This is an optimization exercise on Yosys and OpenROAD, whose aim is small area, a short achievable clock period and few clock cycles per item, not a production implementation.
The RTL was checked by simulation tests, not by an equivalence proof against the original design.
Not every run is shown, and edits may drop behaviour that the tests do not exercise.
Power figures rest on the tool's default switching activity, not on a simulated workload.

### config.mk
export PLATFORM = sky130hd
export DESIGN_NAME = el2_exu_div_ctl
export DESIGN_NICKNAME = el2_exu_div_ctl
export VERILOG_FILES = /design/flow/design.v
export SDC_FILE = /design/flow/constraint.sdc
export NUM_CORES = 8
export LEC_CHECK = 0
export CAP_MARGIN = 40
export CORE_MARGIN = 2
export CORE_UTILIZATION = 40
export SETUP_SLACK_MARGIN = 5
export SLEW_MARGIN = 40
export SYNTH_HIERARCHICAL = 1
export SYNTH_MINIMUM_KEEP_SIZE = 0
### constraint.sdc
create_clock -name core_clock -period 12.0 [get_ports {clk}]
set_input_delay 2.4000 -clock core_clock [delete_from_list [all_inputs] [get_ports {clk}]]
set_output_delay 2.4000 -clock core_clock [all_outputs]
set_load 0.01 [all_outputs]
### design.v
module el2_exu_div_ctl
  (
   input logic           clk,                        
   input logic           rst_l,                      
   input logic           dp_valid,                   
   input logic           dp_unsign,                  
   input logic           dp_rem,                     
   input logic  [31:0]   dividend,                   
   input logic  [31:0]   divisor,                    
   input logic           cancel,                     
   output logic          finish_dly,                 
   output logic [31:0]   out                         
  );
   logic        sv_ff;                  
   logic        it_ff;                  
   logic        fin_ff;                 
   logic [3:0]  cnt_ff;                 
   logic        busy, last;
   logic [31:0] r_ff;                   
   logic [31:0] q_ff;                   
   logic [32:0] b_ff;                   
   logic        rem_ff, neg_ff;         
   assign busy = sv_ff | it_ff;
   assign last = it_ff & (cnt_ff == 4'd0);
   wire  sa = ~dp_unsign & dividend[31];
   wire  sb = ~dp_unsign & divisor[31];
   wire  bz = (divisor == 32'b0);
   wire [31:0] abs_a, abs_b;
   div_cneg_in u_nega (.s(sa), .x(dividend), .y(abs_a));
   div_cneg_in u_negb (.s(sb), .x(divisor),  .y(abs_b));
   wire        q1, d1_co, q2, d2_co;
   wire [31:0] r1, d2;
   div_step34 u_s1 (.en(it_ff), .x({2'b0, r_ff}), .b({1'b0, b_ff}), .q(q1), .co(d1_co), .y(r1));
   div_step33 u_s2 (.en(it_ff), .x({1'b0, r1}), .b({1'b0, b_ff[32:1]}), .q(q2), .co(d2_co), .y(d2));
   wire [31:0] r2_n = busy ? r1 : abs_a;
   wire [31:0] r_next = q2 ? d2 : r2_n;
   wire early = ~d1_co;
   wire [5:0] clza, clzb;
   div_clz32 u_clza (.x(r_ff), .n(clza));
   div_clz32 u_clzb (.x(b_ff[31:0]), .n(clzb));
   wire [5:0]  sdiff = clzb - clza;                     
   wire        bzero = clzb[5];
   wire [3:0]  m     = (bzero | ~sv_ff) ? 4'hf : sdiff[4:1];
   wire [32:0] b_rot;
   div_rot33 u_rot (.b(b_ff), .m(m), .y(b_rot));
   always_ff @(posedge clk or negedge rst_l) begin
      if (!rst_l) begin
         sv_ff  <= 1'b0;
         it_ff  <= 1'b0;
         fin_ff <= 1'b0;
      end
      else begin
         sv_ff  <= dp_valid & ~cancel;
         it_ff  <= ~cancel & ((sv_ff & ~early) | (it_ff & (cnt_ff != 4'd0)));
         fin_ff <= ~cancel & last;
      end
   end
   always_ff @(posedge clk) begin
      cnt_ff <= sv_ff ? m : cnt_ff - 4'd1;
      r_ff   <= r_next;
      q_ff   <= it_ff ? ((last & rem_ff) ? r_next : {q_ff[29:0], q1, q2}) :
                sv_ff ? 32'b0 : (abs_a & {32{dp_rem}});
      b_ff   <= busy ? b_rot : {1'b0, abs_b};
      if (!busy) begin
         rem_ff <= dp_rem;
         neg_ff <= dp_rem ? sa : (sa ^ sb) & ~bz;
      end
   end
   wire [31:0] ans;
   div_cneg_out u_nego (.s(neg_ff), .x(q_ff), .y(ans));
   assign out        = ans;
   assign finish_dly = ~cancel & (fin_ff | (sv_ff & early));
endmodule  
module div_cneg_in (input logic s, input logic [31:0] x, output logic [31:0] y);
   wire yy_po_l0_1 = x[1] | x[0];
   wire yy_po_l0_3 = x[3] | x[2];
   wire yy_po_l0_5 = x[5] | x[4];
   wire yy_po_l0_7 = x[7] | x[6];
   wire yy_po_l0_9 = x[9] | x[8];
   wire yy_po_l0_11 = x[11] | x[10];
   wire yy_po_l0_13 = x[13] | x[12];
   wire yy_po_l0_15 = x[15] | x[14];
   wire yy_po_l0_17 = x[17] | x[16];
   wire yy_po_l0_19 = x[19] | x[18];
   wire yy_po_l0_21 = x[21] | x[20];
   wire yy_po_l0_23 = x[23] | x[22];
   wire yy_po_l0_25 = x[25] | x[24];
   wire yy_po_l0_27 = x[27] | x[26];
   wire yy_po_l0_29 = x[29] | x[28];
   wire yy_po_l1_2 = x[2] | yy_po_l0_1;
   wire yy_po_l1_3 = yy_po_l0_3 | yy_po_l0_1;
   wire yy_po_l1_6 = x[6] | yy_po_l0_5;
   wire yy_po_l1_7 = yy_po_l0_7 | yy_po_l0_5;
   wire yy_po_l1_10 = x[10] | yy_po_l0_9;
   wire yy_po_l1_11 = yy_po_l0_11 | yy_po_l0_9;
   wire yy_po_l1_14 = x[14] | yy_po_l0_13;
   wire yy_po_l1_15 = yy_po_l0_15 | yy_po_l0_13;
   wire yy_po_l1_18 = x[18] | yy_po_l0_17;
   wire yy_po_l1_19 = yy_po_l0_19 | yy_po_l0_17;
   wire yy_po_l1_22 = x[22] | yy_po_l0_21;
   wire yy_po_l1_23 = yy_po_l0_23 | yy_po_l0_21;
   wire yy_po_l1_26 = x[26] | yy_po_l0_25;
   wire yy_po_l1_27 = yy_po_l0_27 | yy_po_l0_25;
   wire yy_po_l1_30 = x[30] | yy_po_l0_29;
   wire yy_po_l2_4 = x[4] | yy_po_l1_3;
   wire yy_po_l2_5 = yy_po_l0_5 | yy_po_l1_3;
   wire yy_po_l2_6 = yy_po_l1_6 | yy_po_l1_3;
   wire yy_po_l2_7 = yy_po_l1_7 | yy_po_l1_3;
   wire yy_po_l2_12 = x[12] | yy_po_l1_11;
   wire yy_po_l2_13 = yy_po_l0_13 | yy_po_l1_11;
   wire yy_po_l2_14 = yy_po_l1_14 | yy_po_l1_11;
   wire yy_po_l2_15 = yy_po_l1_15 | yy_po_l1_11;
   wire yy_po_l2_20 = x[20] | yy_po_l1_19;
   wire yy_po_l2_21 = yy_po_l0_21 | yy_po_l1_19;
   wire yy_po_l2_22 = yy_po_l1_22 | yy_po_l1_19;
   wire yy_po_l2_23 = yy_po_l1_23 | yy_po_l1_19;
   wire yy_po_l2_28 = x[28] | yy_po_l1_27;
   wire yy_po_l2_29 = yy_po_l0_29 | yy_po_l1_27;
   wire yy_po_l2_30 = yy_po_l1_30 | yy_po_l1_27;
   wire yy_po_l3_8 = x[8] | yy_po_l2_7;
   wire yy_po_l3_9 = yy_po_l0_9 | yy_po_l2_7;
   wire yy_po_l3_10 = yy_po_l1_10 | yy_po_l2_7;
   wire yy_po_l3_11 = yy_po_l1_11 | yy_po_l2_7;
   wire yy_po_l3_12 = yy_po_l2_12 | yy_po_l2_7;
   wire yy_po_l3_13 = yy_po_l2_13 | yy_po_l2_7;
   wire yy_po_l3_14 = yy_po_l2_14 | yy_po_l2_7;
   wire yy_po_l3_15 = yy_po_l2_15 | yy_po_l2_7;
   wire yy_po_l3_24 = x[24] | yy_po_l2_23;
   wire yy_po_l3_25 = yy_po_l0_25 | yy_po_l2_23;
   wire yy_po_l3_26 = yy_po_l1_26 | yy_po_l2_23;
   wire yy_po_l3_27 = yy_po_l1_27 | yy_po_l2_23;
   wire yy_po_l3_28 = yy_po_l2_28 | yy_po_l2_23;
   wire yy_po_l3_29 = yy_po_l2_29 | yy_po_l2_23;
   wire yy_po_l3_30 = yy_po_l2_30 | yy_po_l2_23;
   wire yy_po_l4_16 = x[16] | yy_po_l3_15;
   wire yy_po_l4_17 = yy_po_l0_17 | yy_po_l3_15;
   wire yy_po_l4_18 = yy_po_l1_18 | yy_po_l3_15;
   wire yy_po_l4_19 = yy_po_l1_19 | yy_po_l3_15;
   wire yy_po_l4_20 = yy_po_l2_20 | yy_po_l3_15;
   wire yy_po_l4_21 = yy_po_l2_21 | yy_po_l3_15;
   wire yy_po_l4_22 = yy_po_l2_22 | yy_po_l3_15;
   wire yy_po_l4_23 = yy_po_l2_23 | yy_po_l3_15;
   wire yy_po_l4_24 = yy_po_l3_24 | yy_po_l3_15;
   wire yy_po_l4_25 = yy_po_l3_25 | yy_po_l3_15;
   wire yy_po_l4_26 = yy_po_l3_26 | yy_po_l3_15;
   wire yy_po_l4_27 = yy_po_l3_27 | yy_po_l3_15;
   wire yy_po_l4_28 = yy_po_l3_28 | yy_po_l3_15;
   wire yy_po_l4_29 = yy_po_l3_29 | yy_po_l3_15;
   wire yy_po_l4_30 = yy_po_l3_30 | yy_po_l3_15;
   wire [30:0] yy_po;
   assign yy_po[0] = x[0];
   assign yy_po[1] = yy_po_l0_1;
   assign yy_po[2] = yy_po_l1_2;
   assign yy_po[3] = yy_po_l1_3;
   assign yy_po[4] = yy_po_l2_4;
   assign yy_po[5] = yy_po_l2_5;
   assign yy_po[6] = yy_po_l2_6;
   assign yy_po[7] = yy_po_l2_7;
   assign yy_po[8] = yy_po_l3_8;
   assign yy_po[9] = yy_po_l3_9;
   assign yy_po[10] = yy_po_l3_10;
   assign yy_po[11] = yy_po_l3_11;
   assign yy_po[12] = yy_po_l3_12;
   assign yy_po[13] = yy_po_l3_13;
   assign yy_po[14] = yy_po_l3_14;
   assign yy_po[15] = yy_po_l3_15;
   assign yy_po[16] = yy_po_l4_16;
   assign yy_po[17] = yy_po_l4_17;
   assign yy_po[18] = yy_po_l4_18;
   assign yy_po[19] = yy_po_l4_19;
   assign yy_po[20] = yy_po_l4_20;
   assign yy_po[21] = yy_po_l4_21;
   assign yy_po[22] = yy_po_l4_22;
   assign yy_po[23] = yy_po_l4_23;
   assign yy_po[24] = yy_po_l4_24;
   assign yy_po[25] = yy_po_l4_25;
   assign yy_po[26] = yy_po_l4_26;
   assign yy_po[27] = yy_po_l4_27;
   assign yy_po[28] = yy_po_l4_28;
   assign yy_po[29] = yy_po_l4_29;
   assign yy_po[30] = yy_po_l4_30;
   wire [31:0] yy;
   assign yy[0] = x[0];
   assign yy[31:1] = x[31:1] ^ ({31{s}} & yy_po);
   assign y = yy;
endmodule
module div_cneg_out (input logic s, input logic [31:0] x, output logic [31:0] y);
   wire yy_po_l0_1 = x[1] | x[0];
   wire yy_po_l0_3 = x[3] | x[2];
   wire yy_po_l0_5 = x[5] | x[4];
   wire yy_po_l0_7 = x[7] | x[6];
   wire yy_po_l0_9 = x[9] | x[8];
   wire yy_po_l0_11 = x[11] | x[10];
   wire yy_po_l0_13 = x[13] | x[12];
   wire yy_po_l0_15 = x[15] | x[14];
   wire yy_po_l0_17 = x[17] | x[16];
   wire yy_po_l0_19 = x[19] | x[18];
   wire yy_po_l0_21 = x[21] | x[20];
   wire yy_po_l0_23 = x[23] | x[22];
   wire yy_po_l0_25 = x[25] | x[24];
   wire yy_po_l0_27 = x[27] | x[26];
   wire yy_po_l0_29 = x[29] | x[28];
   wire yy_po_l1_2 = x[2] | yy_po_l0_1;
   wire yy_po_l1_3 = yy_po_l0_3 | yy_po_l0_1;
   wire yy_po_l1_6 = x[6] | yy_po_l0_5;
   wire yy_po_l1_7 = yy_po_l0_7 | yy_po_l0_5;
   wire yy_po_l1_10 = x[10] | yy_po_l0_9;
   wire yy_po_l1_11 = yy_po_l0_11 | yy_po_l0_9;
   wire yy_po_l1_14 = x[14] | yy_po_l0_13;
   wire yy_po_l1_15 = yy_po_l0_15 | yy_po_l0_13;
   wire yy_po_l1_18 = x[18] | yy_po_l0_17;
   wire yy_po_l1_19 = yy_po_l0_19 | yy_po_l0_17;
   wire yy_po_l1_22 = x[22] | yy_po_l0_21;
   wire yy_po_l1_23 = yy_po_l0_23 | yy_po_l0_21;
   wire yy_po_l1_26 = x[26] | yy_po_l0_25;
   wire yy_po_l1_27 = yy_po_l0_27 | yy_po_l0_25;
   wire yy_po_l1_30 = x[30] | yy_po_l0_29;
   wire yy_po_l2_4 = x[4] | yy_po_l1_3;
   wire yy_po_l2_5 = yy_po_l0_5 | yy_po_l1_3;
   wire yy_po_l2_6 = yy_po_l1_6 | yy_po_l1_3;
   wire yy_po_l2_7 = yy_po_l1_7 | yy_po_l1_3;
   wire yy_po_l2_12 = x[12] | yy_po_l1_11;
   wire yy_po_l2_13 = yy_po_l0_13 | yy_po_l1_11;
   wire yy_po_l2_14 = yy_po_l1_14 | yy_po_l1_11;
   wire yy_po_l2_15 = yy_po_l1_15 | yy_po_l1_11;
   wire yy_po_l2_20 = x[20] | yy_po_l1_19;
   wire yy_po_l2_21 = yy_po_l0_21 | yy_po_l1_19;
   wire yy_po_l2_22 = yy_po_l1_22 | yy_po_l1_19;
   wire yy_po_l2_23 = yy_po_l1_23 | yy_po_l1_19;
   wire yy_po_l2_28 = x[28] | yy_po_l1_27;
   wire yy_po_l2_29 = yy_po_l0_29 | yy_po_l1_27;
   wire yy_po_l2_30 = yy_po_l1_30 | yy_po_l1_27;
   wire yy_po_l3_8 = x[8] | yy_po_l2_7;
   wire yy_po_l3_9 = yy_po_l0_9 | yy_po_l2_7;
   wire yy_po_l3_10 = yy_po_l1_10 | yy_po_l2_7;
   wire yy_po_l3_11 = yy_po_l1_11 | yy_po_l2_7;
   wire yy_po_l3_12 = yy_po_l2_12 | yy_po_l2_7;
   wire yy_po_l3_13 = yy_po_l2_13 | yy_po_l2_7;
   wire yy_po_l3_14 = yy_po_l2_14 | yy_po_l2_7;
   wire yy_po_l3_15 = yy_po_l2_15 | yy_po_l2_7;
   wire yy_po_l3_24 = x[24] | yy_po_l2_23;
   wire yy_po_l3_25 = yy_po_l0_25 | yy_po_l2_23;
   wire yy_po_l3_26 = yy_po_l1_26 | yy_po_l2_23;
   wire yy_po_l3_27 = yy_po_l1_27 | yy_po_l2_23;
   wire yy_po_l3_28 = yy_po_l2_28 | yy_po_l2_23;
   wire yy_po_l3_29 = yy_po_l2_29 | yy_po_l2_23;
   wire yy_po_l3_30 = yy_po_l2_30 | yy_po_l2_23;
   wire yy_po_l4_16 = x[16] | yy_po_l3_15;
   wire yy_po_l4_17 = yy_po_l0_17 | yy_po_l3_15;
   wire yy_po_l4_18 = yy_po_l1_18 | yy_po_l3_15;
   wire yy_po_l4_19 = yy_po_l1_19 | yy_po_l3_15;
   wire yy_po_l4_20 = yy_po_l2_20 | yy_po_l3_15;
   wire yy_po_l4_21 = yy_po_l2_21 | yy_po_l3_15;
   wire yy_po_l4_22 = yy_po_l2_22 | yy_po_l3_15;
   wire yy_po_l4_23 = yy_po_l2_23 | yy_po_l3_15;
   wire yy_po_l4_24 = yy_po_l3_24 | yy_po_l3_15;
   wire yy_po_l4_25 = yy_po_l3_25 | yy_po_l3_15;
   wire yy_po_l4_26 = yy_po_l3_26 | yy_po_l3_15;
   wire yy_po_l4_27 = yy_po_l3_27 | yy_po_l3_15;
   wire yy_po_l4_28 = yy_po_l3_28 | yy_po_l3_15;
   wire yy_po_l4_29 = yy_po_l3_29 | yy_po_l3_15;
   wire yy_po_l4_30 = yy_po_l3_30 | yy_po_l3_15;
   wire [30:0] yy_po;
   assign yy_po[0] = x[0];
   assign yy_po[1] = yy_po_l0_1;
   assign yy_po[2] = yy_po_l1_2;
   assign yy_po[3] = yy_po_l1_3;
   assign yy_po[4] = yy_po_l2_4;
   assign yy_po[5] = yy_po_l2_5;
   assign yy_po[6] = yy_po_l2_6;
   assign yy_po[7] = yy_po_l2_7;
   assign yy_po[8] = yy_po_l3_8;
   assign yy_po[9] = yy_po_l3_9;
   assign yy_po[10] = yy_po_l3_10;
   assign yy_po[11] = yy_po_l3_11;
   assign yy_po[12] = yy_po_l3_12;
   assign yy_po[13] = yy_po_l3_13;
   assign yy_po[14] = yy_po_l3_14;
   assign yy_po[15] = yy_po_l3_15;
   assign yy_po[16] = yy_po_l4_16;
   assign yy_po[17] = yy_po_l4_17;
   assign yy_po[18] = yy_po_l4_18;
   assign yy_po[19] = yy_po_l4_19;
   assign yy_po[20] = yy_po_l4_20;
   assign yy_po[21] = yy_po_l4_21;
   assign yy_po[22] = yy_po_l4_22;
   assign yy_po[23] = yy_po_l4_23;
   assign yy_po[24] = yy_po_l4_24;
   assign yy_po[25] = yy_po_l4_25;
   assign yy_po[26] = yy_po_l4_26;
   assign yy_po[27] = yy_po_l4_27;
   assign yy_po[28] = yy_po_l4_28;
   assign yy_po[29] = yy_po_l4_29;
   assign yy_po[30] = yy_po_l4_30;
   wire [31:0] yy;
   assign yy[0] = x[0];
   assign yy[31:1] = x[31:1] ^ ({31{s}} & yy_po);
   assign y = yy;
endmodule
module div_step34 (input logic en, input logic [33:0] x, input logic [33:0] b, output logic q, output logic co, output logic [31:0] y);
   wire [33:0] d_p0 = x ^ ~b;
   wire [33:0] d_g0 = x & ~b;
   wire d_g1_1 = d_g0[1] | (d_p0[1] & (d_g0[0] | d_p0[0]));
   wire d_g1_3 = d_g0[3] | (d_p0[3] & d_g0[2]);
   wire d_p1_3 = d_p0[3] & d_p0[2];
   wire d_g1_5 = d_g0[5] | (d_p0[5] & d_g0[4]);
   wire d_p1_5 = d_p0[5] & d_p0[4];
   wire d_g1_7 = d_g0[7] | (d_p0[7] & d_g0[6]);
   wire d_p1_7 = d_p0[7] & d_p0[6];
   wire d_g1_9 = d_g0[9] | (d_p0[9] & d_g0[8]);
   wire d_p1_9 = d_p0[9] & d_p0[8];
   wire d_g1_11 = d_g0[11] | (d_p0[11] & d_g0[10]);
   wire d_p1_11 = d_p0[11] & d_p0[10];
   wire d_g1_13 = d_g0[13] | (d_p0[13] & d_g0[12]);
   wire d_p1_13 = d_p0[13] & d_p0[12];
   wire d_g1_15 = d_g0[15] | (d_p0[15] & d_g0[14]);
   wire d_p1_15 = d_p0[15] & d_p0[14];
   wire d_g1_17 = d_g0[17] | (d_p0[17] & d_g0[16]);
   wire d_p1_17 = d_p0[17] & d_p0[16];
   wire d_g1_19 = d_g0[19] | (d_p0[19] & d_g0[18]);
   wire d_p1_19 = d_p0[19] & d_p0[18];
   wire d_g1_21 = d_g0[21] | (d_p0[21] & d_g0[20]);
   wire d_p1_21 = d_p0[21] & d_p0[20];
   wire d_g1_23 = d_g0[23] | (d_p0[23] & d_g0[22]);
   wire d_p1_23 = d_p0[23] & d_p0[22];
   wire d_g1_25 = d_g0[25] | (d_p0[25] & d_g0[24]);
   wire d_p1_25 = d_p0[25] & d_p0[24];
   wire d_g1_27 = d_g0[27] | (d_p0[27] & d_g0[26]);
   wire d_p1_27 = d_p0[27] & d_p0[26];
   wire d_g1_29 = d_g0[29] | (d_p0[29] & d_g0[28]);
   wire d_p1_29 = d_p0[29] & d_p0[28];
   wire d_g1_31 = d_g0[31] | (d_p0[31] & d_g0[30]);
   wire d_p1_31 = d_p0[31] & d_p0[30];
   wire d_g1_33 = d_g0[33] | (d_p0[33] & d_g0[32]);
   wire d_p1_33 = d_p0[33] & d_p0[32];
   wire d_g2_3 = d_g1_3 | (d_p1_3 & d_g1_1);
   wire d_g2_7 = d_g1_7 | (d_p1_7 & d_g1_5);
   wire d_p2_7 = d_p1_7 & d_p1_5;
   wire d_g2_11 = d_g1_11 | (d_p1_11 & d_g1_9);
   wire d_p2_11 = d_p1_11 & d_p1_9;
   wire d_g2_15 = d_g1_15 | (d_p1_15 & d_g1_13);
   wire d_p2_15 = d_p1_15 & d_p1_13;
   wire d_g2_19 = d_g1_19 | (d_p1_19 & d_g1_17);
   wire d_p2_19 = d_p1_19 & d_p1_17;
   wire d_g2_23 = d_g1_23 | (d_p1_23 & d_g1_21);
   wire d_p2_23 = d_p1_23 & d_p1_21;
   wire d_g2_27 = d_g1_27 | (d_p1_27 & d_g1_25);
   wire d_p2_27 = d_p1_27 & d_p1_25;
   wire d_g2_31 = d_g1_31 | (d_p1_31 & d_g1_29);
   wire d_p2_31 = d_p1_31 & d_p1_29;
   wire d_g3_7 = d_g2_7 | (d_p2_7 & d_g2_3);
   wire d_g3_15 = d_g2_15 | (d_p2_15 & d_g2_11);
   wire d_p3_15 = d_p2_15 & d_p2_11;
   wire d_g3_23 = d_g2_23 | (d_p2_23 & d_g2_19);
   wire d_p3_23 = d_p2_23 & d_p2_19;
   wire d_g3_31 = d_g2_31 | (d_p2_31 & d_g2_27);
   wire d_p3_31 = d_p2_31 & d_p2_27;
   wire d_g4_15 = d_g3_15 | (d_p3_15 & d_g3_7);
   wire d_g4_31 = d_g3_31 | (d_p3_31 & d_g3_23);
   wire d_p4_31 = d_p3_31 & d_p3_23;
   wire d_g5_31 = d_g4_31 | (d_p4_31 & d_g4_15);
   wire d_g7_23 = d_g3_23 | (d_p3_23 & d_g4_15);
   wire d_g8_11 = d_g2_11 | (d_p2_11 & d_g3_7);
   wire d_g8_19 = d_g2_19 | (d_p2_19 & d_g4_15);
   wire d_g8_27 = d_g2_27 | (d_p2_27 & d_g7_23);
   wire d_g9_5 = d_g1_5 | (d_p1_5 & d_g2_3);
   wire d_g9_9 = d_g1_9 | (d_p1_9 & d_g3_7);
   wire d_g9_13 = d_g1_13 | (d_p1_13 & d_g8_11);
   wire d_g9_17 = d_g1_17 | (d_p1_17 & d_g4_15);
   wire d_g9_21 = d_g1_21 | (d_p1_21 & d_g8_19);
   wire d_g9_25 = d_g1_25 | (d_p1_25 & d_g7_23);
   wire d_g9_29 = d_g1_29 | (d_p1_29 & d_g8_27);
   wire d_g9_33 = d_g1_33 | (d_p1_33 & d_g5_31);
   wire d_g10_2 = d_g0[2] | (d_p0[2] & d_g1_1);
   wire d_g10_4 = d_g0[4] | (d_p0[4] & d_g2_3);
   wire d_g10_6 = d_g0[6] | (d_p0[6] & d_g9_5);
   wire d_g10_8 = d_g0[8] | (d_p0[8] & d_g3_7);
   wire d_g10_10 = d_g0[10] | (d_p0[10] & d_g9_9);
   wire d_g10_12 = d_g0[12] | (d_p0[12] & d_g8_11);
   wire d_g10_14 = d_g0[14] | (d_p0[14] & d_g9_13);
   wire d_g10_16 = d_g0[16] | (d_p0[16] & d_g4_15);
   wire d_g10_18 = d_g0[18] | (d_p0[18] & d_g9_17);
   wire d_g10_20 = d_g0[20] | (d_p0[20] & d_g8_19);
   wire d_g10_22 = d_g0[22] | (d_p0[22] & d_g9_21);
   wire d_g10_24 = d_g0[24] | (d_p0[24] & d_g7_23);
   wire d_g10_26 = d_g0[26] | (d_p0[26] & d_g9_25);
   wire d_g10_28 = d_g0[28] | (d_p0[28] & d_g8_27);
   wire d_g10_30 = d_g0[30] | (d_p0[30] & d_g9_29);
   wire d_g10_32 = d_g0[32] | (d_p0[32] & d_g5_31);
   wire [33:0] d_c = {d_g9_33, d_g10_32, d_g5_31, d_g10_30, d_g9_29, d_g10_28, d_g8_27, d_g10_26, d_g9_25, d_g10_24, d_g7_23, d_g10_22, d_g9_21, d_g10_20, d_g8_19, d_g10_18, d_g9_17, d_g10_16, d_g4_15, d_g10_14, d_g9_13, d_g10_12, d_g8_11, d_g10_10, d_g9_9, d_g10_8, d_g3_7, d_g10_6, d_g9_5, d_g10_4, d_g2_3, d_g10_2, d_g1_1, (d_g0[0] | d_p0[0])};
   wire [33:0] d = d_p0 ^ {d_c[32:0], 1'b1};
   wire d_co = d_c[33];
   assign co = d_co;
   assign q  = en & d_co;
   assign y  = q ? d[31:0] : x[31:0];
endmodule
module div_step33 (input logic en, input logic [32:0] x, input logic [32:0] b, output logic q, output logic co, output logic [31:0] y);
   wire [32:0] d_p0 = x ^ ~b;
   wire [32:0] d_g0 = x & ~b;
   wire d_g1_1 = d_g0[1] | (d_p0[1] & (d_g0[0] | d_p0[0]));
   wire d_g1_3 = d_g0[3] | (d_p0[3] & d_g0[2]);
   wire d_p1_3 = d_p0[3] & d_p0[2];
   wire d_g1_5 = d_g0[5] | (d_p0[5] & d_g0[4]);
   wire d_p1_5 = d_p0[5] & d_p0[4];
   wire d_g1_7 = d_g0[7] | (d_p0[7] & d_g0[6]);
   wire d_p1_7 = d_p0[7] & d_p0[6];
   wire d_g1_9 = d_g0[9] | (d_p0[9] & d_g0[8]);
   wire d_p1_9 = d_p0[9] & d_p0[8];
   wire d_g1_11 = d_g0[11] | (d_p0[11] & d_g0[10]);
   wire d_p1_11 = d_p0[11] & d_p0[10];
   wire d_g1_13 = d_g0[13] | (d_p0[13] & d_g0[12]);
   wire d_p1_13 = d_p0[13] & d_p0[12];
   wire d_g1_15 = d_g0[15] | (d_p0[15] & d_g0[14]);
   wire d_p1_15 = d_p0[15] & d_p0[14];
   wire d_g1_17 = d_g0[17] | (d_p0[17] & d_g0[16]);
   wire d_p1_17 = d_p0[17] & d_p0[16];
   wire d_g1_19 = d_g0[19] | (d_p0[19] & d_g0[18]);
   wire d_p1_19 = d_p0[19] & d_p0[18];
   wire d_g1_21 = d_g0[21] | (d_p0[21] & d_g0[20]);
   wire d_p1_21 = d_p0[21] & d_p0[20];
   wire d_g1_23 = d_g0[23] | (d_p0[23] & d_g0[22]);
   wire d_p1_23 = d_p0[23] & d_p0[22];
   wire d_g1_25 = d_g0[25] | (d_p0[25] & d_g0[24]);
   wire d_p1_25 = d_p0[25] & d_p0[24];
   wire d_g1_27 = d_g0[27] | (d_p0[27] & d_g0[26]);
   wire d_p1_27 = d_p0[27] & d_p0[26];
   wire d_g1_29 = d_g0[29] | (d_p0[29] & d_g0[28]);
   wire d_p1_29 = d_p0[29] & d_p0[28];
   wire d_g1_31 = d_g0[31] | (d_p0[31] & d_g0[30]);
   wire d_p1_31 = d_p0[31] & d_p0[30];
   wire d_g2_3 = d_g1_3 | (d_p1_3 & d_g1_1);
   wire d_g2_7 = d_g1_7 | (d_p1_7 & d_g1_5);
   wire d_p2_7 = d_p1_7 & d_p1_5;
   wire d_g2_11 = d_g1_11 | (d_p1_11 & d_g1_9);
   wire d_p2_11 = d_p1_11 & d_p1_9;
   wire d_g2_15 = d_g1_15 | (d_p1_15 & d_g1_13);
   wire d_p2_15 = d_p1_15 & d_p1_13;
   wire d_g2_19 = d_g1_19 | (d_p1_19 & d_g1_17);
   wire d_p2_19 = d_p1_19 & d_p1_17;
   wire d_g2_23 = d_g1_23 | (d_p1_23 & d_g1_21);
   wire d_p2_23 = d_p1_23 & d_p1_21;
   wire d_g2_27 = d_g1_27 | (d_p1_27 & d_g1_25);
   wire d_p2_27 = d_p1_27 & d_p1_25;
   wire d_g2_31 = d_g1_31 | (d_p1_31 & d_g1_29);
   wire d_p2_31 = d_p1_31 & d_p1_29;
   wire d_g3_7 = d_g2_7 | (d_p2_7 & d_g2_3);
   wire d_g3_15 = d_g2_15 | (d_p2_15 & d_g2_11);
   wire d_p3_15 = d_p2_15 & d_p2_11;
   wire d_g3_23 = d_g2_23 | (d_p2_23 & d_g2_19);
   wire d_p3_23 = d_p2_23 & d_p2_19;
   wire d_g3_31 = d_g2_31 | (d_p2_31 & d_g2_27);
   wire d_p3_31 = d_p2_31 & d_p2_27;
   wire d_g4_15 = d_g3_15 | (d_p3_15 & d_g3_7);
   wire d_g4_31 = d_g3_31 | (d_p3_31 & d_g3_23);
   wire d_p4_31 = d_p3_31 & d_p3_23;
   wire d_g5_31 = d_g4_31 | (d_p4_31 & d_g4_15);
   wire d_g7_23 = d_g3_23 | (d_p3_23 & d_g4_15);
   wire d_g8_11 = d_g2_11 | (d_p2_11 & d_g3_7);
   wire d_g8_19 = d_g2_19 | (d_p2_19 & d_g4_15);
   wire d_g8_27 = d_g2_27 | (d_p2_27 & d_g7_23);
   wire d_g9_5 = d_g1_5 | (d_p1_5 & d_g2_3);
   wire d_g9_9 = d_g1_9 | (d_p1_9 & d_g3_7);
   wire d_g9_13 = d_g1_13 | (d_p1_13 & d_g8_11);
   wire d_g9_17 = d_g1_17 | (d_p1_17 & d_g4_15);
   wire d_g9_21 = d_g1_21 | (d_p1_21 & d_g8_19);
   wire d_g9_25 = d_g1_25 | (d_p1_25 & d_g7_23);
   wire d_g9_29 = d_g1_29 | (d_p1_29 & d_g8_27);
   wire d_g10_2 = d_g0[2] | (d_p0[2] & d_g1_1);
   wire d_g10_4 = d_g0[4] | (d_p0[4] & d_g2_3);
   wire d_g10_6 = d_g0[6] | (d_p0[6] & d_g9_5);
   wire d_g10_8 = d_g0[8] | (d_p0[8] & d_g3_7);
   wire d_g10_10 = d_g0[10] | (d_p0[10] & d_g9_9);
   wire d_g10_12 = d_g0[12] | (d_p0[12] & d_g8_11);
   wire d_g10_14 = d_g0[14] | (d_p0[14] & d_g9_13);
   wire d_g10_16 = d_g0[16] | (d_p0[16] & d_g4_15);
   wire d_g10_18 = d_g0[18] | (d_p0[18] & d_g9_17);
   wire d_g10_20 = d_g0[20] | (d_p0[20] & d_g8_19);
   wire d_g10_22 = d_g0[22] | (d_p0[22] & d_g9_21);
   wire d_g10_24 = d_g0[24] | (d_p0[24] & d_g7_23);
   wire d_g10_26 = d_g0[26] | (d_p0[26] & d_g9_25);
   wire d_g10_28 = d_g0[28] | (d_p0[28] & d_g8_27);
   wire d_g10_30 = d_g0[30] | (d_p0[30] & d_g9_29);
   wire d_g10_32 = d_g0[32] | (d_p0[32] & d_g5_31);
   wire [32:0] d_c = {d_g10_32, d_g5_31, d_g10_30, d_g9_29, d_g10_28, d_g8_27, d_g10_26, d_g9_25, d_g10_24, d_g7_23, d_g10_22, d_g9_21, d_g10_20, d_g8_19, d_g10_18, d_g9_17, d_g10_16, d_g4_15, d_g10_14, d_g9_13, d_g10_12, d_g8_11, d_g10_10, d_g9_9, d_g10_8, d_g3_7, d_g10_6, d_g9_5, d_g10_4, d_g2_3, d_g10_2, d_g1_1, (d_g0[0] | d_p0[0])};
   wire [32:0] d = d_p0 ^ {d_c[31:0], 1'b1};
   wire d_co = d_c[32];
   assign co = d_co;
   assign q  = en & d_co;
   assign y  = d[31:0];
endmodule
module div_clz32 (input logic [31:0] x, output logic [5:0] n);
   wire c_v0_0 = x[1] | x[0];
   wire c_z0_0 = ~x[1];
   wire c_v0_1 = x[3] | x[2];
   wire c_z0_1 = ~x[3];
   wire c_v0_2 = x[5] | x[4];
   wire c_z0_2 = ~x[5];
   wire c_v0_3 = x[7] | x[6];
   wire c_z0_3 = ~x[7];
   wire c_v0_4 = x[9] | x[8];
   wire c_z0_4 = ~x[9];
   wire c_v0_5 = x[11] | x[10];
   wire c_z0_5 = ~x[11];
   wire c_v0_6 = x[13] | x[12];
   wire c_z0_6 = ~x[13];
   wire c_v0_7 = x[15] | x[14];
   wire c_z0_7 = ~x[15];
   wire c_v0_8 = x[17] | x[16];
   wire c_z0_8 = ~x[17];
   wire c_v0_9 = x[19] | x[18];
   wire c_z0_9 = ~x[19];
   wire c_v0_10 = x[21] | x[20];
   wire c_z0_10 = ~x[21];
   wire c_v0_11 = x[23] | x[22];
   wire c_z0_11 = ~x[23];
   wire c_v0_12 = x[25] | x[24];
   wire c_z0_12 = ~x[25];
   wire c_v0_13 = x[27] | x[26];
   wire c_z0_13 = ~x[27];
   wire c_v0_14 = x[29] | x[28];
   wire c_z0_14 = ~x[29];
   wire c_v0_15 = x[31] | x[30];
   wire c_z0_15 = ~x[31];
   wire c_v1_0 = c_v0_1 | c_v0_0;
   wire c_z1_0_0 = c_v0_1 ? c_z0_1 : c_z0_0;
   wire c_v1_1 = c_v0_3 | c_v0_2;
   wire c_z1_1_0 = c_v0_3 ? c_z0_3 : c_z0_2;
   wire c_v1_2 = c_v0_5 | c_v0_4;
   wire c_z1_2_0 = c_v0_5 ? c_z0_5 : c_z0_4;
   wire c_v1_3 = c_v0_7 | c_v0_6;
   wire c_z1_3_0 = c_v0_7 ? c_z0_7 : c_z0_6;
   wire c_v1_4 = c_v0_9 | c_v0_8;
   wire c_z1_4_0 = c_v0_9 ? c_z0_9 : c_z0_8;
   wire c_v1_5 = c_v0_11 | c_v0_10;
   wire c_z1_5_0 = c_v0_11 ? c_z0_11 : c_z0_10;
   wire c_v1_6 = c_v0_13 | c_v0_12;
   wire c_z1_6_0 = c_v0_13 ? c_z0_13 : c_z0_12;
   wire c_v1_7 = c_v0_15 | c_v0_14;
   wire c_z1_7_0 = c_v0_15 ? c_z0_15 : c_z0_14;
   wire c_v2_0 = c_v1_1 | c_v1_0;
   wire c_z2_0_0 = c_v1_1 ? ~c_v0_3 : ~c_v0_1;
   wire c_z2_0_1 = c_v1_1 ? c_z1_1_0 : c_z1_0_0;
   wire c_v2_1 = c_v1_3 | c_v1_2;
   wire c_z2_1_0 = c_v1_3 ? ~c_v0_7 : ~c_v0_5;
   wire c_z2_1_1 = c_v1_3 ? c_z1_3_0 : c_z1_2_0;
   wire c_v2_2 = c_v1_5 | c_v1_4;
   wire c_z2_2_0 = c_v1_5 ? ~c_v0_11 : ~c_v0_9;
   wire c_z2_2_1 = c_v1_5 ? c_z1_5_0 : c_z1_4_0;
   wire c_v2_3 = c_v1_7 | c_v1_6;
   wire c_z2_3_0 = c_v1_7 ? ~c_v0_15 : ~c_v0_13;
   wire c_z2_3_1 = c_v1_7 ? c_z1_7_0 : c_z1_6_0;
   wire c_v3_0 = c_v2_1 | c_v2_0;
   wire c_z3_0_0 = c_v2_1 ? ~c_v1_3 : ~c_v1_1;
   wire c_z3_0_1 = c_v2_1 ? c_z2_1_0 : c_z2_0_0;
   wire c_z3_0_2 = c_v2_1 ? c_z2_1_1 : c_z2_0_1;
   wire c_v3_1 = c_v2_3 | c_v2_2;
   wire c_z3_1_0 = c_v2_3 ? ~c_v1_7 : ~c_v1_5;
   wire c_z3_1_1 = c_v2_3 ? c_z2_3_0 : c_z2_2_0;
   wire c_z3_1_2 = c_v2_3 ? c_z2_3_1 : c_z2_2_1;
   wire c_v4_0 = c_v3_1 | c_v3_0;
   wire c_z4_0_0 = c_v3_1 ? ~c_v2_3 : ~c_v2_1;
   wire c_z4_0_1 = c_v3_1 ? c_z3_1_0 : c_z3_0_0;
   wire c_z4_0_2 = c_v3_1 ? c_z3_1_1 : c_z3_0_1;
   wire c_z4_0_3 = c_v3_1 ? c_z3_1_2 : c_z3_0_2;
   wire [5:0] c = {~c_v4_0, c_v4_0 & ~c_v3_1, c_v4_0 & c_z4_0_0, c_v4_0 & c_z4_0_1, c_v4_0 & c_z4_0_2, c_v4_0 & c_z4_0_3};
   assign n = c;
endmodule
module div_rot33 (input logic [32:0] b, input logic [3:0] m, output logic [32:0] y);
   wire [32:0] b_r1  = {b[31:0], b[32]};
   wire [32:0] b_r2  = m[0] ? {b_r1[30:0], b_r1[32:31]} : b_r1;
   wire [32:0] b_r4  = m[1] ? {b_r2[28:0], b_r2[32:29]} : b_r2;
   wire [32:0] b_r8  = m[2] ? {b_r4[24:0], b_r4[32:25]} : b_r4;
   assign y          = m[3] ? {b_r8[16:0], b_r8[32:17]} : b_r8;
endmodule
### flow/run.sh
#!/bin/bash
# The standard layout (standard.sh), with these changes in how the layout is made:
#  - every input and output port still gets its own buffer, but a plain buf_1
#    (OpenROAD's buffer_ports -buffer_cell) instead of the default delay buffer;
#    the resizer upsizes it where timing needs;
#  - any further ORFS variables listed in flow/extra_vars (one NAME=value per line).
# make's output goes to flow.log; ORFS keeps each step's own log under orfs/logs.
set -euo pipefail
MARGIN=${MARGIN:-6.8}
PORTBUF=${PORTBUF:-sky130_fd_sc_hd__buf_1}
EXTRA="'BUFFER_PORTS_ARGS=-buffer_cell ${PORTBUF}'"
if [[ -f flow/extra_vars ]]; then
  while read -r line; do
    [[ -z "$line" || "$line" == \#* ]] && continue
    EXTRA="$EXTRA '$line'"
  done < flow/extra_vars
fi
sed -E -e "s/SETUP_SLACK_MARGIN=[^ ]+/SETUP_SLACK_MARGIN=${MARGIN}/" \
       -e "s|CLKGATE_MAP_FILE= |CLKGATE_MAP_FILE= ${EXTRA} |" \
       standard.sh > standard_mod.sh
grep -q "BUFFER_PORTS_ARGS" standard_mod.sh
bash standard_mod.sh > flow.log 2>&1
### flow/extra_vars
SKIP_INCREMENTAL_REPAIR=1
SKIP_GATE_CLONING=1
### standard.sh
#!/bin/bash
# synth_recipe.tcl (not shown) runs the flow's synth.tcl, then flattens the netlist and writes it again
# the make line also repeats each setting of config.mk as NAME=value (left out here)
make -C /OpenROAD-flow-scripts/flow DESIGN_CONFIG=/design/flow/config.mk WORK_HOME=/design/flow/orfs CLKGATE_MAP_FILE= SYNTH_SCRIPT=/design/flow/synth_recipe.tcl "${@:-finish}"
### M1 wires, run 1

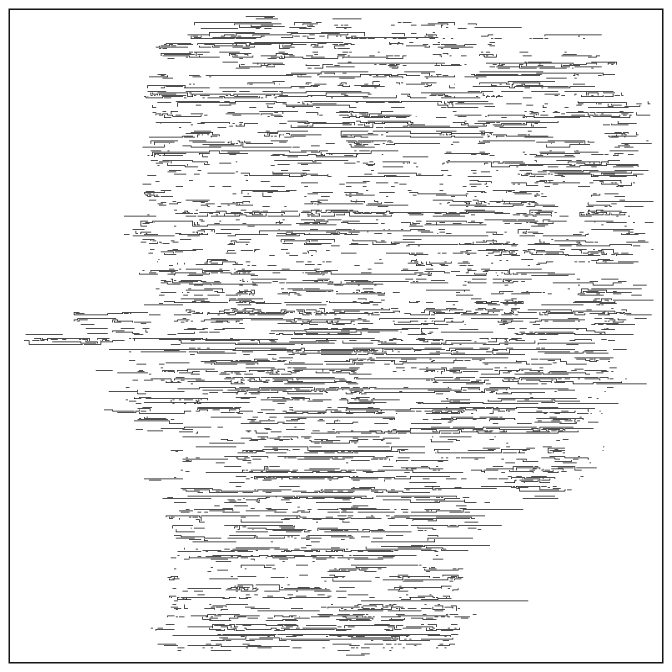
share of all routed wire: 41%
nets with wire on the layer: 1384
wire length on this layer: 14200 um

### Signal wires on met2, run 1

The bar under the picture is 50 um long.
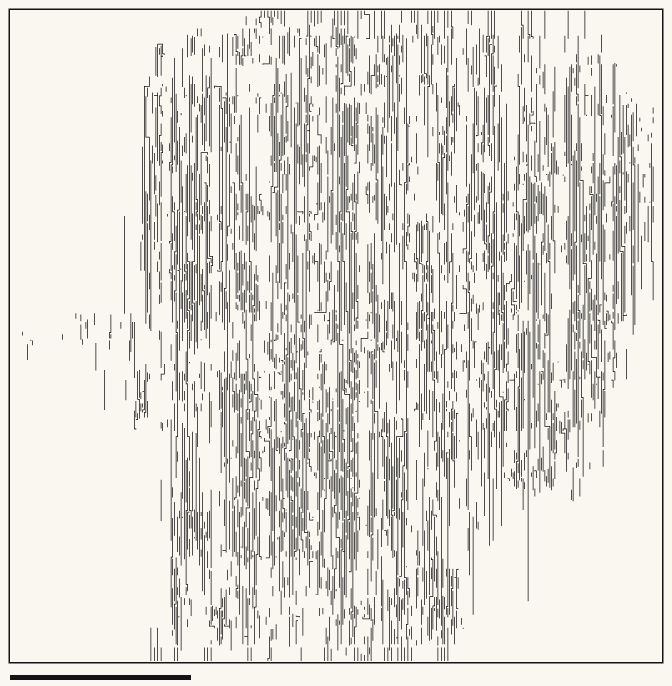
share of all routed wire: 51%
longest straight run: 77.2 um
wire length on this layer: 17900 um
main direction: vertical
via count: 10174
met2 usage: 39.2%
Post-Route WL: 34.9 mm

==> notes.md, run 1 <==
Tot GR Track Use between 20% and 30%; Post-DP HPWL around 27 mm; Slew headroom 41.4%; worst vdd ir around 110 uV; clk root buf clkbuf_16; number of antenna repair diodes 0; Final Wtd Congestion around 0.88; Vias/cell between 5 and 6; post-CTS setup buffers 9; total power divided by cell area around 300 nW/um^2; Rows 64; H-tree lvl count 3; dpl ws around 5.4 ns; post-CTS sizing 60; DR iter-0 viols between 800 and 900; Peak Freq between 0.15 and 0.2 GHz; antenna-violating nets left 0; # hold bufs at CTS 0; wire length per cell roughly 20 um; Logic pwr share approximately 71%; Die H approximately 180 um; die width between 150 and 200 um; # DRC 0; Critical Path Sink Type flip-flop; Reg2Reg Setup Slack roughly 6.7 ns; initial antenna violation count 0; Net Sw Power approximately 0.0019 W; TritonCTS buffer count 9; Max clock buf depth 2; later-pin clock latency in the skew report roughly 0.37 ns; Ys Warns 7; most common cell after layout, fill and taps aside inv_1; initial core utilization between 40% and 50%; share of layout cells above drive strength 1 between 20% and 30%; Power Internal 0.00201 W; startpoint types flip-flop; path category of the worst min-delay check reg2reg; Final Max Slew Viols 0; TNS Setup 0 ns; min Tclk post-route around 5.3 ns; most frequent cells in the layout inv_1, xnor2_1, buf_1, nand2_1, dfxtp_1; largest net degree at the start of global routing 65; Non-Filler Instances ~1700; Mapped Area ~12000 sq um; TritonCTS clock tree done; status finished clean; clock group share of total power ~7.8%; first-pass GRT wire length roughly 56 mm; vias in the first global route roughly 10000; Finish-stage setup viols 0; Worst-path clk slew approximately 0.080 ns; Flop pwr share between 20% and 30%; average size of a mapped cell 9.78 sq um
Testbench counts for the RTL of run 1, summed over its fixed seeds: cycles 18,134, items 3,200.
### Metal 3, run 1

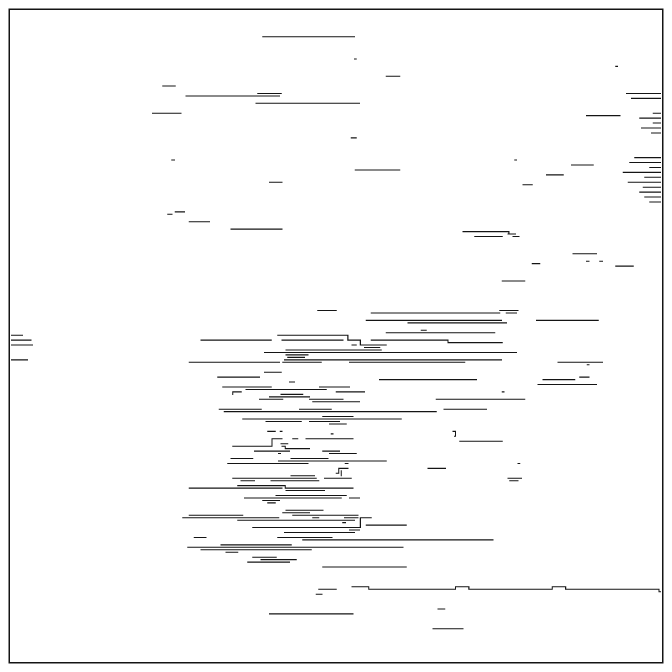
share of all routed wire: 6.0%
wire length on this layer: 2090 um
nets with wire on the layer: 117
longest straight run: 69.5 um
main direction: horizontal

## run 1: worst paths after layout
check | start | end | depth (start not counted)
max in group asynchronous | rst_l | sv_ff | 1
worst min-delay path | cnt_ff[0] | cnt_ff[0] | 1
worst min register to register | cnt_ff[0] | cnt_ff[0] | 1
worst max register to register | b_ff[13] | q_ff[27] | 23
worst max-delay path | b_ff[13] | q_ff[27] | 23
min in group asynchronous | rst_l | it_ff | 1
## run 1: registers in the layout, indices dropped and copies added, names as in the netlist
register and count:
b_ff 33, cnt_ff 4, sv_ff 1, neg_ff 1
it_ff 1, fin_ff 1, rem_ff 1, r_ff 32
q_ff 32
## run 1: per-layer routing
metal | wire length [um] | GRT usage [%] | share of wire (%)
met4 | 654 | 5.63 | 1.9
met1 | 14200 | 26.6 | 41
met3 | 2090 | 3.79 | 6.0
met5 | 0 | 0 | 0
met2 | 17900 | 39.2 | 51
## run 1: layout make-up
type | instances | area (sq um)
Tap cell | 396 | 495
Inverter | 118 | 443
Fill cell | 2920 | 17000
Clock buffer | 10 | 239
Multi-Input combinational cell | 980 | 9430
Clock inverter | 6 | 56.3
Timing Repair Buffer | 123 | 618
Sequential cell | 106 | 2210
## run 1: power groups by stage
| stage | combinational [W] | sequential [W] | clock, W |
|---|---|---|---|
| floorplan | 0.00219 | 0.000665 | 0 |
| global placement | 0.00265 | 0.000827 | 0 |
| detailed placement | 0.00271 | 0.000823 | 0 |
| CTS | 0.00279 | 0.000824 | 0.000313 |
| global route | 0.00310 | 0.000852 | 0.000325 |
| finish | 0.00280 | 0.000831 | 0.000306 |
## run 1: worst max-delay path, cell delays in order (launching register included)
cell and delay (ns):
dfxtp_2 0.48, inv_1 0.07, ha_1 0.36, a21oi_1 0.20, nor2b_1 0.07, o21ai_1 0.28, a31oi_4 0.15, o41ai_4 0.30
buf_12 0.16, mux2i_1 0.22, inv_1 0.06, ha_1 0.19, fa_1 0.37, nand2b_1 0.19, a21oi_2 0.18, o2111ai_2 0.19
o211a_4 0.33, o21ai_4 0.20, a31oi_1 0.13, fa_1 0.40, xnor2_1 0.14, nand2_1 0.08, o21ai_2 0.08, a221o_1 0.29
## Run 2: what changed since run 1
==> flow/extra_vars (replaced) <==
SKIP_INCREMENTAL_REPAIR=1
SKIP_CTS_REPAIR_TIMING=1
### M1 wires, run 2

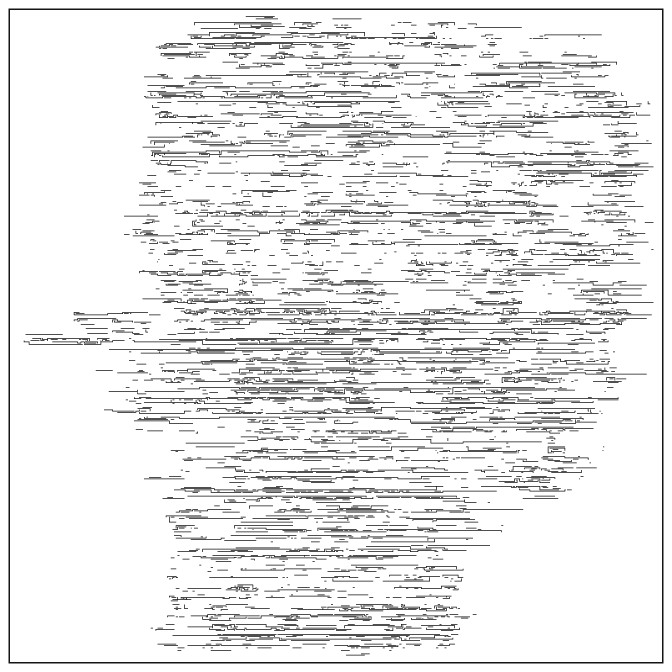
nets with wire on the layer: 1377
wire length on this layer: 14100 um

### The clock tree on the layout, run 2

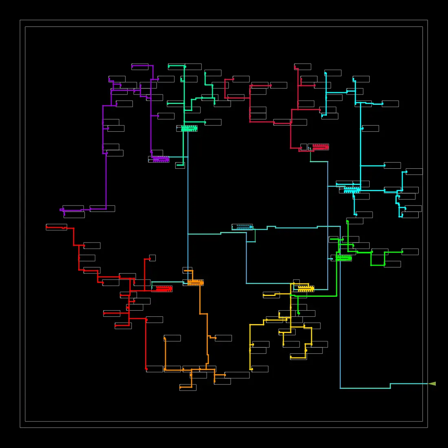
seq_cells: 106
TritonCTS buffer count: 9
H-tree lvl count: 3

### Met4 routing, run 2

The bar under the picture is 50 um long.
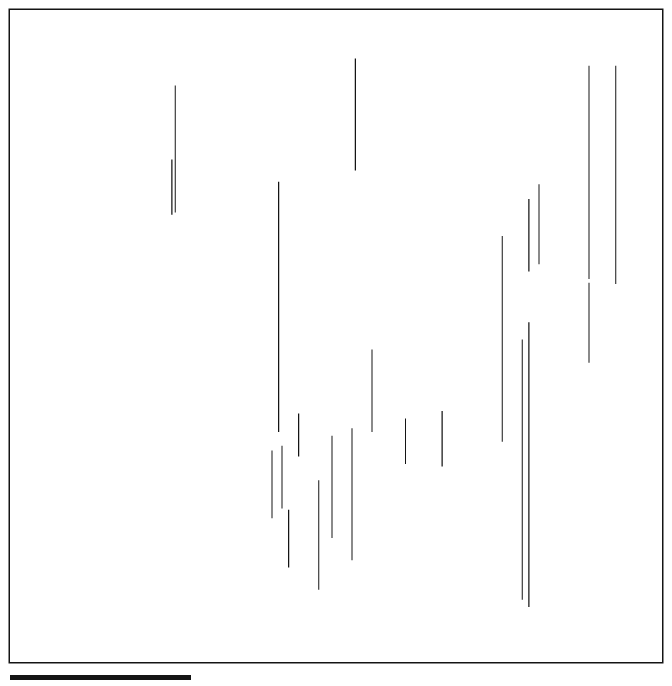
wire length on this layer: 743 um
longest straight run: 78.2 um
share of all routed wire: 2.2%
via count: 10062
Post-Route WL: 34.5 mm

==> run 2 against run 1 <==
Net effect: largest power group unchanged; combinational power shrank 3%; count of clock-buffer cells in the layout is the same; clock power barely moved; critical endpoint is now q_ff[12].
==> notes.md, run 2 <==
status finished clean (unchanged); Post-DP HPWL 27.2 mm (unchanged); Final Hold Fails 0 (unchanged); initial antenna violation count 0 (unchanged); Worst-path clk slew 0.08 ns (about the same); Area Overhead vs Synth 7.41% (was 9.22%); die area 32300 sq um (unchanged); Non-Filler Instances 1730 (was 1739); number of antenna repair diodes 0 (unchanged); CP Buf/Inv Count 4 (was 3); Final nets 1501 (was 1510); core area 30500 sq um (unchanged); total power divided by cell area 290 nW/um^2 (was 292 nW/um^2); TNS Setup 0 ns (unchanged); GRT Max-Usage Layer met2 (unchanged); path category of the worst min-delay check reg2reg (unchanged); leakage power 5.48 nW (was 5.55 nW); CP arrival 6.96 ns (was 5.51 ns); met1 Use GR 26.2% (was 26.6%); Final Max Slew Viols 0 (unchanged); met3 Use GR 3.59% (was 3.79%); CP top delay family compound AO/OA/AOI/OAI gates (unchanged); clk root buf clkbuf_16 (unchanged); clk sink count 106 (unchanged); cells along the critical path inv_1 -> ha_1 -> a21oi_1 -> o21ai_1 -> a211oi_2 -> nor3_2 -> o41ai_4 -> buf_4 -> mux2i_1 -> inv_1 -> ha_1 -> fa_1 -> nand2b_1 -> a21oi_2 -> o2111ai_2 -> o211a_4 -> o211ai_2 -> and3_2 -> buf_4 -> o21ai_2 -> a221o_1 (was inv_1 -> ha_1 -> a21oi_1 -> nor2b_1 -> o21ai_1 -> a31oi_4 -> o41ai_4 -> buf_12 -> mux2i_1 -> inv_1 -> ha_1 -> fa_1 -> nand2b_1 -> a21oi_2 -> o2111ai_2 -> o211a_4 -> o21ai_4 -> a31oi_1 -> fa_1 -> xnor2_1 -> nand2_1 -> o21ai_2 -> a221o_1); first-pass GRT wire length 55.4 mm (was 56.0 mm); WP data required 12.27 ns (was 12.26 ns); Slowest Stage Delay on Critical Path 0.84 ns (was 0.48 ns); Final Cycle Share 55.8% (was 43.8%); drt pass-1 iters 7 (was 4); dpl cells 1714 (unchanged); Finish-stage setup viols 0 (unchanged); grt ovf 0 (unchanged); Critical Path Sink Type flip-flop (unchanged); worst-path fanout max 45 (was 10); min Tclk post-route 6.70 ns (was 5.25 ns); max reg flops 33 (unchanged); IO buf count 102 (unchanged); # DRC 0 (unchanged); Crit Path Class reg2reg (unchanged); met2 usage 38.7% (was 39.2%); Peak Freq 0.149 GHz (was 0.190 GHz); wire length per cell 19.9 um (was 20.1 um); Die H 180 um (unchanged); share of layout cells above drive strength 1 19.3% (was 22.9%); Tot GR Track Use 21.4% (was 21.7%); largest register by flop count b_ff (unchanged); MaxCap Viol Count 0 (unchanged); TritonCTS clock tree done (unchanged); Crit-path slowest cell o41ai_4 (was dfxtp_2); die width 180 um (unchanged); Regs by FF count b_ff: 33 flops, q_ff: 32 flops, r_ff: 32 flops (unchanged); startpoint types flip-flop (unchanged); most common cell after layout, fill and taps aside inv_1 (unchanged); Mapped Cells 1264 (unchanged); Slew headroom 41.8% (was 41.4%); Least-Margin Pin Slew 0.870 ns (was 0.876 ns); worst vdd ir 108 uV (about the same); Ys Warns 7 (unchanged); initial core utilization 40.5% (unchanged); Final Wtd Congestion 0.885 (unchanged); vias in the first global route 9913 (was 9981); antenna-violating nets left 0 (unchanged); Max clock buf depth 2 (unchanged); Post-Layout Inst Area 13300 sq um (was 13500 sq um); Layout Skew 0.0117 ns (was 0.0114 ns); most frequent cells in the layout inv_1, xnor2_1, dfxtp_1, buf_1, nand2_1 (was inv_1, xnor2_1, buf_1, nand2_1, dfxtp_1); num ports 103 (unchanged); later-pin clock latency in the skew report 0.38 ns (was 0.37 ns); Rows 64 (unchanged); DR iter-0 viols 787 (was 846); largest net degree at the start of global routing 65 (unchanged); Vias/cell 5.82 (was 5.85); average size of a mapped cell 9.78 sq um (unchanged); Mapped Area 12400 sq um (unchanged); Placed Area 13000 sq um (unchanged)
## run 2: report_power, final
part	total (W)	internal [W]	switching (W)
Combinational	0.00273	0.00132	0.00140
Sequential	0.000821	0.000489	0.000333
Clock	0.000307	0.000151	0.000156
Total	0.00385	0.00196	0.00189
## run 2: final timing paths
path                           start        end  slack (ns)  cells after the start
min                        cnt_ff[0]  cnt_ff[0]        0.48                      1
max reg2reg                 b_ff[23]   q_ff[12]        5.30                     21
max                         b_ff[23]   q_ff[12]        5.30                     21
min reg2reg                cnt_ff[0]  cnt_ff[0]        0.48                      1
min in group asynchronous      rst_l      it_ff        1.82                      1
max in group asynchronous      rst_l      sv_ff       10.02                      1
## run 2: cell type report
type                       instances  area (sq um)
timing repair buffer             114           517
inverter                         118           443
clock buffer                      10           239
fill                            2950         17200
multi-input combinational        980          9360
clock inverter                     6          56.3
tap                              396           495
sequential                       106          2160
## run 2: routing by layer
metal  share of wire [%]  vias to the layer above
li1                    -                     4819
met1                  41                     4949
met2                  51                      242
met3                 5.6                       52
met4                 2.2                        0
met5                   0                        -
## run 2: per-stage QoR
| step | worst slack (ns) | utilization (%) | hold slack [ns] | power (W) |
|---|---|---|---|---|
| final | 5.30 | 43.5 | 0.483 | 0.00385 |
| after global routing | 4.88 | 43.5 | 0.512 | 0.00420 |
| after CTS | 5.34 | 43.5 | 0.488 | 0.00386 |
| after detailed placement | 5.41 | 42.5 | 0.464 | 0.00353 |
| after global placement | 5.51 | 42.2 | 0.476 | 0.00347 |
| after floorplan | 6.99 | - | 0.442 | 0.00286 |
## Run 3: what changed since run 2
==> flow/extra_vars (replaced) <==
SKIP_INCREMENTAL_REPAIR=1
--- a/config.mk
+++ b/config.mk
@@ -14 +14,2 @@
 export SYNTH_MINIMUM_KEEP_SIZE = 0
+export TNS_END_PERCENT = 5
### Met4 routing, run 3

The bar under the picture is 50 um long.
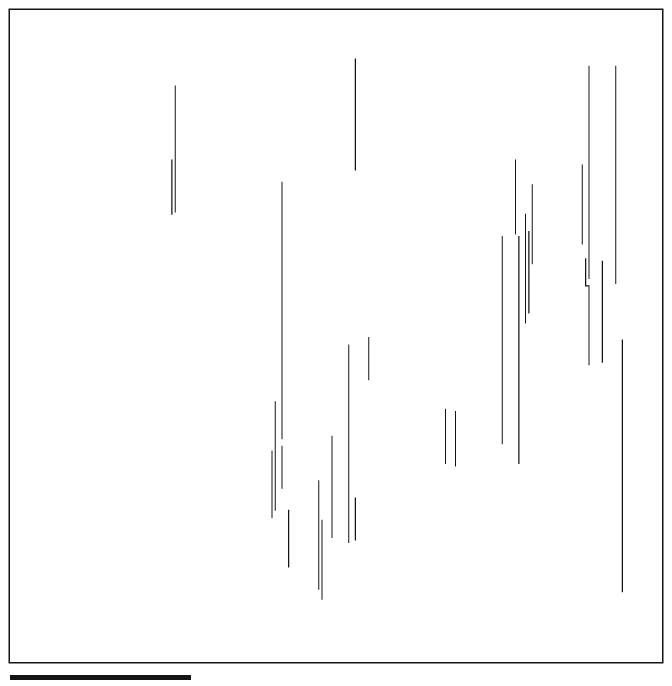
share of all routed wire: 2.6%
nets with wire on the layer: 26
longest straight run: 70.7 um
main direction: vertical
wire length on this layer: 895 um

### M1 wires, run 3

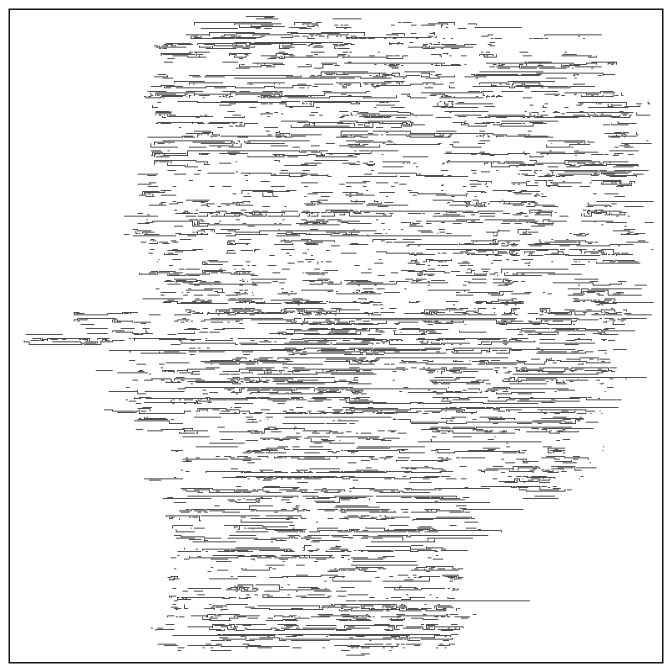
longest straight run: 58.4 um
main direction: horizontal
nets with wire on the layer: 1383
share of all routed wire: 41%

### The clock tree on the layout, run 3

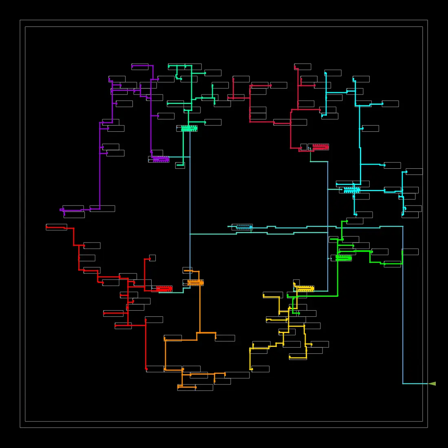
clk root buf: clkbuf_16
clk sink count: 106

==> run 3 against run 2 <==
Net effect: core utilization up 0.70 points; worst setup slack gained 1.4 ns; register-to-register slack improved by 1.4 ns; still clean on timing, DRC and antenna; sequential share of layout area grew 0.12 points; flip-flop and latch count is the same; largest cell class unchanged.
==> notes.md, run 3 <==
status finished clean (unchanged); Slowest Stage Delay on Critical Path 0.50 ns (was 0.84 ns); Placed Area 13000 sq um (unchanged); Least-Margin Pin Slew 0.918 ns (was 0.870 ns); core area 30500 sq um (unchanged); Post-DP HPWL 27.2 mm (unchanged); min Tclk post-route 5.34 ns (was 6.70 ns); Rows 64 (unchanged); first-pass GRT wire length 56.0 mm (was 55.4 mm); Regs by FF count b_ff: 33 flops, q_ff: 32 flops, r_ff: 32 flops (unchanged); most common cell after layout, fill and taps aside inv_1 (unchanged); TritonCTS buffer count 9 (unchanged); max reg flops 33 (unchanged); path category of the worst min-delay check reg2reg (unchanged); CP most frequent cell inv_1; Post-Route WL 35.0 mm (was 34.5 mm); Ys Warns 7 (unchanged); # hold bufs at CTS 0; initial antenna violation count 0 (unchanged); number of antenna repair diodes 0 (unchanged); num ports 103 (unchanged); vias in the first global route 10025 (was 9913); Final Cycle Share 44.5% (was 55.8%); Max clock buf depth 2 (unchanged); cells along the critical path inv_1 -> ha_1 -> a21oi_2 -> o21ai_2 -> a211oi_2 -> nor3_2 -> o41ai_4 -> buf_12 -> mux2i_1 -> inv_1 -> ha_1 -> fa_1 -> nand2b_1 -> a21oi_2 -> o2111ai_2 -> o211a_4 -> o21ai_4 -> a21oi_1 -> fa_1 -> inv_1 -> nand2_1 -> o21ai_1 -> a221o_1 (was inv_1 -> ha_1 -> a21oi_1 -> o21ai_1 -> a211oi_2 -> nor3_2 -> o41ai_4 -> buf_4 -> mux2i_1 -> inv_1 -> ha_1 -> fa_1 -> nand2b_1 -> a21oi_2 -> o2111ai_2 -> o211a_4 -> o211ai_2 -> and3_2 -> buf_4 -> o21ai_2 -> a221o_1); H-tree lvl count 3 (unchanged); largest register by flop count b_ff (unchanged); # DRC 0 (unchanged); DR iter-0 viols 829 (was 787); drt pass-1 iters 4 (was 7); worst-path fanout max 13 (was 45); Final Max Slew Viols 0 (unchanged); grt ovf 0 (unchanged); Worst-path clk slew 0.08 ns (about the same); Peak Freq 0.187 GHz (was 0.149 GHz); Non-Filler Instances 1736 (was 1730); startpoint types flip-flop (unchanged); dpl cells 1714 (unchanged); Crit Path Class reg2reg (unchanged); initial core utilization 40.5% (unchanged); Final nets 1507 (was 1501); total power divided by cell area 291 nW/um^2 (was 290 nW/um^2); die width 180 um (unchanged)
## run 3: cell types whose count changed in the layout (fill, tap and decap cells not counted), moves of 2 or more
cell     previous run  this run
buf_4               7         9
a31oi_1            10         8
dfxtp_1           101        72
o21ai_0            51        49
a21oi_2             5         8
dfxtp_4             0         6
a21oi_1            46        43
buf_12              0         2
dfxtp_2             0        23
## run 3: path summary, 6_finish.rpt
check | start | to | slack [ns] | depth (start not counted)
max in group asynchronous | rst_l | sv_ff | 10.02 | 1
hold / removal | cnt_ff[0] | cnt_ff[0] | 0.48 | 1
setup reg to reg | b_ff[19] | q_ff[30] | 6.66 | 23
min in group asynchronous | rst_l | it_ff | 1.82 | 1
setup / recovery | b_ff[19] | q_ff[30] | 6.66 | 23
hold reg to reg | cnt_ff[0] | cnt_ff[0] | 0.48 | 1
## run 3: layout make-up
| type | instances | area, sq um |
|---|---|---|
| clock buffers | 10 | 239 |
| inverters | 118 | 443 |
| flip-flops and latches | 106 | 2210 |
| multi-input cells | 981 | 9440 |
| repair buffers | 119 | 604 |
| clock inverters | 6 | 56.3 |
| fillers | 2933 | 17000 |
| well taps | 396 | 495 |
## run 3: power by group
part	internal [W]	total (W)	switching, W
Clock	0.000151	0.000307	0.000156
Combinational	0.00134	0.00277	0.00143
Sequential	0.000507	0.000844	0.000337
Total	0.00200	0.00393	0.00193
## run 3: through the flow
step,util [%],total power [W]
floorplan,-,0.00286
global placement,42.2,0.00347
detailed placement,42.5,0.00353
CTS,44.2,0.00392
global route,44.2,0.00427
finish,44.2,0.00393
## run 3: routing by layer
metal | global-route usage (%) | vias up | part of all wire (%)
li1 | - | 4831 | -
met1 | 26.5 | 4972 | 41
met2 | 39.1 | 287 | 51
met3 | 3.71 | 65 | 5.8
met4 | 6.15 | 0 | 2.6
met5 | 0 | - | 0
## Run 4: what changed since run 3
--- a/config.mk
+++ b/config.mk
@@ -10,2 +10,3 @@
 export CORE_UTILIZATION = 40
+export PLACE_DENSITY = 0.7
 export SETUP_SLACK_MARGIN = 5
@@ -14,2 +15 @@
 export SYNTH_MINIMUM_KEEP_SIZE = 0
-export TNS_END_PERCENT = 5
### Signal wires on met2, run 4

The bar under the picture is 50 um long.
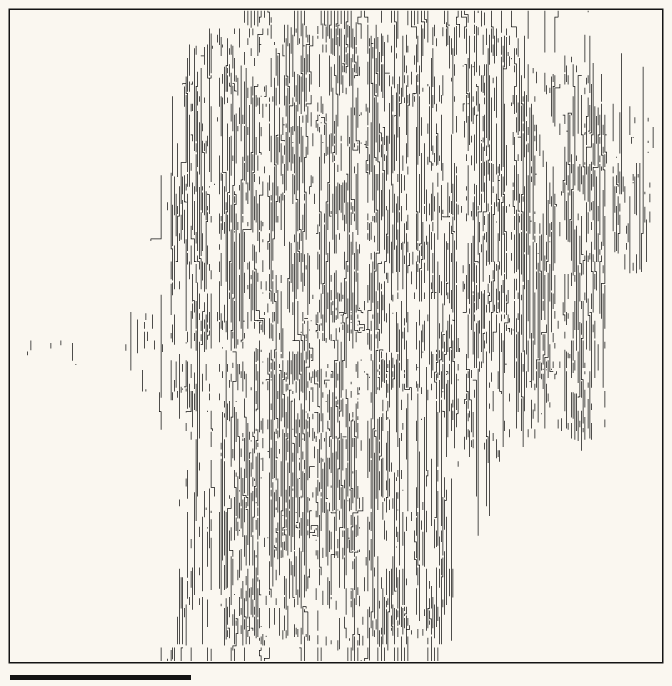
main direction: vertical
nets with wire on the layer: 1281
via count: 10371
Post-Route WL: 34.1 mm
met2 usage: 37.6%

### Metal 3, run 4

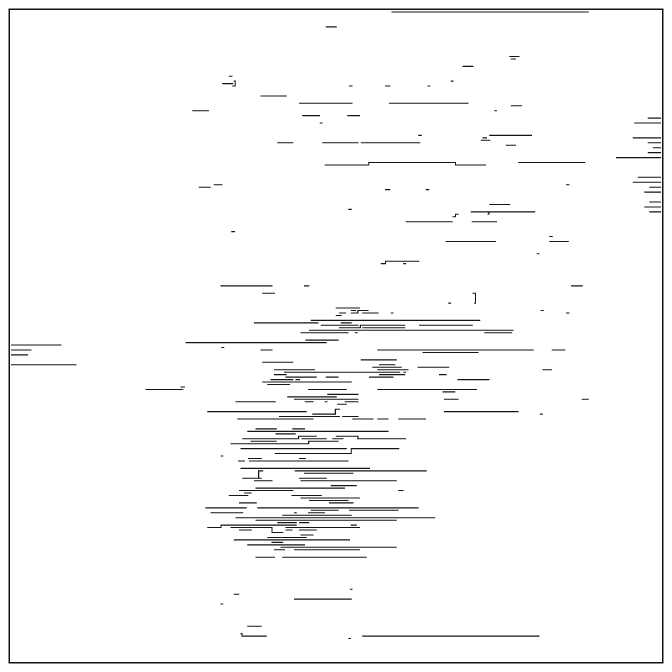
main direction: horizontal
nets with wire on the layer: 130
met3 Use GR: 4.01%

### The clock tree on the layout, run 4

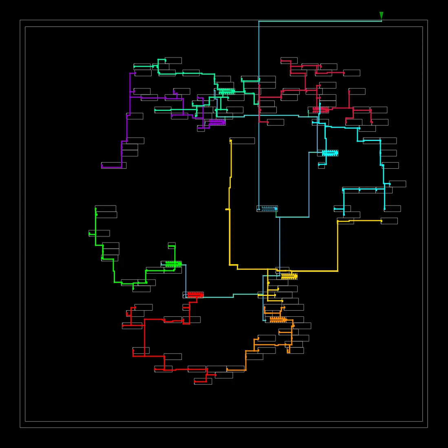

==> run 4 against run 3 <==
Net effect: still clean on timing, DRC and antenna; synthesized area stayed put; register-to-register slack better by 0.07 ns; combinational power hardly changed; via count is 2.1% higher; critical path depth is 1 higher; clock skew is 0.0054 ns higher; final cell count stayed put; clock power is 3% lower; non-clock buffer count is 1 higher; sequential share of layout area hardly changed; fmax is 1.3% higher; largest cell class unchanged; highest routed layer unchanged.
==> notes.md, run 4 <==
Slew headroom 38.6% (was 38.7%); Final Max Slew Viols 0 (unchanged); wire length per cell 19.6 um (was 20.2 um); largest register by flop count b_ff (unchanged); die area 32300 sq um (unchanged); later-pin clock latency in the skew report 0.37 ns (was 0.38 ns); grt ovf 0 (unchanged); share of layout cells above drive strength 1 22.8% (was 22.5%); Post-Layout Inst Area 13500 sq um (about the same); Rows 64 (unchanged); Regs by FF count b_ff: 33 flops, q_ff: 32 flops, r_ff: 32 flops (unchanged); most frequent cells in the layout inv_1, xnor2_1, buf_1, nand2_1, dfxtp_1 (unchanged); most common cell after layout, fill and taps aside inv_1 (unchanged); path category of the worst min-delay check reg2reg (unchanged); min Tclk post-route 5.27 ns (was 5.34 ns); Placed Area 12900 sq um (was 13000 sq um); # hold bufs at CTS 0 (unchanged); leakage power 5.53 nW (was 5.55 nW); Die H 180 um (unchanged); WP data required 12.26 ns (was 12.27 ns); number of antenna repair diodes 0 (unchanged); initial core utilization 40.5% (unchanged); TritonCTS clock tree done (unchanged); Final Hold Fails 0 (unchanged); antenna-violating nets left 0 (unchanged); Layout Skew 0.0168 ns (was 0.0114 ns); core area 30500 sq um (unchanged); Final Cycle Share 43.9% (was 44.5%); Peak Freq 0.190 GHz (was 0.187 GHz); H-tree lvl count 3 (unchanged); startpoint types flip-flop (unchanged); Least-Margin Pin Slew 0.898 ns (was 0.918 ns); clk sink count 106 (unchanged); Post-DP HPWL 26.4 mm (was 27.2 mm); Max clock buf depth 2 (unchanged); Crit Path Class reg2reg (unchanged); TNS Setup 0 ns (unchanged); worst vdd ir 128 uV (was 107 uV); max reg flops 33 (unchanged); first-pass GRT wire length 55.1 mm (was 56.0 mm); TritonCTS buffer count 9 (unchanged); IO buf count 102 (unchanged); total power draw 0.00391 W (was 0.00393 W); drt pass-1 iters 5 (was 4); Ys Warns 7 (unchanged); Mapped Area 12400 sq um (unchanged); vias in the first global route 10466 (was 10025); Finish-stage setup viols 0 (unchanged); die width 180 um (unchanged); largest net degree at the start of global routing 67 (was 65); CP arrival 5.53 ns (was 5.61 ns); status finished clean (unchanged); total power divided by cell area 291 nW/um^2 (about the same); initial antenna violation count 0 (unchanged); post-CTS setup buffers 5 (was 4); Area Overhead vs Synth 8.87% (was 9.13%); Worst-path clk slew 0.08 ns (about the same); Vias/cell 5.97 (was 5.85); DR iter-0 viols 850 (was 829); average size of a mapped cell 9.78 sq um (unchanged); Final Wtd Congestion 0.944 (was 0.885); Final nets 1507 (unchanged); Mapped Cells 1264 (unchanged); dpl cells 1714 (unchanged); MaxCap Viol Count 0 (unchanged); post-CTS sizing 63 (was 55); Non-Filler Instances 1736 (unchanged); Tot GR Track Use 21.1% (was 21.7%); Critical Path Sink Type flip-flop (unchanged); clk root buf clkbuf_16 (unchanged); num ports 103 (unchanged); # DRC 0 (unchanged); worst-path fanout max 13 (unchanged)
## run 4: power breakdown
group	leakage, nW	internal (W)	switching (W)
registers	0.910	0.000507	0.000331
clock network	0.137	0.000146	0.000153
logic	4.49	0.00134	0.00143
total	5.53	0.00199	0.00192
## run 4: final cells by class
type / count / area, sq um
sequential: 106 / 2210
clock buffer: 10 / 229
fill: 2888 / 17100
clock inverter: 6 / 58.8
inverter: 118 / 443
timing repair buffer: 120 / 586
tap: 396 / 495
multi-input combinational: 980 / 9430
## run 4: per-stage QoR
step	hold slack [ns]	worst slack (ns)	utilization [%]
2_1_floorplan	0.442	6.99	-
4_1_cts	0.492	6.77	44.1
3_3_place_gp	0.472	5.61	42.3
3_5_place_dp	0.483	5.49	42.4
6_report	0.489	6.73	44.1
5_1_grt	0.522	6.40	44.1
## run 4: worst max-delay path, stage by stage (launching register included)
cell       delay [ns]
dfxtp_2          0.43
inv_1            0.07
ha_1             0.33
o211ai_1         0.29
a21oi_4          0.06
o211ai_1         0.16
buf_4            0.16
a31oi_4          0.09
o41ai_4          0.31
buf_12           0.21
mux2i_1          0.23
inv_1            0.07
ha_1             0.19
fa_1             0.37
nand2b_1         0.18
a21oi_2          0.17
o2111ai_2        0.18
o211a_4          0.32
o21ai_4          0.19
a21oi_1          0.11
fa_1             0.49
inv_1            0.04
nand2_1          0.04
o21ai_1          0.11
a221o_1          0.34
## run 4: metal layers
layer | share of wire [%] | GRT usage [%] | wire length [um]
met3 | 6.3 | 4.01 | 2160
met2 | 51 | 37.6 | 17400
met1 | 39 | 24.4 | 13100
met5 | 0 | 0 | 0
met4 | 4.1 | 9.56 | 1400
## run 4: worst paths after layout
kind                            from        end  slack [ns]  cells past startpoint
setup / recovery             b_ff[3]   q_ff[30]        6.73                     24
hold / removal             cnt_ff[0]  cnt_ff[0]        0.49                      1
setup reg to reg             b_ff[3]   q_ff[30]        6.73                     24
hold reg to reg            cnt_ff[0]  cnt_ff[0]        0.49                      1
max in group asynchronous      rst_l      it_ff       10.02                      1
min in group asynchronous      rst_l      sv_ff        1.83                      1
## Run 5: what changed since run 4
--- a/config.mk
+++ b/config.mk
@@ -10,3 +10,3 @@
 export CORE_UTILIZATION = 40
-export PLACE_DENSITY = 0.7
+export PLACE_DENSITY = 0.45
 export SETUP_SLACK_MARGIN = 5
### Metal 3, run 5

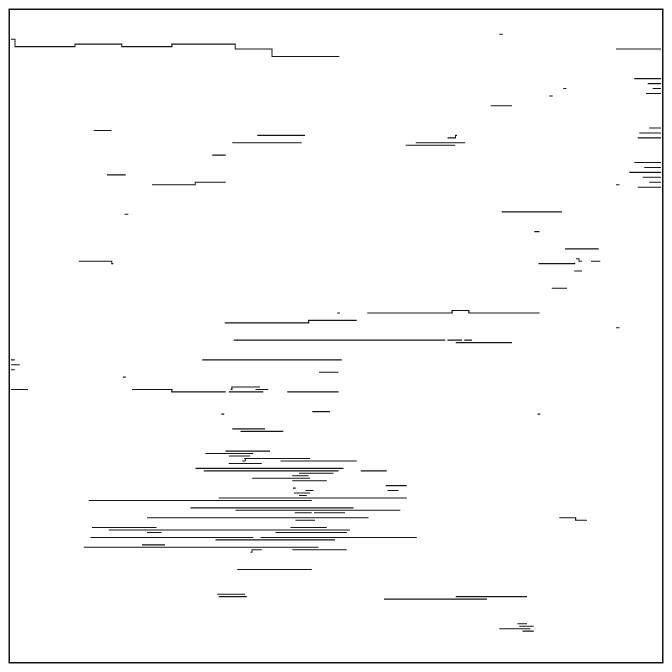
nets with wire on the layer: 85
wire length on this layer: 1570 um

### M1 wires, run 5

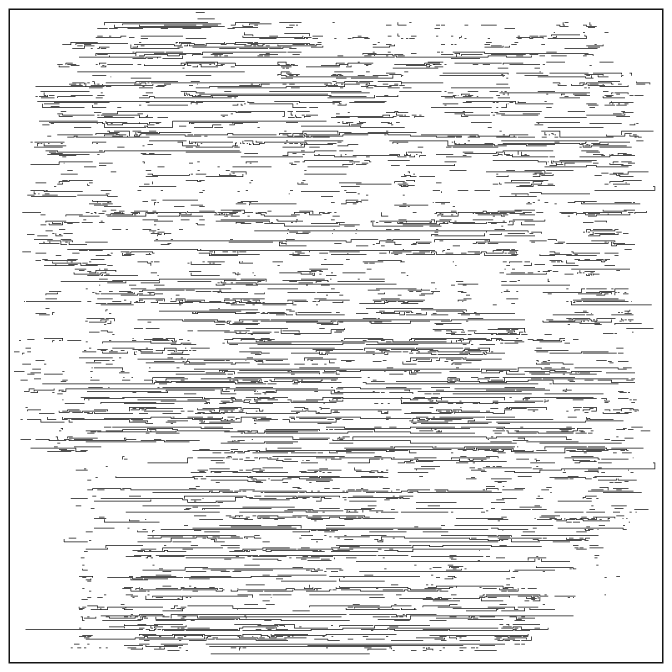
main direction: horizontal
share of all routed wire: 45%
longest straight run: 82.3 um
wire length on this layer: 17100 um
nets with wire on the layer: 1412

### The clock tree on the layout, run 5

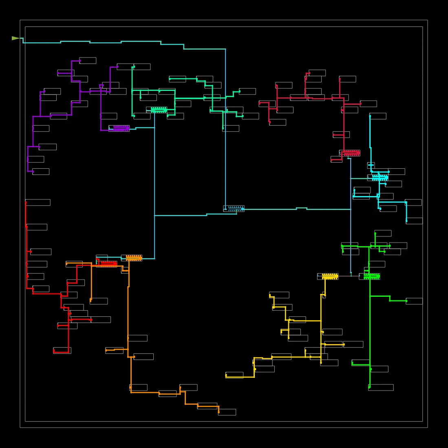

==> run 5 against run 4 <==
Net effect: count of clock-buffer cells in the layout increased by 2; synthesized cell count unchanged; critical path type unchanged; via count decreased by 2.6%; critical path depth decreased by 1; highest routed layer unchanged; largest power group unchanged; largest cell class unchanged.
==> notes.md, run 5 <==
Post-Layout Inst Area 13700 sq um (was 13500 sq um); Least-Margin Pin Slew 0.893 ns (was 0.898 ns); max reg flops 33 (unchanged); fin util 44.8% (was 44.1%); Final Max Slew Viols 0 (unchanged); post-CTS sizing 89 (was 63); most frequent cells in the layout inv_1, xnor2_1, buf_1, nand2_1, dfxtp_1 (unchanged); Final Wtd Congestion 0.870 (was 0.944); total power divided by cell area 296 nW/um^2 (was 291 nW/um^2); Non-Filler Instances 1749 (was 1736); initial antenna violation count 0 (unchanged); startpoint types flip-flop (unchanged); most common cell after layout, fill and taps aside inv_1 (unchanged); num ports 103 (unchanged); share of layout cells above drive strength 1 24.3% (was 22.8%); Peak Freq 0.190 GHz (about the same); average size of a mapped cell 9.78 sq um (unchanged); core area 30500 sq um (unchanged); Worst-path clk slew 0.07 ns (was 0.08 ns); worst-path fanout max 5 (was 13); Rows 64 (unchanged); first-pass GRT wire length 60.3 mm (was 55.1 mm); clk sink count 106 (unchanged); H-tree lvl count 3 (unchanged); Finish-stage setup viols 0 (unchanged); Reg2Reg Setup Slack 6.75 ns (was 6.73 ns); # hold bufs at CTS 0 (unchanged); Hold WS 0.505 ns (was 0.489 ns); Hold Path End cnt_ff[0] (unchanged); DR iter-0 viols 484 (was 850); Hold Path Depth 1 (unchanged); fillers 3090 (was 2888); die width 180 um (unchanged); area of the multi-input gates 9530 sq um (was 9430 sq um); TritonCTS clock tree done (unchanged); later-pin clock latency in the skew report 0.37 ns (about the same); MaxCap Viol Count 0 (unchanged); post-CTS setup buffers 18 (was 5); Max clock buf depth 2 (unchanged); Reg-to-Reg End q_ff[26] (was q_ff[30]); drt pass-1 iters 5 (unchanged); Post-DP HPWL 29.4 mm (was 26.4 mm); grt ovf 0 (unchanged); Die H 180 um (unchanged); Mapped Area 12400 sq um (unchanged); status finished clean (unchanged); Critical Path Sink Type flip-flop (unchanged); Seq. cell area 2240 sq um (was 2210 sq um)
[run 5: worst max-delay path by stage]
stage | from | to | slack, ns | cells after the start
2_1_floorplan | b_ff[27] | q_ff[27] | 6.99 | 23
3_3_place_gp | b_ff[23] | q_ff[6] | 5.39 | 21
3_5_place_dp | b_ff[27] | q_ff[1] | 5.31 | 21
4_1_cts | b_ff[3] | q_ff[26] | 6.78 | 24
5_1_grt | b_ff[3] | q_ff[27] | 6.45 | 24
6_report | r_ff[3] | q_ff[26] | 6.75 | 23
[run 5: cell type report]
class / instances / area share (%)
diodes: 1 / 0.0183
clock buffers: 12 / 1.88
clock inverters: 3 / 0.174
inverters: 118 / 3.24
multi-input cells: 980 / 69.7
flip-flops and latches: 106 / 16.4
well taps: 396 / 3.62
repair buffers: 133 / 5.01
[run 5: report_power, final]
part / leakage [nW] / internal [W] / switching, W
sequential: 0.914 / 0.000517 / 0.000319
clock: 0.139 / 0.000152 / 0.000141
combinational: 4.55 / 0.00141 / 0.00152
total: 5.61 / 0.00207 / 0.00198
[run 5: layer usage]
layer	part of all wire, %	GRT usage (%)
met5	0	0
met4	1.2	4.42
met3	4.1	4.32
met2	49	40.9
met1	45	31.8
[run 5: through the flow]
stage / total power (W) / setup slack (ns)
final: 0.00405 / 6.75
after global routing: 0.00446 / 6.45
after CTS: 0.00407 / 6.78
after detailed placement: 0.00359 / 5.31
after global placement: 0.00359 / 5.39
after floorplan: 0.00286 / 6.99
[run 5: worst max-delay path, stage by stage (launching register included)]
cell	delay [ns]
dfxtp_1	0.48
ha_1	0.33
o211ai_1	0.28
a21oi_4	0.06
o211ai_1	0.16
buf_4	0.16
buf_4	0.11
nand3_2	0.16
a21o_1	0.22
a21o_1	0.19
fa_1	0.38
xor2_1	0.15
mux2_4	0.28
ha_1	0.33
a21oi_1	0.19
o21ai_2	0.12
a221oi_4	0.37
o21ai_4	0.15
a31oi_1	0.25
fa_1	0.45
inv_1	0.06
nand2_1	0.06
o21ai_2	0.08
a221o_1	0.15
## Run 6: what changed since run 5
==> flow/extra_vars (replaced) <==
SKIP_INCREMENTAL_REPAIR=1
SETUP_MOVE_SEQUENCE=unbuffer,sizeup,swap
--- a/config.mk
+++ b/config.mk
@@ -10,3 +10,2 @@
 export CORE_UTILIZATION = 40
-export PLACE_DENSITY = 0.45
 export SETUP_SLACK_MARGIN = 5
### Met4 routing, run 6

The bar under the picture is 50 um long.
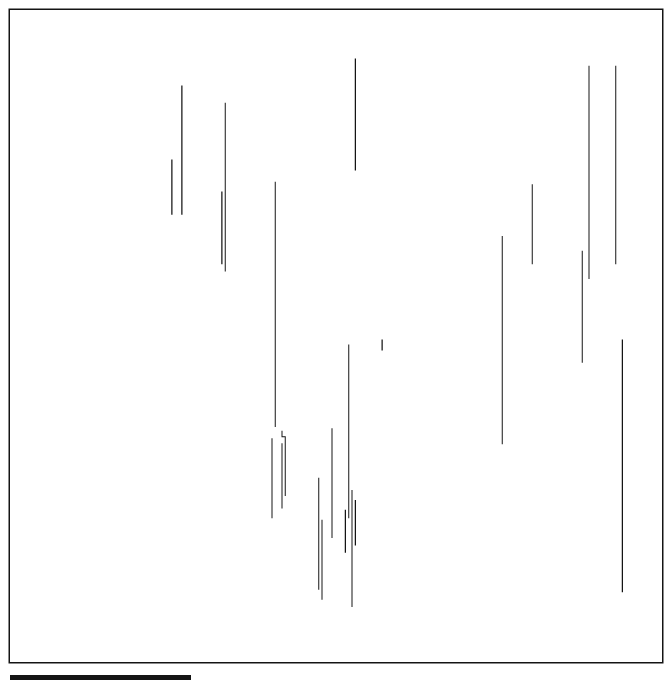
longest straight run: 69.4 um
share of all routed wire: 2.2%
main direction: vertical
nets with wire on the layer: 21
wire length on this layer: 752 um
Post-Route WL: 34.8 mm
via count: 10117

### The clock tree on the layout, run 6

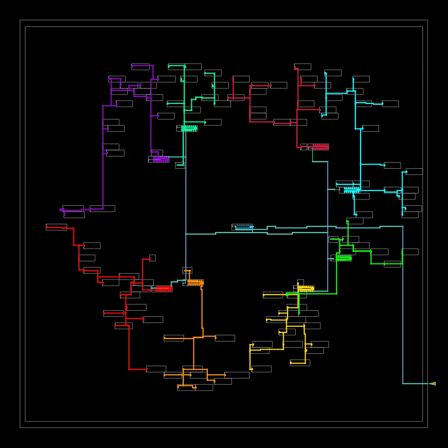

### Signal wires on met2, run 6

The bar under the picture is 50 um long.
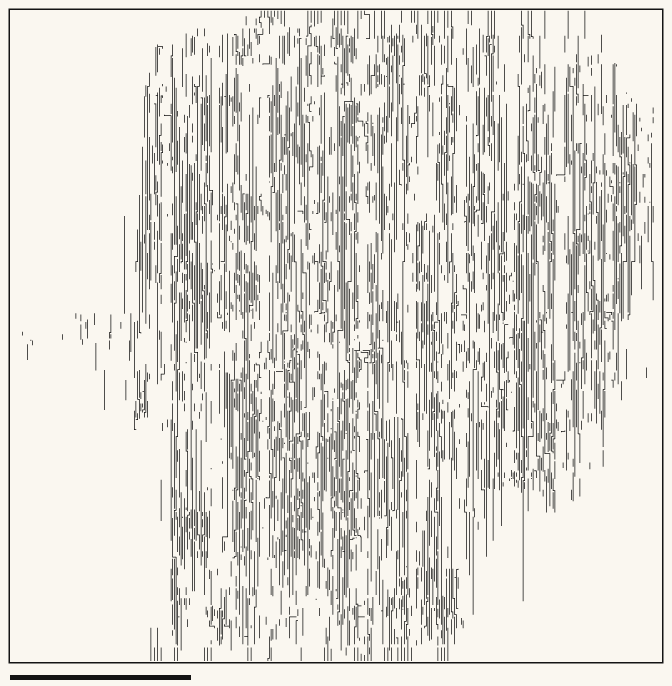
wire length on this layer: 18000 um
share of all routed wire: 52%

==> run 6 against run 5 <==
Net effect: sequential power grew 3.7%; combinational power is 2% lower; count of clock-buffer cells in the layout fell by 2; routed wire length fell by 7.8%; flip-flop and latch count unchanged; clock power increased by 4%; clock skew is 0.00069 ns lower; sequential share of layout area up 0.18 points; critical endpoint unchanged; largest power group unchanged; via count grew 0.19%; synthesized area stayed put; critical path type unchanged; final cell count shrank 1.1%; worst hold slack got worse by 0.022 ns.
==> notes.md, run 6 <==
worst-path fanout max 25 (was 5); IO buf count 102 (unchanged); vias in the first global route 10002 (was 10217); total power divided by cell area 296 nW/um^2 (about the same); num ports 103 (unchanged); die area 32300 sq um (unchanged); CP arrival 5.97 ns (was 5.56 ns); CP Buf/Inv Count 4 (was 3); status finished clean (unchanged); CP top delay family compound AO/OA/AOI/OAI gates (unchanged); post-CTS setup buffers 0 (was 18); Post-DP HPWL 27.2 mm (was 29.4 mm); Max clock buf depth 2 (unchanged); H-tree lvl count 3 (unchanged); Final Hold Fails 0 (unchanged); average size of a mapped cell 9.78 sq um (unchanged); Mapped Area 12400 sq um (unchanged); Finish-stage setup viols 0 (unchanged); TNS Setup 0 ns (unchanged); Slowest Stage Delay on Critical Path 0.77 ns (was 0.48 ns); Slew headroom 37.7% (was 39.9%); path category of the worst min-delay check reg2reg (unchanged); core area 30500 sq um (unchanged); Final nets 1501 (was 1520); Ys Warns 7 (unchanged); Critical Path Sink Type flip-flop (unchanged); Non-Filler Instances 1730 (was 1749); Crit-path slowest cell o41ai_4 (was dfxtp_1); Crit Path Class reg2reg (unchanged); Least-Margin Pin Slew 0.931 ns (was 0.893 ns); largest net degree at the start of global routing 65 (was 58); MaxCap Viol Count 0 (unchanged); later-pin clock latency in the skew report 0.37 ns (about the same); wire length per cell 20.1 um (was 21.6 um); Rows 64 (unchanged); grt ovf 0 (unchanged); largest register by flop count b_ff (unchanged); Area Overhead vs Synth 10.4% (was 10.7%); Mapped Cells 1264 (unchanged); Worst-path clk slew 0.08 ns (was 0.07 ns); min Tclk post-route 5.70 ns (was 5.25 ns); initial antenna violation count 0 (unchanged); clk sink count 106 (unchanged); # DRC 0 (unchanged); antenna-violating nets left 0 (unchanged); Tot GR Track Use 21.7% (was 23.9%); number of antenna repair diodes 0 (was 1); TritonCTS buffer count 9 (unchanged); Final Wtd Congestion 0.885 (was 0.870); fillers 2909 (was 3090); Final Cycle Share 47.5% (was 43.8%); DR iter-0 viols 803 (was 484); Hold WS 0.483 ns (was 0.505 ns); post-CTS sizing 108 (was 89); Die H 180 um (unchanged); most frequent cells in the layout inv_1, xnor2_1, buf_1, nand2_1, dfxtp_1 (unchanged); max reg flops 33 (unchanged); die width 180 um (unchanged); initial core utilization 40.5% (unchanged); leakage power 5.51 nW (was 5.61 nW); share of layout cells above drive strength 1 24.7% (was 24.3%); WP data required 12.27 ns (was 12.30 ns); startpoint types flip-flop (unchanged); # hold bufs at CTS 0 (unchanged); Vias/cell 5.85 (was 5.77); clk root buf clkbuf_16 (unchanged); worst vdd ir 108 uV (was 114 uV); drt pass-1 iters 5 (unchanged); most common cell after layout, fill and taps aside inv_1 (unchanged); dpl cells 1714 (unchanged); cells along the critical path inv_1 -> ha_1 -> fa_1 -> nand2b_4 -> a21oi_2 -> o211ai_1 -> a31oi_2 -> o41ai_4 -> buf_12 -> mux2i_2 -> inv_1 -> ha_2 -> fa_2 -> nand2b_4 -> a21oi_4 -> o2111ai_2 -> o211a_4 -> o21ai_4 -> a31oi_1 -> fa_2 -> inv_2 -> nand2_2 -> o21ai_2 -> a221o_1 (was ha_1 -> o211ai_1 -> a21oi_4 -> o211ai_1 -> buf_4 -> buf_4 -> nand3_2 -> a21o_1 -> a21o_1 -> fa_1 -> xor2_1 -> mux2_4 -> ha_1 -> a21oi_1 -> o21ai_2 -> a221oi_4 -> o21ai_4 -> a31oi_1 -> fa_1 -> inv_1 -> nand2_1 -> o21ai_2 -> a221o_1); Peak Freq 0.175 GHz (was 0.190 GHz); Final Max Slew Viols 0 (unchanged); TritonCTS clock tree done (unchanged); first-pass GRT wire length 56.0 mm (was 60.3 mm); Layout Skew 0.0107 ns (was 0.0114 ns); Regs by FF count b_ff: 33 flops, q_ff: 32 flops, r_ff: 32 flops (unchanged)
==> run 6: layout make-up <==
type,count,area (sq um),area share [%]
clock buffer,10,239,1.75
clock inverter,6,56.3,0.413
inverter,118,443,3.25
multi-input combinational,980,9610,70.4
sequential,106,2260,16.6
tap,396,495,3.63
timing repair buffer,114,538,3.94
==> run 6: final timing paths <==
| check | start | to | slack (ns) | depth (start not counted) |
|---|---|---|---|---|
| max in group asynchronous | rst_l | sv_ff | 10.02 | 1 |
| min | cnt_ff[0] | cnt_ff[0] | 0.48 | 1 |
| max | r_ff[0] | q_ff[26] | 6.30 | 24 |
| max reg2reg | r_ff[0] | q_ff[26] | 6.30 | 24 |
| min in group asynchronous | rst_l | it_ff | 1.82 | 1 |
| min reg2reg | cnt_ff[0] | cnt_ff[0] | 0.48 | 1 |
==> run 6: layer usage <==
metal  global-route usage (%)  wire length, um  part of all wire (%)  up-vias
met2                     39.5            18000                    52      275
li1                         -                -                     -     4822
met4                     5.79              752                   2.2        0
met5                        0                0                     0        -
met3                     3.53             1920                   5.5       54
met1                     26.3            14200                    41     4966
==> run 6: stage by stage <==
stage	area (sq um)	power (W)	utilization, %	setup slack, ns
detailed placement	13000	0.00353	42.5	5.41
global placement	12900	0.00347	42.2	5.51
finish	13600	0.00404	44.7	6.30
global route	13600	0.00439	44.7	6.02
floorplan	12400	0.00286	-	6.99
CTS	13600	0.00404	44.7	6.37
==> run 6: power by group <==
group | switching, W | leakage [nW] | internal, W | total [W]
logic | 0.00146 | 4.46 | 0.00141 | 0.00287
registers | 0.000344 | 0.916 | 0.000523 | 0.000867
clock network | 0.000154 | 0.137 | 0.000151 | 0.000305
## Run 7: what changed since run 6
--- a/flow/run.sh
+++ b/flow/run.sh
@@ -8,3 +8,3 @@
 set -euo pipefail
-MARGIN=${MARGIN:-6.8}
+MARGIN=${MARGIN:-7.0}
 PORTBUF=${PORTBUF:-sky130_fd_sc_hd__buf_1}
==> flow/extra_vars (replaced) <==
SKIP_INCREMENTAL_REPAIR=1
### Met4 routing, run 7

The bar under the picture is 50 um long.
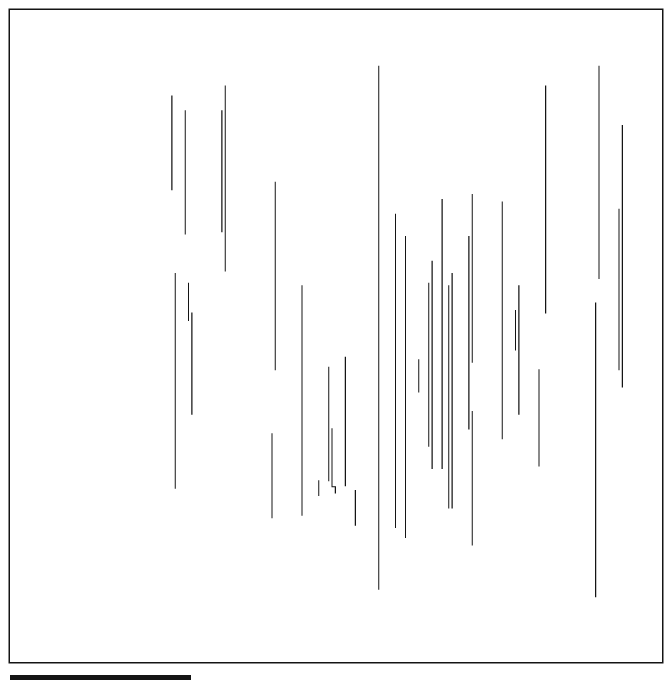
share of all routed wire: 4.6%
longest straight run: 144 um
nets with wire on the layer: 33
wire length on this layer: 1690 um
main direction: vertical

### M1 wires, run 7

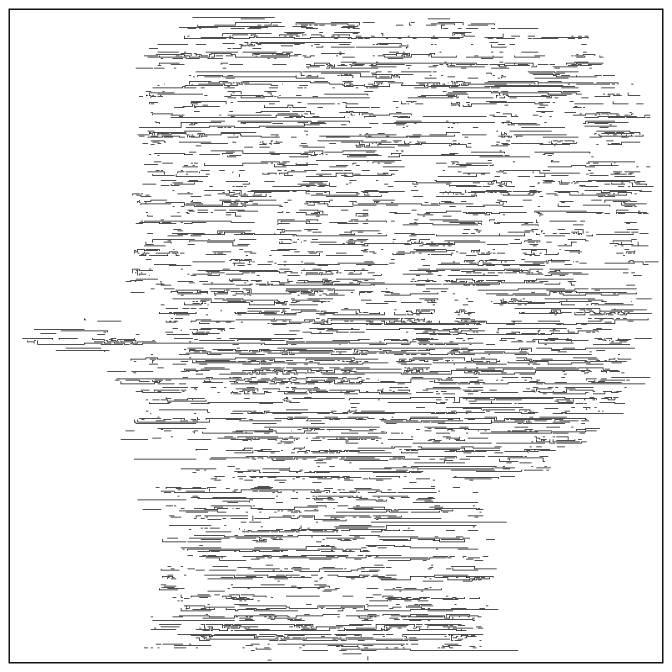
nets with wire on the layer: 1426
longest straight run: 50.1 um
via count: 10402
met1 Use GR: 27.0%

### Metal 3, run 7

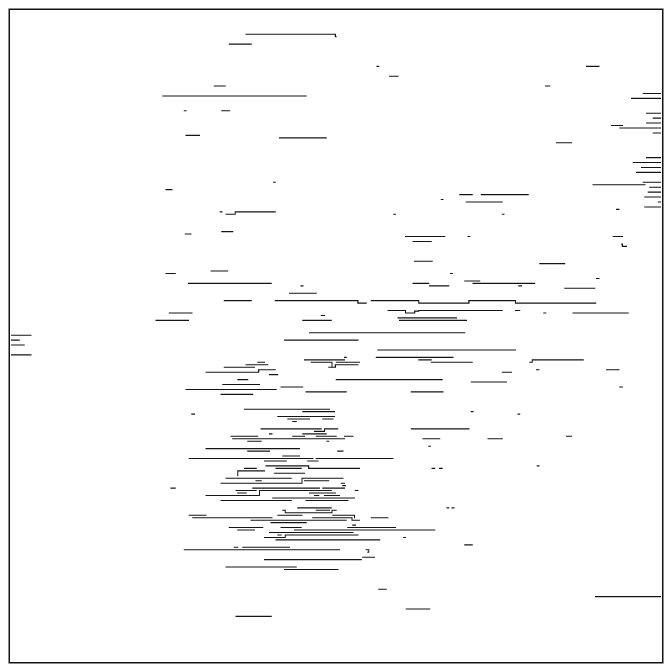
nets with wire on the layer: 131
share of all routed wire: 5.1%
longest straight run: 42.8 um

==> run 7 against run 6 <==
Net effect: final cell count up 1.9%; synthesized cell count unchanged; worst setup slack improved by 0.54 ns; critical path type unchanged; flip-flop and latch count unchanged; routed wire length grew 5.6%; count of clock-buffer cells in the layout stayed put; first-iteration DRC count fell by 7.3%; design area rose by 2.4%; worst hold slack better by 0.0050 ns; clock power rose by 6%; still clean; via count up 2.8%; total power rose by 2.7%.
==> notes.md, run 7 <==
status finished clean (unchanged); post-CTS setup buffers 33 (was 0); Layout Skew 0.0129 ns (was 0.0107 ns); Reg2Reg Setup Slack 6.84 ns (was 6.30 ns); leakage power 5.70 nW (was 5.51 nW); Mapped Cells 1264 (unchanged); Final Max Slew Viols 0 (unchanged); first-pass GRT wire length 57.7 mm (was 56.0 mm); antenna-violating nets left 0 (unchanged); Slew headroom 31.9% (was 37.7%); Post-Route WL 36.8 mm (was 34.8 mm); TritonCTS buffer count 9 (unchanged); Max clock buf depth 2 (unchanged); Post-DP HPWL 27.3 mm (was 27.2 mm); largest register by flop count b_ff (unchanged); Regs by FF count b_ff: 33 flops, q_ff: 32 flops, r_ff: 32 flops (unchanged); max reg flops 33 (unchanged); TNS Setup 0 ns (unchanged); Ys Warns 7 (unchanged); DR iter-0 viols 744 (was 803); num ports 103 (unchanged); CP most frequent cell inv_1; Placed Area 13000 sq um (about the same); worst vdd ir 112 uV (was 108 uV); startpoint types flip-flop (unchanged); total power divided by cell area 297 nW/um^2 (was 296 nW/um^2); wire length per cell 20.9 um (was 20.1 um); H-tree lvl count 3 (unchanged); Final nets 1534 (was 1501); CP Launch Point b_ff[3] (was r_ff[0]); total power draw 0.00415 W (was 0.00404 W); hold_sp cnt_ff[0] (unchanged); worst-path fanout max 6 (was 25); drt pass-1 iters 5 (unchanged); later-pin clock latency in the skew report 0.37 ns (about the same); most frequent cells in the layout inv_1, xnor2_1, buf_1, nand2_1, mux4_2 (was inv_1, xnor2_1, buf_1, nand2_1, dfxtp_1); Finish-stage setup viols 0 (unchanged); Mapped Area 12400 sq um (unchanged); core area 30500 sq um (unchanged); number of antenna repair diodes 0 (unchanged); Worst-path clk slew 0.08 ns (about the same); Vias/cell 5.90 (was 5.85); average size of a mapped cell 9.78 sq um (unchanged); Die H 180 um (unchanged); Post-Layout Inst Area 14000 sq um (was 13600 sq um); share of layout cells above drive strength 1 27.2% (was 24.7%); CP arrival 5.41 ns (was 5.97 ns); Peak Freq 0.194 GHz (was 0.175 GHz); most common cell after layout, fill and taps aside inv_1 (unchanged); grt ovf 0 (unchanged); Critical Path Sink Type flip-flop (unchanged); R2R Path Start b_ff[3] (was r_ff[0]); MaxCap Viol Count 0 (unchanged); clk root buf clkbuf_16 (unchanged); largest net degree at the start of global routing 66 (was 65); die area 32300 sq um (unchanged); path category of the worst min-delay check reg2reg (unchanged); die width 180 um (unchanged); Area Overhead vs Synth 13.0% (was 10.4%); Rows 64 (unchanged); CP Buf/Inv Count 6 (was 4); clk sink count 106 (unchanged); Final Cycle Share 43.0% (was 47.5%); vias in the first global route 10383 (was 10002); initial antenna violation count 0 (unchanged); min Tclk post-route 5.16 ns (was 5.70 ns); TritonCTS clock tree done (unchanged); WP data required 12.25 ns (was 12.27 ns); initial core utilization 40.5% (unchanged); Tot GR Track Use 22.5% (was 21.7%); Crit Path Class reg2reg (unchanged); Least-Margin Pin Slew 0.996 ns (was 0.931 ns); # DRC 0 (unchanged); Slowest Stage Delay on Critical Path 0.53 ns (was 0.77 ns); post-CTS sizing 130 (was 108); Crit-path slowest cell fa_2 (was o41ai_4); CP top delay family compound AO/OA/AOI/OAI gates (unchanged); Final Wtd Congestion 0.909 (was 0.885); IO buf count 102 (unchanged); Final Hold Fails 0 (unchanged); # hold bufs at CTS 0 (unchanged)
## run 7: per-stage QoR
step                instances  util [%]  hold slack (ns)  worst slack [ns]
floorplan                1268         -            0.442              7.01
global placement         1709      42.2            0.475              5.67
detailed placement       1713      42.5            0.483              5.55
CTS                      1763      45.8            0.492              6.91
global route             1763      45.8            0.548              6.56
finish                   1763      45.8            0.488              6.84
## run 7: where the power goes
group	switching [W]	internal, W
sequential	0.000252	0.000528
clock	0.000151	0.000171
combinational	0.00159	0.00146
## run 7: layer usage
layer  vias up  routed length [um]  global-route usage, %
met5         -                   0                      0
met1      5106               15000                   27.0
met4         0                1690                   10.4
met2       338               18200                   39.8
li1       4877                   -                      -
met3        81                1880                   3.10
## run 7: area by class of cell
class                           count  area [sq um]
Clock buffer                       10           239
Clock inverter                      6          71.3
Fill cell                        2890         16500
Inverter                          118           443
Multi-Input combinational cell    980          9600
Sequential cell                   106          2280
Tap cell                          396           495
Timing Repair Buffer              147           835
## run 7: worst reg2reg max path: cells and delay by family, from the launching register on
kind                     cells  cell delay, ns
AO/OA/AOI/OAI               12            2.20
adder cells (fa/ha/maj)      4            1.32
buffers and inverters        6            0.67
flip-flops                   1            0.36
multiplexers                 1            0.24
AND/OR/NAND/NOR              2            0.23
## run 7: final timing paths
check / depth (start not counted) / to
setup / recovery: 25 / q_ff[26]
setup reg to reg: 25 / q_ff[26]
min in group asynchronous: 1 / fin_ff
hold reg to reg: 1 / cnt_ff[0]
hold / removal: 1 / cnt_ff[0]
max in group asynchronous: 1 / it_ff
## Run 8: what changed since run 7
--- a/flow/run.sh
+++ b/flow/run.sh
@@ -8,3 +8,3 @@
 set -euo pipefail
-MARGIN=${MARGIN:-7.0}
+MARGIN=${MARGIN:-6.9}
 PORTBUF=${PORTBUF:-sky130_fd_sc_hd__buf_1}
### Met4 routing, run 8

The bar under the picture is 50 um long.
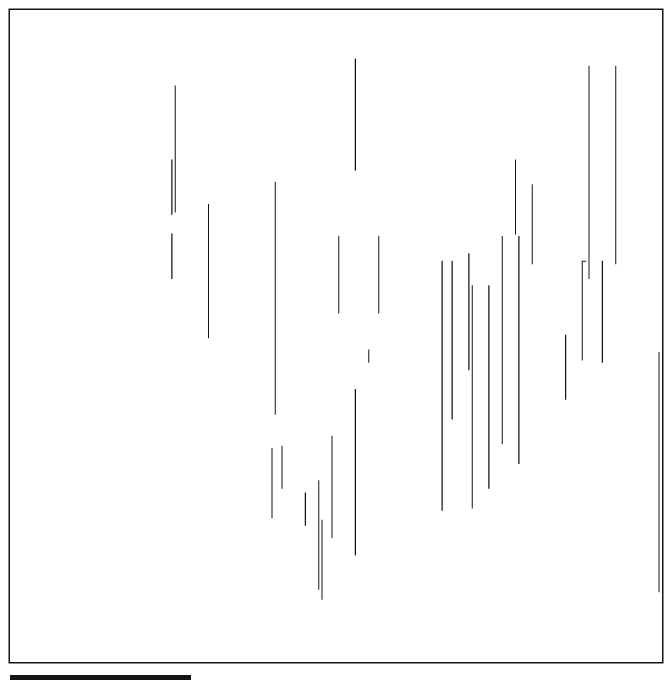
share of all routed wire: 3.0%
longest straight run: 68.7 um
main direction: vertical

### Signal wires on met2, run 8

The bar under the picture is 50 um long.
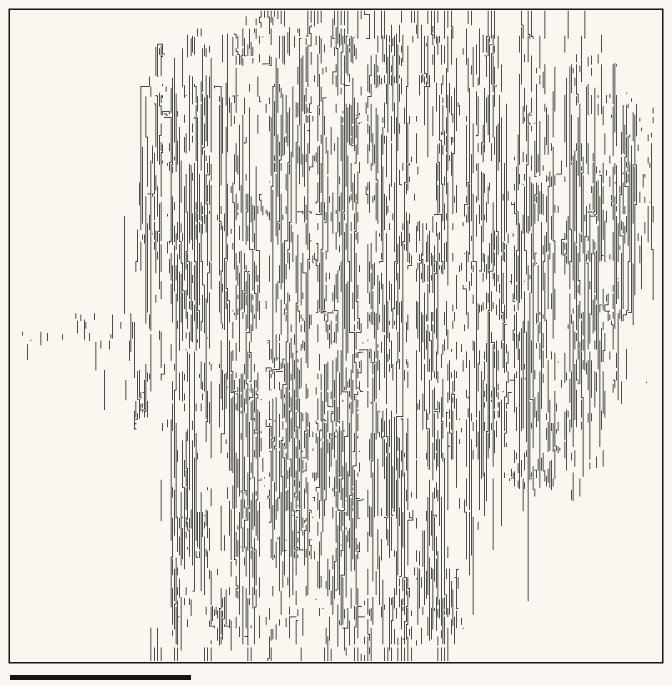
share of all routed wire: 51%
longest straight run: 77.2 um
Post-Route WL: 35.6 mm
via count: 10241
met2 usage: 39.5%

### The clock tree on the layout, run 8

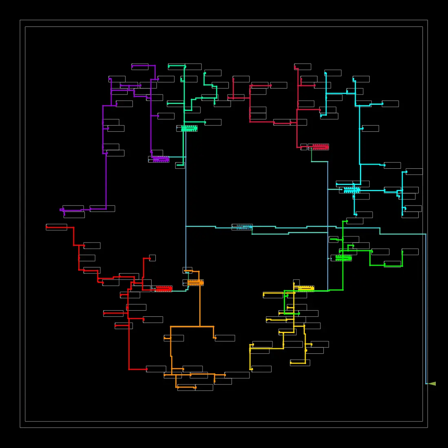

==> run 8 against run 7 <==
Net effect: still clean; design area down 1.1%; die area did not move; register-to-register slack gained 0.02 ns; core utilization decreased by 0.49 points; critical path depth decreased by 11.
==> notes.md, run 8 <==
share of layout cells above drive strength 1 25.7% (was 27.2%); Final Wtd Congestion 0.885 (was 0.909); core area 30500 sq um (unchanged); TritonCTS clock tree done (unchanged); Worst-path clk slew 0.08 ns (about the same); most frequent cells in the layout inv_1, xnor2_1, buf_1, nand2_1, ha_1 (was inv_1, xnor2_1, buf_1, nand2_1, mux4_2); MaxCap Viol Count 0 (unchanged); Area Overhead vs Synth 11.8% (was 13.0%); post-CTS sizing 108 (was 130); Tot GR Track Use 22.1% (was 22.5%); Ys Warns 7 (unchanged); CP arrival 2.76 ns (was 5.41 ns); worst vdd ir 105 uV (was 112 uV); die width 180 um (unchanged); IO buf count 102 (unchanged); min Tclk post-route 5.16 ns (about the same); Mapped Cells 1264 (unchanged); Max clock buf depth 2 (unchanged); path category of the worst min-delay check reg2reg (unchanged); Final Cycle Share 43.0% (about the same); Seq. cell area 2260 sq um (was 2280 sq um); Final Max Slew Viols 0 (unchanged); Least-Margin Pin Slew 0.863 ns (was 0.996 ns); Finish-stage setup viols 0 (unchanged); clk root buf clkbuf_16 (unchanged); Mapped Area 12400 sq um (unchanged); grt ovf 0 (unchanged); first-pass GRT wire length 56.9 mm (was 57.7 mm); Slew headroom 42.3% (was 31.9%); TNS Setup 0 ns (unchanged); max reg flops 33 (unchanged); Final nets 1527 (was 1534); fillers 2885 (was 2890); Crit Path Class reg2out (was reg2reg); clk sink count 106 (unchanged); Layout Skew 0.0108 ns (was 0.0129 ns); most common cell after layout, fill and taps aside inv_1 (unchanged); Critical Path Sink Type output pin (was flip-flop); Rows 64 (unchanged); largest register by flop count b_ff (unchanged); Peak Freq 0.194 GHz (about the same); # DRC 0 (unchanged); average size of a mapped cell 9.78 sq um (unchanged); later-pin clock latency in the skew report 0.37 ns (about the same); leakage power 5.67 nW (was 5.70 nW); post-CTS setup buffers 24 (was 33); Vias/cell 5.83 (was 5.90); initial antenna violation count 0 (unchanged); Die H 180 um (unchanged); # hold bufs at CTS 0 (unchanged); Final Hold Fails 0 (unchanged); drt pass-1 iters 5 (unchanged); total power divided by cell area 295 nW/um^2 (was 297 nW/um^2); DR iter-0 viols 803 (was 744); TritonCTS buffer count 9 (unchanged); H-tree lvl count 3 (unchanged); antenna-violating nets left 0 (unchanged); dpl cells 1714 (was 1713); WP data required 9.60 ns (was 12.25 ns); startpoint types flip-flop (unchanged); die area 32300 sq um (unchanged); largest net degree at the start of global routing 65 (was 66); area of the multi-input gates 9550 sq um (was 9600 sq um); Non-Filler Instances 1756 (was 1763); num ports 103 (unchanged); Post-DP HPWL 27.2 mm (was 27.3 mm); status finished clean (unchanged); initial core utilization 40.5% (unchanged); Regs by FF count b_ff: 33 flops, q_ff: 32 flops, r_ff: 32 flops (unchanged); worst-path fanout max 3 (was 6); vias in the first global route 10190 (was 10383); FF-to-FF path depth 23 (was 25); wire length per cell 20.3 um (was 20.9 um); number of antenna repair diodes 0 (unchanged); Hold Path Depth 1 (unchanged)
[run 8: area by class of cell]
class	instances	area share, %
Sequential cell	106	16.3
Tap cell	396	3.59
Inverter	118	3.21
Timing Repair Buffer	139	5.58
Multi-Input combinational cell	981	69.1
Clock inverter	6	0.408
Clock buffer	10	1.73
[run 8: path summary, 6_finish.rpt]
path / from / endpoint / slack [ns]
min reg2reg: cnt_ff[0] / cnt_ff[0] / 0.48
min in group asynchronous: rst_l / it_ff / 1.82
max: r_ff[0] / finish_dly / 6.84
max reg2reg: b_ff[11] / q_ff[26] / 6.86
min: cnt_ff[0] / cnt_ff[0] / 0.48
max in group asynchronous: rst_l / sv_ff / 10.01
[run 8: power by group]
group / internal [W] / total, W / switching [W]
combinational: 0.00142 / 0.00297 / 0.00155
sequential: 0.000521 / 0.000793 / 0.000272
clock: 0.000151 / 0.000307 / 0.000156
total: 0.00210 / 0.00407 / 0.00197
[run 8: layer usage]
layer / vias up / GRT usage [%] / wire (um)
li1: 4877 / - / -
met1: 5003 / 26.6 / 14400
met2: 292 / 39.5 / 18000
met3: 69 / 3.95 / 2020
met4: 0 / 7.54 / 1080
met5: - / 0 / 0
[run 8: worst max-delay path: stages (launching register included)]
cell and delay (ns):
dfxtp_2 0.35, inv_2 0.05, ha_4 0.15, fa_2 0.36, nand2b_4 0.17, a21oi_4 0.16, o211ai_1 0.09, buf_4 0.17
a31oi_4 0.17, nor3_2 0.07, o21ai_2 0.23, inv_1 0.08, a21oi_2 0.13, nor2_2 0.05, buf_2 0.13
[run 8: per-stage QoR]
step,setup slack (ns),hold WS [ns],instance area [sq um],power (W),util (%)
finish,6.84,0.480,13800,0.00407,45.3
global route,6.55,0.512,13800,0.00442,45.3
CTS,6.85,0.488,13800,0.00406,45.3
detailed placement,5.41,0.464,13000,0.00353,42.5
global placement,5.51,0.476,12900,0.00347,42.2
floorplan,6.99,0.442,12400,0.00286,-
## Run 9: what changed since run 8
--- a/flow/run.sh
+++ b/flow/run.sh
@@ -8,3 +8,3 @@
 set -euo pipefail
-MARGIN=${MARGIN:-6.9}
+MARGIN=${MARGIN:-6.6}
 PORTBUF=${PORTBUF:-sky130_fd_sc_hd__buf_1}
### Signal wires on met2, run 9

The bar under the picture is 50 um long.
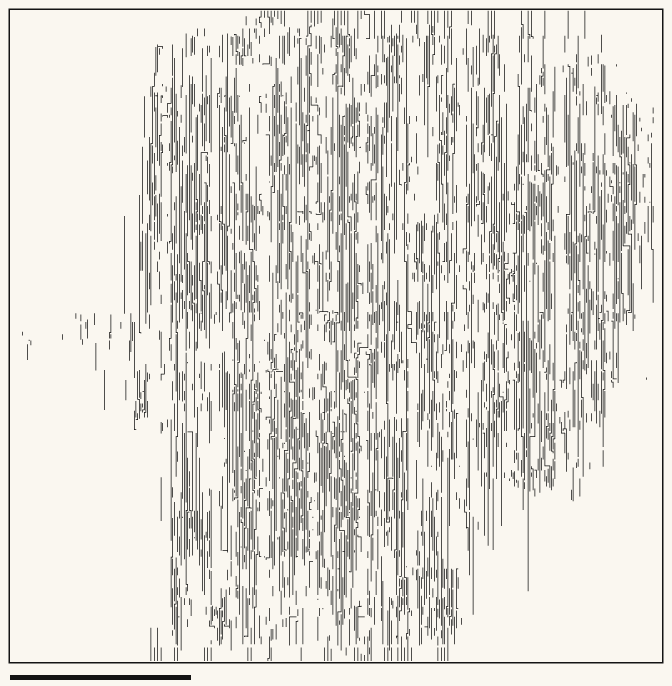
main direction: vertical
nets with wire on the layer: 1279
longest straight run: 74.5 um
Post-Route WL: 34.6 mm
via count: 10125

### M1 wires, run 9

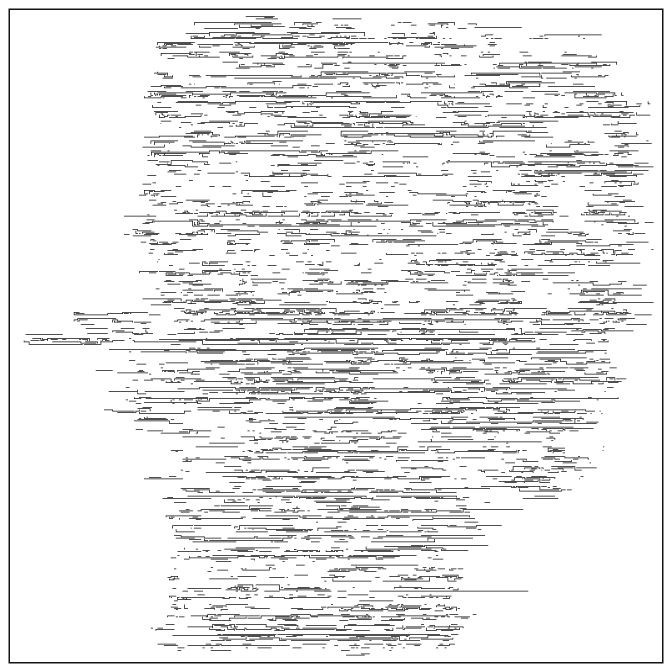
nets with wire on the layer: 1385
share of all routed wire: 41%

### Met4 routing, run 9

The bar under the picture is 50 um long.
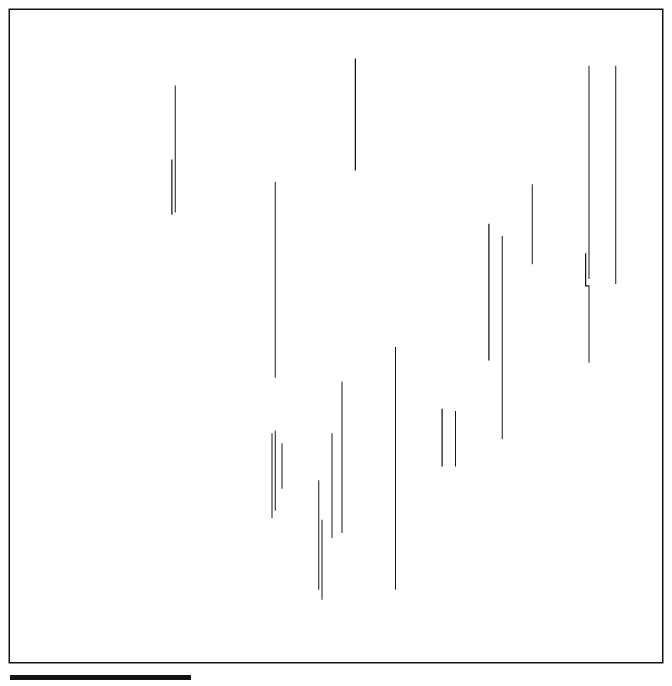
wire length on this layer: 674 um
share of all routed wire: 2.0%
longest straight run: 66.6 um
main direction: vertical
nets with wire on the layer: 19

==> run 9 against run 8 <==
Net effect: still clean; sequential power rose by 5.7%; non-clock buffer count decreased by 23; first-iteration DRC count fell by 2.9%; count of clock-buffer cells in the layout unchanged; combinational power decreased by 7.7%; critical endpoint is now q_ff[13]; largest power group unchanged; sequential share of layout area up 0.074 points; die area unchanged; flip-flop and latch count stayed put; synthesized cell count is the same.
==> notes.md, run 9 <==
number of antenna repair diodes 0 (unchanged); wire length per cell 20.0 um (was 20.3 um); initial core utilization 40.5% (unchanged); largest net degree at the start of global routing 65 (unchanged); CP arrival 5.70 ns (was 2.76 ns); grt ovf 0 (unchanged); antenna-violating nets left 0 (unchanged); share of layout cells above drive strength 1 21.6% (was 25.7%); Tot GR Track Use 21.5% (was 22.1%); Finish-stage setup viols 0 (unchanged); Crit-path slowest cell a221oi_2 (was fa_2); Placed Area 13000 sq um (unchanged); fillers 2937 (was 2885); post-CTS sizing 40 (was 108); die width 180 um (unchanged); # DRC 0 (unchanged); Rows 64 (unchanged); Final WS setup 6.56 ns (was 6.84 ns); drt pass-1 iters 6 (was 5); Peak Freq 0.184 GHz (was 0.194 GHz); CP top delay family compound AO/OA/AOI/OAI gates (unchanged); CP Buf/Inv Count 2 (was 4); H-tree lvl count 3 (unchanged); most frequent cells in the layout inv_1, xnor2_1, buf_1, nand2_1, dfxtp_1 (was inv_1, xnor2_1, buf_1, nand2_1, ha_1); TNS Setup 0 ns (unchanged); Max clock buf depth 2 (unchanged); Regs by FF count b_ff: 33 flops, q_ff: 32 flops, r_ff: 32 flops (unchanged); TritonCTS clock tree done (unchanged); MaxCap Viol Count 0 (unchanged); most common cell after layout, fill and taps aside inv_1 (unchanged); Post-DP HPWL 27.2 mm (unchanged); Slowest Stage Delay on Critical Path 0.46 ns (was 0.36 ns); Mapped Area 12400 sq um (unchanged); fin util 43.9% (was 45.3%); Critical Path Sink Type flip-flop (was output pin); leakage power 5.52 nW (was 5.67 nW); path category of the worst min-delay check reg2reg (unchanged); max reg flops 33 (unchanged); worst vdd ir 108 uV (was 105 uV); status finished clean (unchanged); area of the multi-input gates 9390 sq um (was 9550 sq um); clk sink count 106 (unchanged); core area 30500 sq um (unchanged); Final nets 1503 (was 1527); later-pin clock latency in the skew report 0.37 ns (about the same); first-pass GRT wire length 55.6 mm (was 56.9 mm); post-CTS setup buffers 1 (was 24); total power divided by cell area 290 nW/um^2 (was 295 nW/um^2); vias in the first global route 9937 (was 10190); TritonCTS buffer count 9 (unchanged); Crit Path Class reg2reg (was reg2out); Layout Skew 0.0114 ns (was 0.0108 ns); Least-Margin Pin Slew 0.874 ns (was 0.863 ns); Seq. cell area 2200 sq um (was 2260 sq um); Slew headroom 41.6% (was 42.3%); clk root buf clkbuf_16 (unchanged); # hold bufs at CTS 0 (unchanged); WP data required 12.26 ns (was 9.60 ns); cells along the critical path inv_1 -> ha_1 -> a21oi_1 -> nand2_1 -> o211ai_1 -> nand3_1 -> a21o_1 -> a21o_1 -> fa_1 -> xor2_1 -> mux2_4 -> ha_1 -> a21oi_1 -> o21ai_0 -> a221oi_2 -> o211ai_2 -> and3_4 -> buf_8 -> nand2_1 -> o21ai_2 -> a221o_1 (was inv_2 -> ha_4 -> fa_2 -> nand2b_4 -> a21oi_4 -> o211ai_1 -> buf_4 -> a31oi_4 -> nor3_2 -> o21ai_2 -> inv_1 -> a21oi_2 -> nor2_2 -> buf_2); dpl ws 5.41 ns (unchanged); Vias/cell 5.85 (was 5.83); initial antenna violation count 0 (unchanged); Die H 180 um (unchanged); Ys Warns 7 (unchanged); Post-Layout Inst Area 13400 sq um (was 13800 sq um); average size of a mapped cell 9.78 sq um (unchanged); largest register by flop count b_ff (unchanged); DR iter-0 viols 780 (was 803); min Tclk post-route 5.44 ns (was 5.16 ns); Final Wtd Congestion 0.885 (unchanged); worst-path fanout max 45 (was 3); Final Max Slew Viols 0 (unchanged); Area Overhead vs Synth 8.41% (was 11.8%); Worst-path clk slew 0.08 ns (about the same); die area 32300 sq um (unchanged); Mapped Cells 1264 (unchanged); Final Hold Fails 0 (unchanged); startpoint types flip-flop (unchanged); IO buf count 102 (unchanged); Final Cycle Share 45.4% (was 43.0%); num ports 103 (unchanged)
==> run 9: cell count changes in the layout (fill, tap and decap cells not counted), moves of 3 or more <==
| cell | previous run | this run |
|---|---|---|
| a21oi_1 | 38 | 46 |
| a21oi_2 | 12 | 5 |
| buf_4 | 28 | 6 |
| dfxtp_1 | 64 | 75 |
| dfxtp_2 | 15 | 22 |
| dfxtp_4 | 22 | 4 |
| ha_1 | 65 | 69 |
| ha_4 | 4 | 0 |
| o21ai_0 | 47 | 50 |
==> run 9: path summary, 6_finish.rpt <==
path                            startpoint        end  slack, ns  depth (start not counted)
worst max-delay path               b_ff[7]   q_ff[13]       6.56                         21
worst min-delay path             cnt_ff[0]  cnt_ff[0]       0.48                          1
worst max register to register     b_ff[7]   q_ff[13]       6.56                         21
worst min register to register   cnt_ff[0]  cnt_ff[0]       0.48                          1
max in group asynchronous            rst_l      sv_ff      10.02                          1
min in group asynchronous            rst_l      it_ff       1.82                          1
==> run 9: metrics by stage <==
step                hold WS (ns)  std cells  power [W]
floorplan                  0.442       1268    0.00286
global placement           0.476       1709    0.00347
detailed placement         0.464       1714    0.00353
CTS                        0.488       1732    0.00389
global route               0.512       1732    0.00423
finish                     0.485       1732    0.00389
==> run 9: per-layer routing <==
metal / track usage [%] / up-vias / share of wire, %
met5: 0 / - / 0
met4: 5.50 / 0 / 1.9
met3: 3.63 / 48 / 5.2
met2: 39.0 / 261 / 52
met1: 26.4 / 4993 / 41
li1: - / 4823 / -
==> run 9: layout make-up <==
cell class                      instances  share of cell area (%)
Multi-Input combinational cell        980                    70.1
Clock buffer                           10                    1.78
Timing Repair Buffer                  116                    4.31
Inverter                              118                    3.31
Sequential cell                       106                    16.4
Tap cell                              396                    3.70
Clock inverter                          6                   0.420
==> run 9: power by group <==
part	switching, W	internal [W]
clock	0.000155	0.000151
sequential	0.000334	0.000504
combinational	0.00141	0.00133
total	0.00190	0.00198
## Run 10: what changed since run 9
--- a/flow/run.sh
+++ b/flow/run.sh
@@ -8,3 +8,3 @@
 set -euo pipefail
-MARGIN=${MARGIN:-6.6}
+MARGIN=${MARGIN:-6.8}
 PORTBUF=${PORTBUF:-sky130_fd_sc_hd__buf_1}
==> flow/extra_vars (replaced) <==
SKIP_INCREMENTAL_REPAIR=1
SETUP_MOVE_SEQUENCE=unbuffer,sizeup,swap,buffer
### Signal wires on met2, run 10

The bar under the picture is 50 um long.
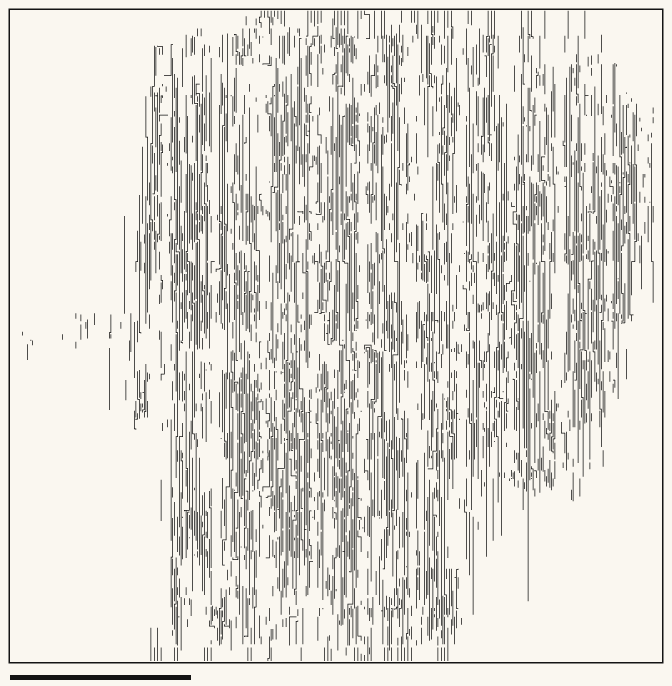
longest straight run: 77.2 um
wire length on this layer: 18100 um
main direction: vertical
via count: 10129
met2 usage: 39.6%
Post-Route WL: 35.0 mm

### Met4 routing, run 10

The bar under the picture is 50 um long.
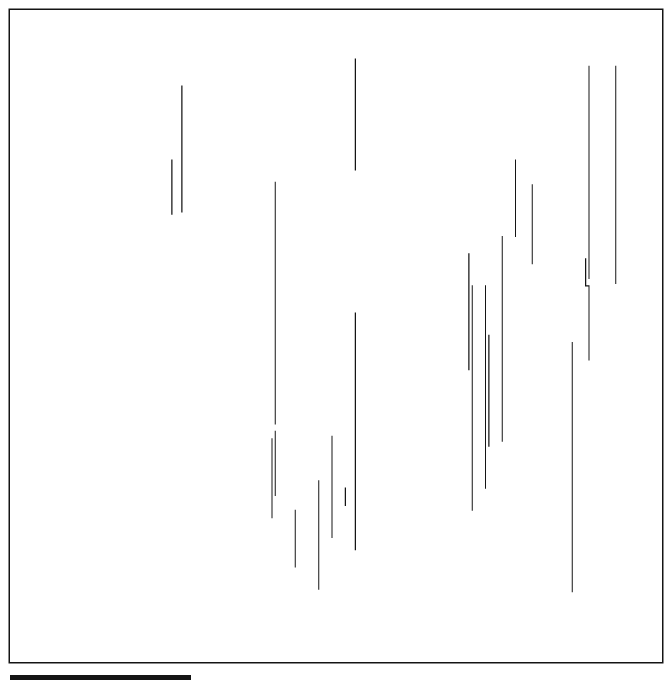
nets with wire on the layer: 19
longest straight run: 68.7 um

### M1 wires, run 10

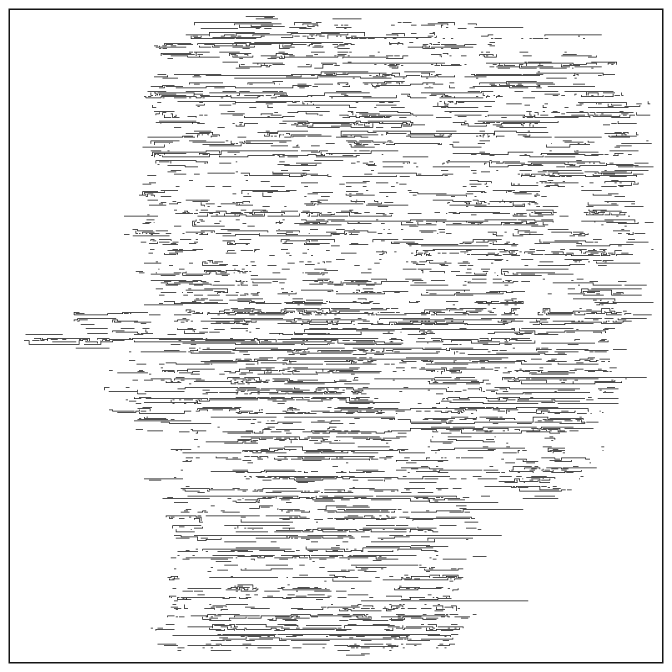
share of all routed wire: 41%
wire length on this layer: 14200 um
nets with wire on the layer: 1395
met1 Use GR: 26.4%

==> run 10 against run 9 <==
Net effect: global-route usage is 0.32 points higher; worst hold slack got worse by 0.0012 ns; design area is 1.4% higher; clock skew grew 0.00081 ns; combinational power rose by 5%; sequential share of layout area up 0.13 points; core utilization up 0.64 points; critical endpoint is now q_ff[27]; largest power group unchanged; highest routed layer unchanged.
==> notes.md, run 10 <==
Crit Path Class reg2reg (unchanged); min Tclk post-route 5.27 ns (was 5.44 ns); initial core utilization 40.5% (unchanged); die width 180 um (unchanged); Final WS setup 6.73 ns (was 6.56 ns); number of antenna repair diodes 0 (unchanged); Layout Skew 0.0122 ns (was 0.0114 ns); Crit-path slowest cell dfxtp_2 (was a221oi_2); Final Hold Fails 0 (unchanged); Vias/cell 5.81 (was 5.85); Ys Warns 7 (unchanged); worst-path fanout max 25 (was 45); antenna-violating nets left 0 (unchanged); Die H 180 um (unchanged); status finished clean (unchanged); Max clock buf depth 2 (unchanged); Peak Freq 0.190 GHz (was 0.184 GHz); average size of a mapped cell 9.78 sq um (unchanged); cells along the critical path inv_1 -> ha_1 -> a21oi_1 -> o21ai_0 -> a21oi_2 -> a31oi_4 -> o41ai_4 -> buf_12 -> mux2i_2 -> inv_1 -> ha_1 -> fa_1 -> nand2b_4 -> a21oi_2 -> o2111ai_2 -> o211a_4 -> o21ai_4 -> a31oi_1 -> fa_1 -> xnor2_1 -> nand2_1 -> o21ai_2 -> a221o_1 (was inv_1 -> ha_1 -> a21oi_1 -> nand2_1 -> o211ai_1 -> nand3_1 -> a21o_1 -> a21o_1 -> fa_1 -> xor2_1 -> mux2_4 -> ha_1 -> a21oi_1 -> o21ai_0 -> a221oi_2 -> o211ai_2 -> and3_4 -> buf_8 -> nand2_1 -> o21ai_2 -> a221o_1); IO buf count 102 (unchanged); vias in the first global route 10061 (was 9937); Regs by FF count b_ff: 33 flops, q_ff: 32 flops, r_ff: 32 flops (unchanged); Mapped Area 12400 sq um (unchanged); CP top delay family compound AO/OA/AOI/OAI gates (unchanged); largest register by flop count b_ff (unchanged); post-CTS sizing 84 (was 40); Area Overhead vs Synth 9.98% (was 8.41%); MaxCap Viol Count 0 (unchanged); WP data required 12.26 ns (about the same); Least-Margin Pin Slew 0.854 ns (was 0.874 ns); initial antenna violation count 0 (unchanged); CP arrival 5.54 ns (was 5.70 ns); post-CTS setup buffers 12 (was 1); grt ovf 0 (unchanged); Final Max Slew Viols 0 (unchanged); largest net degree at the start of global routing 65 (unchanged); max reg flops 33 (unchanged); startpoint types flip-flop (unchanged); clk root buf clkbuf_16 (unchanged); first-pass GRT wire length 56.4 mm (was 55.6 mm); drt pass-1 iters 4 (was 6); num ports 103 (unchanged); Final Wtd Congestion 0.885 (unchanged); TNS Setup 0 ns (unchanged); path category of the worst min-delay check reg2reg (unchanged)
==> run 10: changes by cell type in the layout (fill, tap and decap cells not counted), sizes merged <==
cell    previous run  this run
bufbuf             1         0
buf              114       125
==> run 10: routing by layer <==
metal / global-route usage (%) / vias up / routed length (um)
li1: - / 4838 / -
met2: 39.6 / 263 / 18100
met5: 0 / - / 0
met4: 6.24 / 0 / 825
met3: 3.75 / 53 / 1920
met1: 26.4 / 4975 / 14200
==> run 10: path summary, 6_finish.rpt <==
| path | startpoint | endpoint | slack, ns | depth (start not counted) |
|---|---|---|---|---|
| max reg2reg | b_ff[11] | q_ff[27] | 6.73 | 23 |
| max in group asynchronous | rst_l | sv_ff | 10.02 | 1 |
| min reg2reg | cnt_ff[0] | cnt_ff[0] | 0.48 | 1 |
| min in group asynchronous | rst_l | it_ff | 1.82 | 1 |
| min | cnt_ff[0] | cnt_ff[0] | 0.48 | 1 |
| max | b_ff[11] | q_ff[27] | 6.73 | 23 |
==> run 10: per-stage QoR <==
stage | util [%] | hold WS, ns | std cells | area (sq um) | total power [W]
after global routing | 44.5 | 0.512 | 1742 | 13600 | 0.00434
final | 44.5 | 0.483 | 1742 | 13600 | 0.00399
after detailed placement | 42.5 | 0.464 | 1714 | 13000 | 0.00353
after global placement | 42.2 | 0.476 | 1709 | 12900 | 0.00347
after floorplan | - | 0.442 | 1268 | 12400 | 0.00286
after CTS | 44.5 | 0.488 | 1742 | 13600 | 0.00399
==> run 10: cell type report <==
type	instances	area (sq um)
Sequential cell	106	2250
Inverter	118	443
Timing Repair Buffer	126	628
Clock buffer	10	239
Multi-Input combinational cell	980	9480
Tap cell	396	495
Fill cell	2912	16900
Clock inverter	6	56.3
==> run 10: worst register-to-register path, delay by kind of cell (launching register included) <==
family,cells,cell delay (ns)
fa+ha+maj,4,1.30
mux,1,0.27
simple gates,2,0.25
flops,1,0.44
compound gates,12,2.37
xor+xnor,1,0.14
buf+inv,3,0.40
==> run 10: where the power goes <==
part | leakage [nW] | internal [W] | switching (W)
sequential | 0.915 | 0.000519 | 0.000300
combinational | 4.51 | 0.00138 | 0.00149
clock | 0.137 | 0.000151 | 0.000154
total | 5.56 | 0.00205 | 0.00194
## Run 11: what changed since run 10
==> flow/extra_vars (replaced) <==
SKIP_INCREMENTAL_REPAIR=1
--- a/config.mk
+++ b/config.mk
@@ -10,2 +10,3 @@
 export CORE_UTILIZATION = 40
+export CTS_BUF_LIST = sky130_fd_sc_hd__clkbuf_8
 export SETUP_SLACK_MARGIN = 5
### Metal 3, run 11

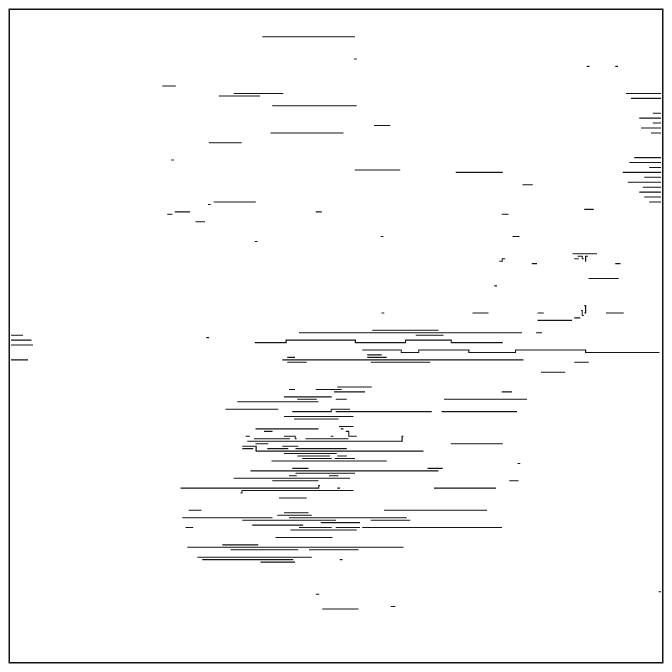
wire length on this layer: 1790 um
nets with wire on the layer: 109

### Signal wires on met2, run 11

The bar under the picture is 50 um long.
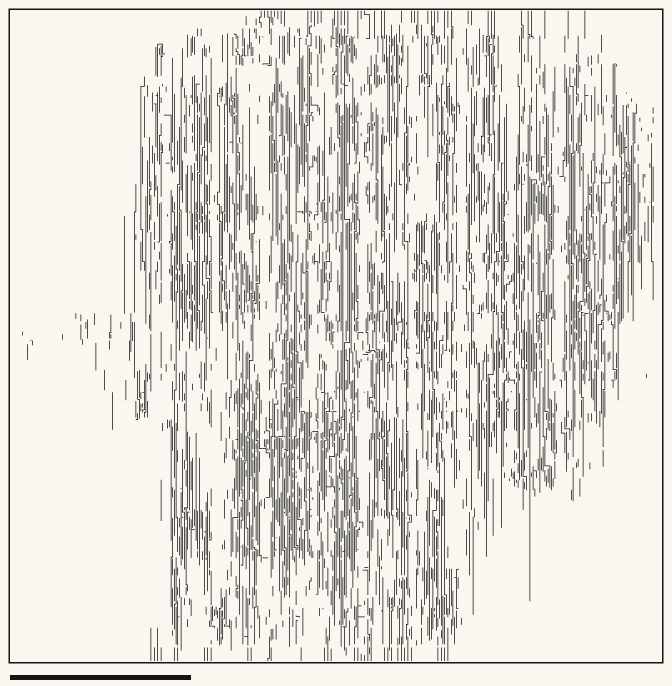
nets with wire on the layer: 1291
longest straight run: 81.1 um
main direction: vertical
wire length on this layer: 17900 um
share of all routed wire: 51%
met2 usage: 38.9%
Post-Route WL: 35.0 mm

### Met4 routing, run 11

The bar under the picture is 50 um long.
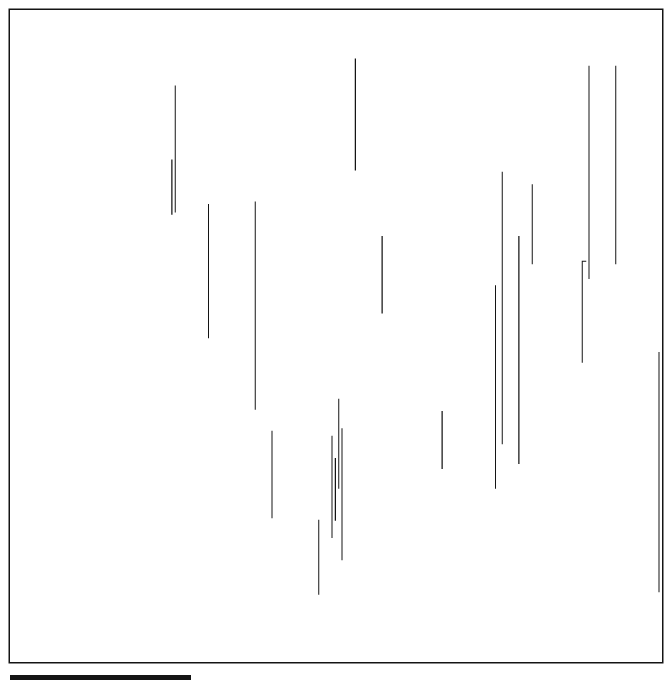
wire length on this layer: 783 um
main direction: vertical
longest straight run: 74.8 um
nets with wire on the layer: 19

==> run 11 against run 10 <==
Net effect: still clean; die area unchanged; global-route usage about the same; register-to-register slack better by 0.06 ns; routed wire length about the same; final cell count grew 0.17%; count of clock-buffer cells in the layout unchanged; non-clock buffer count up 2; critical path depth is 9 lower; clock skew grew 0.0055 ns; sequential share of layout area is essentially flat; total power decreased by 2.3%; worst hold slack gained 0.00098 ns.
==> notes.md, run 11 <==
met3 Use GR 3.48% (was 3.75%); Final Wtd Congestion 0.885 (unchanged); dpl cells 1714 (unchanged); most frequent cells in the layout inv_1, xnor2_1, buf_1, nand2_1 (was inv_1, xnor2_1, buf_1, nand2_1, ha_1); Vias/cell 5.81 (about the same); TritonCTS buffer count 9 (unchanged); Final Max Slew Viols 0 (unchanged); clk sink count 106 (unchanged); MaxCap Viol Count 0 (unchanged); grt ovf 0 (unchanged); worst vdd ir 108 uV (about the same); Worst-path clk slew 0.12 ns (was 0.08 ns); Peak Freq 0.191 GHz (was 0.190 GHz); Layout Skew 0.0177 ns (was 0.0122 ns); post-CTS sizing 77 (was 84); Post-Layout Inst Area 13500 sq um (was 13600 sq um); core area 30500 sq um (unchanged); Sw Ratio 49.5% (was 48.6%); via count 10134 (was 10129); path category of the worst min-delay check reg2reg (unchanged); status finished clean (unchanged); clock group share of total power 6.0% (was 7.7%); antenna-violating nets left 0 (unchanged); wire length per cell 20.1 um (about the same); WP data required 9.60 ns (was 12.26 ns); Post-DP HPWL 27.2 mm (unchanged); vias in the first global route 10053 (was 10061); CP arrival 2.83 ns (was 5.54 ns); H-tree lvl count 3 (unchanged); Final Cycle Share 43.6% (was 43.9%); worst-path fanout max 3 (was 25); min Tclk post-route 5.23 ns (was 5.27 ns); startpoint types flip-flop (unchanged); drt pass-1 iters 5 (was 4); post-CTS setup buffers 13 (was 12); largest register by flop count b_ff (unchanged); leakage power 5.55 nW (was 5.56 nW); Final nets 1516 (was 1513); Non-Filler Instances 1745 (was 1742); average size of a mapped cell 9.78 sq um (unchanged); Crit Path Class reg2out (was reg2reg); Final Hold Fails 0 (unchanged); Critical Path Sink Type output pin (was flip-flop); die area 32300 sq um (unchanged); Flop pwr share 21.1% (was 20.5%); first-pass GRT wire length 56.3 mm (was 56.4 mm); DR iter-0 viols 823 (was 893); total power divided by cell area 289 nW/um^2 (was 294 nW/um^2); clk root buf clkbuf_8 (was clkbuf_16); Power Internal 0.00197 W (was 0.00205 W); TNS Setup 0 ns (unchanged); # DRC 0 (unchanged); Logic pwr share 72.9% (was 71.8%); die width 180 um (unchanged); max reg flops 33 (unchanged); Placed Area 13000 sq um (unchanged); Rows 64 (unchanged); num ports 103 (unchanged); Max clock buf depth 2 (unchanged); most common cell after layout, fill and taps aside inv_1 (unchanged); Slew headroom 42.9% (was 43.1%); initial antenna violation count 1 (was 0); initial core utilization 40.5% (unchanged); Mapped Cells 1264 (unchanged); Ys Warns 7 (unchanged); Finish-stage setup viols 0 (unchanged); met1 Use GR 27.0% (was 26.4%); Regs by FF count b_ff: 33 flops, q_ff: 32 flops, r_ff: 32 flops (unchanged); number of antenna repair diodes 0 (unchanged); fillers 2913 (was 2912); Least-Margin Pin Slew 0.854 ns (about the same); Net Sw Power 0.00193 W (was 0.00194 W); Area Overhead vs Synth 9.37% (was 9.98%); TritonCTS clock tree done (unchanged); Die H 180 um (unchanged); IO buf count 102 (unchanged); largest net degree at the start of global routing 65 (unchanged); # hold bufs at CTS 0 (unchanged); GRT Max-Usage Layer met2 (unchanged); later-pin clock latency in the skew report 0.42 ns (was 0.37 ns); share of layout cells above drive strength 1 23.6% (was 24.1%); Mapped Area 12400 sq um (unchanged)
==> run 11: area by class of cell <==
cell class,count,area [sq um],share of cell area [%]
tap,396,495,3.67
timing repair buffer,128,681,5.04
clock buffer,10,138,1.02
inverter,118,443,3.28
sequential,106,2240,16.6
clock inverter,6,56.3,0.417
multi-input combinational,981,9460,70.0
==> run 11: path summary, 6_finish.rpt <==
| kind | cells past startpoint | end | from | slack, ns |
|---|---|---|---|---|
| max | 14 | finish_dly | r_ff[0] | 6.77 |
| min | 1 | cnt_ff[0] | cnt_ff[0] | 0.48 |
| max reg2reg | 15 | b_ff[2] | r_ff[22] | 6.79 |
| min reg2reg | 1 | cnt_ff[0] | cnt_ff[0] | 0.48 |
| max in group asynchronous | 1 | sv_ff | rst_l | 10.07 |
| min in group asynchronous | 1 | it_ff | rst_l | 1.76 |
==> run 11: metrics by stage <==
stage	setup slack [ns]	power [W]	hold WS (ns)	utilization, %
final	6.77	0.00390	0.484	44.3
after global routing	6.48	0.00424	0.517	44.3
after CTS	6.80	0.00389	0.493	44.3
after detailed placement	5.41	0.00353	0.464	42.5
after global placement	5.51	0.00347	0.476	42.2
after floorplan	6.99	0.00286	0.442	-
==> run 11: worst max-delay path, cell delays in order (launching register included) <==
cell and delay (ns):
dfxtp_2 0.36, inv_1 0.05, ha_1 0.19, fa_2 0.35, nand2b_4 0.17, a21oi_4 0.16, o211ai_1 0.09, buf_4 0.16
a31oi_4 0.18, nor3_2 0.06, o21ai_2 0.24, inv_1 0.07, a21oi_1 0.13, nor2_1 0.06, buf_2 0.14
==> run 11: layer usage <==
metal / up-vias / routed length (um) / part of all wire, %
met5: - / 0 / 0
met4: 0 / 782 / 2.2
met3: 48 / 1790 / 5.1
met2: 274 / 17900 / 51
met1: 4968 / 14600 / 42
li1: 4844 / - / -
==> run 11: power by group through the flow <==
stage                     Sequential (W)  Combinational, W  Clock, W
final                           0.000824           0.00284  0.000233
after global routing            0.000845           0.00315  0.000249
after CTS                       0.000817           0.00284  0.000237
after detailed placement        0.000823           0.00271         0
after global placement          0.000827           0.00265         0
after floorplan                 0.000665           0.00219         0
## Run 12: what changed since run 11
--- a/config.mk
+++ b/config.mk
@@ -11,2 +11,4 @@
 export CTS_BUF_LIST = sky130_fd_sc_hd__clkbuf_8
+export CTS_CLUSTER_DIAMETER = 200
+export CTS_CLUSTER_SIZE = 60
 export SETUP_SLACK_MARGIN = 5
### The clock tree on the layout, run 12

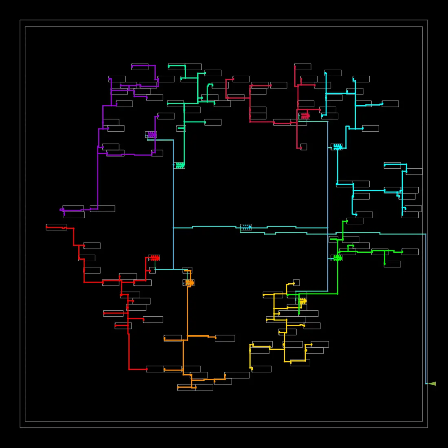
clk root buf: clkbuf_8

### M1 wires, run 12

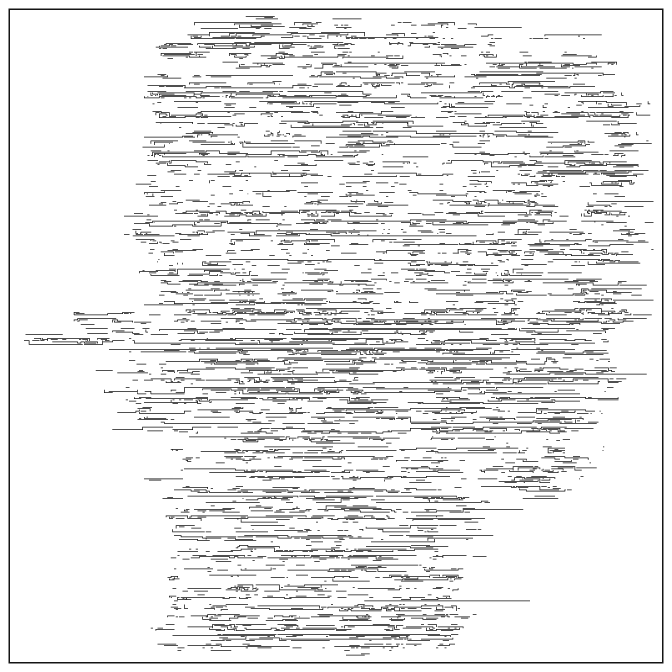
main direction: horizontal
longest straight run: 58.4 um

==> run 12 against run 11 <==
Net effect: critical path type unchanged; critical endpoint unchanged; total power unchanged; worst hold slack unchanged; flip-flop and latch count unchanged; register-to-register slack about the same; first-iteration DRC count unchanged; highest routed layer unchanged; core utilization unchanged; combinational power about the same; synthesized cell count unchanged.
==> notes.md, run 12 <==
post-CTS sizing 77 (unchanged); initial antenna violation count 1 (unchanged); # hold bufs at CTS 0 (unchanged); Mapped Cells 1264 (unchanged); Post-DP HPWL 27.2 mm (unchanged); IO buf count 102 (unchanged); Finish-stage setup viols 0 (unchanged); H-tree lvl count 3 (unchanged); Area Overhead vs Synth 9.37% (unchanged); most frequent cells in the layout inv_1, xnor2_1, buf_1, nand2_1 (unchanged); largest net degree at the start of global routing 65 (unchanged); Slowest Stage Delay on Critical Path 0.36 ns (about the same); Mapped Area 12400 sq um (unchanged); largest register by flop count b_ff (unchanged); most common cell after layout, fill and taps aside inv_1 (unchanged); Peak Freq 0.191 GHz (unchanged); clk sink count 106 (unchanged); clock group share of total power 6.0% (about the same); Critical Path Sink Type output pin (unchanged); Slew headroom 42.9% (unchanged); WP data required 9.60 ns (about the same); Ys Warns 7 (unchanged); DR iter-0 viols 823 (unchanged); Vias/cell 5.81 (unchanged); post-CTS setup buffers 13 (unchanged); min Tclk post-route 5.23 ns (unchanged); later-pin clock latency in the skew report 0.42 ns (about the same); CP most frequent cell inv_1 (unchanged); Crit-path slowest cell dfxtp_2 (unchanged); CP Buf/Inv Count 4 (unchanged); met2 usage 38.9% (unchanged); Crit Path Class reg2out (unchanged); Rows 64 (unchanged); TritonCTS buffer count 9 (unchanged); Regs by FF count b_ff: 33 flops, q_ff: 32 flops, r_ff: 32 flops (unchanged); worst vdd ir 108 uV (unchanged); startpoint types flip-flop (unchanged); number of antenna repair diodes 0 (unchanged); CP top delay family compound AO/OA/AOI/OAI gates (unchanged); Final Hold Fails 0 (unchanged); Power Internal 0.00197 W (unchanged); die width 180 um (unchanged); Worst-path clk slew 0.12 ns (about the same); leakage power 5.55 nW (unchanged); met3 Use GR 3.48% (unchanged); status finished clean (unchanged); GRT Max-Usage Layer met2 (unchanged); TNS Setup 0 ns (unchanged); path category of the worst min-delay check reg2reg (unchanged); cells along the critical path inv_1 -> ha_1 -> fa_2 -> nand2b_4 -> a21oi_4 -> o211ai_1 -> buf_4 -> a31oi_4 -> nor3_2 -> o21ai_2 -> inv_1 -> a21oi_1 -> nor2_1 -> buf_2 (unchanged); Layout Skew 0.0177 ns (unchanged); num ports 103 (unchanged); Final Max Slew Viols 0 (unchanged); grt ovf 0 (unchanged); initial core utilization 40.5% (unchanged); Tot GR Track Use 21.8% (unchanged); Max clock buf depth 2 (unchanged); drt pass-1 iters 5 (unchanged); met1 Use GR 27.0% (unchanged); CP arrival 2.83 ns (about the same); # DRC 0 (unchanged); vias in the first global route 10053 (unchanged); Placed Area 13000 sq um (unchanged); Net Sw Power 0.00193 W (unchanged); Logic pwr share 72.9% (about the same); antenna-violating nets left 0 (unchanged); die area 32300 sq um (unchanged); wire length per cell 20.1 um (unchanged); Final Cycle Share 43.6% (unchanged); core area 30500 sq um (unchanged); Post-Route WL 35.0 mm (unchanged); TritonCTS clock tree done (unchanged); Final Wtd Congestion 0.885 (unchanged); Least-Margin Pin Slew 0.854 ns (unchanged); Flop pwr share 21.1% (about the same); first-pass GRT wire length 56.3 mm (unchanged); share of layout cells above drive strength 1 23.6% (unchanged); via count 10134 (unchanged)
run 12: area by class of cell:
cell class / count / area, sq um
tap: 396 / 495
inverter: 118 / 443
timing repair buffer: 128 / 681
multi-input combinational: 981 / 9460
fill: 2913 / 17000
clock inverter: 6 / 56.3
clock buffer: 10 / 138
sequential: 106 / 2240
run 12: path summary, 6_finish.rpt:
| check | slack [ns] | cells past startpoint | from | endpoint |
|---|---|---|---|---|
| max | 6.77 | 14 | r_ff[0] | finish_dly |
| min | 0.48 | 1 | cnt_ff[0] | cnt_ff[0] |
| max reg2reg | 6.79 | 15 | r_ff[22] | b_ff[2] |
| min reg2reg | 0.48 | 1 | cnt_ff[0] | cnt_ff[0] |
| max in group asynchronous | 10.07 | 1 | rst_l | sv_ff |
| min in group asynchronous | 1.76 | 1 | rst_l | it_ff |
run 12: stage by stage:
stage               utilization (%)  setup WS [ns]  hold slack [ns]  instances  total power, W
global route                   44.3           6.48            0.517       1745         0.00424
finish                         44.3           6.77            0.484       1745         0.00390
CTS                            44.3           6.80            0.493       1745         0.00389
floorplan                         -           6.99            0.442       1268         0.00286
detailed placement             42.5           5.41            0.464       1714         0.00353
global placement               42.2           5.51            0.476       1709         0.00347
run 12: worst register-to-register path, stage by stage (launching register included):
cell	delay, ns
dfxtp_1	0.40
nor4_2	0.45
nand2_1	0.25
or2_4	0.32
or4_4	0.49
o21ai_2	0.13
inv_1	0.09
fa_1	0.46
a21o_1	0.19
a21oi_1	0.17
xnor2_1	0.14
nand2_1	0.09
buf_4	0.38
mux4_1	0.71
mux4_1	0.54
mux2_2	0.29
run 12: power groups by stage:
stage               clock network (W)  registers, W  logic [W]
global placement                    0      0.000827    0.00265
floorplan                           0      0.000665    0.00219
CTS                          0.000237      0.000817    0.00284
detailed placement                  0      0.000823    0.00271
global route                 0.000249      0.000845    0.00315
finish                       0.000233      0.000824    0.00284
run 12: metal layers:
layer | vias up | wire length [um]
met2 | 274 | 17900
met5 | - | 0
met3 | 48 | 1790
met4 | 0 | 782
li1 | 4844 | -
met1 | 4968 | 14600
## Run 13: what changed since run 12
--- a/config.mk
+++ b/config.mk
@@ -9,6 +9,3 @@
 export CORE_MARGIN = 2
-export CORE_UTILIZATION = 40
-export CTS_BUF_LIST = sky130_fd_sc_hd__clkbuf_8
-export CTS_CLUSTER_DIAMETER = 200
-export CTS_CLUSTER_SIZE = 60
+export CORE_UTILIZATION = 55
 export SETUP_SLACK_MARGIN = 5
### Signal wires on met2, run 13

The bar under the picture is 50 um long.
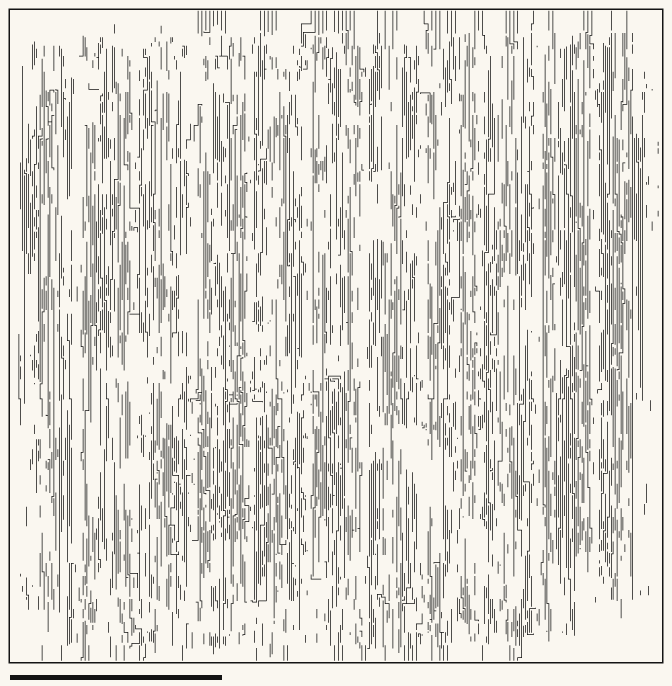
main direction: vertical
nets with wire on the layer: 1290
wire length on this layer: 16900 um

### M1 wires, run 13

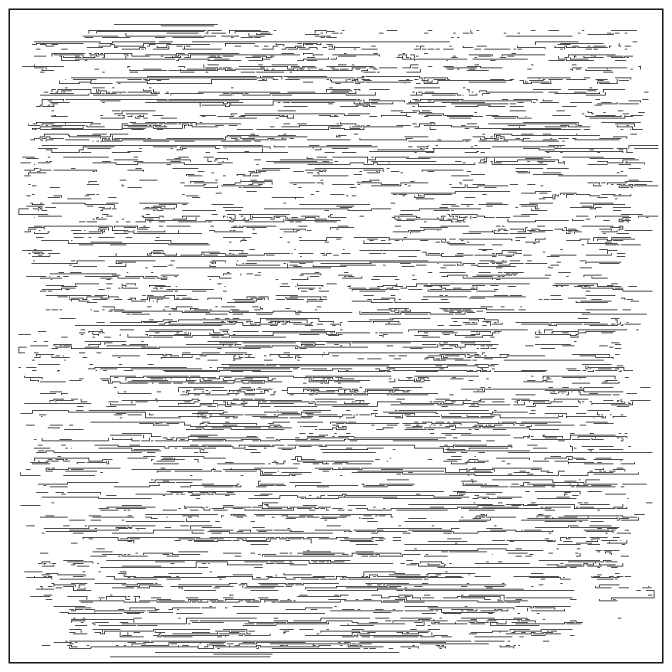
share of all routed wire: 45%
main direction: horizontal

### Metal 3, run 13

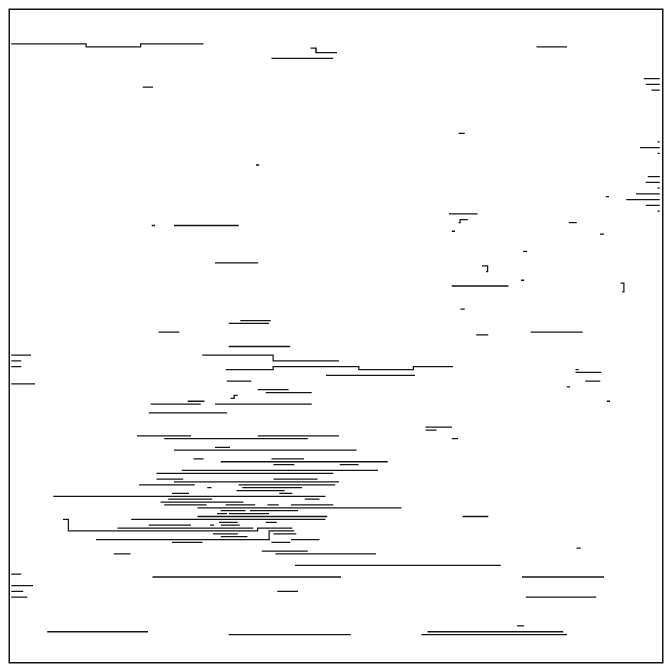
share of all routed wire: 4.6%
main direction: horizontal
met3 Use GR: 5.33%
Post-Route WL: 35.0 mm
via count: 10192

==> run 13 against run 12 <==
Net effect: synthesized area unchanged; sequential power up 1%; clock power rose by 33%; critical path depth grew 9; synthesized cell count unchanged; critical path type is now reg2reg; critical endpoint is now q_ff[30]; largest power group unchanged.
==> notes.md, run 13 <==
status finished clean (unchanged); initial antenna violation count 0 (was 1); drt pass-1 iters 4 (was 5); H-tree lvl count 3 (unchanged); Ys Warns 7 (unchanged); Net Sw Power 0.00194 W (was 0.00193 W); Area Overhead vs Synth 8.57% (was 9.37%); fin util 61.1% (was 44.3%); Final WS setup 6.73 ns (was 6.77 ns); largest register by flop count b_ff (unchanged); Crit Path Class reg2reg (was reg2out); die width 154 um (was 180 um); initial core utilization 56.3% (was 40.5%); Least-Margin Pin Slew 0.938 ns (was 0.854 ns); max reg flops 33 (unchanged); largest net degree at the start of global routing 51 (was 65); Finish-stage setup viols 0 (unchanged); Worst-path clk slew 0.08 ns (was 0.12 ns); vias in the first global route 10025 (was 10053); CP arrival 5.52 ns (was 2.83 ns); worst vdd ir 177 uV (was 108 uV); path category of the worst min-delay check reg2reg (unchanged); first-pass GRT wire length 56.1 mm (was 56.3 mm); min Tclk post-route 5.27 ns (was 5.23 ns); metal3 WL 1.60 mm (was 1.79 mm); leakage power 5.56 nW (was 5.55 nW); IO buf count 102 (unchanged); clk sink count 106 (unchanged); die area 23700 sq um (was 32300 sq um); Slew headroom 37.3% (was 42.9%); Tot GR Track Use 30.3% (was 21.8%); Sw Ratio 48.5% (was 49.5%); Non-Filler Instances 1627 (was 1745); Final nets 1514 (was 1516); clk root buf clkbuf_16 (was clkbuf_8); dpl ws 5.46 ns (was 5.41 ns); wire length per cell 21.5 um (was 20.1 um); Max clock buf depth 2 (unchanged); core area 22000 sq um (was 30500 sq um); later-pin clock latency in the skew report 0.37 ns (was 0.42 ns); Mapped Cells 1264 (unchanged); share of layout cells above drive strength 1 23.2% (was 23.6%); post-CTS sizing 77 (unchanged); worst-path fanout max 8 (was 3); Layout Skew 0.0140 ns (was 0.0177 ns); Reg2Reg Setup Slack 6.73 ns (was 6.79 ns); Final Hold Fails 0 (unchanged); Peak Freq 0.190 GHz (was 0.191 GHz); post-CTS setup buffers 13 (unchanged); Logic pwr share 71.4% (was 72.9%); # DRC 0 (unchanged); Top Layer Used met4 (unchanged); antenna-violating nets left 0 (unchanged); Die H 154 um (was 180 um); # hold bufs at CTS 0 (unchanged); DR iter-0 viols 637 (was 823); TritonCTS buffer count 9 (unchanged); Final Cycle Share 43.9% (was 43.6%); num ports 103 (unchanged); startpoint types flip-flop (unchanged); Power Internal 0.00205 W (was 0.00197 W); clock group share of total power 7.7% (was 6.0%); Critical Path Sink Type flip-flop (was output pin); met2 wire len 16.9 mm (was 17.9 mm); MaxCap Viol Count 0 (unchanged); most common cell after layout, fill and taps aside inv_1 (unchanged); Flop pwr share 20.9% (was 21.1%); Mapped Area 12400 sq um (unchanged); dpl cells 1597 (was 1714); WP data required 12.25 ns (was 9.60 ns); number of antenna repair diodes 0 (unchanged); M1 WL 15.8 mm (was 14.6 mm); grt ovf 0 (unchanged); total power divided by cell area 297 nW/um^2 (was 289 nW/um^2); most frequent cells in the layout inv_1, xnor2_1, buf_1, nand2_1 (unchanged); Regs by FF count b_ff: 33 flops, q_ff: 32 flops, r_ff: 32 flops (unchanged); Final Max Slew Viols 0 (unchanged); Post-DP HPWL 26.9 mm (was 27.2 mm); Rows 54 (was 64); average size of a mapped cell 9.78 sq um (unchanged); Vias/cell 6.26 (was 5.81); TNS Setup 0 ns (unchanged); Final Wtd Congestion 0.916 (was 0.885); Hold WS 0.481 ns (was 0.484 ns); TritonCTS clock tree done (unchanged)
==> run 13: path summary, 6_finish.rpt <==
path                       startpoint         to  cells past startpoint
setup / recovery              b_ff[9]   q_ff[30]                     23
hold / removal              cnt_ff[0]  cnt_ff[0]                      1
setup reg to reg              b_ff[9]   q_ff[30]                     23
hold reg to reg             cnt_ff[0]  cnt_ff[0]                      1
max in group asynchronous       rst_l      sv_ff                      1
min in group asynchronous       rst_l      it_ff                      1
==> run 13: power groups by stage <==
| stage | clock network, W | logic, W | registers [W] |
|---|---|---|---|
| 6_report | 0.000309 | 0.00285 | 0.000834 |
| 3_5_place_dp | 0 | 0.00271 | 0.000819 |
| 4_1_cts | 0.000312 | 0.00283 | 0.000825 |
| 5_1_grt | 0.000323 | 0.00315 | 0.000853 |
| 2_1_floorplan | 0 | 0.00219 | 0.000665 |
| 3_3_place_gp | 0 | 0.00268 | 0.000829 |
==> run 13: critical path, stage by stage, from the launching register on <==
cell and delay (ns):
dfxtp_2 0.42, inv_1 0.07, ha_1 0.34, a21oi_2 0.19, o21ai_0 0.14, a21oi_2 0.25
a31oi_4 0.13, o41ai_4 0.31, buf_12 0.17, mux2i_2 0.23, inv_1 0.06, ha_1 0.19
fa_1 0.37, nand2b_1 0.19, a21oi_2 0.20, o2111ai_2 0.19, o211a_4 0.30, o21ai_4 0.24
a21oi_1 0.13, fa_1 0.49, inv_1 0.07, nand2_1 0.06, o21ai_1 0.09, a221o_1 0.32
==> run 13: routing by layer <==
| layer | vias to the layer above | track usage [%] |
|---|---|---|
| li1 | 4844 | - |
| met1 | 5083 | 41.1 |
| met2 | 229 | 50.9 |
| met3 | 36 | 5.33 |
| met4 | 0 | 6.85 |
| met5 | - | 0 |
==> run 13: layout make-up <==
class	count	area, sq um
multi-input cells	980	9450
inverters	118	443
clock buffers	12	236
flip-flops and latches	106	2240
fillers	1966	8540
well taps	280	350
repair buffers	127	641
clock inverters	4	53.8
==> run 13: per-stage QoR <==
| step | total power (W) | instance area (sq um) |
|---|---|---|
| 6_report | 0.00399 | 13400 |
| 3_3_place_gp | 0.00351 | 12700 |
| 4_1_cts | 0.00397 | 13400 |
| 2_1_floorplan | 0.00286 | 12400 |
| 3_5_place_dp | 0.00353 | 12800 |
| 5_1_grt | 0.00432 | 13400 |
## Run 14: what changed since run 13
--- a/config.mk
+++ b/config.mk
@@ -9,3 +9,5 @@
 export CORE_MARGIN = 2
-export CORE_UTILIZATION = 55
+export CORE_UTILIZATION = 40
+export CTS_CLUSTER_DIAMETER = 150
+export CTS_CLUSTER_SIZE = 40
 export SETUP_SLACK_MARGIN = 5
### The clock tree on the layout, run 14

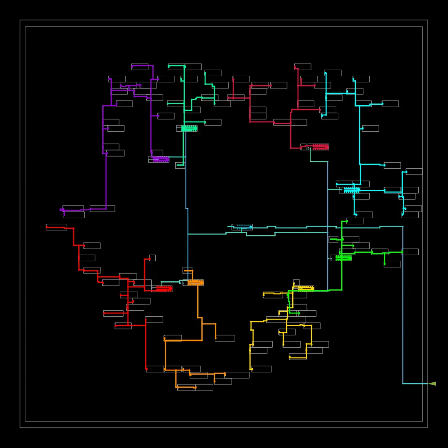
clk root buf: clkbuf_16

### M1 wires, run 14

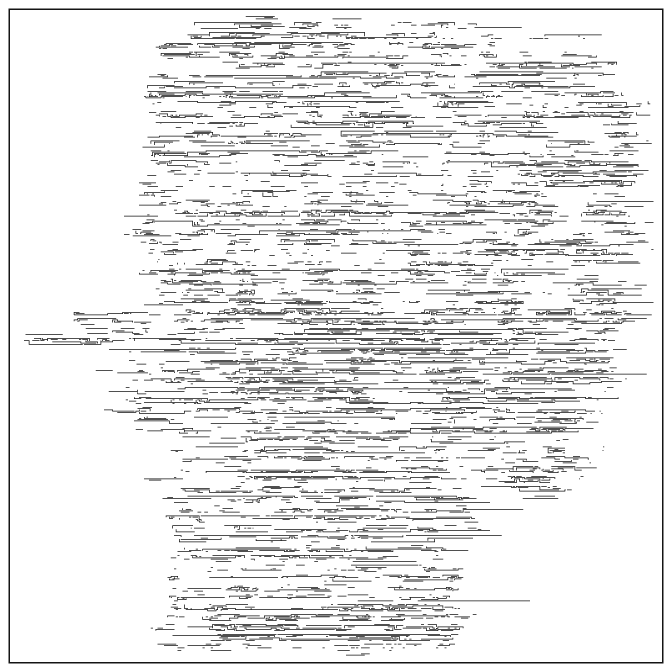
wire length on this layer: 14300 um
main direction: horizontal
nets with wire on the layer: 1386
via count: 10144
met1 Use GR: 26.7%
Post-Route WL: 35.1 mm

### Met4 routing, run 14

The bar under the picture is 50 um long.
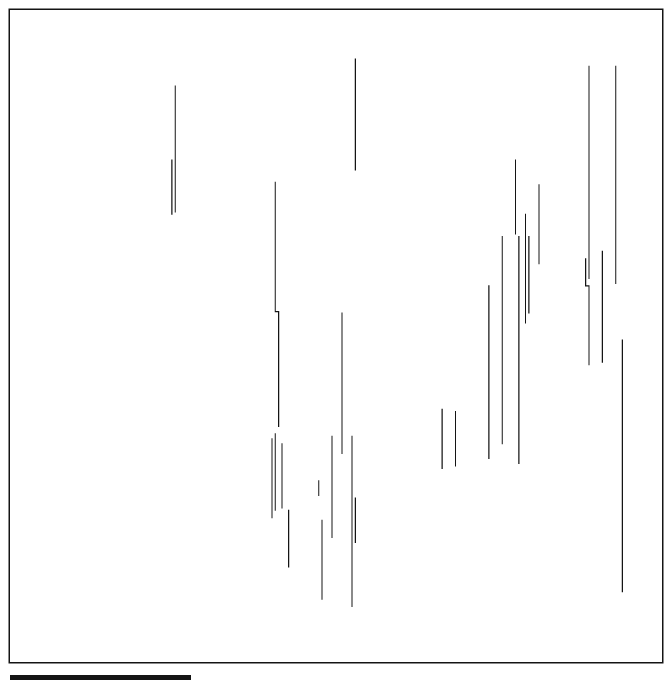
longest straight run: 69.4 um
wire length on this layer: 916 um
share of all routed wire: 2.6%

==> run 14 against run 13 <==
Net effect: routed wire length rose by 0.29%; sequential share of layout area down 0.32 points; synthesized area unchanged; critical path depth is 1 lower; highest routed layer unchanged.
==> notes.md, run 14 <==
status finished clean (unchanged); Layout Skew 0.0120 ns (was 0.0140 ns); worst vdd ir 107 uV (was 177 uV); later-pin clock latency in the skew report 0.37 ns (about the same); initial antenna violation count 0 (unchanged); Crit Path Class reg2reg (unchanged); H-tree lvl count 3 (unchanged); post-CTS sizing 62 (was 77); post-CTS setup buffers 10 (was 13); path category of the worst min-delay check reg2reg (unchanged); Final nets 1513 (was 1514); TritonCTS clock tree done (unchanged); # DRC 0 (unchanged); Finish-stage setup viols 0 (unchanged); max reg flops 33 (unchanged); Reg2Reg Setup Slack 6.77 ns (was 6.73 ns); clk sink count 106 (unchanged); MaxCap Viol Count 0 (unchanged); Regs by FF count b_ff: 33 flops, q_ff: 32 flops, r_ff: 32 flops (unchanged); WP data required 12.26 ns (was 12.25 ns); worst-path fanout max 10 (was 8); share of layout cells above drive strength 1 23.1% (was 23.2%); most common cell after layout, fill and taps aside inv_1 (unchanged); Final Wtd Congestion 0.885 (was 0.916); Slew headroom 44.4% (was 37.3%); Ys Warns 7 (unchanged); Final WS setup 6.77 ns (was 6.73 ns); vias in the first global route 10045 (was 10025); initial core utilization 40.5% (was 56.3%); Max clock buf depth 2 (unchanged); DR iter-0 viols 811 (was 637); wire length per cell 20.1 um (was 21.5 um); Post-DP HPWL 27.2 mm (was 26.9 mm); total power divided by cell area 292 nW/um^2 (was 297 nW/um^2); min Tclk post-route 5.23 ns (was 5.27 ns); R2R Path Start b_ff[29] (was b_ff[9]); antenna-violating nets left 0 (unchanged); largest net degree at the start of global routing 65 (was 51); Final Max Slew Viols 0 (unchanged); average size of a mapped cell 9.78 sq um (unchanged); Area Overhead vs Synth 9.60% (was 8.57%); Mapped Area 12400 sq um (unchanged); die width 180 um (was 154 um); hold_sp cnt_ff[0] (unchanged); Final Cycle Share 43.6% (was 43.9%); grt ovf 0 (unchanged); startpoint types flip-flop (unchanged); IO buf count 102 (unchanged); TNS Setup 0 ns (unchanged); FF-to-FF path depth 22 (was 23); dpl ws 5.41 ns (was 5.46 ns); Worst-path clk slew 0.08 ns (about the same); number of antenna repair diodes 0 (unchanged); Hold Path Depth 1 (unchanged); core area 30500 sq um (was 22000 sq um); drt pass-1 iters 5 (was 4); Critical Path Sink Type flip-flop (unchanged); fillers 2920 (was 1966); die area 32300 sq um (was 23700 sq um); TritonCTS buffer count 9 (unchanged); Final Hold Fails 0 (unchanged); Rows 64 (was 54); num ports 103 (unchanged); Peak Freq 0.191 GHz (was 0.190 GHz); most frequent cells in the layout inv_1, xnor2_1, buf_1, nand2_1, dfxtp_1 (was inv_1, xnor2_1, buf_1, nand2_1); Hold Path End cnt_ff[0] (unchanged); largest register by flop count b_ff (unchanged); Tot GR Track Use 21.8% (was 30.3%); leakage power 5.58 nW (was 5.56 nW)
## run 14: layout make-up
cell class	count	area, sq um	area share (%)
clock buffers	10	239	1.76
clock inverters	6	56.3	0.416
inverters	118	443	3.27
multi-input cells	981	9440	69.7
flip-flops and latches	106	2220	16.4
well taps	396	495	3.66
repair buffers	125	651	4.80
## run 14: power breakdown
part | internal (W) | switching (W)
Combinational | 0.00136 | 0.00146
Clock | 0.000151 | 0.000157
Sequential | 0.000509 | 0.000318
## run 14: routing by layer
metal	up-vias	GRT usage [%]	part of all wire [%]
li1	4845	-	-
met1	4955	26.7	41
met2	282	39.1	51
met3	62	3.77	5.8
met4	0	6.37	2.6
met5	-	0	0
## run 14: worst max-delay path, cell delays in order (launching register included)
cell and delay (ns):
dfxtp_2 0.50, inv_1 0.08, ha_1 0.36, a21o_1 0.18, a21o_1 0.16, a21o_1 0.22, o41ai_4 0.40, buf_12 0.17
mux2i_1 0.22, inv_1 0.06, ha_1 0.19, fa_1 0.38, nand2b_1 0.19, a21oi_2 0.18, o2111ai_2 0.19, o211a_4 0.33
o21ai_4 0.20, a21boi_1 0.12, fa_1 0.38, xnor2_1 0.17, nand2_1 0.10, o21ai_2 0.06, a221o_1 0.29
## run 14: per-stage QoR
step / hold slack (ns) / total power, W / util (%) / area, sq um / instances
2_1_floorplan: 0.442 / 0.00286 / - / 12400 / 1268
3_3_place_gp: 0.476 / 0.00347 / 42.2 / 12900 / 1709
3_5_place_dp: 0.464 / 0.00353 / 42.5 / 13000 / 1714
4_1_cts: 0.488 / 0.00394 / 44.4 / 13500 / 1742
5_1_grt: 0.512 / 0.00429 / 44.4 / 13500 / 1742
6_report: 0.485 / 0.00395 / 44.4 / 13500 / 1742
## run 14: how the worst max path moves through the flow
stage,start,end,slack [ns],depth (start not counted)
final,b_ff[29],q_ff[29],6.77,22
after CTS,cancel,finish_dly,6.80,3
after global routing,b_ff[5],q_ff[23],6.45,24
after detailed placement,b_ff[23],q_ff[12],5.41,21
after global placement,b_ff[23],q_ff[3],5.51,21
after floorplan,b_ff[27],q_ff[27],6.99,23
## Run 15: what changed since run 14
--- a/config.mk
+++ b/config.mk
@@ -7,9 +7,7 @@
 export LEC_CHECK = 0
-export CAP_MARGIN = 40
+export CAP_MARGIN = 5
 export CORE_MARGIN = 2
 export CORE_UTILIZATION = 40
-export CTS_CLUSTER_DIAMETER = 150
-export CTS_CLUSTER_SIZE = 40
 export SETUP_SLACK_MARGIN = 5
-export SLEW_MARGIN = 40
+export SLEW_MARGIN = 5
 export SYNTH_HIERARCHICAL = 1
### Metal 3, run 15

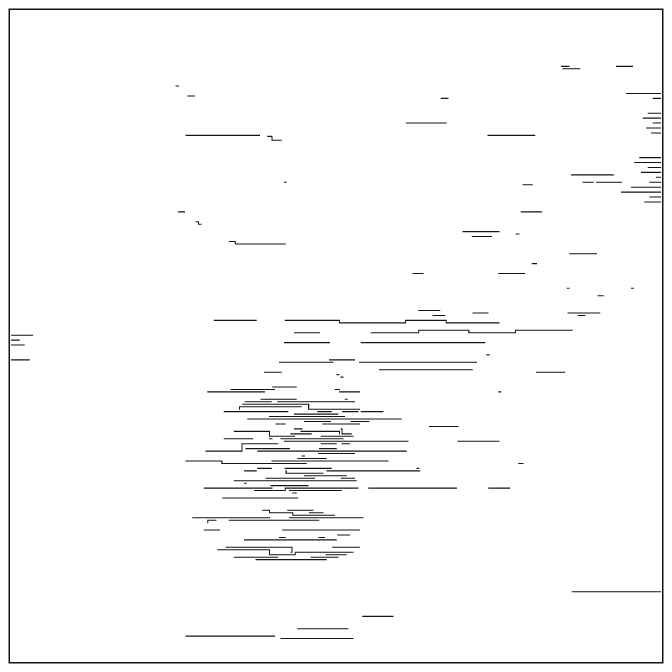
nets with wire on the layer: 108
main direction: horizontal
wire length on this layer: 1710 um
share of all routed wire: 4.9%
longest straight run: 42.3 um
via count: 10138
met3 Use GR: 2.82%
Post-Route WL: 35.1 mm

### The clock tree on the layout, run 15

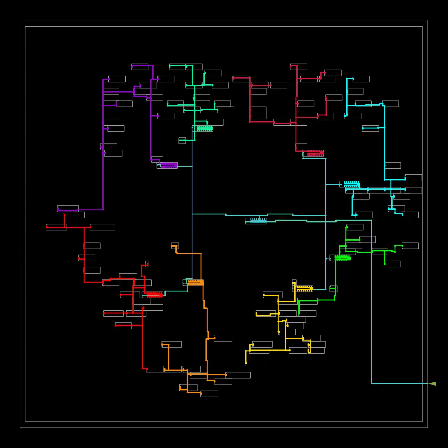

### Signal wires on met2, run 15

The bar under the picture is 50 um long.
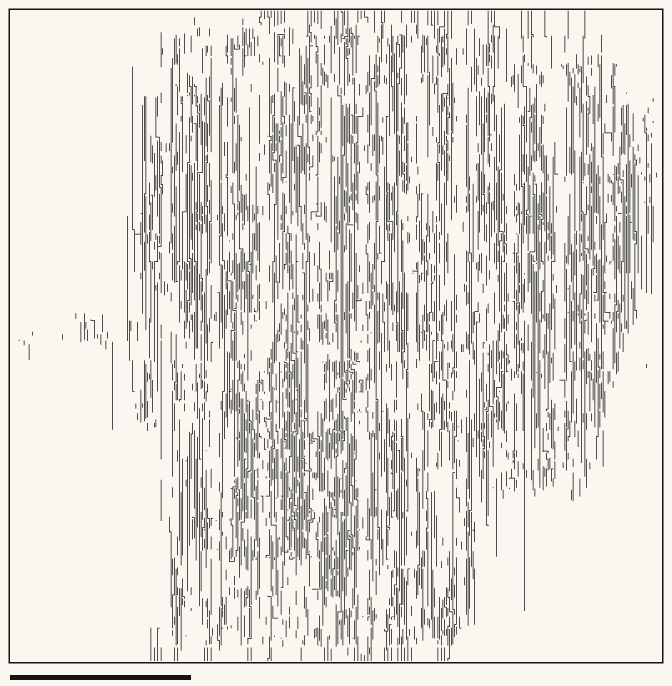
wire length on this layer: 18000 um
nets with wire on the layer: 1284
longest straight run: 91.8 um

==> run 15 against run 14 <==
Net effect: highest routed layer unchanged; combinational power about the same; global-route usage is essentially flat; worst setup slack got worse by 0.043 ns; largest cell class unchanged; fmax down 0.81%; routed wire length is essentially flat.
==> notes.md, run 15 <==
worst-path fanout max 6 (was 10); Final Cycle Share 43.9% (was 43.6%); Hold Path Depth 1 (unchanged); Tot GR Track Use 21.8% (about the same); Critical Path Sink Type flip-flop (unchanged); # DRC 0 (unchanged); path category of the worst min-delay check reg2reg (unchanged); largest register by flop count b_ff (unchanged); Max clock buf depth 2 (unchanged); total power draw 0.00396 W (was 0.00395 W); MaxCap Viol Count 0 (unchanged); num ports 103 (unchanged); leakage power 5.54 nW (was 5.58 nW); Peak Freq 0.190 GHz (was 0.191 GHz); worst vdd ir 101 uV (was 107 uV); # hold bufs at CTS 0 (unchanged); Hold Path End cnt_ff[0] (unchanged); post-CTS sizing 70 (was 62); number of antenna repair diodes 0 (unchanged); die area 32300 sq um (unchanged); Slowest Stage Delay on Critical Path 0.47 ns (was 0.50 ns); post-CTS setup buffers 11 (was 10); most common cell after layout, fill and taps aside inv_1 (unchanged); drt pass-1 iters 4 (was 5); Slew headroom 18.5% (was 44.4%); Final WS setup 6.73 ns (was 6.77 ns); clk sink count 106 (unchanged); total power divided by cell area 294 nW/um^2 (was 292 nW/um^2); startpoint types flip-flop (unchanged); max reg flops 33 (unchanged); share of layout cells above drive strength 1 23.0% (was 23.1%); Final Wtd Congestion 0.885 (unchanged); Crit Path Class reg2reg (unchanged); Final Max Slew Viols 0 (unchanged); Vias/cell 5.83 (was 5.82); Finish-stage setup viols 0 (unchanged); Reg2Reg Setup Slack 6.73 ns (was 6.77 ns); initial antenna violation count 0 (unchanged); initial core utilization 40.5% (unchanged); TNS Setup 0 ns (unchanged); IO buf count 102 (unchanged); hold_sp cnt_ff[0] (unchanged); Regs by FF count b_ff: 33 flops, q_ff: 32 flops, r_ff: 32 flops (unchanged); first-pass GRT wire length 56.6 mm (was 56.2 mm); Worst-path clk slew 0.08 ns (about the same); Area Overhead vs Synth 9.06% (was 9.60%); most frequent cells in the layout inv_1, xnor2_1, buf_1, nand2_1, dfxtp_1 (unchanged); Crit-path slowest cell dfxtp_1 (was dfxtp_2); status finished clean (unchanged); Layout Skew 0.0134 ns (was 0.0120 ns); Mapped Cells 1264 (unchanged); Reg-to-Reg End q_ff[27] (was q_ff[29]); DR iter-0 viols 750 (was 811); fillers 2918 (was 2920); WP data required 12.26 ns (about the same); Ys Warns 7 (unchanged); TritonCTS buffer count 9 (unchanged); Final nets 1509 (was 1513); cells along the critical path ha_1 -> o211ai_1 -> a21oi_4 -> o211ai_1 -> buf_4 -> a31oi_4 -> o41ai_4 -> buf_12 -> mux2i_2 -> inv_1 -> ha_1 -> fa_1 -> nand2b_1 -> a21oi_2 -> o2111ai_2 -> o211a_4 -> o21ai_4 -> a31oi_1 -> fa_1 -> xnor2_1 -> nand2_1 -> o21ai_2 -> a221o_1 (was inv_1 -> ha_1 -> a21o_1 -> a21o_1 -> a21o_1 -> o41ai_4 -> buf_12 -> mux2i_1 -> inv_1 -> ha_1 -> fa_1 -> nand2b_1 -> a21oi_2 -> o2111ai_2 -> o211a_4 -> o21ai_4 -> a21boi_1 -> fa_1 -> xnor2_1 -> nand2_1 -> o21ai_2 -> a221o_1); average size of a mapped cell 9.78 sq um (unchanged); die width 180 um (unchanged); Final Hold Fails 0 (unchanged); vias in the first global route 10159 (was 10045); Post-DP HPWL 27.0 mm (was 27.2 mm); wire length per cell 20.2 um (was 20.1 um)
-- run 15: cell type report --
cell class	count	area, sq um	area share, %
clock buffers	12	256	1.90
clock inverters	4	31.3	0.232
inverters	118	443	3.29
multi-input cells	981	9440	70.1
flip-flops and latches	106	2230	16.5
well taps	396	495	3.68
repair buffers	121	578	4.29
-- run 15: worst max path at each step --
stage	startpoint	endpoint	cells after the start
floorplan	b_ff[27]	q_ff[27]	23
global placement	b_ff[23]	q_ff[3]	21
detailed placement	b_ff[23]	q_ff[13]	21
CTS	r_ff[3]	q_ff[27]	23
global route	b_ff[3]	q_ff[27]	24
finish	r_ff[3]	q_ff[27]	23
-- run 15: routing by layer --
layer / GRT usage (%) / share of wire (%)
met5: 0 / 0
met4: 6.02 / 2.1
met3: 2.82 / 4.9
met2: 39.8 / 51
met1: 26.9 / 42
-- run 15: power by group --
| group | leakage [nW] | internal, W | switching (W) |
|---|---|---|---|
| sequential | 0.913 | 0.000512 | 0.000328 |
| combinational | 4.48 | 0.00136 | 0.00146 |
| clock | 0.144 | 0.000154 | 0.000145 |
| total | 5.54 | 0.00203 | 0.00193 |
-- run 15: critical path, delay by kind of cell, from the launching register on --
kind / cells / cell delay [ns]
compound gates: 12 / 2.34
buf+inv: 3 / 0.40
fa+ha+maj: 4 / 1.29
xor+xnor: 1 / 0.14
flops: 1 / 0.47
simple gates: 2 / 0.27
mux: 1 / 0.23
-- run 15: stage by stage --
step | utilization, % | instance area, sq um | hold WS (ns)
5_1_grt | 44.2 | 13500 | 0.510
4_1_cts | 44.2 | 13500 | 0.487
6_report | 44.2 | 13500 | 0.484
3_5_place_dp | 42.2 | 12900 | 0.470
3_3_place_gp | 42.2 | 12900 | 0.476
2_1_floorplan | - | 12400 | 0.442
## Run 16: what changed since run 15
--- a/config.mk
+++ b/config.mk
@@ -7,3 +7,3 @@
 export LEC_CHECK = 0
-export CAP_MARGIN = 5
+export CAP_MARGIN = 20
 export CORE_MARGIN = 2
@@ -11,3 +11,3 @@
 export SETUP_SLACK_MARGIN = 5
-export SLEW_MARGIN = 5
+export SLEW_MARGIN = 20
 export SYNTH_HIERARCHICAL = 1
### M1 wires, run 16

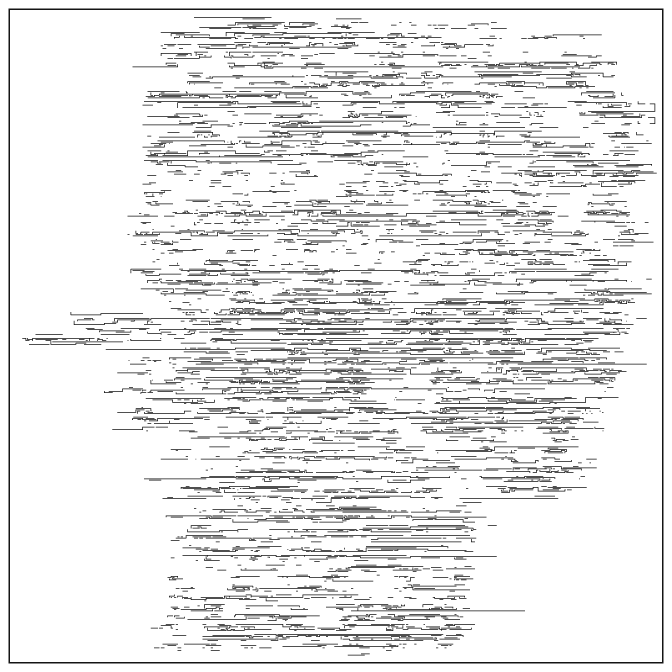
main direction: horizontal
nets with wire on the layer: 1394

==> run 16 against run 15 <==
Net effect: still clean; design area is the same; register-to-register slack barely moved; fmax is the same; global-route usage is the same; critical endpoint unchanged; routed wire length stayed put; critical path depth is the same; largest cell class unchanged; sequential power about the same.
==> notes.md, run 16 <==
Reg2Reg Setup Slack 6.73 ns (about the same); Area Overhead vs Synth 9.06% (unchanged); IO buf count 102 (unchanged); Net Sw Power 0.00193 W (unchanged); largest net degree at the start of global routing 65 (unchanged); TritonCTS clock tree done (unchanged); Max clock buf depth 2 (unchanged); leakage power 5.54 nW (unchanged); Ys Warns 7 (unchanged); CP top delay family compound AO/OA/AOI/OAI gates (unchanged); status finished clean (unchanged); FF-to-FF path depth 23 (unchanged); min Tclk post-route 5.27 ns (unchanged); average size of a mapped cell 9.78 sq um (unchanged); Final Hold Fails 0 (unchanged); H-tree lvl count 3 (unchanged); post-CTS setup buffers 11 (unchanged); worst-path fanout max 6 (unchanged); Regs by FF count b_ff: 33 flops, q_ff: 32 flops, r_ff: 32 flops (unchanged); die area 32300 sq um (unchanged); Rows 64 (unchanged); largest register by flop count b_ff (unchanged); Die H 180 um (unchanged); initial core utilization 40.5% (unchanged); Final Wtd Congestion 0.885 (unchanged); Final Cycle Share 43.9% (unchanged); worst vdd ir 101 uV (unchanged); grt ovf 0 (unchanged); die width 180 um (unchanged); Post-Route WL 35.1 mm (unchanged); Mapped Cells 1264 (unchanged); number of antenna repair diodes 0 (unchanged); total power draw 0.00396 W (unchanged); MaxCap Viol Count 0 (unchanged); fillers 2918 (unchanged); hold_sp cnt_ff[0] (unchanged); Power Internal 0.00203 W (unchanged); initial antenna violation count 0 (unchanged); most frequent cells in the layout inv_1, xnor2_1, buf_1, nand2_1, dfxtp_1 (unchanged); Worst-path clk slew 0.08 ns (about the same); CP arrival 5.53 ns (about the same); Critical Path Sink Type flip-flop (unchanged); Hold WS 0.484 ns (unchanged); most common cell after layout, fill and taps aside inv_1 (unchanged); post-CTS sizing 70 (unchanged); Hold Path Depth 1 (unchanged); clk sink count 106 (unchanged); wire length per cell 20.2 um (unchanged); Crit Path Class reg2reg (unchanged); core area 30500 sq um (unchanged); Finish-stage setup viols 0 (unchanged); clk root buf clkbuf_16 (unchanged); Flop pwr share 21.2% (about the same); Final nets 1509 (unchanged); WP data required 12.26 ns (about the same); startpoint types flip-flop (unchanged); later-pin clock latency in the skew report 0.37 ns (about the same); vias in the first global route 10159 (unchanged); cells along the critical path ha_1 -> o211ai_1 -> a21oi_4 -> o211ai_1 -> buf_4 -> a31oi_4 -> o41ai_4 -> buf_12 -> mux2i_2 -> inv_1 -> ha_1 -> fa_1 -> nand2b_1 -> a21oi_2 -> o2111ai_2 -> o211a_4 -> o21ai_4 -> a31oi_1 -> fa_1 -> xnor2_1 -> nand2_1 -> o21ai_2 -> a221o_1 (unchanged); Post-DP HPWL 27.0 mm (unchanged); R2R Path Start r_ff[3] (unchanged); via count 10138 (unchanged); Sw Ratio 48.7% (unchanged); DR iter-0 viols 750 (unchanged); Logic pwr share 71.2% (about the same); clock group share of total power 7.6% (about the same); Peak Freq 0.190 GHz (unchanged); share of layout cells above drive strength 1 23.0% (unchanged); Final Max Slew Viols 0 (unchanged); total power divided by cell area 294 nW/um^2 (unchanged); Slew headroom 18.5% (unchanged); Layout Skew 0.0134 ns (unchanged); TNS Setup 0 ns (unchanged); TritonCTS buffer count 9 (unchanged); drt pass-1 iters 4 (unchanged); Tot GR Track Use 21.8% (unchanged); Mapped Area 12400 sq um (unchanged); antenna-violating nets left 0 (unchanged); num ports 103 (unchanged); Least-Margin Pin Slew 1.22 ns (unchanged); # hold bufs at CTS 0 (unchanged); Vias/cell 5.83 (unchanged); Crit-path slowest cell dfxtp_1 (unchanged); max reg flops 33 (unchanged); path category of the worst min-delay check reg2reg (unchanged); CP Launch Point r_ff[3] (unchanged); critical path depth 23 (unchanged); Slowest Stage Delay on Critical Path 0.47 ns (about the same); fin util 44.2% (unchanged); CP Buf/Inv Count 3 (unchanged); # DRC 0 (unchanged); first-pass GRT wire length 56.6 mm (unchanged)
[run 16: final cells by class]
| cell class | count | area [sq um] | share of cell area (%) |
|---|---|---|---|
| multi-input combinational | 981 | 9440 | 70.1 |
| sequential | 106 | 2230 | 16.5 |
| timing repair buffer | 121 | 578 | 4.29 |
| tap | 396 | 495 | 3.68 |
| inverter | 118 | 443 | 3.29 |
| clock buffer | 12 | 256 | 1.90 |
| clock inverter | 4 | 31.3 | 0.232 |
[run 16: path summary, 6_finish.rpt]
kind / endpoint
setup / recovery: q_ff[27]
hold / removal: cnt_ff[0]
setup reg to reg: q_ff[27]
hold reg to reg: cnt_ff[0]
max in group asynchronous: it_ff
min in group asynchronous: fin_ff
[run 16: power by group through the flow]
stage,clock (W),sequential (W),combinational (W)
after floorplan,0,0.000665,0.00219
after global placement,0,0.000827,0.00265
after detailed placement,0,0.000827,0.00269
after CTS,0.000306,0.000831,0.00281
after global routing,0.000318,0.000861,0.00312
final,0.000299,0.000841,0.00282
[run 16: per-stage QoR]
step                area (sq um)  worst slack, ns  std cells
floorplan                  12400             6.99       1268
global placement           12900             5.51       1709
detailed placement         12900             5.42       1709
CTS                        13500             6.80       1738
global route               13500             6.44       1738
finish                     13500             6.73       1738
[run 16: per-layer routing]
metal  routed length (um)  track usage, %
met2                18000            39.8
met4                  746            6.02
met3                 1710            2.82
met1                14600            26.9
met5                    0               0
## Run 17: what changed since run 16
==> flow/run.sh (replaced) <==
#!/bin/bash
set -euo pipefail
MARGIN=${MARGIN:-6.8}
PORTBUF=${PORTBUF:-sky130_fd_sc_hd__buf_1}
sed -E -e "s/SETUP_SLACK_MARGIN=[^ ]+/SETUP_SLACK_MARGIN=${MARGIN}/" \
       -e "s/CLKGATE_MAP_FILE= /CLKGATE_MAP_FILE= 'BUFFER_PORTS_ARGS=-buffer_cell ${PORTBUF}' /" \
       standard.sh > standard_mod.sh
grep -q "BUFFER_PORTS_ARGS" standard_mod.sh
bash standard_mod.sh > flow.log 2>&1
--- a/config.mk
+++ b/config.mk
@@ -7,3 +7,3 @@
 export LEC_CHECK = 0
-export CAP_MARGIN = 20
+export CAP_MARGIN = 40
 export CORE_MARGIN = 2
@@ -11,3 +11,3 @@
 export SETUP_SLACK_MARGIN = 5
-export SLEW_MARGIN = 20
+export SLEW_MARGIN = 40
 export SYNTH_HIERARCHICAL = 1
removed: flow/extra_vars
### Metal 3, run 17

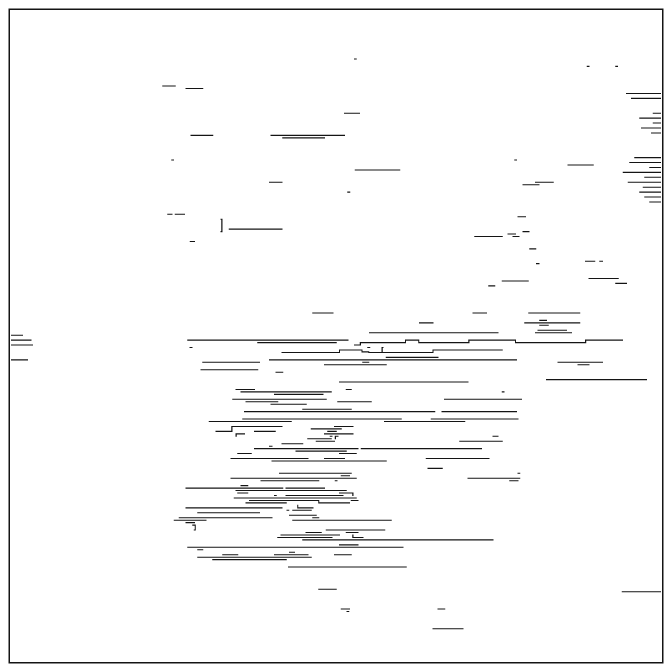
wire length on this layer: 2040 um
main direction: horizontal
met3 Use GR: 3.77%
via count: 10336
Post-Route WL: 35.7 mm

### Signal wires on met2, run 17

The bar under the picture is 50 um long.
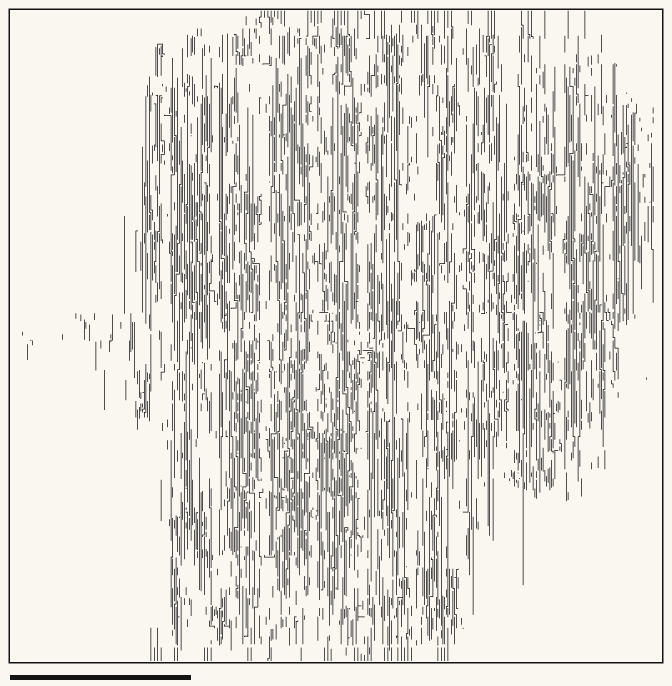
nets with wire on the layer: 1328
longest straight run: 88.4 um
wire length on this layer: 18200 um
share of all routed wire: 51%
main direction: vertical

### Met4 routing, run 17

The bar under the picture is 50 um long.
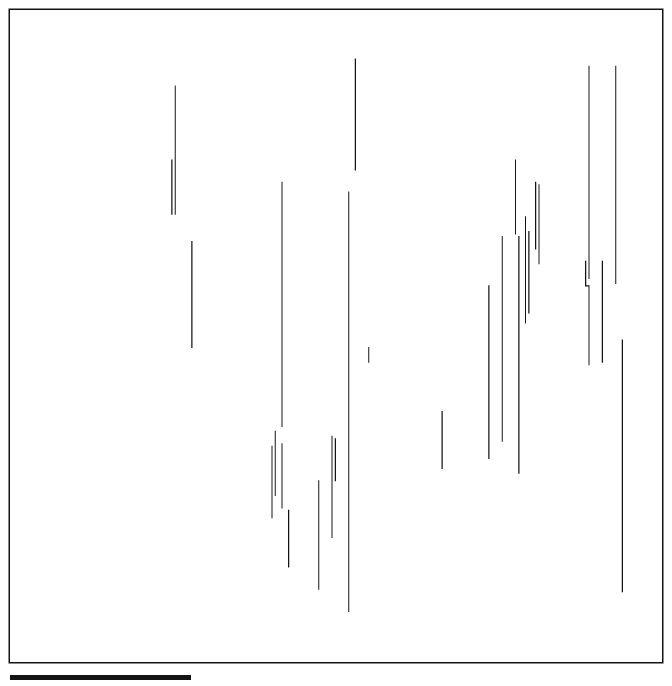
main direction: vertical
longest straight run: 116 um
wire length on this layer: 979 um
share of all routed wire: 2.7%

==> run 17 against run 16 <==
Net effect: sequential power down 2%; total power up 6.4%; via count up 2.0%; fmax up 0.56%; sequential share of layout area down 0.38 points; global-route usage about the same; combinational power up 9.2%; flip-flop and latch count unchanged; critical path depth down 9; clock skew down 0.0016 ns; non-clock buffer count up 30; die area unchanged.
==> notes.md, run 17 <==
H-tree lvl count 3 (unchanged); Final Cycle Share 43.7% (was 43.9%); TritonCTS clock tree done (unchanged); Peak Freq 0.191 GHz (was 0.190 GHz); total power divided by cell area 299 nW/um^2 (was 294 nW/um^2); RSZ-0062 raised after global routing true; CP arrival 2.84 ns (was 5.53 ns); Die H 180 um (unchanged); worst vdd ir 106 uV (was 101 uV); Non-Filler Instances 1768 (was 1738); number of antenna repair diodes 0 (unchanged); core area 30500 sq um (unchanged); path category of the worst min-delay check reg2reg (unchanged); Mapped Area 12400 sq um (unchanged); first-pass GRT wire length 56.2 mm (was 56.6 mm); largest net degree at the start of global routing 65 (unchanged); Tot GR Track Use 21.8% (about the same); Final Wtd Congestion 0.885 (unchanged); drt pass-1 iters 5 (was 4); Placed Area 13000 sq um (was 12900 sq um); TritonCTS buffer count 9 (unchanged); DR iter-0 viols 874 (was 750); FF-to-FF path depth 23 (unchanged); initial antenna violation count 0 (unchanged); status finished clean (unchanged); Slowest Stage Delay on Critical Path 0.36 ns (was 0.47 ns); cells along the critical path inv_2 -> ha_4 -> fa_2 -> nand2b_4 -> a21oi_4 -> o211ai_1 -> buf_4 -> a31oi_4 -> nor3_2 -> o21ai_2 -> inv_1 -> a21oi_2 -> nor2_1 -> buf_2 (was ha_1 -> o211ai_1 -> a21oi_4 -> o211ai_1 -> buf_4 -> a31oi_4 -> o41ai_4 -> buf_12 -> mux2i_2 -> inv_1 -> ha_1 -> fa_1 -> nand2b_1 -> a21oi_2 -> o2111ai_2 -> o211a_4 -> o21ai_4 -> a31oi_1 -> fa_1 -> xnor2_1 -> nand2_1 -> o21ai_2 -> a221o_1); Max clock buf depth 2 (unchanged); Reg-to-Reg End q_ff[26] (was q_ff[27]); Finish-stage setup viols 0 (unchanged); max reg flops 33 (unchanged); MaxCap Viol Count 0 (unchanged); WP data required 9.60 ns (was 12.26 ns); clk sink count 106 (unchanged); antenna-violating nets left 0 (unchanged); share of layout cells above drive strength 1 28.5% (was 23.0%); Regs by FF count b_ff: 33 flops, q_ff: 32 flops, r_ff: 32 flops (unchanged); fillers 2874 (was 2918); die width 180 um (unchanged); most common cell after layout, fill and taps aside inv_1 (unchanged); most frequent cells in the layout inv_1, xnor2_1, buf_1, nand2_1, dfxtp_1 (unchanged); Worst-path clk slew 0.08 ns (about the same); Layout Skew 0.0117 ns (was 0.0134 ns); CP Capture Point finish_dly (was q_ff[27]); worst-path fanout max 3 (was 6); num ports 103 (unchanged); CP Launch Point r_ff[0] (was r_ff[3]); R2R Path Start r_ff[3] (unchanged); Crit-path slowest cell fa_2 (was dfxtp_1); grt ovf 0 (unchanged); Final nets 1539 (was 1509); wire length per cell 20.2 um (about the same); Final Hold Fails 0 (unchanged); Reg2Reg Setup Slack 6.81 ns (was 6.73 ns); Mapped Cells 1264 (unchanged); Crit Path Class reg2out (was reg2reg); leakage power 5.73 nW (was 5.54 nW); # DRC 0 (unchanged); clk root buf clkbuf_16 (unchanged); Vias/cell 5.85 (was 5.83); Post-Layout Inst Area 14100 sq um (was 13500 sq um); Least-Margin Pin Slew 0.865 ns (was 1.22 ns); Area Overhead vs Synth 13.8% (was 9.06%); dpl cells 1714 (was 1709); Ys Warns 7 (unchanged); Slew headroom 42.2% (was 18.5%); vias in the first global route 10045 (was 10159); # hold bufs at CTS 0 (unchanged); Post-DP HPWL 27.2 mm (was 27.0 mm); largest register by flop count b_ff (unchanged); min Tclk post-route 5.24 ns (was 5.27 ns); Final Max Slew Viols 0 (unchanged); Critical Path Sink Type output pin (was flip-flop); later-pin clock latency in the skew report 0.38 ns (was 0.37 ns); startpoint types flip-flop (unchanged); die area 32300 sq um (unchanged); TNS Setup 0 ns (unchanged); Rows 64 (unchanged); IO buf count 102 (unchanged); initial core utilization 40.5% (unchanged); average size of a mapped cell 9.78 sq um (unchanged)
==> run 17: per-layer routing <==
metal / part of all wire [%] / up-vias / GRT usage (%)
met3: 5.7 / 63 / 3.77
li1: - / 4887 / -
met4: 2.7 / 0 / 6.37
met5: 0 / - / 0
met2: 51 / 301 / 39.1
met1: 41 / 5085 / 26.7
==> run 17: worst max-delay path, delay by kind of cell (launching register included) <==
kind | cells | cell delay (ns)
buffers and inverters | 4 | 0.45
AOI/OAI and AO/OA | 5 | 0.86
adders and majority gates | 2 | 0.51
DFF | 1 | 0.35
and+or+nand+nor | 3 | 0.28
==> run 17: final cells by class <==
cell class / count / area (sq um) / area share (%)
Inverter: 118 / 445 / 3.17
Clock inverter: 6 / 56.3 / 0.400
Multi-Input combinational cell: 981 / 9700 / 69.0
Clock buffer: 10 / 239 / 1.70
Timing Repair Buffer: 151 / 856 / 6.09
Tap cell: 396 / 495 / 3.52
Sequential cell: 106 / 2270 / 16.1
==> run 17: timing repair <==
action	in CTS	in global routing
resized for setup	62	87
endpoints found under the hold margin	0	0
cloned	2	0
endpoints found under the setup margin	76	61
setup buffers	10	26
pin swaps	8	19
==> run 17: report_power, final <==
group          switching [W]  internal (W)
clock               0.000156      0.000151
sequential          0.000301      0.000525
combinational        0.00158       0.00150
==> run 17: worst min path at each step <==
| stage | depth (start not counted) | endpoint | slack (ns) | from |
|---|---|---|---|---|
| after floorplan | 1 | cnt_ff[0] | 0.44 | cnt_ff[0] |
| after global placement | 1 | cnt_ff[0] | 0.48 | cnt_ff[0] |
| after detailed placement | 1 | cnt_ff[0] | 0.46 | cnt_ff[0] |
| after CTS | 1 | cnt_ff[0] | 0.49 | cnt_ff[0] |
| after global routing | 1 | cnt_ff[0] | 0.51 | cnt_ff[0] |
| final | 1 | cnt_ff[0] | 0.48 | cnt_ff[0] |
==> run 17: through the flow <==
stage / power (W) / setup WS (ns) / util [%] / hold WS, ns
2_1_floorplan: 0.00286 / 6.99 / - / 0.442
3_3_place_gp: 0.00347 / 5.51 / 42.2 / 0.476
3_5_place_dp: 0.00353 / 5.41 / 42.5 / 0.464
4_1_cts: 0.00394 / 6.80 / 44.4 / 0.488
5_1_grt: 0.00455 / 6.62 / 46.1 / 0.512
6_report: 0.00421 / 6.76 / 46.1 / 0.482
## Run 18: what changed since run 17
--- a/config.mk
+++ b/config.mk
@@ -7,2 +7,3 @@
 export LEC_CHECK = 0
+export ABC_AREA = 1
 export CAP_MARGIN = 40
### Signal wires on met2, run 18

The bar under the picture is 50 um long.
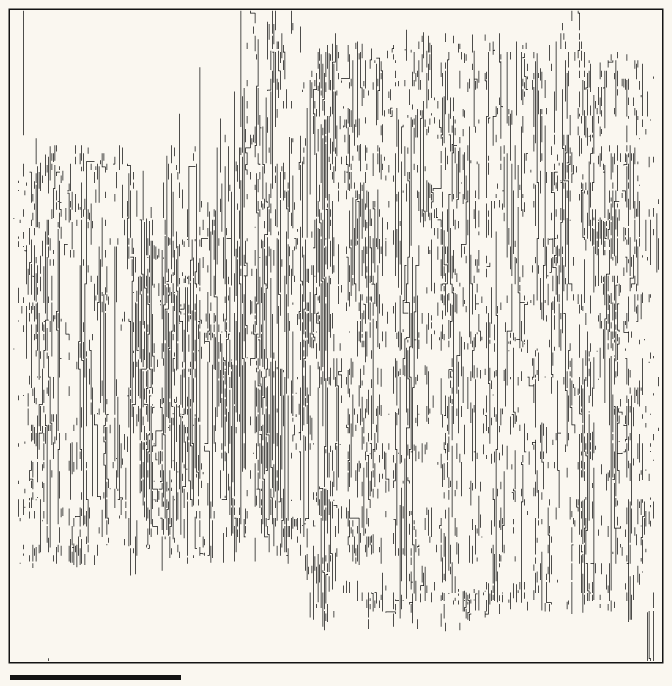
longest straight run: 70.1 um
nets with wire on the layer: 1935
main direction: vertical
share of all routed wire: 45%
Post-Route WL: 41.2 mm
met2 usage: 39.5%

### M1 wires, run 18

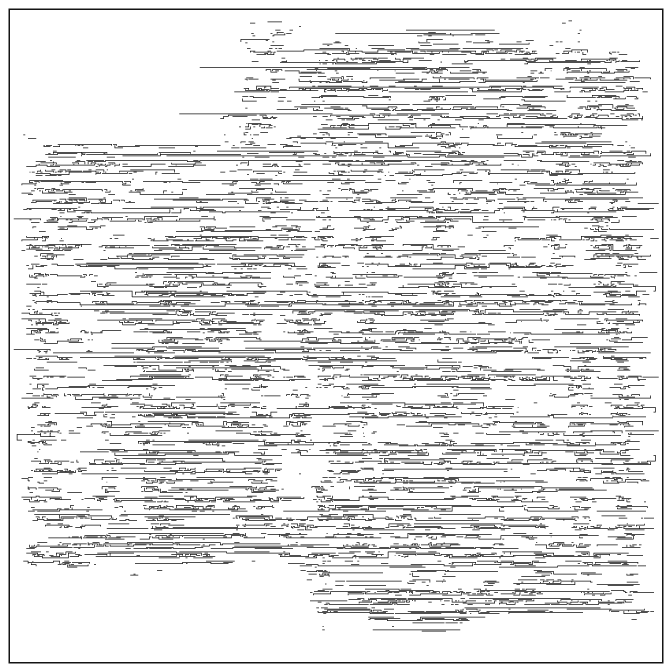
wire length on this layer: 19800 um
nets with wire on the layer: 2413
main direction: horizontal
longest straight run: 80.0 um

### Metal 3, run 18

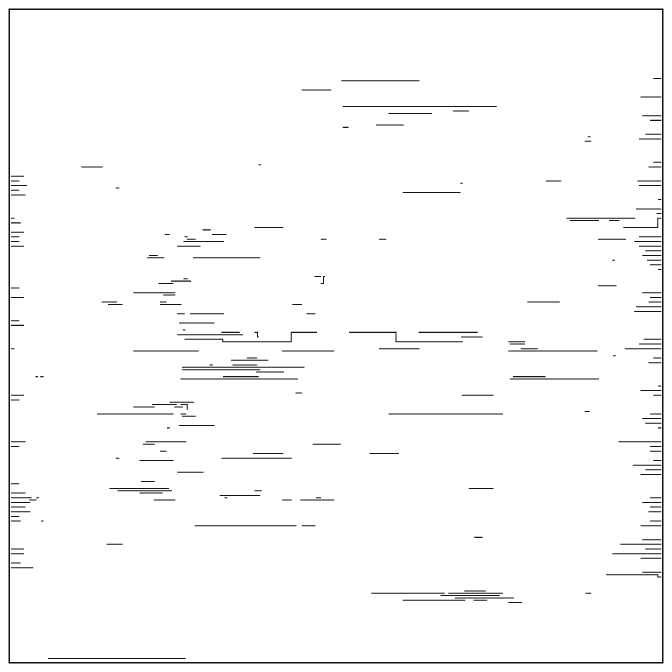
wire length on this layer: 1560 um
nets with wire on the layer: 177
longest straight run: 44.6 um
share of all routed wire: 3.8%
main direction: horizontal

==> run 18 against run 17 <==
Net effect: still clean on timing, DRC and antenna; non-clock buffer count fell by 31; die area rose by 12%; synthesized cell count rose by 91%; core utilization fell by 3.2 points; largest power group unchanged.
==> notes.md, run 18 <==
status finished clean (unchanged); TritonCTS clock tree done (unchanged); number of antenna repair diodes 0 (unchanged); leakage power 8.26 nW (was 5.73 nW); via count 14166 (was 10336); worst-path fanout max 4 (was 3); later-pin clock latency in the skew report 0.38 ns (about the same); RSZ-0062 raised after global routing false (was true); initial antenna violation count 0 (unchanged); most common cell after layout, fill and taps aside nand2_1 (was inv_1); Vias/cell 4.86 (was 5.85); min Tclk post-route 5.16 ns (was 5.24 ns); WP data required 9.60 ns (about the same); antenna-violating nets left 0 (unchanged); die area 36200 sq um (was 32300 sq um); Finish-stage setup viols 0 (unchanged); CP arrival 2.76 ns (was 2.84 ns); fin util 42.9% (was 46.1%); worst vdd ir 99.5 uV (was 106 uV); Least-Margin Pin Slew 0.786 ns (was 0.865 ns); initial core utilization 40.4% (was 40.5%); DR iter-0 viols 854 (was 874); IO buf count 102 (unchanged); Post-DP HPWL 32.4 mm (was 27.2 mm); largest net degree at the start of global routing 71 (was 65); Slowest Stage Delay on Critical Path 0.15 ns (was 0.36 ns); Final nets 2626 (was 1539); FF-to-FF path depth 29 (was 23); Final Hold Fails 0 (unchanged); startpoint types input port (was flip-flop); Layout Skew 0.0176 ns (was 0.0117 ns); max reg flops 33 (unchanged); Tot GR Track Use 23.2% (was 21.8%); clk sink count 106 (unchanged); Worst-path clk slew 0.07 ns (was 0.08 ns); CP most frequent cell buf_1; Crit-path slowest cell buf_1 (was fa_2); path category of the worst min-delay check reg2reg (unchanged); Die H 190 um (was 180 um); dpl cells 2892 (was 1714); MaxCap Viol Count 0 (unchanged); vias in the first global route 13197 (was 10045); largest register by flop count b_ff (unchanged); total power divided by cell area 249 nW/um^2 (was 299 nW/um^2); drt pass-1 iters 5 (unchanged); Crit Path Class in2out (was reg2out); average size of a mapped cell 5.76 sq um (was 9.78 sq um); share of layout cells above drive strength 1 7.89% (was 28.5%); # DRC 0 (unchanged); Post-Layout Inst Area 14800 sq um (was 14100 sq um); Final Cycle Share 43.0% (was 43.7%); Slew headroom 47.6% (was 42.2%); Ys Warns 7 (unchanged); Critical Path Sink Type output pin (unchanged); first-pass GRT wire length 67.4 mm (was 56.2 mm); grt ovf 0 (unchanged); TNS Setup 0 ns (unchanged); most frequent cells in the layout nand2_1, inv_1, nand3_1, nor2_1, buf_1 (was inv_1, xnor2_1, buf_1, nand2_1, dfxtp_1); H-tree lvl count 3 (unchanged); Peak Freq 0.194 GHz (was 0.191 GHz); cells along the critical path buf_1 -> nor2_1 -> buf_1 (was inv_2 -> ha_4 -> fa_2 -> nand2b_4 -> a21oi_4 -> o211ai_1 -> buf_4 -> a31oi_4 -> nor3_2 -> o21ai_2 -> inv_1 -> a21oi_2 -> nor2_1 -> buf_2); Placed Area 14400 sq um (was 13000 sq um); Final Wtd Congestion 0.956 (was 0.885); core area 34400 sq um (was 30500 sq um); Hold Path Depth 1 (unchanged); Mapped Area 13900 sq um (was 12400 sq um); die width 190 um (was 180 um); Final Max Slew Viols 0 (unchanged); Regs by FF count b_ff: 33 flops, q_ff: 32 flops, r_ff: 32 flops (unchanged); TritonCTS buffer count 9 (unchanged); num ports 103 (unchanged); Non-Filler Instances 2914 (was 1768); Rows 68 (was 64); Mapped Cells 2409 (was 1264); # hold bufs at CTS 0 (unchanged); fillers 3821 (was 2874)
[run 18: final cells by class]
type                            count  area (sq um)  area share (%)
Clock inverter                      5          38.8           0.263
Tap cell                          455           569            3.86
Clock buffer                       11           233            1.58
Sequential cell                   106          2170            14.7
Multi-Input combinational cell   1836          9760            66.2
Inverter                          381          1440            9.74
Timing Repair Buffer              120           538            3.65
[run 18: power by group]
group	leakage (nW)	internal (W)	switching [W]	total, W
clock	0.127	0.000143	0.000157	0.000300
sequential	0.906	0.000473	0.000222	0.000695
combinational	7.23	0.000957	0.00172	0.00268
[run 18: worst paths after layout]
path / end / start / slack [ns]
worst max-delay path: finish_dly / cancel / 6.84
worst min-delay path: cnt_ff[0] / cnt_ff[0] / 0.47
worst max register to register: q_ff[2] / r_ff[0] / 7.14
worst min register to register: cnt_ff[0] / cnt_ff[0] / 0.47
max in group asynchronous: it_ff / rst_l / 10.01
min in group asynchronous: sv_ff / rst_l / 1.82
[run 18: stage by stage]
step / worst slack, ns / hold slack (ns)
after CTS: 6.83 / 0.474
final: 6.84 / 0.473
after detailed placement: 6.79 / 0.465
after global placement: 6.81 / 0.471
after global routing: 6.81 / 0.521
after floorplan: 7.03 / 0.436
[run 18: what timing repair did]
action | CTS | global route
hold endpoints to repair | 0 | 0
pin swaps | 1 | 1
endpoints found under the setup margin | 2 | 65
buffers inserted | 3 | 1
gates cloned | 1 | 0
resized for setup | 1 | 20
[run 18: layer usage]
layer  up-vias  track usage [%]  share of wire (%)
met4         0             7.81                2.7
met2       339             39.5                 45
li1       7490                -                  -
met5         -                0                  0
met1      6295             30.9                 48
met3        42             1.62                3.8
[run 18: critical path: cells and delay by family]
| family | cells | cell delay, ns |
|---|---|---|
| buf+inv | 2 | 0.26 |
| simple gates | 1 | 0.10 |
## Run 19: what changed since run 18
--- a/config.mk
+++ b/config.mk
@@ -7,3 +7,2 @@
 export LEC_CHECK = 0
-export ABC_AREA = 1
 export CAP_MARGIN = 40
@@ -11,2 +10,3 @@
 export CORE_UTILIZATION = 40
+export GPL_TIMING_DRIVEN = 1
 export SETUP_SLACK_MARGIN = 5
### The clock tree on the layout, run 19

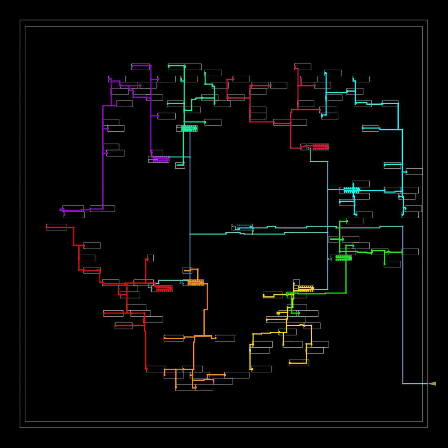

### M1 wires, run 19

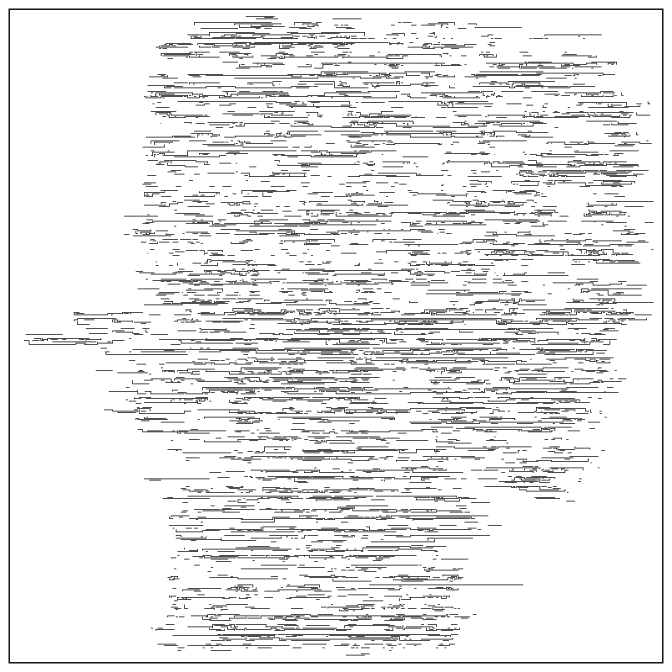
wire length on this layer: 14500 um
share of all routed wire: 41%
main direction: horizontal
longest straight run: 58.0 um
Post-Route WL: 35.7 mm

==> run 19 against run 18 <==
Net effect: fmax fell by 1.5%; worst setup slack got worse by 0.078 ns; global-route usage fell by 1.4 points; critical endpoint unchanged; still clean; via count fell by 27%; largest power group unchanged; routed wire length fell by 13%; flip-flop and latch count did not move.
==> notes.md, run 19 <==
status finished clean (unchanged); initial core utilization 40.5% (was 40.4%); MaxCap Viol Count 0 (unchanged); Post-DP HPWL 27.2 mm (was 32.4 mm); RSZ-0062 raised after global routing true (was false); M1 WL 14.5 mm (was 19.8 mm); total power divided by cell area 299 nW/um^2 (was 249 nW/um^2); Worst-path clk slew 0.08 ns (was 0.07 ns); wire length per cell 20.2 um (was 14.1 um); # DRC 0 (unchanged); worst-path fanout max 3 (was 4); Ys Warns 7 (unchanged); largest register by flop count b_ff (unchanged); core area 30500 sq um (was 34400 sq um); Non-Filler Instances 1768 (was 2914); grt ovf 0 (unchanged); CP top delay family compound AO/OA/AOI/OAI gates (was buffers and inverters); Logic pwr share 73.1% (was 72.9%); Die H 180 um (was 190 um); later-pin clock latency in the skew report 0.38 ns (about the same); most frequent cells in the layout inv_1, xnor2_1, buf_1, nand2_1, dfxtp_1 (was nand2_1, inv_1, nand3_1, nor2_1, buf_1); IO buf count 102 (unchanged); Tot GR Track Use 21.8% (was 23.2%); Mapped Cells 1264 (was 2409); TritonCTS buffer count 9 (unchanged); drt pass-1 iters 5 (unchanged); vias in the first global route 10045 (was 13197); Peak Freq 0.191 GHz (was 0.194 GHz); first-pass GRT wire length 56.2 mm (was 67.4 mm); Rows 64 (was 68); number of antenna repair diodes 0 (unchanged); Power Internal 0.00218 W (was 0.00157 W); largest net degree at the start of global routing 65 (was 71); total power draw 0.00421 W (was 0.00368 W); Final Cycle Share 43.7% (was 43.0%); Final Wtd Congestion 0.885 (was 0.956); met2 wire len 18.2 mm (was 18.7 mm); Sw Ratio 48.3% (was 57.2%); worst vdd ir 106 uV (was 99.5 uV); CP arrival 2.84 ns (was 2.76 ns); cells along the critical path inv_2 -> ha_4 -> fa_2 -> nand2b_4 -> a21oi_4 -> o211ai_1 -> buf_4 -> a31oi_4 -> nor3_2 -> o21ai_2 -> inv_1 -> a21oi_2 -> nor2_1 -> buf_2 (was buf_1 -> nor2_1 -> buf_1); Layout Skew 0.0117 ns (was 0.0176 ns); die width 180 um (was 190 um); share of layout cells above drive strength 1 28.5% (was 7.89%); die area 32300 sq um (was 36200 sq um); Top Layer Used met4 (unchanged); Max clock buf depth 2 (unchanged); Least-Margin Pin Slew 0.865 ns (was 0.786 ns); Finish-stage setup viols 0 (unchanged); max reg flops 33 (unchanged); Slew headroom 42.2% (was 47.6%); num ports 103 (unchanged); clock group share of total power 7.3% (was 8.2%); clk root buf clkbuf_16 (unchanged); Final nets 1539 (was 2626); Regs by FF count b_ff: 33 flops, q_ff: 32 flops, r_ff: 32 flops (unchanged); Final Max Slew Viols 0 (unchanged); initial antenna violation count 0 (unchanged); Flop pwr share 19.6% (was 18.9%); Hold WS 0.482 ns (was 0.473 ns); leakage power 5.73 nW (was 8.26 nW)
==> run 19: changes by cell type in the layout (fill, tap and decap cells not counted), sizes merged, moves of 56 or more <==
cell	previous run	this run
inv	382	121
mux2	0	56
mux4	0	66
nand2	943	87
nand3	282	9
nor2	208	41
xnor2	22	110
==> run 19: path summary, 6_finish.rpt <==
check / cells after the start / slack [ns] / startpoint / endpoint
min in group asynchronous: 1 / 1.82 / rst_l / it_ff
worst min register to register: 1 / 0.48 / cnt_ff[0] / cnt_ff[0]
worst min-delay path: 1 / 0.48 / cnt_ff[0] / cnt_ff[0]
max in group asynchronous: 1 / 10.02 / rst_l / sv_ff
worst max register to register: 23 / 6.81 / r_ff[3] / q_ff[26]
worst max-delay path: 14 / 6.76 / r_ff[0] / finish_dly
==> run 19: layer usage <==
metal	global-route usage, %	vias to the layer above
met4	6.37	0
met3	3.77	63
li1	-	4887
met5	0	-
met1	26.7	5085
met2	39.1	301
==> run 19: timing repair <==
item,4_1_cts,5_1_grt
cloned,2,0
resized for setup,62,87
pin swaps,8,19
buffers inserted,10,26
hold buffers,0,0
endpoints found under the setup margin,76,61
==> run 19: cell type report <==
type	instances	area, sq um	area share (%)
Tap cell	396	495	3.52
Timing Repair Buffer	151	856	6.09
Multi-Input combinational cell	981	9700	69.0
Inverter	118	445	3.17
Clock buffer	10	239	1.70
Clock inverter	6	56.3	0.400
Sequential cell	106	2270	16.1
==> run 19: power by group through the flow <==
stage	clock network (W)	registers, W	logic (W)
after global routing	0.000325	0.000848	0.00338
final	0.000307	0.000827	0.00308
after floorplan	0	0.000665	0.00219
after detailed placement	0	0.000823	0.00271
after CTS	0.000313	0.000820	0.00281
after global placement	0	0.000827	0.00265
==> run 19: through the flow <==
| step | cell area, sq um | utilization (%) | worst slack, ns |
|---|---|---|---|
| after floorplan | 12400 | - | 6.99 |
| after CTS | 13500 | 44.4 | 6.80 |
| after global placement | 12900 | 42.2 | 5.51 |
| after global routing | 14100 | 46.1 | 6.62 |
| after detailed placement | 13000 | 42.5 | 5.41 |
| final | 14100 | 46.1 | 6.76 |
## Run 20: what changed since run 19
--- a/flow/run.sh
+++ b/flow/run.sh
@@ -2,3 +2,3 @@
 set -euo pipefail
-MARGIN=${MARGIN:-6.8}
+MARGIN=${MARGIN:-6.7}
 PORTBUF=${PORTBUF:-sky130_fd_sc_hd__buf_1}
--- a/config.mk
+++ b/config.mk
@@ -10,3 +10,2 @@
 export CORE_UTILIZATION = 40
-export GPL_TIMING_DRIVEN = 1
 export SETUP_SLACK_MARGIN = 5
### Met4 routing, run 20

The bar under the picture is 50 um long.
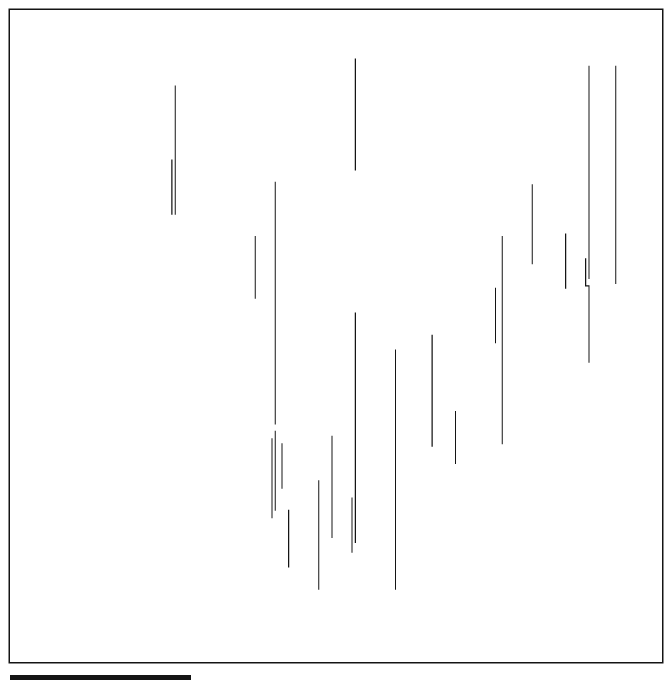
wire length on this layer: 739 um
share of all routed wire: 2.1%
longest straight run: 66.6 um
main direction: vertical

### M1 wires, run 20

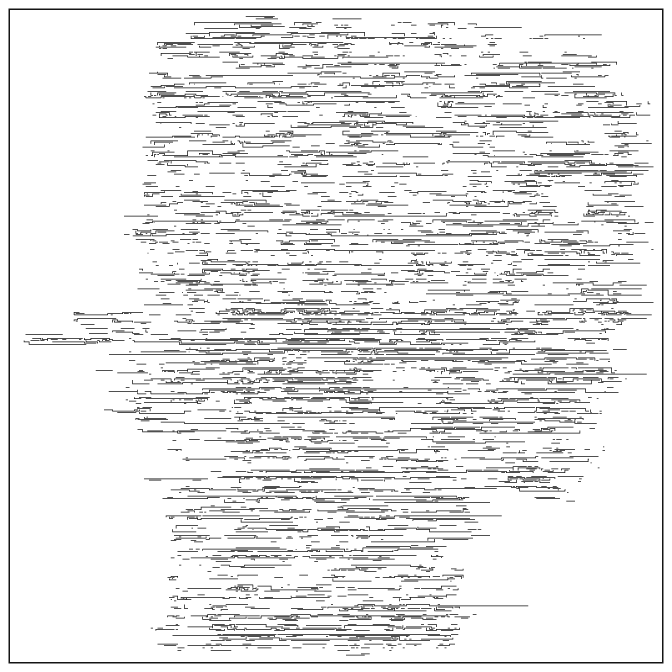
wire length on this layer: 14600 um
main direction: horizontal

### Signal wires on met2, run 20

The bar under the picture is 50 um long.
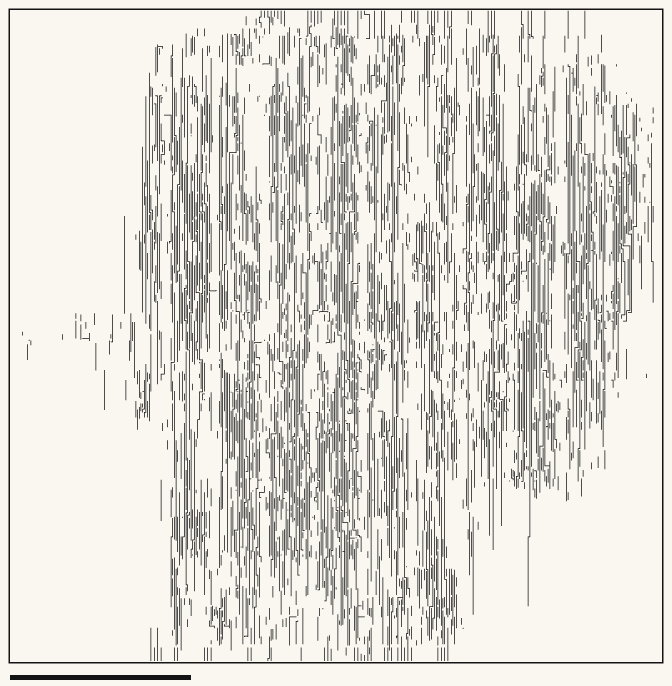
nets with wire on the layer: 1324
wire length on this layer: 18500 um
share of all routed wire: 52%
longest straight run: 76.7 um
main direction: vertical
met2 usage: 39.1%
via count: 10406
Post-Route WL: 35.8 mm

==> run 20 against run 19 <==
Net effect: routed wire length rose by 0.37%; highest routed layer unchanged; sequential power is essentially flat; count of clock-buffer cells in the layout unchanged.
==> notes.md, run 20 <==
status finished clean (unchanged); TritonCTS clock tree done (unchanged); vias in the first global route 9954 (was 10045); Regs by FF count b_ff: 33 flops, q_ff: 32 flops, r_ff: 32 flops (unchanged); worst-path fanout max 3 (unchanged); initial antenna violation count 0 (unchanged); worst vdd ir 105 uV (was 106 uV); later-pin clock latency in the skew report 0.37 ns (was 0.38 ns); Final nets 1544 (was 1539); # DRC 0 (unchanged); most frequent cells in the layout inv_1, xnor2_1, buf_1, nand2_1, dfxtp_1 (unchanged); clk root buf clkbuf_16 (unchanged); Non-Filler Instances 1773 (was 1768); Final Wtd Congestion 0.885 (unchanged); most common cell after layout, fill and taps aside inv_1 (unchanged); GRT Max-Usage Layer met2 (unchanged); Tot GR Track Use 21.6% (was 21.8%); CP arrival 2.87 ns (was 2.84 ns); DR iter-0 viols 824 (was 874); drt pass-1 iters 5 (unchanged); wire length per cell 20.2 um (about the same); Slowest Stage Delay on Critical Path 0.36 ns (about the same); Peak Freq 0.190 GHz (was 0.191 GHz); Crit-path slowest cell fa_2 (unchanged); die area 32300 sq um (unchanged); grt ovf 0 (unchanged); Worst-path clk slew 0.08 ns (about the same); antenna-violating nets left 0 (unchanged); TNS Setup 0 ns (unchanged); Final Hold Fails 0 (unchanged); Vias/cell 5.87 (was 5.85); max reg flops 33 (unchanged); Layout Skew 0.0121 ns (was 0.0117 ns); Slew headroom 41.9% (was 42.2%); total power divided by cell area 298 nW/um^2 (was 299 nW/um^2); Least-Margin Pin Slew 0.869 ns (was 0.865 ns); dpl cells 1714 (unchanged); RSZ-0062 raised after global routing true (unchanged); Final Max Slew Viols 0 (unchanged); Crit Path Class reg2out (unchanged); Final Cycle Share 43.9% (was 43.7%); share of layout cells above drive strength 1 28.1% (was 28.5%); num ports 103 (unchanged); TritonCTS buffer count 9 (unchanged); Area Overhead vs Synth 13.9% (was 13.8%); number of antenna repair diodes 0 (unchanged); Ys Warns 7 (unchanged); Mapped Area 12400 sq um (unchanged); Rows 64 (unchanged); Max clock buf depth 2 (unchanged); average size of a mapped cell 9.78 sq um (unchanged); Mapped Cells 1264 (unchanged); dpl ws 5.41 ns (unchanged); Die H 180 um (unchanged); min Tclk post-route 5.27 ns (was 5.24 ns); first-pass GRT wire length 55.7 mm (was 56.2 mm); Final WS setup 6.73 ns (was 6.76 ns); path category of the worst min-delay check reg2reg (unchanged); leakage power 5.73 nW (about the same); initial core utilization 40.5% (unchanged); Post-DP HPWL 27.2 mm (unchanged); Critical Path Sink Type output pin (unchanged); met3 Use GR 3.63% (was 3.77%); fin util 46.1% (about the same); IO buf count 102 (unchanged); Hold WS 0.483 ns (was 0.482 ns); cells along the critical path inv_2 -> ha_4 -> fa_2 -> nand2b_4 -> a21oi_4 -> o211ai_1 -> buf_4 -> a31oi_4 -> nor3_1 -> o21ai_2 -> inv_1 -> a21oi_1 -> nor2_1 -> buf_1 (was inv_2 -> ha_4 -> fa_2 -> nand2b_4 -> a21oi_4 -> o211ai_1 -> buf_4 -> a31oi_4 -> nor3_2 -> o21ai_2 -> inv_1 -> a21oi_2 -> nor2_1 -> buf_2); core area 30500 sq um (unchanged); largest net degree at the start of global routing 65 (unchanged); WP data required 9.60 ns (about the same); H-tree lvl count 3 (unchanged); Finish-stage setup viols 0 (unchanged); die width 180 um (unchanged)
-- run 20: path summary, 6_finish.rpt --
path | start | end | slack, ns | cells after the start
hold reg to reg | cnt_ff[0] | cnt_ff[0] | 0.48 | 1
setup / recovery | r_ff[0] | finish_dly | 6.73 | 14
min in group asynchronous | rst_l | it_ff | 1.82 | 1
setup reg to reg | r_ff[3] | q_ff[30] | 6.75 | 23
max in group asynchronous | rst_l | sv_ff | 10.02 | 1
hold / removal | cnt_ff[0] | cnt_ff[0] | 0.48 | 1
-- run 20: where the power goes --
group,internal (W),switching [W]
clock network,0.000151,0.000155
registers,0.000526,0.000303
logic,0.00149,0.00157
-- run 20: metal layers --
metal	vias to the layer above	wire (um)
met2	313	18500
met4	0	739
met5	-	0
met3	53	2040
li1	4907	-
met1	5133	14600
-- run 20: worst max-delay path, delay by kind of cell, from the launching register on --
| kind | cells | cell delay (ns) |
|---|---|---|
| AO/OA/AOI/OAI | 5 | 0.89 |
| adder cells (fa/ha/maj) | 2 | 0.51 |
| buffers and inverters | 4 | 0.42 |
| flip-flops | 1 | 0.35 |
| AND/OR/NAND/NOR | 3 | 0.31 |
-- run 20: area by class of cell --
cell class	count	area, sq um
Sequential cell	106	2270
Clock buffer	10	239
Multi-Input combinational cell	981	9670
Tap cell	396	495
Inverter	118	445
Fill cell	2869	16400
Timing Repair Buffer	156	892
Clock inverter	6	56.3
-- run 20: what timing repair did --
item | 4_1_cts | 5_1_grt
pin swaps | 5 | 19
endpoints found under the setup margin | 65 | 83
hold buffers | 0 | 0
endpoints found under the hold margin | 0 | 0
gates resized for setup | 50 | 90
cloned | 1 | 1
setup buffers | 3 | 38
-- run 20: stage by stage --
step | power [W] | instance area, sq um
2_1_floorplan | 0.00286 | 12400
3_3_place_gp | 0.00347 | 12900
3_5_place_dp | 0.00353 | 13000
4_1_cts | 0.00391 | 13400
5_1_grt | 0.00453 | 14100
6_report | 0.00419 | 14100
## Run 21: what changed since run 20
--- a/flow/run.sh
+++ b/flow/run.sh
@@ -2,3 +2,3 @@
 set -euo pipefail
-MARGIN=${MARGIN:-6.7}
+MARGIN=${MARGIN:-6.8}
 PORTBUF=${PORTBUF:-sky130_fd_sc_hd__buf_1}
--- a/config.mk
+++ b/config.mk
@@ -10,2 +10,4 @@
 export CORE_UTILIZATION = 40
+export CTS_CLUSTER_DIAMETER = 200
+export CTS_CLUSTER_SIZE = 50
 export SETUP_SLACK_MARGIN = 5
==> run 21 against run 20 <==
Net effect: still clean on timing, DRC and antenna; die area unchanged; worst setup slack better by 0.033 ns; flip-flop and latch count unchanged; clock skew about the same; critical path type unchanged; critical endpoint unchanged; largest cell class unchanged.
==> notes.md, run 21 <==
status finished clean (unchanged); Critical Path Sink Type output pin (unchanged); R2R Path Start r_ff[3] (unchanged); Mapped Area 12400 sq um (unchanged); share of layout cells above drive strength 1 28.5% (was 28.1%); Placed Area 13000 sq um (unchanged); most common cell after layout, fill and taps aside inv_1 (unchanged); average size of a mapped cell 9.78 sq um (unchanged); Top Layer Used met4 (unchanged); metal3 WL 2.04 mm (about the same); wire length per cell 20.2 um (about the same); Area Overhead vs Synth 13.8% (was 13.9%); Crit Path Class reg2out (unchanged); number of antenna repair diodes 0 (unchanged); IO buf count 102 (unchanged); max reg flops 33 (unchanged); most frequent cells in the layout inv_1, xnor2_1, buf_1, nand2_1, dfxtp_1 (unchanged); path category of the worst min-delay check reg2reg (unchanged); clk root buf clkbuf_16 (unchanged); Ys Warns 7 (unchanged); initial core utilization 40.5% (unchanged); RSZ-0062 raised after global routing true (unchanged); Peak Freq 0.191 GHz (was 0.190 GHz); Final nets 1539 (was 1544); TNS Setup 0 ns (unchanged); M1 WL 14.5 mm (was 14.6 mm); largest net degree at the start of global routing 65 (unchanged); antenna-violating nets left 0 (unchanged); num ports 103 (unchanged); CP Capture Point finish_dly (unchanged); Post-DP HPWL 27.2 mm (unchanged); clk sink count 106 (unchanged); vias in the first global route 10045 (was 9954); Seq. cell area 2270 sq um (unchanged); Final Cycle Share 43.7% (was 43.9%); Worst-path clk slew 0.08 ns (about the same); CP Launch Point r_ff[0] (unchanged); Finish-stage setup viols 0 (unchanged); Final Max Slew Viols 0 (unchanged); Final Hold Fails 0 (unchanged); initial antenna violation count 0 (unchanged); total power divided by cell area 299 nW/um^2 (was 298 nW/um^2); drt pass-1 iters 5 (unchanged); worst vdd ir 106 uV (was 105 uV); TritonCTS buffer count 9 (unchanged); Reg-to-Reg End q_ff[26] (was q_ff[30]); dpl cells 1714 (unchanged); die area 32300 sq um (unchanged); MaxCap Viol Count 0 (unchanged); fillers 2874 (was 2869); die width 180 um (unchanged); leakage power 5.73 nW (about the same); WP data required 9.60 ns (about the same); Least-Margin Pin Slew 0.865 ns (was 0.869 ns); core area 30500 sq um (unchanged); Final Wtd Congestion 0.885 (unchanged); later-pin clock latency in the skew report 0.38 ns (was 0.37 ns); first-pass GRT wire length 56.2 mm (was 55.7 mm); # DRC 0 (unchanged); Die H 180 um (unchanged); Layout Skew 0.0117 ns (was 0.0121 ns); FF-to-FF path depth 23 (unchanged); startpoint types flip-flop (unchanged); via count 10336 (was 10406); area of the multi-input gates 9700 sq um (was 9670 sq um); CP arrival 2.84 ns (was 2.87 ns); Non-Filler Instances 1768 (was 1773); # hold bufs at CTS 0 (unchanged); Post-Route WL 35.7 mm (was 35.8 mm); worst-path fanout max 3 (unchanged); Hold WS 0.482 ns (was 0.483 ns); Regs by FF count b_ff: 33 flops, q_ff: 32 flops, r_ff: 32 flops (unchanged); Slew headroom 42.2% (was 41.9%); largest register by flop count b_ff (unchanged); Reg2Reg Setup Slack 6.81 ns (was 6.75 ns); Mapped Cells 1264 (unchanged); Vias/cell 5.85 (was 5.87); Rows 64 (unchanged); DR iter-0 viols 874 (was 824); Post-Layout Inst Area 14100 sq um (about the same); Max clock buf depth 2 (unchanged); min Tclk post-route 5.24 ns (was 5.27 ns); TritonCTS clock tree done (unchanged); met2 wire len 18.2 mm (was 18.5 mm); grt ovf 0 (unchanged); H-tree lvl count 3 (unchanged); Tot GR Track Use 21.8% (was 21.6%)
==> run 21: where the power goes <==
group / switching, W / internal [W]
registers: 0.000301 / 0.000525
clock network: 0.000156 / 0.000151
logic: 0.00158 / 0.00150
==> run 21: worst min path at each step <==
stage / to / from / depth (start not counted) / slack, ns
final: cnt_ff[0] / cnt_ff[0] / 1 / 0.48
after global routing: cnt_ff[0] / cnt_ff[0] / 1 / 0.51
after CTS: cnt_ff[0] / cnt_ff[0] / 1 / 0.49
after detailed placement: cnt_ff[0] / cnt_ff[0] / 1 / 0.46
after global placement: cnt_ff[0] / cnt_ff[0] / 1 / 0.48
after floorplan: cnt_ff[0] / cnt_ff[0] / 1 / 0.44
==> run 21: per-stage QoR <==
step | power, W | setup WS, ns | utilization, %
finish | 0.00421 | 6.76 | 46.1
CTS | 0.00394 | 6.80 | 44.4
global placement | 0.00347 | 5.51 | 42.2
detailed placement | 0.00353 | 5.41 | 42.5
floorplan | 0.00286 | 6.99 | -
global route | 0.00455 | 6.62 | 46.1
==> run 21: critical path, cell delays in order, from the launching register on <==
cell and delay [ns]:
dfxtp_2 0.35, inv_2 0.06, ha_4 0.15, fa_2 0.36
nand2b_4 0.16, a21oi_4 0.13, o211ai_1 0.11, buf_4 0.16
a31oi_4 0.22, nor3_2 0.07, o21ai_2 0.28, inv_1 0.09
a21oi_2 0.12, nor2_1 0.05, buf_2 0.14
==> run 21: timing repair <==
| action | CTS | global route |
|---|---|---|
| endpoints found under the setup margin | 76 | 61 |
| resized for setup | 62 | 87 |
| pin swaps | 8 | 19 |
| setup buffers | 10 | 26 |
| gates cloned | 2 | 0 |
==> run 21: routing by layer <==
metal  vias to the layer above  GRT usage (%)
met2                       301           39.1
met5                         -              0
met3                        63           3.77
met4                         0           6.37
li1                       4887              -
met1                      5085           26.7
==> run 21: layout make-up <==
class	instances	area share, %
multi-input combinational	981	69.0
clock inverter	6	0.400
tap	396	3.52
timing repair buffer	151	6.09
inverter	118	3.17
clock buffer	10	1.70
sequential	106	16.1
## Run 22: what changed since run 21
--- a/design.v
+++ b/design.v
@@ -43,4 +43,7 @@
    wire [3:0]  m     = (bzero | ~sv_ff) ? 4'hf : sdiff[4:1];
-   wire [32:0] b_rot;
-   div_rot33 u_rot (.b(b_ff), .m(m), .y(b_rot));
+   wire [32:0] b_r1  = {b_ff[31:0], b_ff[32]};
+   wire [32:0] b_r2  = m[0] ? {b_r1[30:0], b_r1[32:31]} : b_r1;
+   wire [32:0] b_r4  = m[1] ? {b_r2[28:0], b_r2[32:29]} : b_r2;
+   wire [32:0] b_r8  = m[2] ? {b_r4[24:0], b_r4[32:25]} : b_r4;
+   wire [32:0] b_rot = m[3] ? {b_r8[16:0], b_r8[32:17]} : b_r8;
    always_ff @(posedge clk or negedge rst_l) begin
@@ -567,8 +570 @@
 endmodule
-module div_rot33 (input logic [32:0] b, input logic [3:0] m, output logic [32:0] y);
-   wire [32:0] b_r1  = {b[31:0], b[32]};
-   wire [32:0] b_r2  = m[0] ? {b_r1[30:0], b_r1[32:31]} : b_r1;
-   wire [32:0] b_r4  = m[1] ? {b_r2[28:0], b_r2[32:29]} : b_r2;
-   wire [32:0] b_r8  = m[2] ? {b_r4[24:0], b_r4[32:25]} : b_r4;
-   assign y          = m[3] ? {b_r8[16:0], b_r8[32:17]} : b_r8;
-endmodule
--- a/config.mk
+++ b/config.mk
@@ -10,4 +10,2 @@
 export CORE_UTILIZATION = 40
-export CTS_CLUSTER_DIAMETER = 200
-export CTS_CLUSTER_SIZE = 50
 export SETUP_SLACK_MARGIN = 5
### Metal 3, run 22

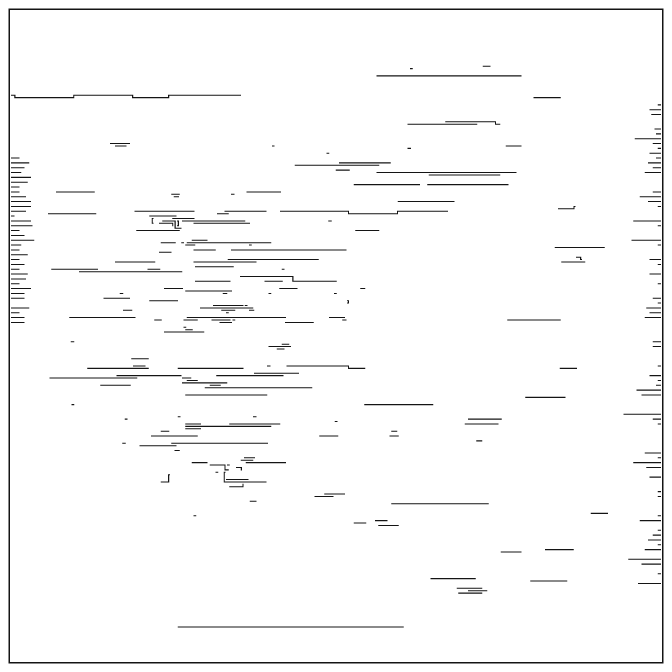
wire length on this layer: 1870 um
main direction: horizontal
longest straight run: 63.2 um
share of all routed wire: 4.6%
nets with wire on the layer: 209
via count: 12176
met3 Use GR: 2.48%
Post-Route WL: 40.7 mm

### Signal wires on met2, run 22

The bar under the picture is 50 um long.
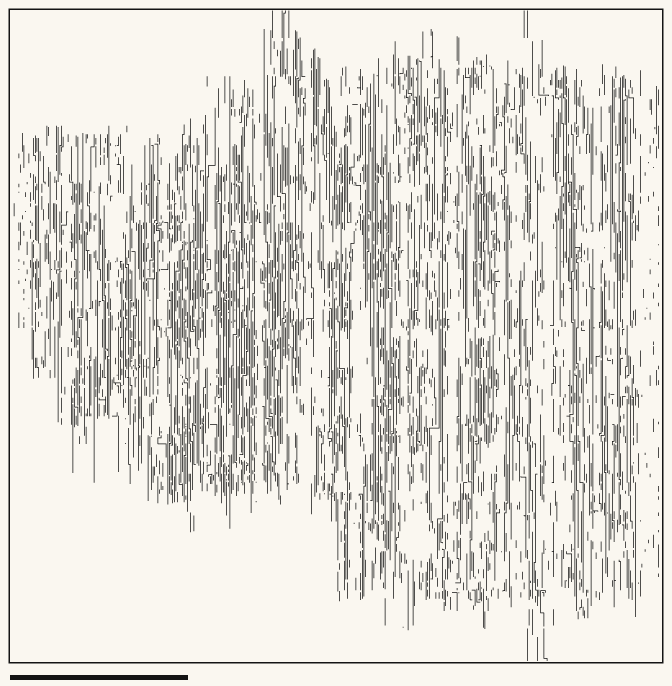
share of all routed wire: 44%
wire length on this layer: 18000 um
main direction: vertical
longest straight run: 94.2 um

### M1 wires, run 22

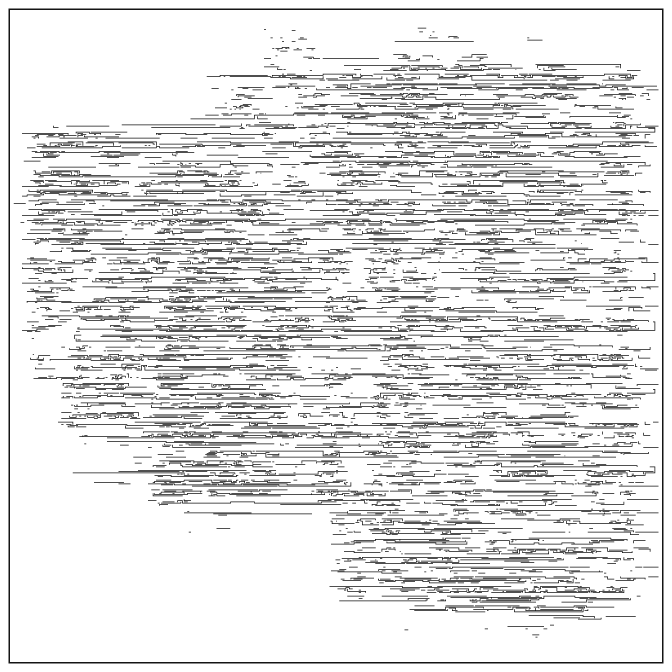
longest straight run: 47.4 um
nets with wire on the layer: 1661
main direction: horizontal

==> run 22 against run 21 <==
Net effect: design area is 2.8% higher; register-to-register slack gained 0.15 ns; sequential power decreased by 0.8%; critical path type unchanged; critical endpoint unchanged.
==> notes.md, run 22 <==
vias in the first global route 11396 (was 10045); wire length per cell 19.7 um (was 20.2 um); first-pass GRT wire length 62.9 mm (was 56.2 mm); Least-Margin Pin Slew 0.781 ns (was 0.865 ns); Critical Path Sink Type output pin (unchanged); initial antenna violation count 1 (was 0); TNS Setup 0 ns (unchanged); MaxCap Viol Count 0 (unchanged); RSZ-0062 raised after global routing true (unchanged); leakage power 5.86 nW (was 5.73 nW); total power draw 0.00444 W (was 0.00421 W); largest net degree at the start of global routing 77 (was 65); Rows 65 (was 64); Post-DP HPWL 29.7 mm (was 27.2 mm); # hold bufs at CTS 0 (unchanged); Final nets 1829 (was 1539); later-pin clock latency in the skew report 0.36 ns (was 0.38 ns); Crit-path slowest cell dfxtp_2 (was fa_2); Slew headroom 47.9% (was 42.2%); Hold Path Depth 1 (unchanged); Regs by FF count b_ff: 33 flops, q_ff: 32 flops, r_ff: 32 flops (unchanged); clk root buf clkbuf_16 (unchanged); IO buf count 102 (unchanged); Layout Skew 0.0159 ns (was 0.0117 ns); status finished clean (unchanged); Worst-path clk slew 0.08 ns (about the same); share of layout cells above drive strength 1 18.3% (was 28.5%); # DRC 0 (unchanged); Slowest Stage Delay on Critical Path 0.37 ns (was 0.36 ns); Tot GR Track Use 23.5% (was 21.8%); average size of a mapped cell 8.14 sq um (was 9.78 sq um); WP data required 9.60 ns (about the same); H-tree lvl count 3 (unchanged); most frequent cells in the layout nand2_1, inv_1, xnor2_1, buf_1, mux2i_1 (was inv_1, xnor2_1, buf_1, nand2_1, dfxtp_1); antenna-violating nets left 0 (unchanged); Peak Freq 0.192 GHz (was 0.191 GHz); Die H 183 um (was 180 um); initial core utilization 40.7% (was 40.5%); Max clock buf depth 2 (unchanged); DR iter-0 viols 1142 (was 874); num ports 103 (unchanged); total power divided by cell area 307 nW/um^2 (was 299 nW/um^2); most common cell after layout, fill and taps aside nand2_1 (was inv_1)
Testbench counts for the RTL of run 22, summed over its fixed seeds: cycles 18,134, items 3,200.
## run 22: layer usage
metal  GRT usage (%)  vias to the layer above  share of wire, %  wire length [um]
li1                -                     5867                 -                 -
met1            33.6                     5851                48             19600
met2            36.8                      400                44             18000
met3            2.48                       58               4.6              1870
met4            8.19                        0               3.0              1210
met5               0                        -                 0                 0
## run 22: critical path: cells and delay by family, from the launching register on
family	cells	cell delay, ns
AO/OA/AOI/OAI	5	0.84
adder cells (fa/ha/maj)	2	0.51
buffers and inverters	4	0.42
flip-flops	1	0.37
AND/OR/NAND/NOR	3	0.29
## run 22: area by class of cell
| class | count | area [sq um] |
|---|---|---|
| fill | 3150 | 17200 |
| inverter | 120 | 453 |
| clock buffer | 9 | 225 |
| tap | 402 | 503 |
| sequential | 106 | 2250 |
| clock inverter | 6 | 50.0 |
| timing repair buffer | 151 | 810 |
| multi-input combinational | 1269 | 10200 |
## run 22: timing repair
| action | CTS | global route |
|---|---|---|
| setup buffers | 18 | 13 |
| pin swaps | 7 | 19 |
| gates cloned | 1 | 2 |
| setup endpoints to repair | 65 | 66 |
| resized for setup | 57 | 62 |
## run 22: final timing paths
check	start	end	slack, ns
max	r_ff[0]	finish_dly	6.80
min	cnt_ff[0]	cnt_ff[0]	0.47
max reg2reg	r_ff[0]	q_ff[26]	6.96
min reg2reg	cnt_ff[0]	cnt_ff[0]	0.47
max in group asynchronous	rst_l	it_ff	10.02
min in group asynchronous	rst_l	fin_ff	1.84
## run 22: through the flow
stage / setup slack, ns / instances / util, % / hold WS (ns) / instance area [sq um]
global placement: 6.03 / 2011 / 42.5 / 0.451 / 13500
finish: 6.80 / 2063 / 45.7 / 0.467 / 14500
global route: 6.65 / 2063 / 45.7 / 0.484 / 14500
detailed placement: 6.15 / 2014 / 42.7 / 0.456 / 13500
floorplan: 7.03 / 1586 / - / 0.431 / 12900
CTS: 6.81 / 2048 / 44.5 / 0.469 / 14100
## run 22: power by group
| group | total, W | switching (W) | internal (W) |
|---|---|---|---|
| combinational | 0.00332 | 0.00191 | 0.00140 |
| sequential | 0.000820 | 0.000304 | 0.000516 |
| clock | 0.000301 | 0.000157 | 0.000143 |
## Run 23: what changed since run 22
--- a/config.mk
+++ b/config.mk
@@ -7,2 +7,3 @@
 export LEC_CHECK = 0
+export ABC_AREA = 1
 export CAP_MARGIN = 40
### M1 wires, run 23

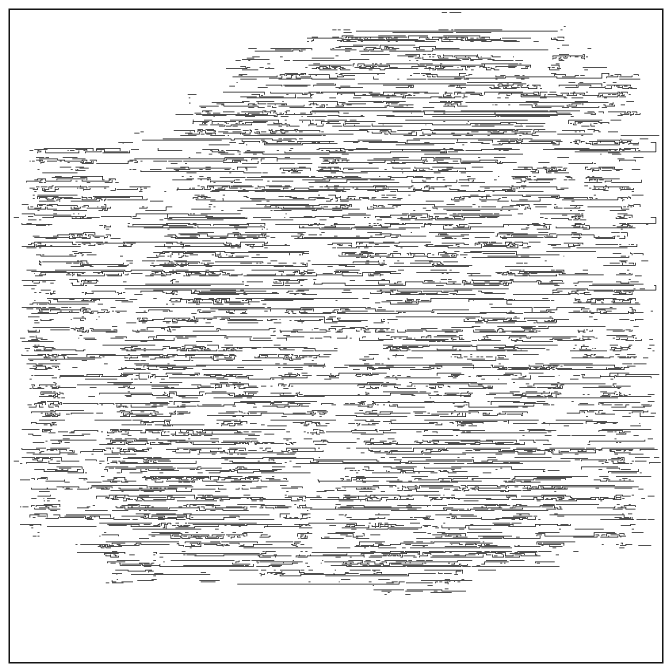
nets with wire on the layer: 2351
main direction: horizontal

### Met4 routing, run 23

The bar under the picture is 50 um long.
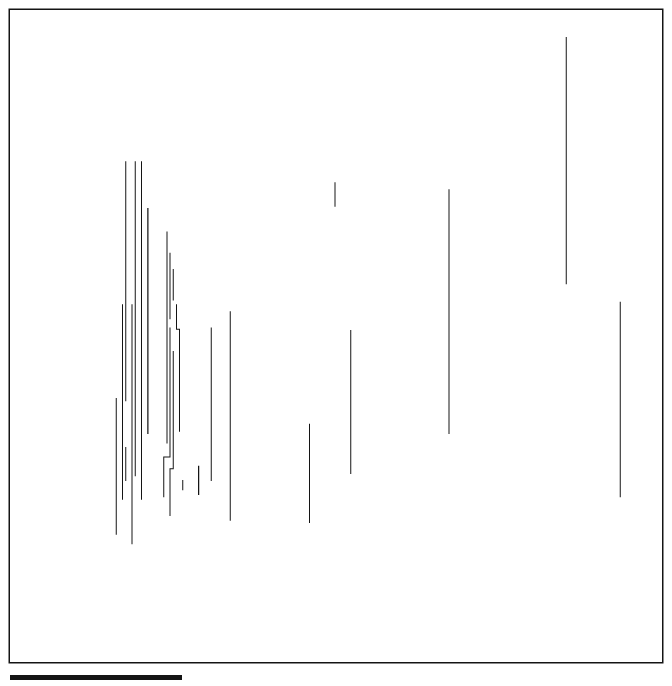
share of all routed wire: 2.6%
longest straight run: 97.9 um
main direction: vertical
nets with wire on the layer: 24
wire length on this layer: 1120 um
via count: 14446
Post-Route WL: 43.1 mm

### Metal 3, run 23

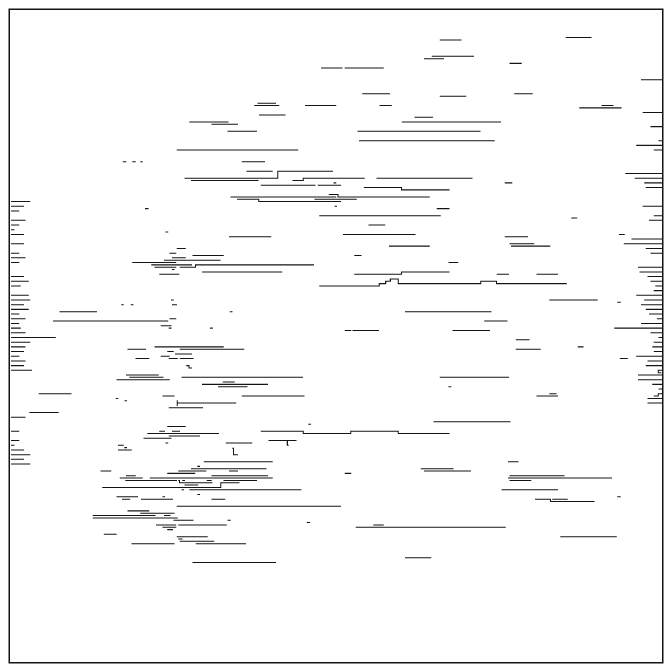
longest straight run: 47.4 um
share of all routed wire: 5.8%
wire length on this layer: 2480 um
main direction: horizontal
nets with wire on the layer: 218
met3 Use GR: 2.39%

==> run 23 against run 22 <==
Net effect: fmax grew 1.1%; register-to-register slack better by 0.21 ns; design area increased by 1.4%; still clean; worst hold slack gained 0.074 ns; highest routed layer is now met5; critical endpoint unchanged.
==> notes.md, run 23 <==
Peak Freq 0.194 GHz (was 0.192 GHz); Final Cycle Share 42.8% (was 43.3%); worst vdd ir 111 uV (was 224 uV); path category of the worst min-delay check reg2reg (unchanged); Ys Warns 7 (unchanged); Hold Path Depth 2 (was 1); clk root buf clkbuf_16 (unchanged); Mapped Cells 2343 (was 1582); most frequent cells in the layout nand2_1, inv_1, nand3_1, nor2_1 (was nand2_1, inv_1, xnor2_1, buf_1, mux2i_1); RSZ-0062 raised after global routing true (unchanged); Hold Path End q_ff[20] (was cnt_ff[0]); TNS Setup 0 ns (unchanged); Final Max Slew Viols 0 (unchanged); # hold bufs at CTS 0 (unchanged); Die H 189 um (was 183 um); initial antenna violation count 1 (unchanged); H-tree lvl count 3 (unchanged); Final Wtd Congestion 0.935 (was 0.899); largest register by flop count b_ff (unchanged); clock group share of total power 8.6% (was 6.8%); Flop pwr share 19.2% (was 18.5%); fillers 3701 (was 3150); first-pass GRT wire length 70.0 mm (was 62.9 mm); core area 33700 sq um (was 31600 sq um); # DRC 0 (unchanged); Non-Filler Instances 2831 (was 2063); most common cell after layout, fill and taps aside nand2_1 (unchanged); num ports 103 (unchanged); Final nets 2550 (was 1829); status finished clean (unchanged); die area 35800 sq um (was 33700 sq um); IO buf count 102 (unchanged); Worst-path clk slew 0.08 ns (about the same); TritonCTS buffer count 9 (unchanged); CP arrival 2.74 ns (was 2.80 ns); worst-path fanout max 4 (was 3); Logic pwr share 72.3% (was 74.7%); Post-DP HPWL 33.8 mm (was 29.7 mm); clk sink count 106 (unchanged); die width 189 um (was 183 um); vias in the first global route 13250 (was 11396); Mapped Area 13700 sq um (was 12900 sq um); R2R Path Start r_ff[7] (was r_ff[0]); largest net degree at the start of global routing 67 (was 77); DR iter-0 viols 1312 (was 1142); Power Internal 0.00155 W (was 0.00206 W); Reg-to-Reg End q_ff[30] (was q_ff[26]); FF-to-FF path depth 36 (was 24); initial core utilization 40.7% (about the same); grt ovf 0 (unchanged); Area Overhead vs Synth 6.76% (was 12.2%)
## run 23: cell types whose count changed in the layout (fill, tap and decap cells not counted), sizes merged, moves of 32 or more
cell,change
nor2,+135
a21oi,+50
mux2i,-79
nand2,+647
xnor2,-88
nand3,+227
inv,+196
a32oi,-32
## run 23: timing repair
action | in CTS | in global routing
resized for setup | 5 | 32
gates cloned | 1 | 1
endpoints found under the setup margin | 33 | 65
setup buffers | 3 | 3
pin swaps | 1 | 6
## run 23: critical path, stage by stage
cell and delay [ns]:
clkbuf_2 0.11, nor2_1 0.09, buf_2 0.14
## run 23: through the flow
stage	setup slack [ns]	cell area [sq um]	power, W	hold WS, ns
2_1_floorplan	7.03	13700	0.00261	0.492
3_3_place_gp	6.43	14200	0.00318	0.513
3_5_place_dp	6.61	14200	0.00320	0.532
4_1_cts	6.82	14600	0.00355	0.551
5_1_grt	6.80	14700	0.00399	0.582
6_report	6.86	14700	0.00359	0.541
## run 23: power groups by stage
stage / sequential [W] / clock [W] / combinational, W
2_1_floorplan: 0.000592 / 0 / 0.00202
3_3_place_gp: 0.000682 / 0 / 0.00250
3_5_place_dp: 0.000683 / 0 / 0.00252
4_1_cts: 0.000677 / 0.000314 / 0.00256
5_1_grt: 0.000707 / 0.000328 / 0.00296
6_report: 0.000687 / 0.000308 / 0.00259
## run 23: worst max-delay path by stage
| stage | end | slack [ns] | cells past startpoint |
|---|---|---|---|
| after floorplan | finish_dly | 7.03 | 1 |
| after global placement | q_ff[23] | 6.43 | 32 |
| after detailed placement | q_ff[14] | 6.61 | 35 |
| after CTS | finish_dly | 6.82 | 3 |
| after global routing | q_ff[0] | 6.80 | 32 |
| final | finish_dly | 6.86 | 3 |
## run 23: area by class of cell
class / count / area share [%]
Clock buffer: 11 / 1.72
Clock inverter: 5 / 0.299
Inverter: 315 / 8.15
Multi-Input combinational cell: 1827 / 67.5
Sequential cell: 106 / 14.9
Tap cell: 448 / 3.83
Timing Repair Buffer: 119 / 3.64
## run 23: metal layers
| metal | global-route usage [%] | vias up | wire (um) |
|---|---|---|---|
| li1 | - | 7403 | - |
| met1 | 33.9 | 6517 | 20200 |
| met2 | 39.4 | 469 | 19200 |
| met3 | 2.39 | 55 | 2480 |
| met4 | 6.65 | 2 | 1120 |
| met5 | 0 | - | 13 |
## Run 24: what changed since run 23
--- a/flow/run.sh
+++ b/flow/run.sh
@@ -2,3 +2,3 @@
 set -euo pipefail
-MARGIN=${MARGIN:-6.8}
+MARGIN=${MARGIN:-6.6}
 PORTBUF=${PORTBUF:-sky130_fd_sc_hd__buf_1}
### Met4 routing, run 24

The bar under the picture is 50 um long.
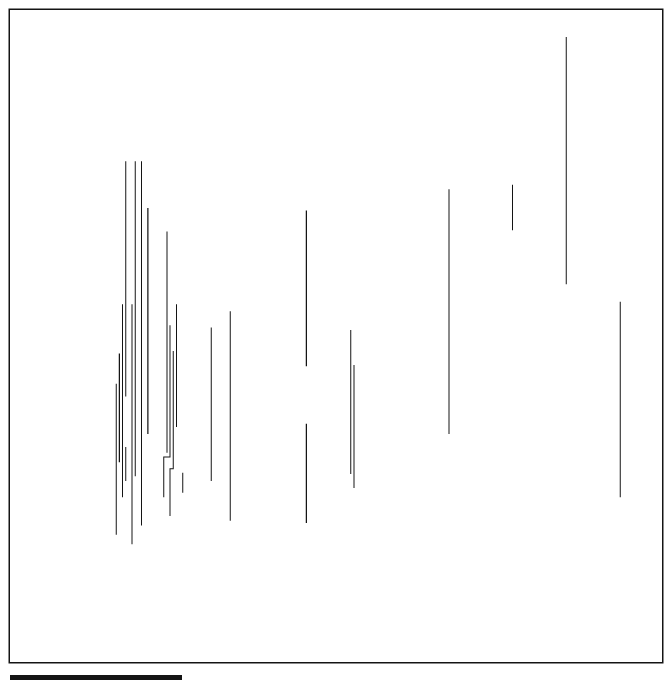
share of all routed wire: 2.8%
longest straight run: 105 um
Post-Route WL: 43.2 mm
via count: 14472

### M1 wires, run 24

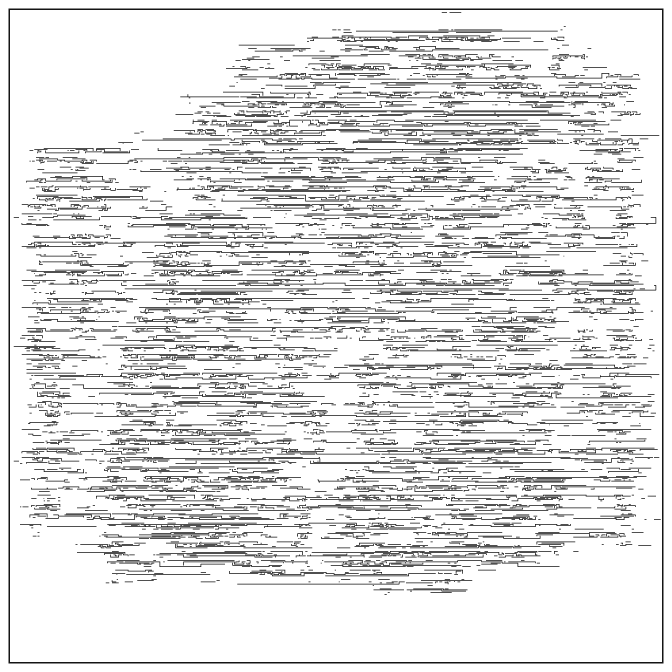
wire length on this layer: 20.6 mm
main direction: horizontal
longest straight run: 111 um
met1 Use GR: 33.8%

### Metal 3, run 24

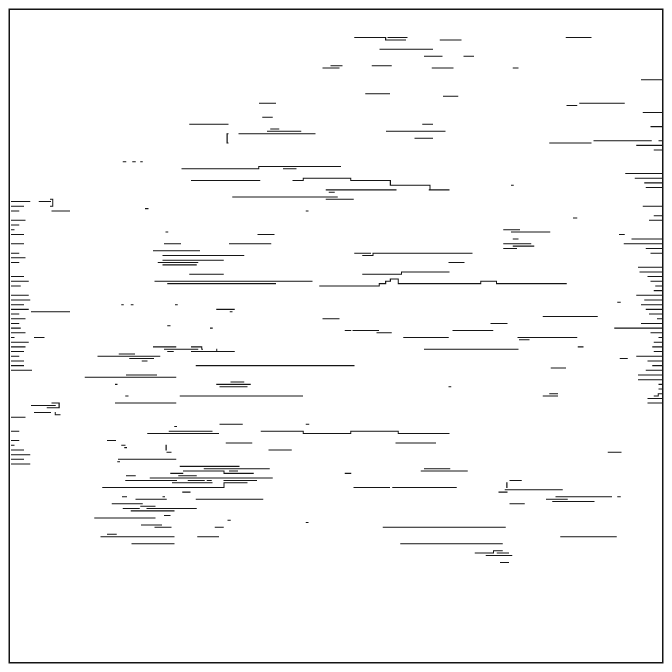
longest straight run: 45.8 um
share of all routed wire: 5.1%
wire length on this layer: 2200 um

==> run 24 against run 23 <==
Net effect: still clean on timing, DRC and antenna; die area stayed put; non-clock buffer count is 2 lower; total power is 0.47% lower; register-to-register slack worse by 0.09 ns; clock skew is 0.0010 ns lower; count of clock-buffer cells in the layout stayed put; clock power hardly changed; largest power group unchanged.
==> notes.md, run 24 <==
vias in the first global route 13208 (was 13250); # DRC 0 (unchanged); wire length per cell 15.3 um (was 15.2 um); Die H 189 um (unchanged); largest net degree at the start of global routing 67 (unchanged); Layout Skew 0.0114 ns (was 0.0125 ns); TritonCTS clock tree done (unchanged); initial core utilization 40.7% (unchanged); Vias/cell 5.11 (was 5.10); drt pass-1 iters 5 (unchanged); total power draw 0.00357 W (was 0.00359 W); RSZ-0062 raised after global routing false (was true); Rows 67 (unchanged); num ports 103 (unchanged); Finish-stage setup viols 0 (unchanged); leakage power 7.65 nW (was 7.67 nW); Final Max Slew Viols 0 (unchanged); hold_sp q_ff[18] (unchanged); Slew headroom 48.3% (was 48.0%); number of antenna repair diodes 0 (unchanged); Post-DP HPWL 33.8 mm (unchanged); antenna-violating nets left 0 (unchanged); average size of a mapped cell 5.86 sq um (unchanged); startpoint types input port (unchanged); Max clock buf depth 2 (unchanged); status finished clean (unchanged); Regs by FF count b_ff: 33 flops, q_ff: 32 flops, r_ff: 32 flops (unchanged); Ys Warns 7 (unchanged); most common cell after layout, fill and taps aside nand2_1 (unchanged); max reg flops 33 (unchanged); CP arrival 2.81 ns (was 2.74 ns); DR iter-0 viols 1226 (was 1312); min Tclk post-route 5.21 ns (was 5.14 ns); H-tree lvl count 3 (unchanged); Mapped Cells 2343 (unchanged); Area Overhead vs Synth 6.34% (was 6.76%); TNS Setup 0 ns (unchanged); Peak Freq 0.192 GHz (was 0.194 GHz); largest register by flop count b_ff (unchanged); Final Hold Fails 0 (unchanged); WP data required 9.60 ns (about the same); path category of the worst min-delay check reg2reg (unchanged); Critical Path Sink Type output pin (unchanged); grt ovf 0 (unchanged); Non-Filler Instances 2830 (was 2831)
-- run 24: worst max-delay path: stages --
cell,delay [ns]
buf_1,0.12
nor2_1,0.12
buf_1,0.17
-- run 24: worst paths after layout --
path | endpoint | slack [ns] | cells after the start
hold / removal | q_ff[20] | 0.54 | 2
setup / recovery | finish_dly | 6.79 | 3
setup reg to reg | q_ff[2] | 7.08 | 33
hold reg to reg | q_ff[20] | 0.54 | 2
max in group asynchronous | it_ff | 9.99 | 1
min in group asynchronous | fin_ff | 1.83 | 1
-- run 24: what timing repair did --
| action | in CTS | in global routing |
|---|---|---|
| endpoints found under the hold margin | 0 | 0 |
| setup buffers | 0 | 4 |
| cloned | 0 | 3 |
| hold buffers | 0 | 0 |
| setup endpoints to repair | 3 | 65 |
| resized for setup | 2 | 12 |
| pin swaps | 0 | 2 |
-- run 24: power by group --
part / internal (W) / leakage, nW / total [W] / switching, W
Clock: 0.000156 / 0.149 / 0.000310 / 0.000153
Combinational: 0.000911 / 6.60 / 0.00258 / 0.00167
Sequential: 0.000466 / 0.904 / 0.000683 / 0.000216
-- run 24: area by class of cell --
cell class | count | area (sq um)
tap | 448 | 561
clock inverter | 5 | 43.8
inverter | 315 | 1190
fill | 3700 | 19100
multi-input combinational | 1828 | 9870
timing repair buffer | 117 | 503
clock buffer | 11 | 253
sequential | 106 | 2170
-- run 24: layer usage --
| metal | global-route usage (%) | up-vias | routed length [um] |
|---|---|---|---|
| met5 | 0 | - | 13 |
| met4 | 6.65 | 2 | 1210 |
| met3 | 2.39 | 54 | 2200 |
| met2 | 38.9 | 446 | 19200 |
| met1 | 33.8 | 6555 | 20600 |
| li1 | - | 7415 | - |
-- run 24: through the flow --
step / util, % / area, sq um / hold slack (ns) / setup slack (ns)
2_1_floorplan: - / 13700 / 0.492 / 7.03
3_3_place_gp: 42.1 / 14200 / 0.513 / 6.43
4_1_cts: 43.0 / 14500 / 0.551 / 6.63
6_report: 43.3 / 14600 / 0.540 / 6.79
3_5_place_dp: 42.1 / 14200 / 0.532 / 6.61
5_1_grt: 43.3 / 14600 / 0.582 / 6.62

## Gallery

The clock tree on the layout.
image #1
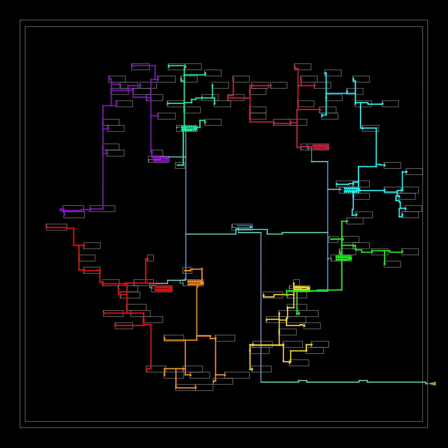
image #2
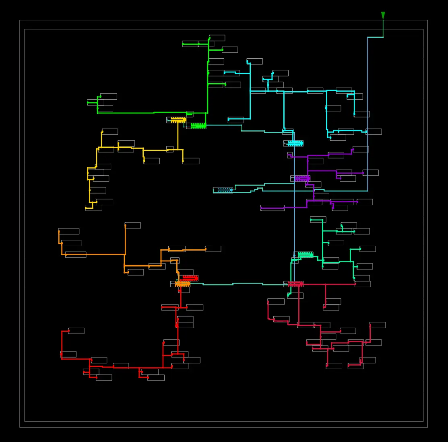
image #3
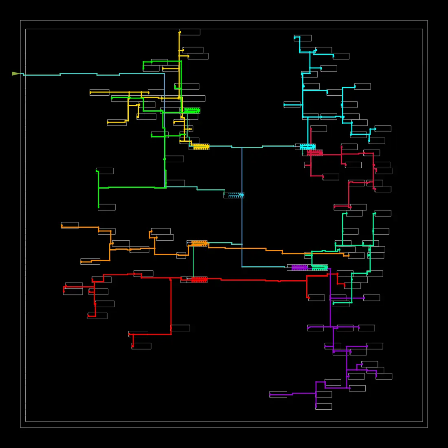
image #4
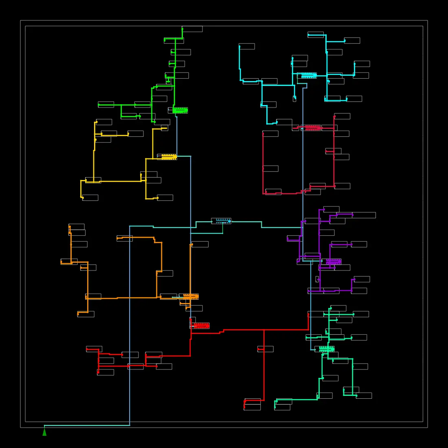
| from | picture |
|---|---|
| run 22 | image #3 |
| run 20 | image #1 |
| run 18 | image #4 |
| run 23 | image #2 |

## afterwards: timing with drivers on the ports
How much do the figures lean on ideal ports? The routed layouts below were timed once more, with nothing changed but the port constraints.
Step 1 assumes that a clkbuf_16 drives the clock port and a buf_2 every other input.
Step 2 times the ports against the registers' clock, not the clock port: input delays grow and output delays shrink by t, the midpoint of the rising clock arrivals with the driver on.
Slacks: no drivers / after step 1 / after step 2; pairs: no drivers / after step 1.
run | t, ns | setup slack, ns | worst setup path after step 2
run 1 | 0.417 | 6.749 / 6.721 / 6.749 | register to register
run 2 | 0.421 | 5.305 / 5.305 / 5.305 | register to register
run 3 | 0.419 | 6.656 / 6.640 / 6.656 | register to register
run 4 | 0.410 | 6.727 / 6.727 / 6.727 | register to register
run 5 | 0.414 | 6.746 / 6.722 / 6.746 | register to register
run 6 | 0.416 | 6.299 / 6.299 / 6.299 | register to register
run 7 | 0.409 | 6.843 / 6.843 / 6.843 | register to register
run 8 | 0.413 | 6.839 / 6.793 / 6.851 | input to output
run 9 | 0.417 | 6.556 / 6.536 / 6.556 | register to register
run 10 | 0.419 | 6.729 / 6.698 / 6.729 | register to register
run 11 | 0.452 | 6.768 / 6.726 / 6.769 | input to output
run 12 | 0.452 | 6.768 / 6.726 / 6.769 | input to output
run 13 | 0.412 | 6.735 / 6.735 / 6.735 | register to register
run 14 | 0.418 | 6.774 / 6.740 / 6.770 | input to output
run 15 | 0.412 | 6.731 / 6.731 / 6.731 | register to register
run 16 | 0.412 | 6.731 / 6.731 / 6.731 | register to register
run 17 | 0.418 | 6.761 / 6.712 / 6.777 | input to output
run 18 | 0.426 | 6.838 / 6.817 / 6.817 | input to output
run 19 | 0.418 | 6.761 / 6.712 / 6.777 | input to output
run 20 | 0.417 | 6.728 / 6.678 / 6.754 | register to register
run 21 | 0.418 | 6.761 / 6.712 / 6.777 | input to output
run 22 | 0.399 | 6.802 / 6.755 / 6.809 | input to output
run 23 | 0.413 | 6.859 / 6.837 / 6.837 | input to output
run 24 | 0.414 | 6.794 / 6.773 / 6.773 | input to output
After both steps setup and hold are still met in every run listed. For run 23, which loses most, drivers alone change the setup slack by -0.022 ns; drivers and shift together by -0.022 ns.
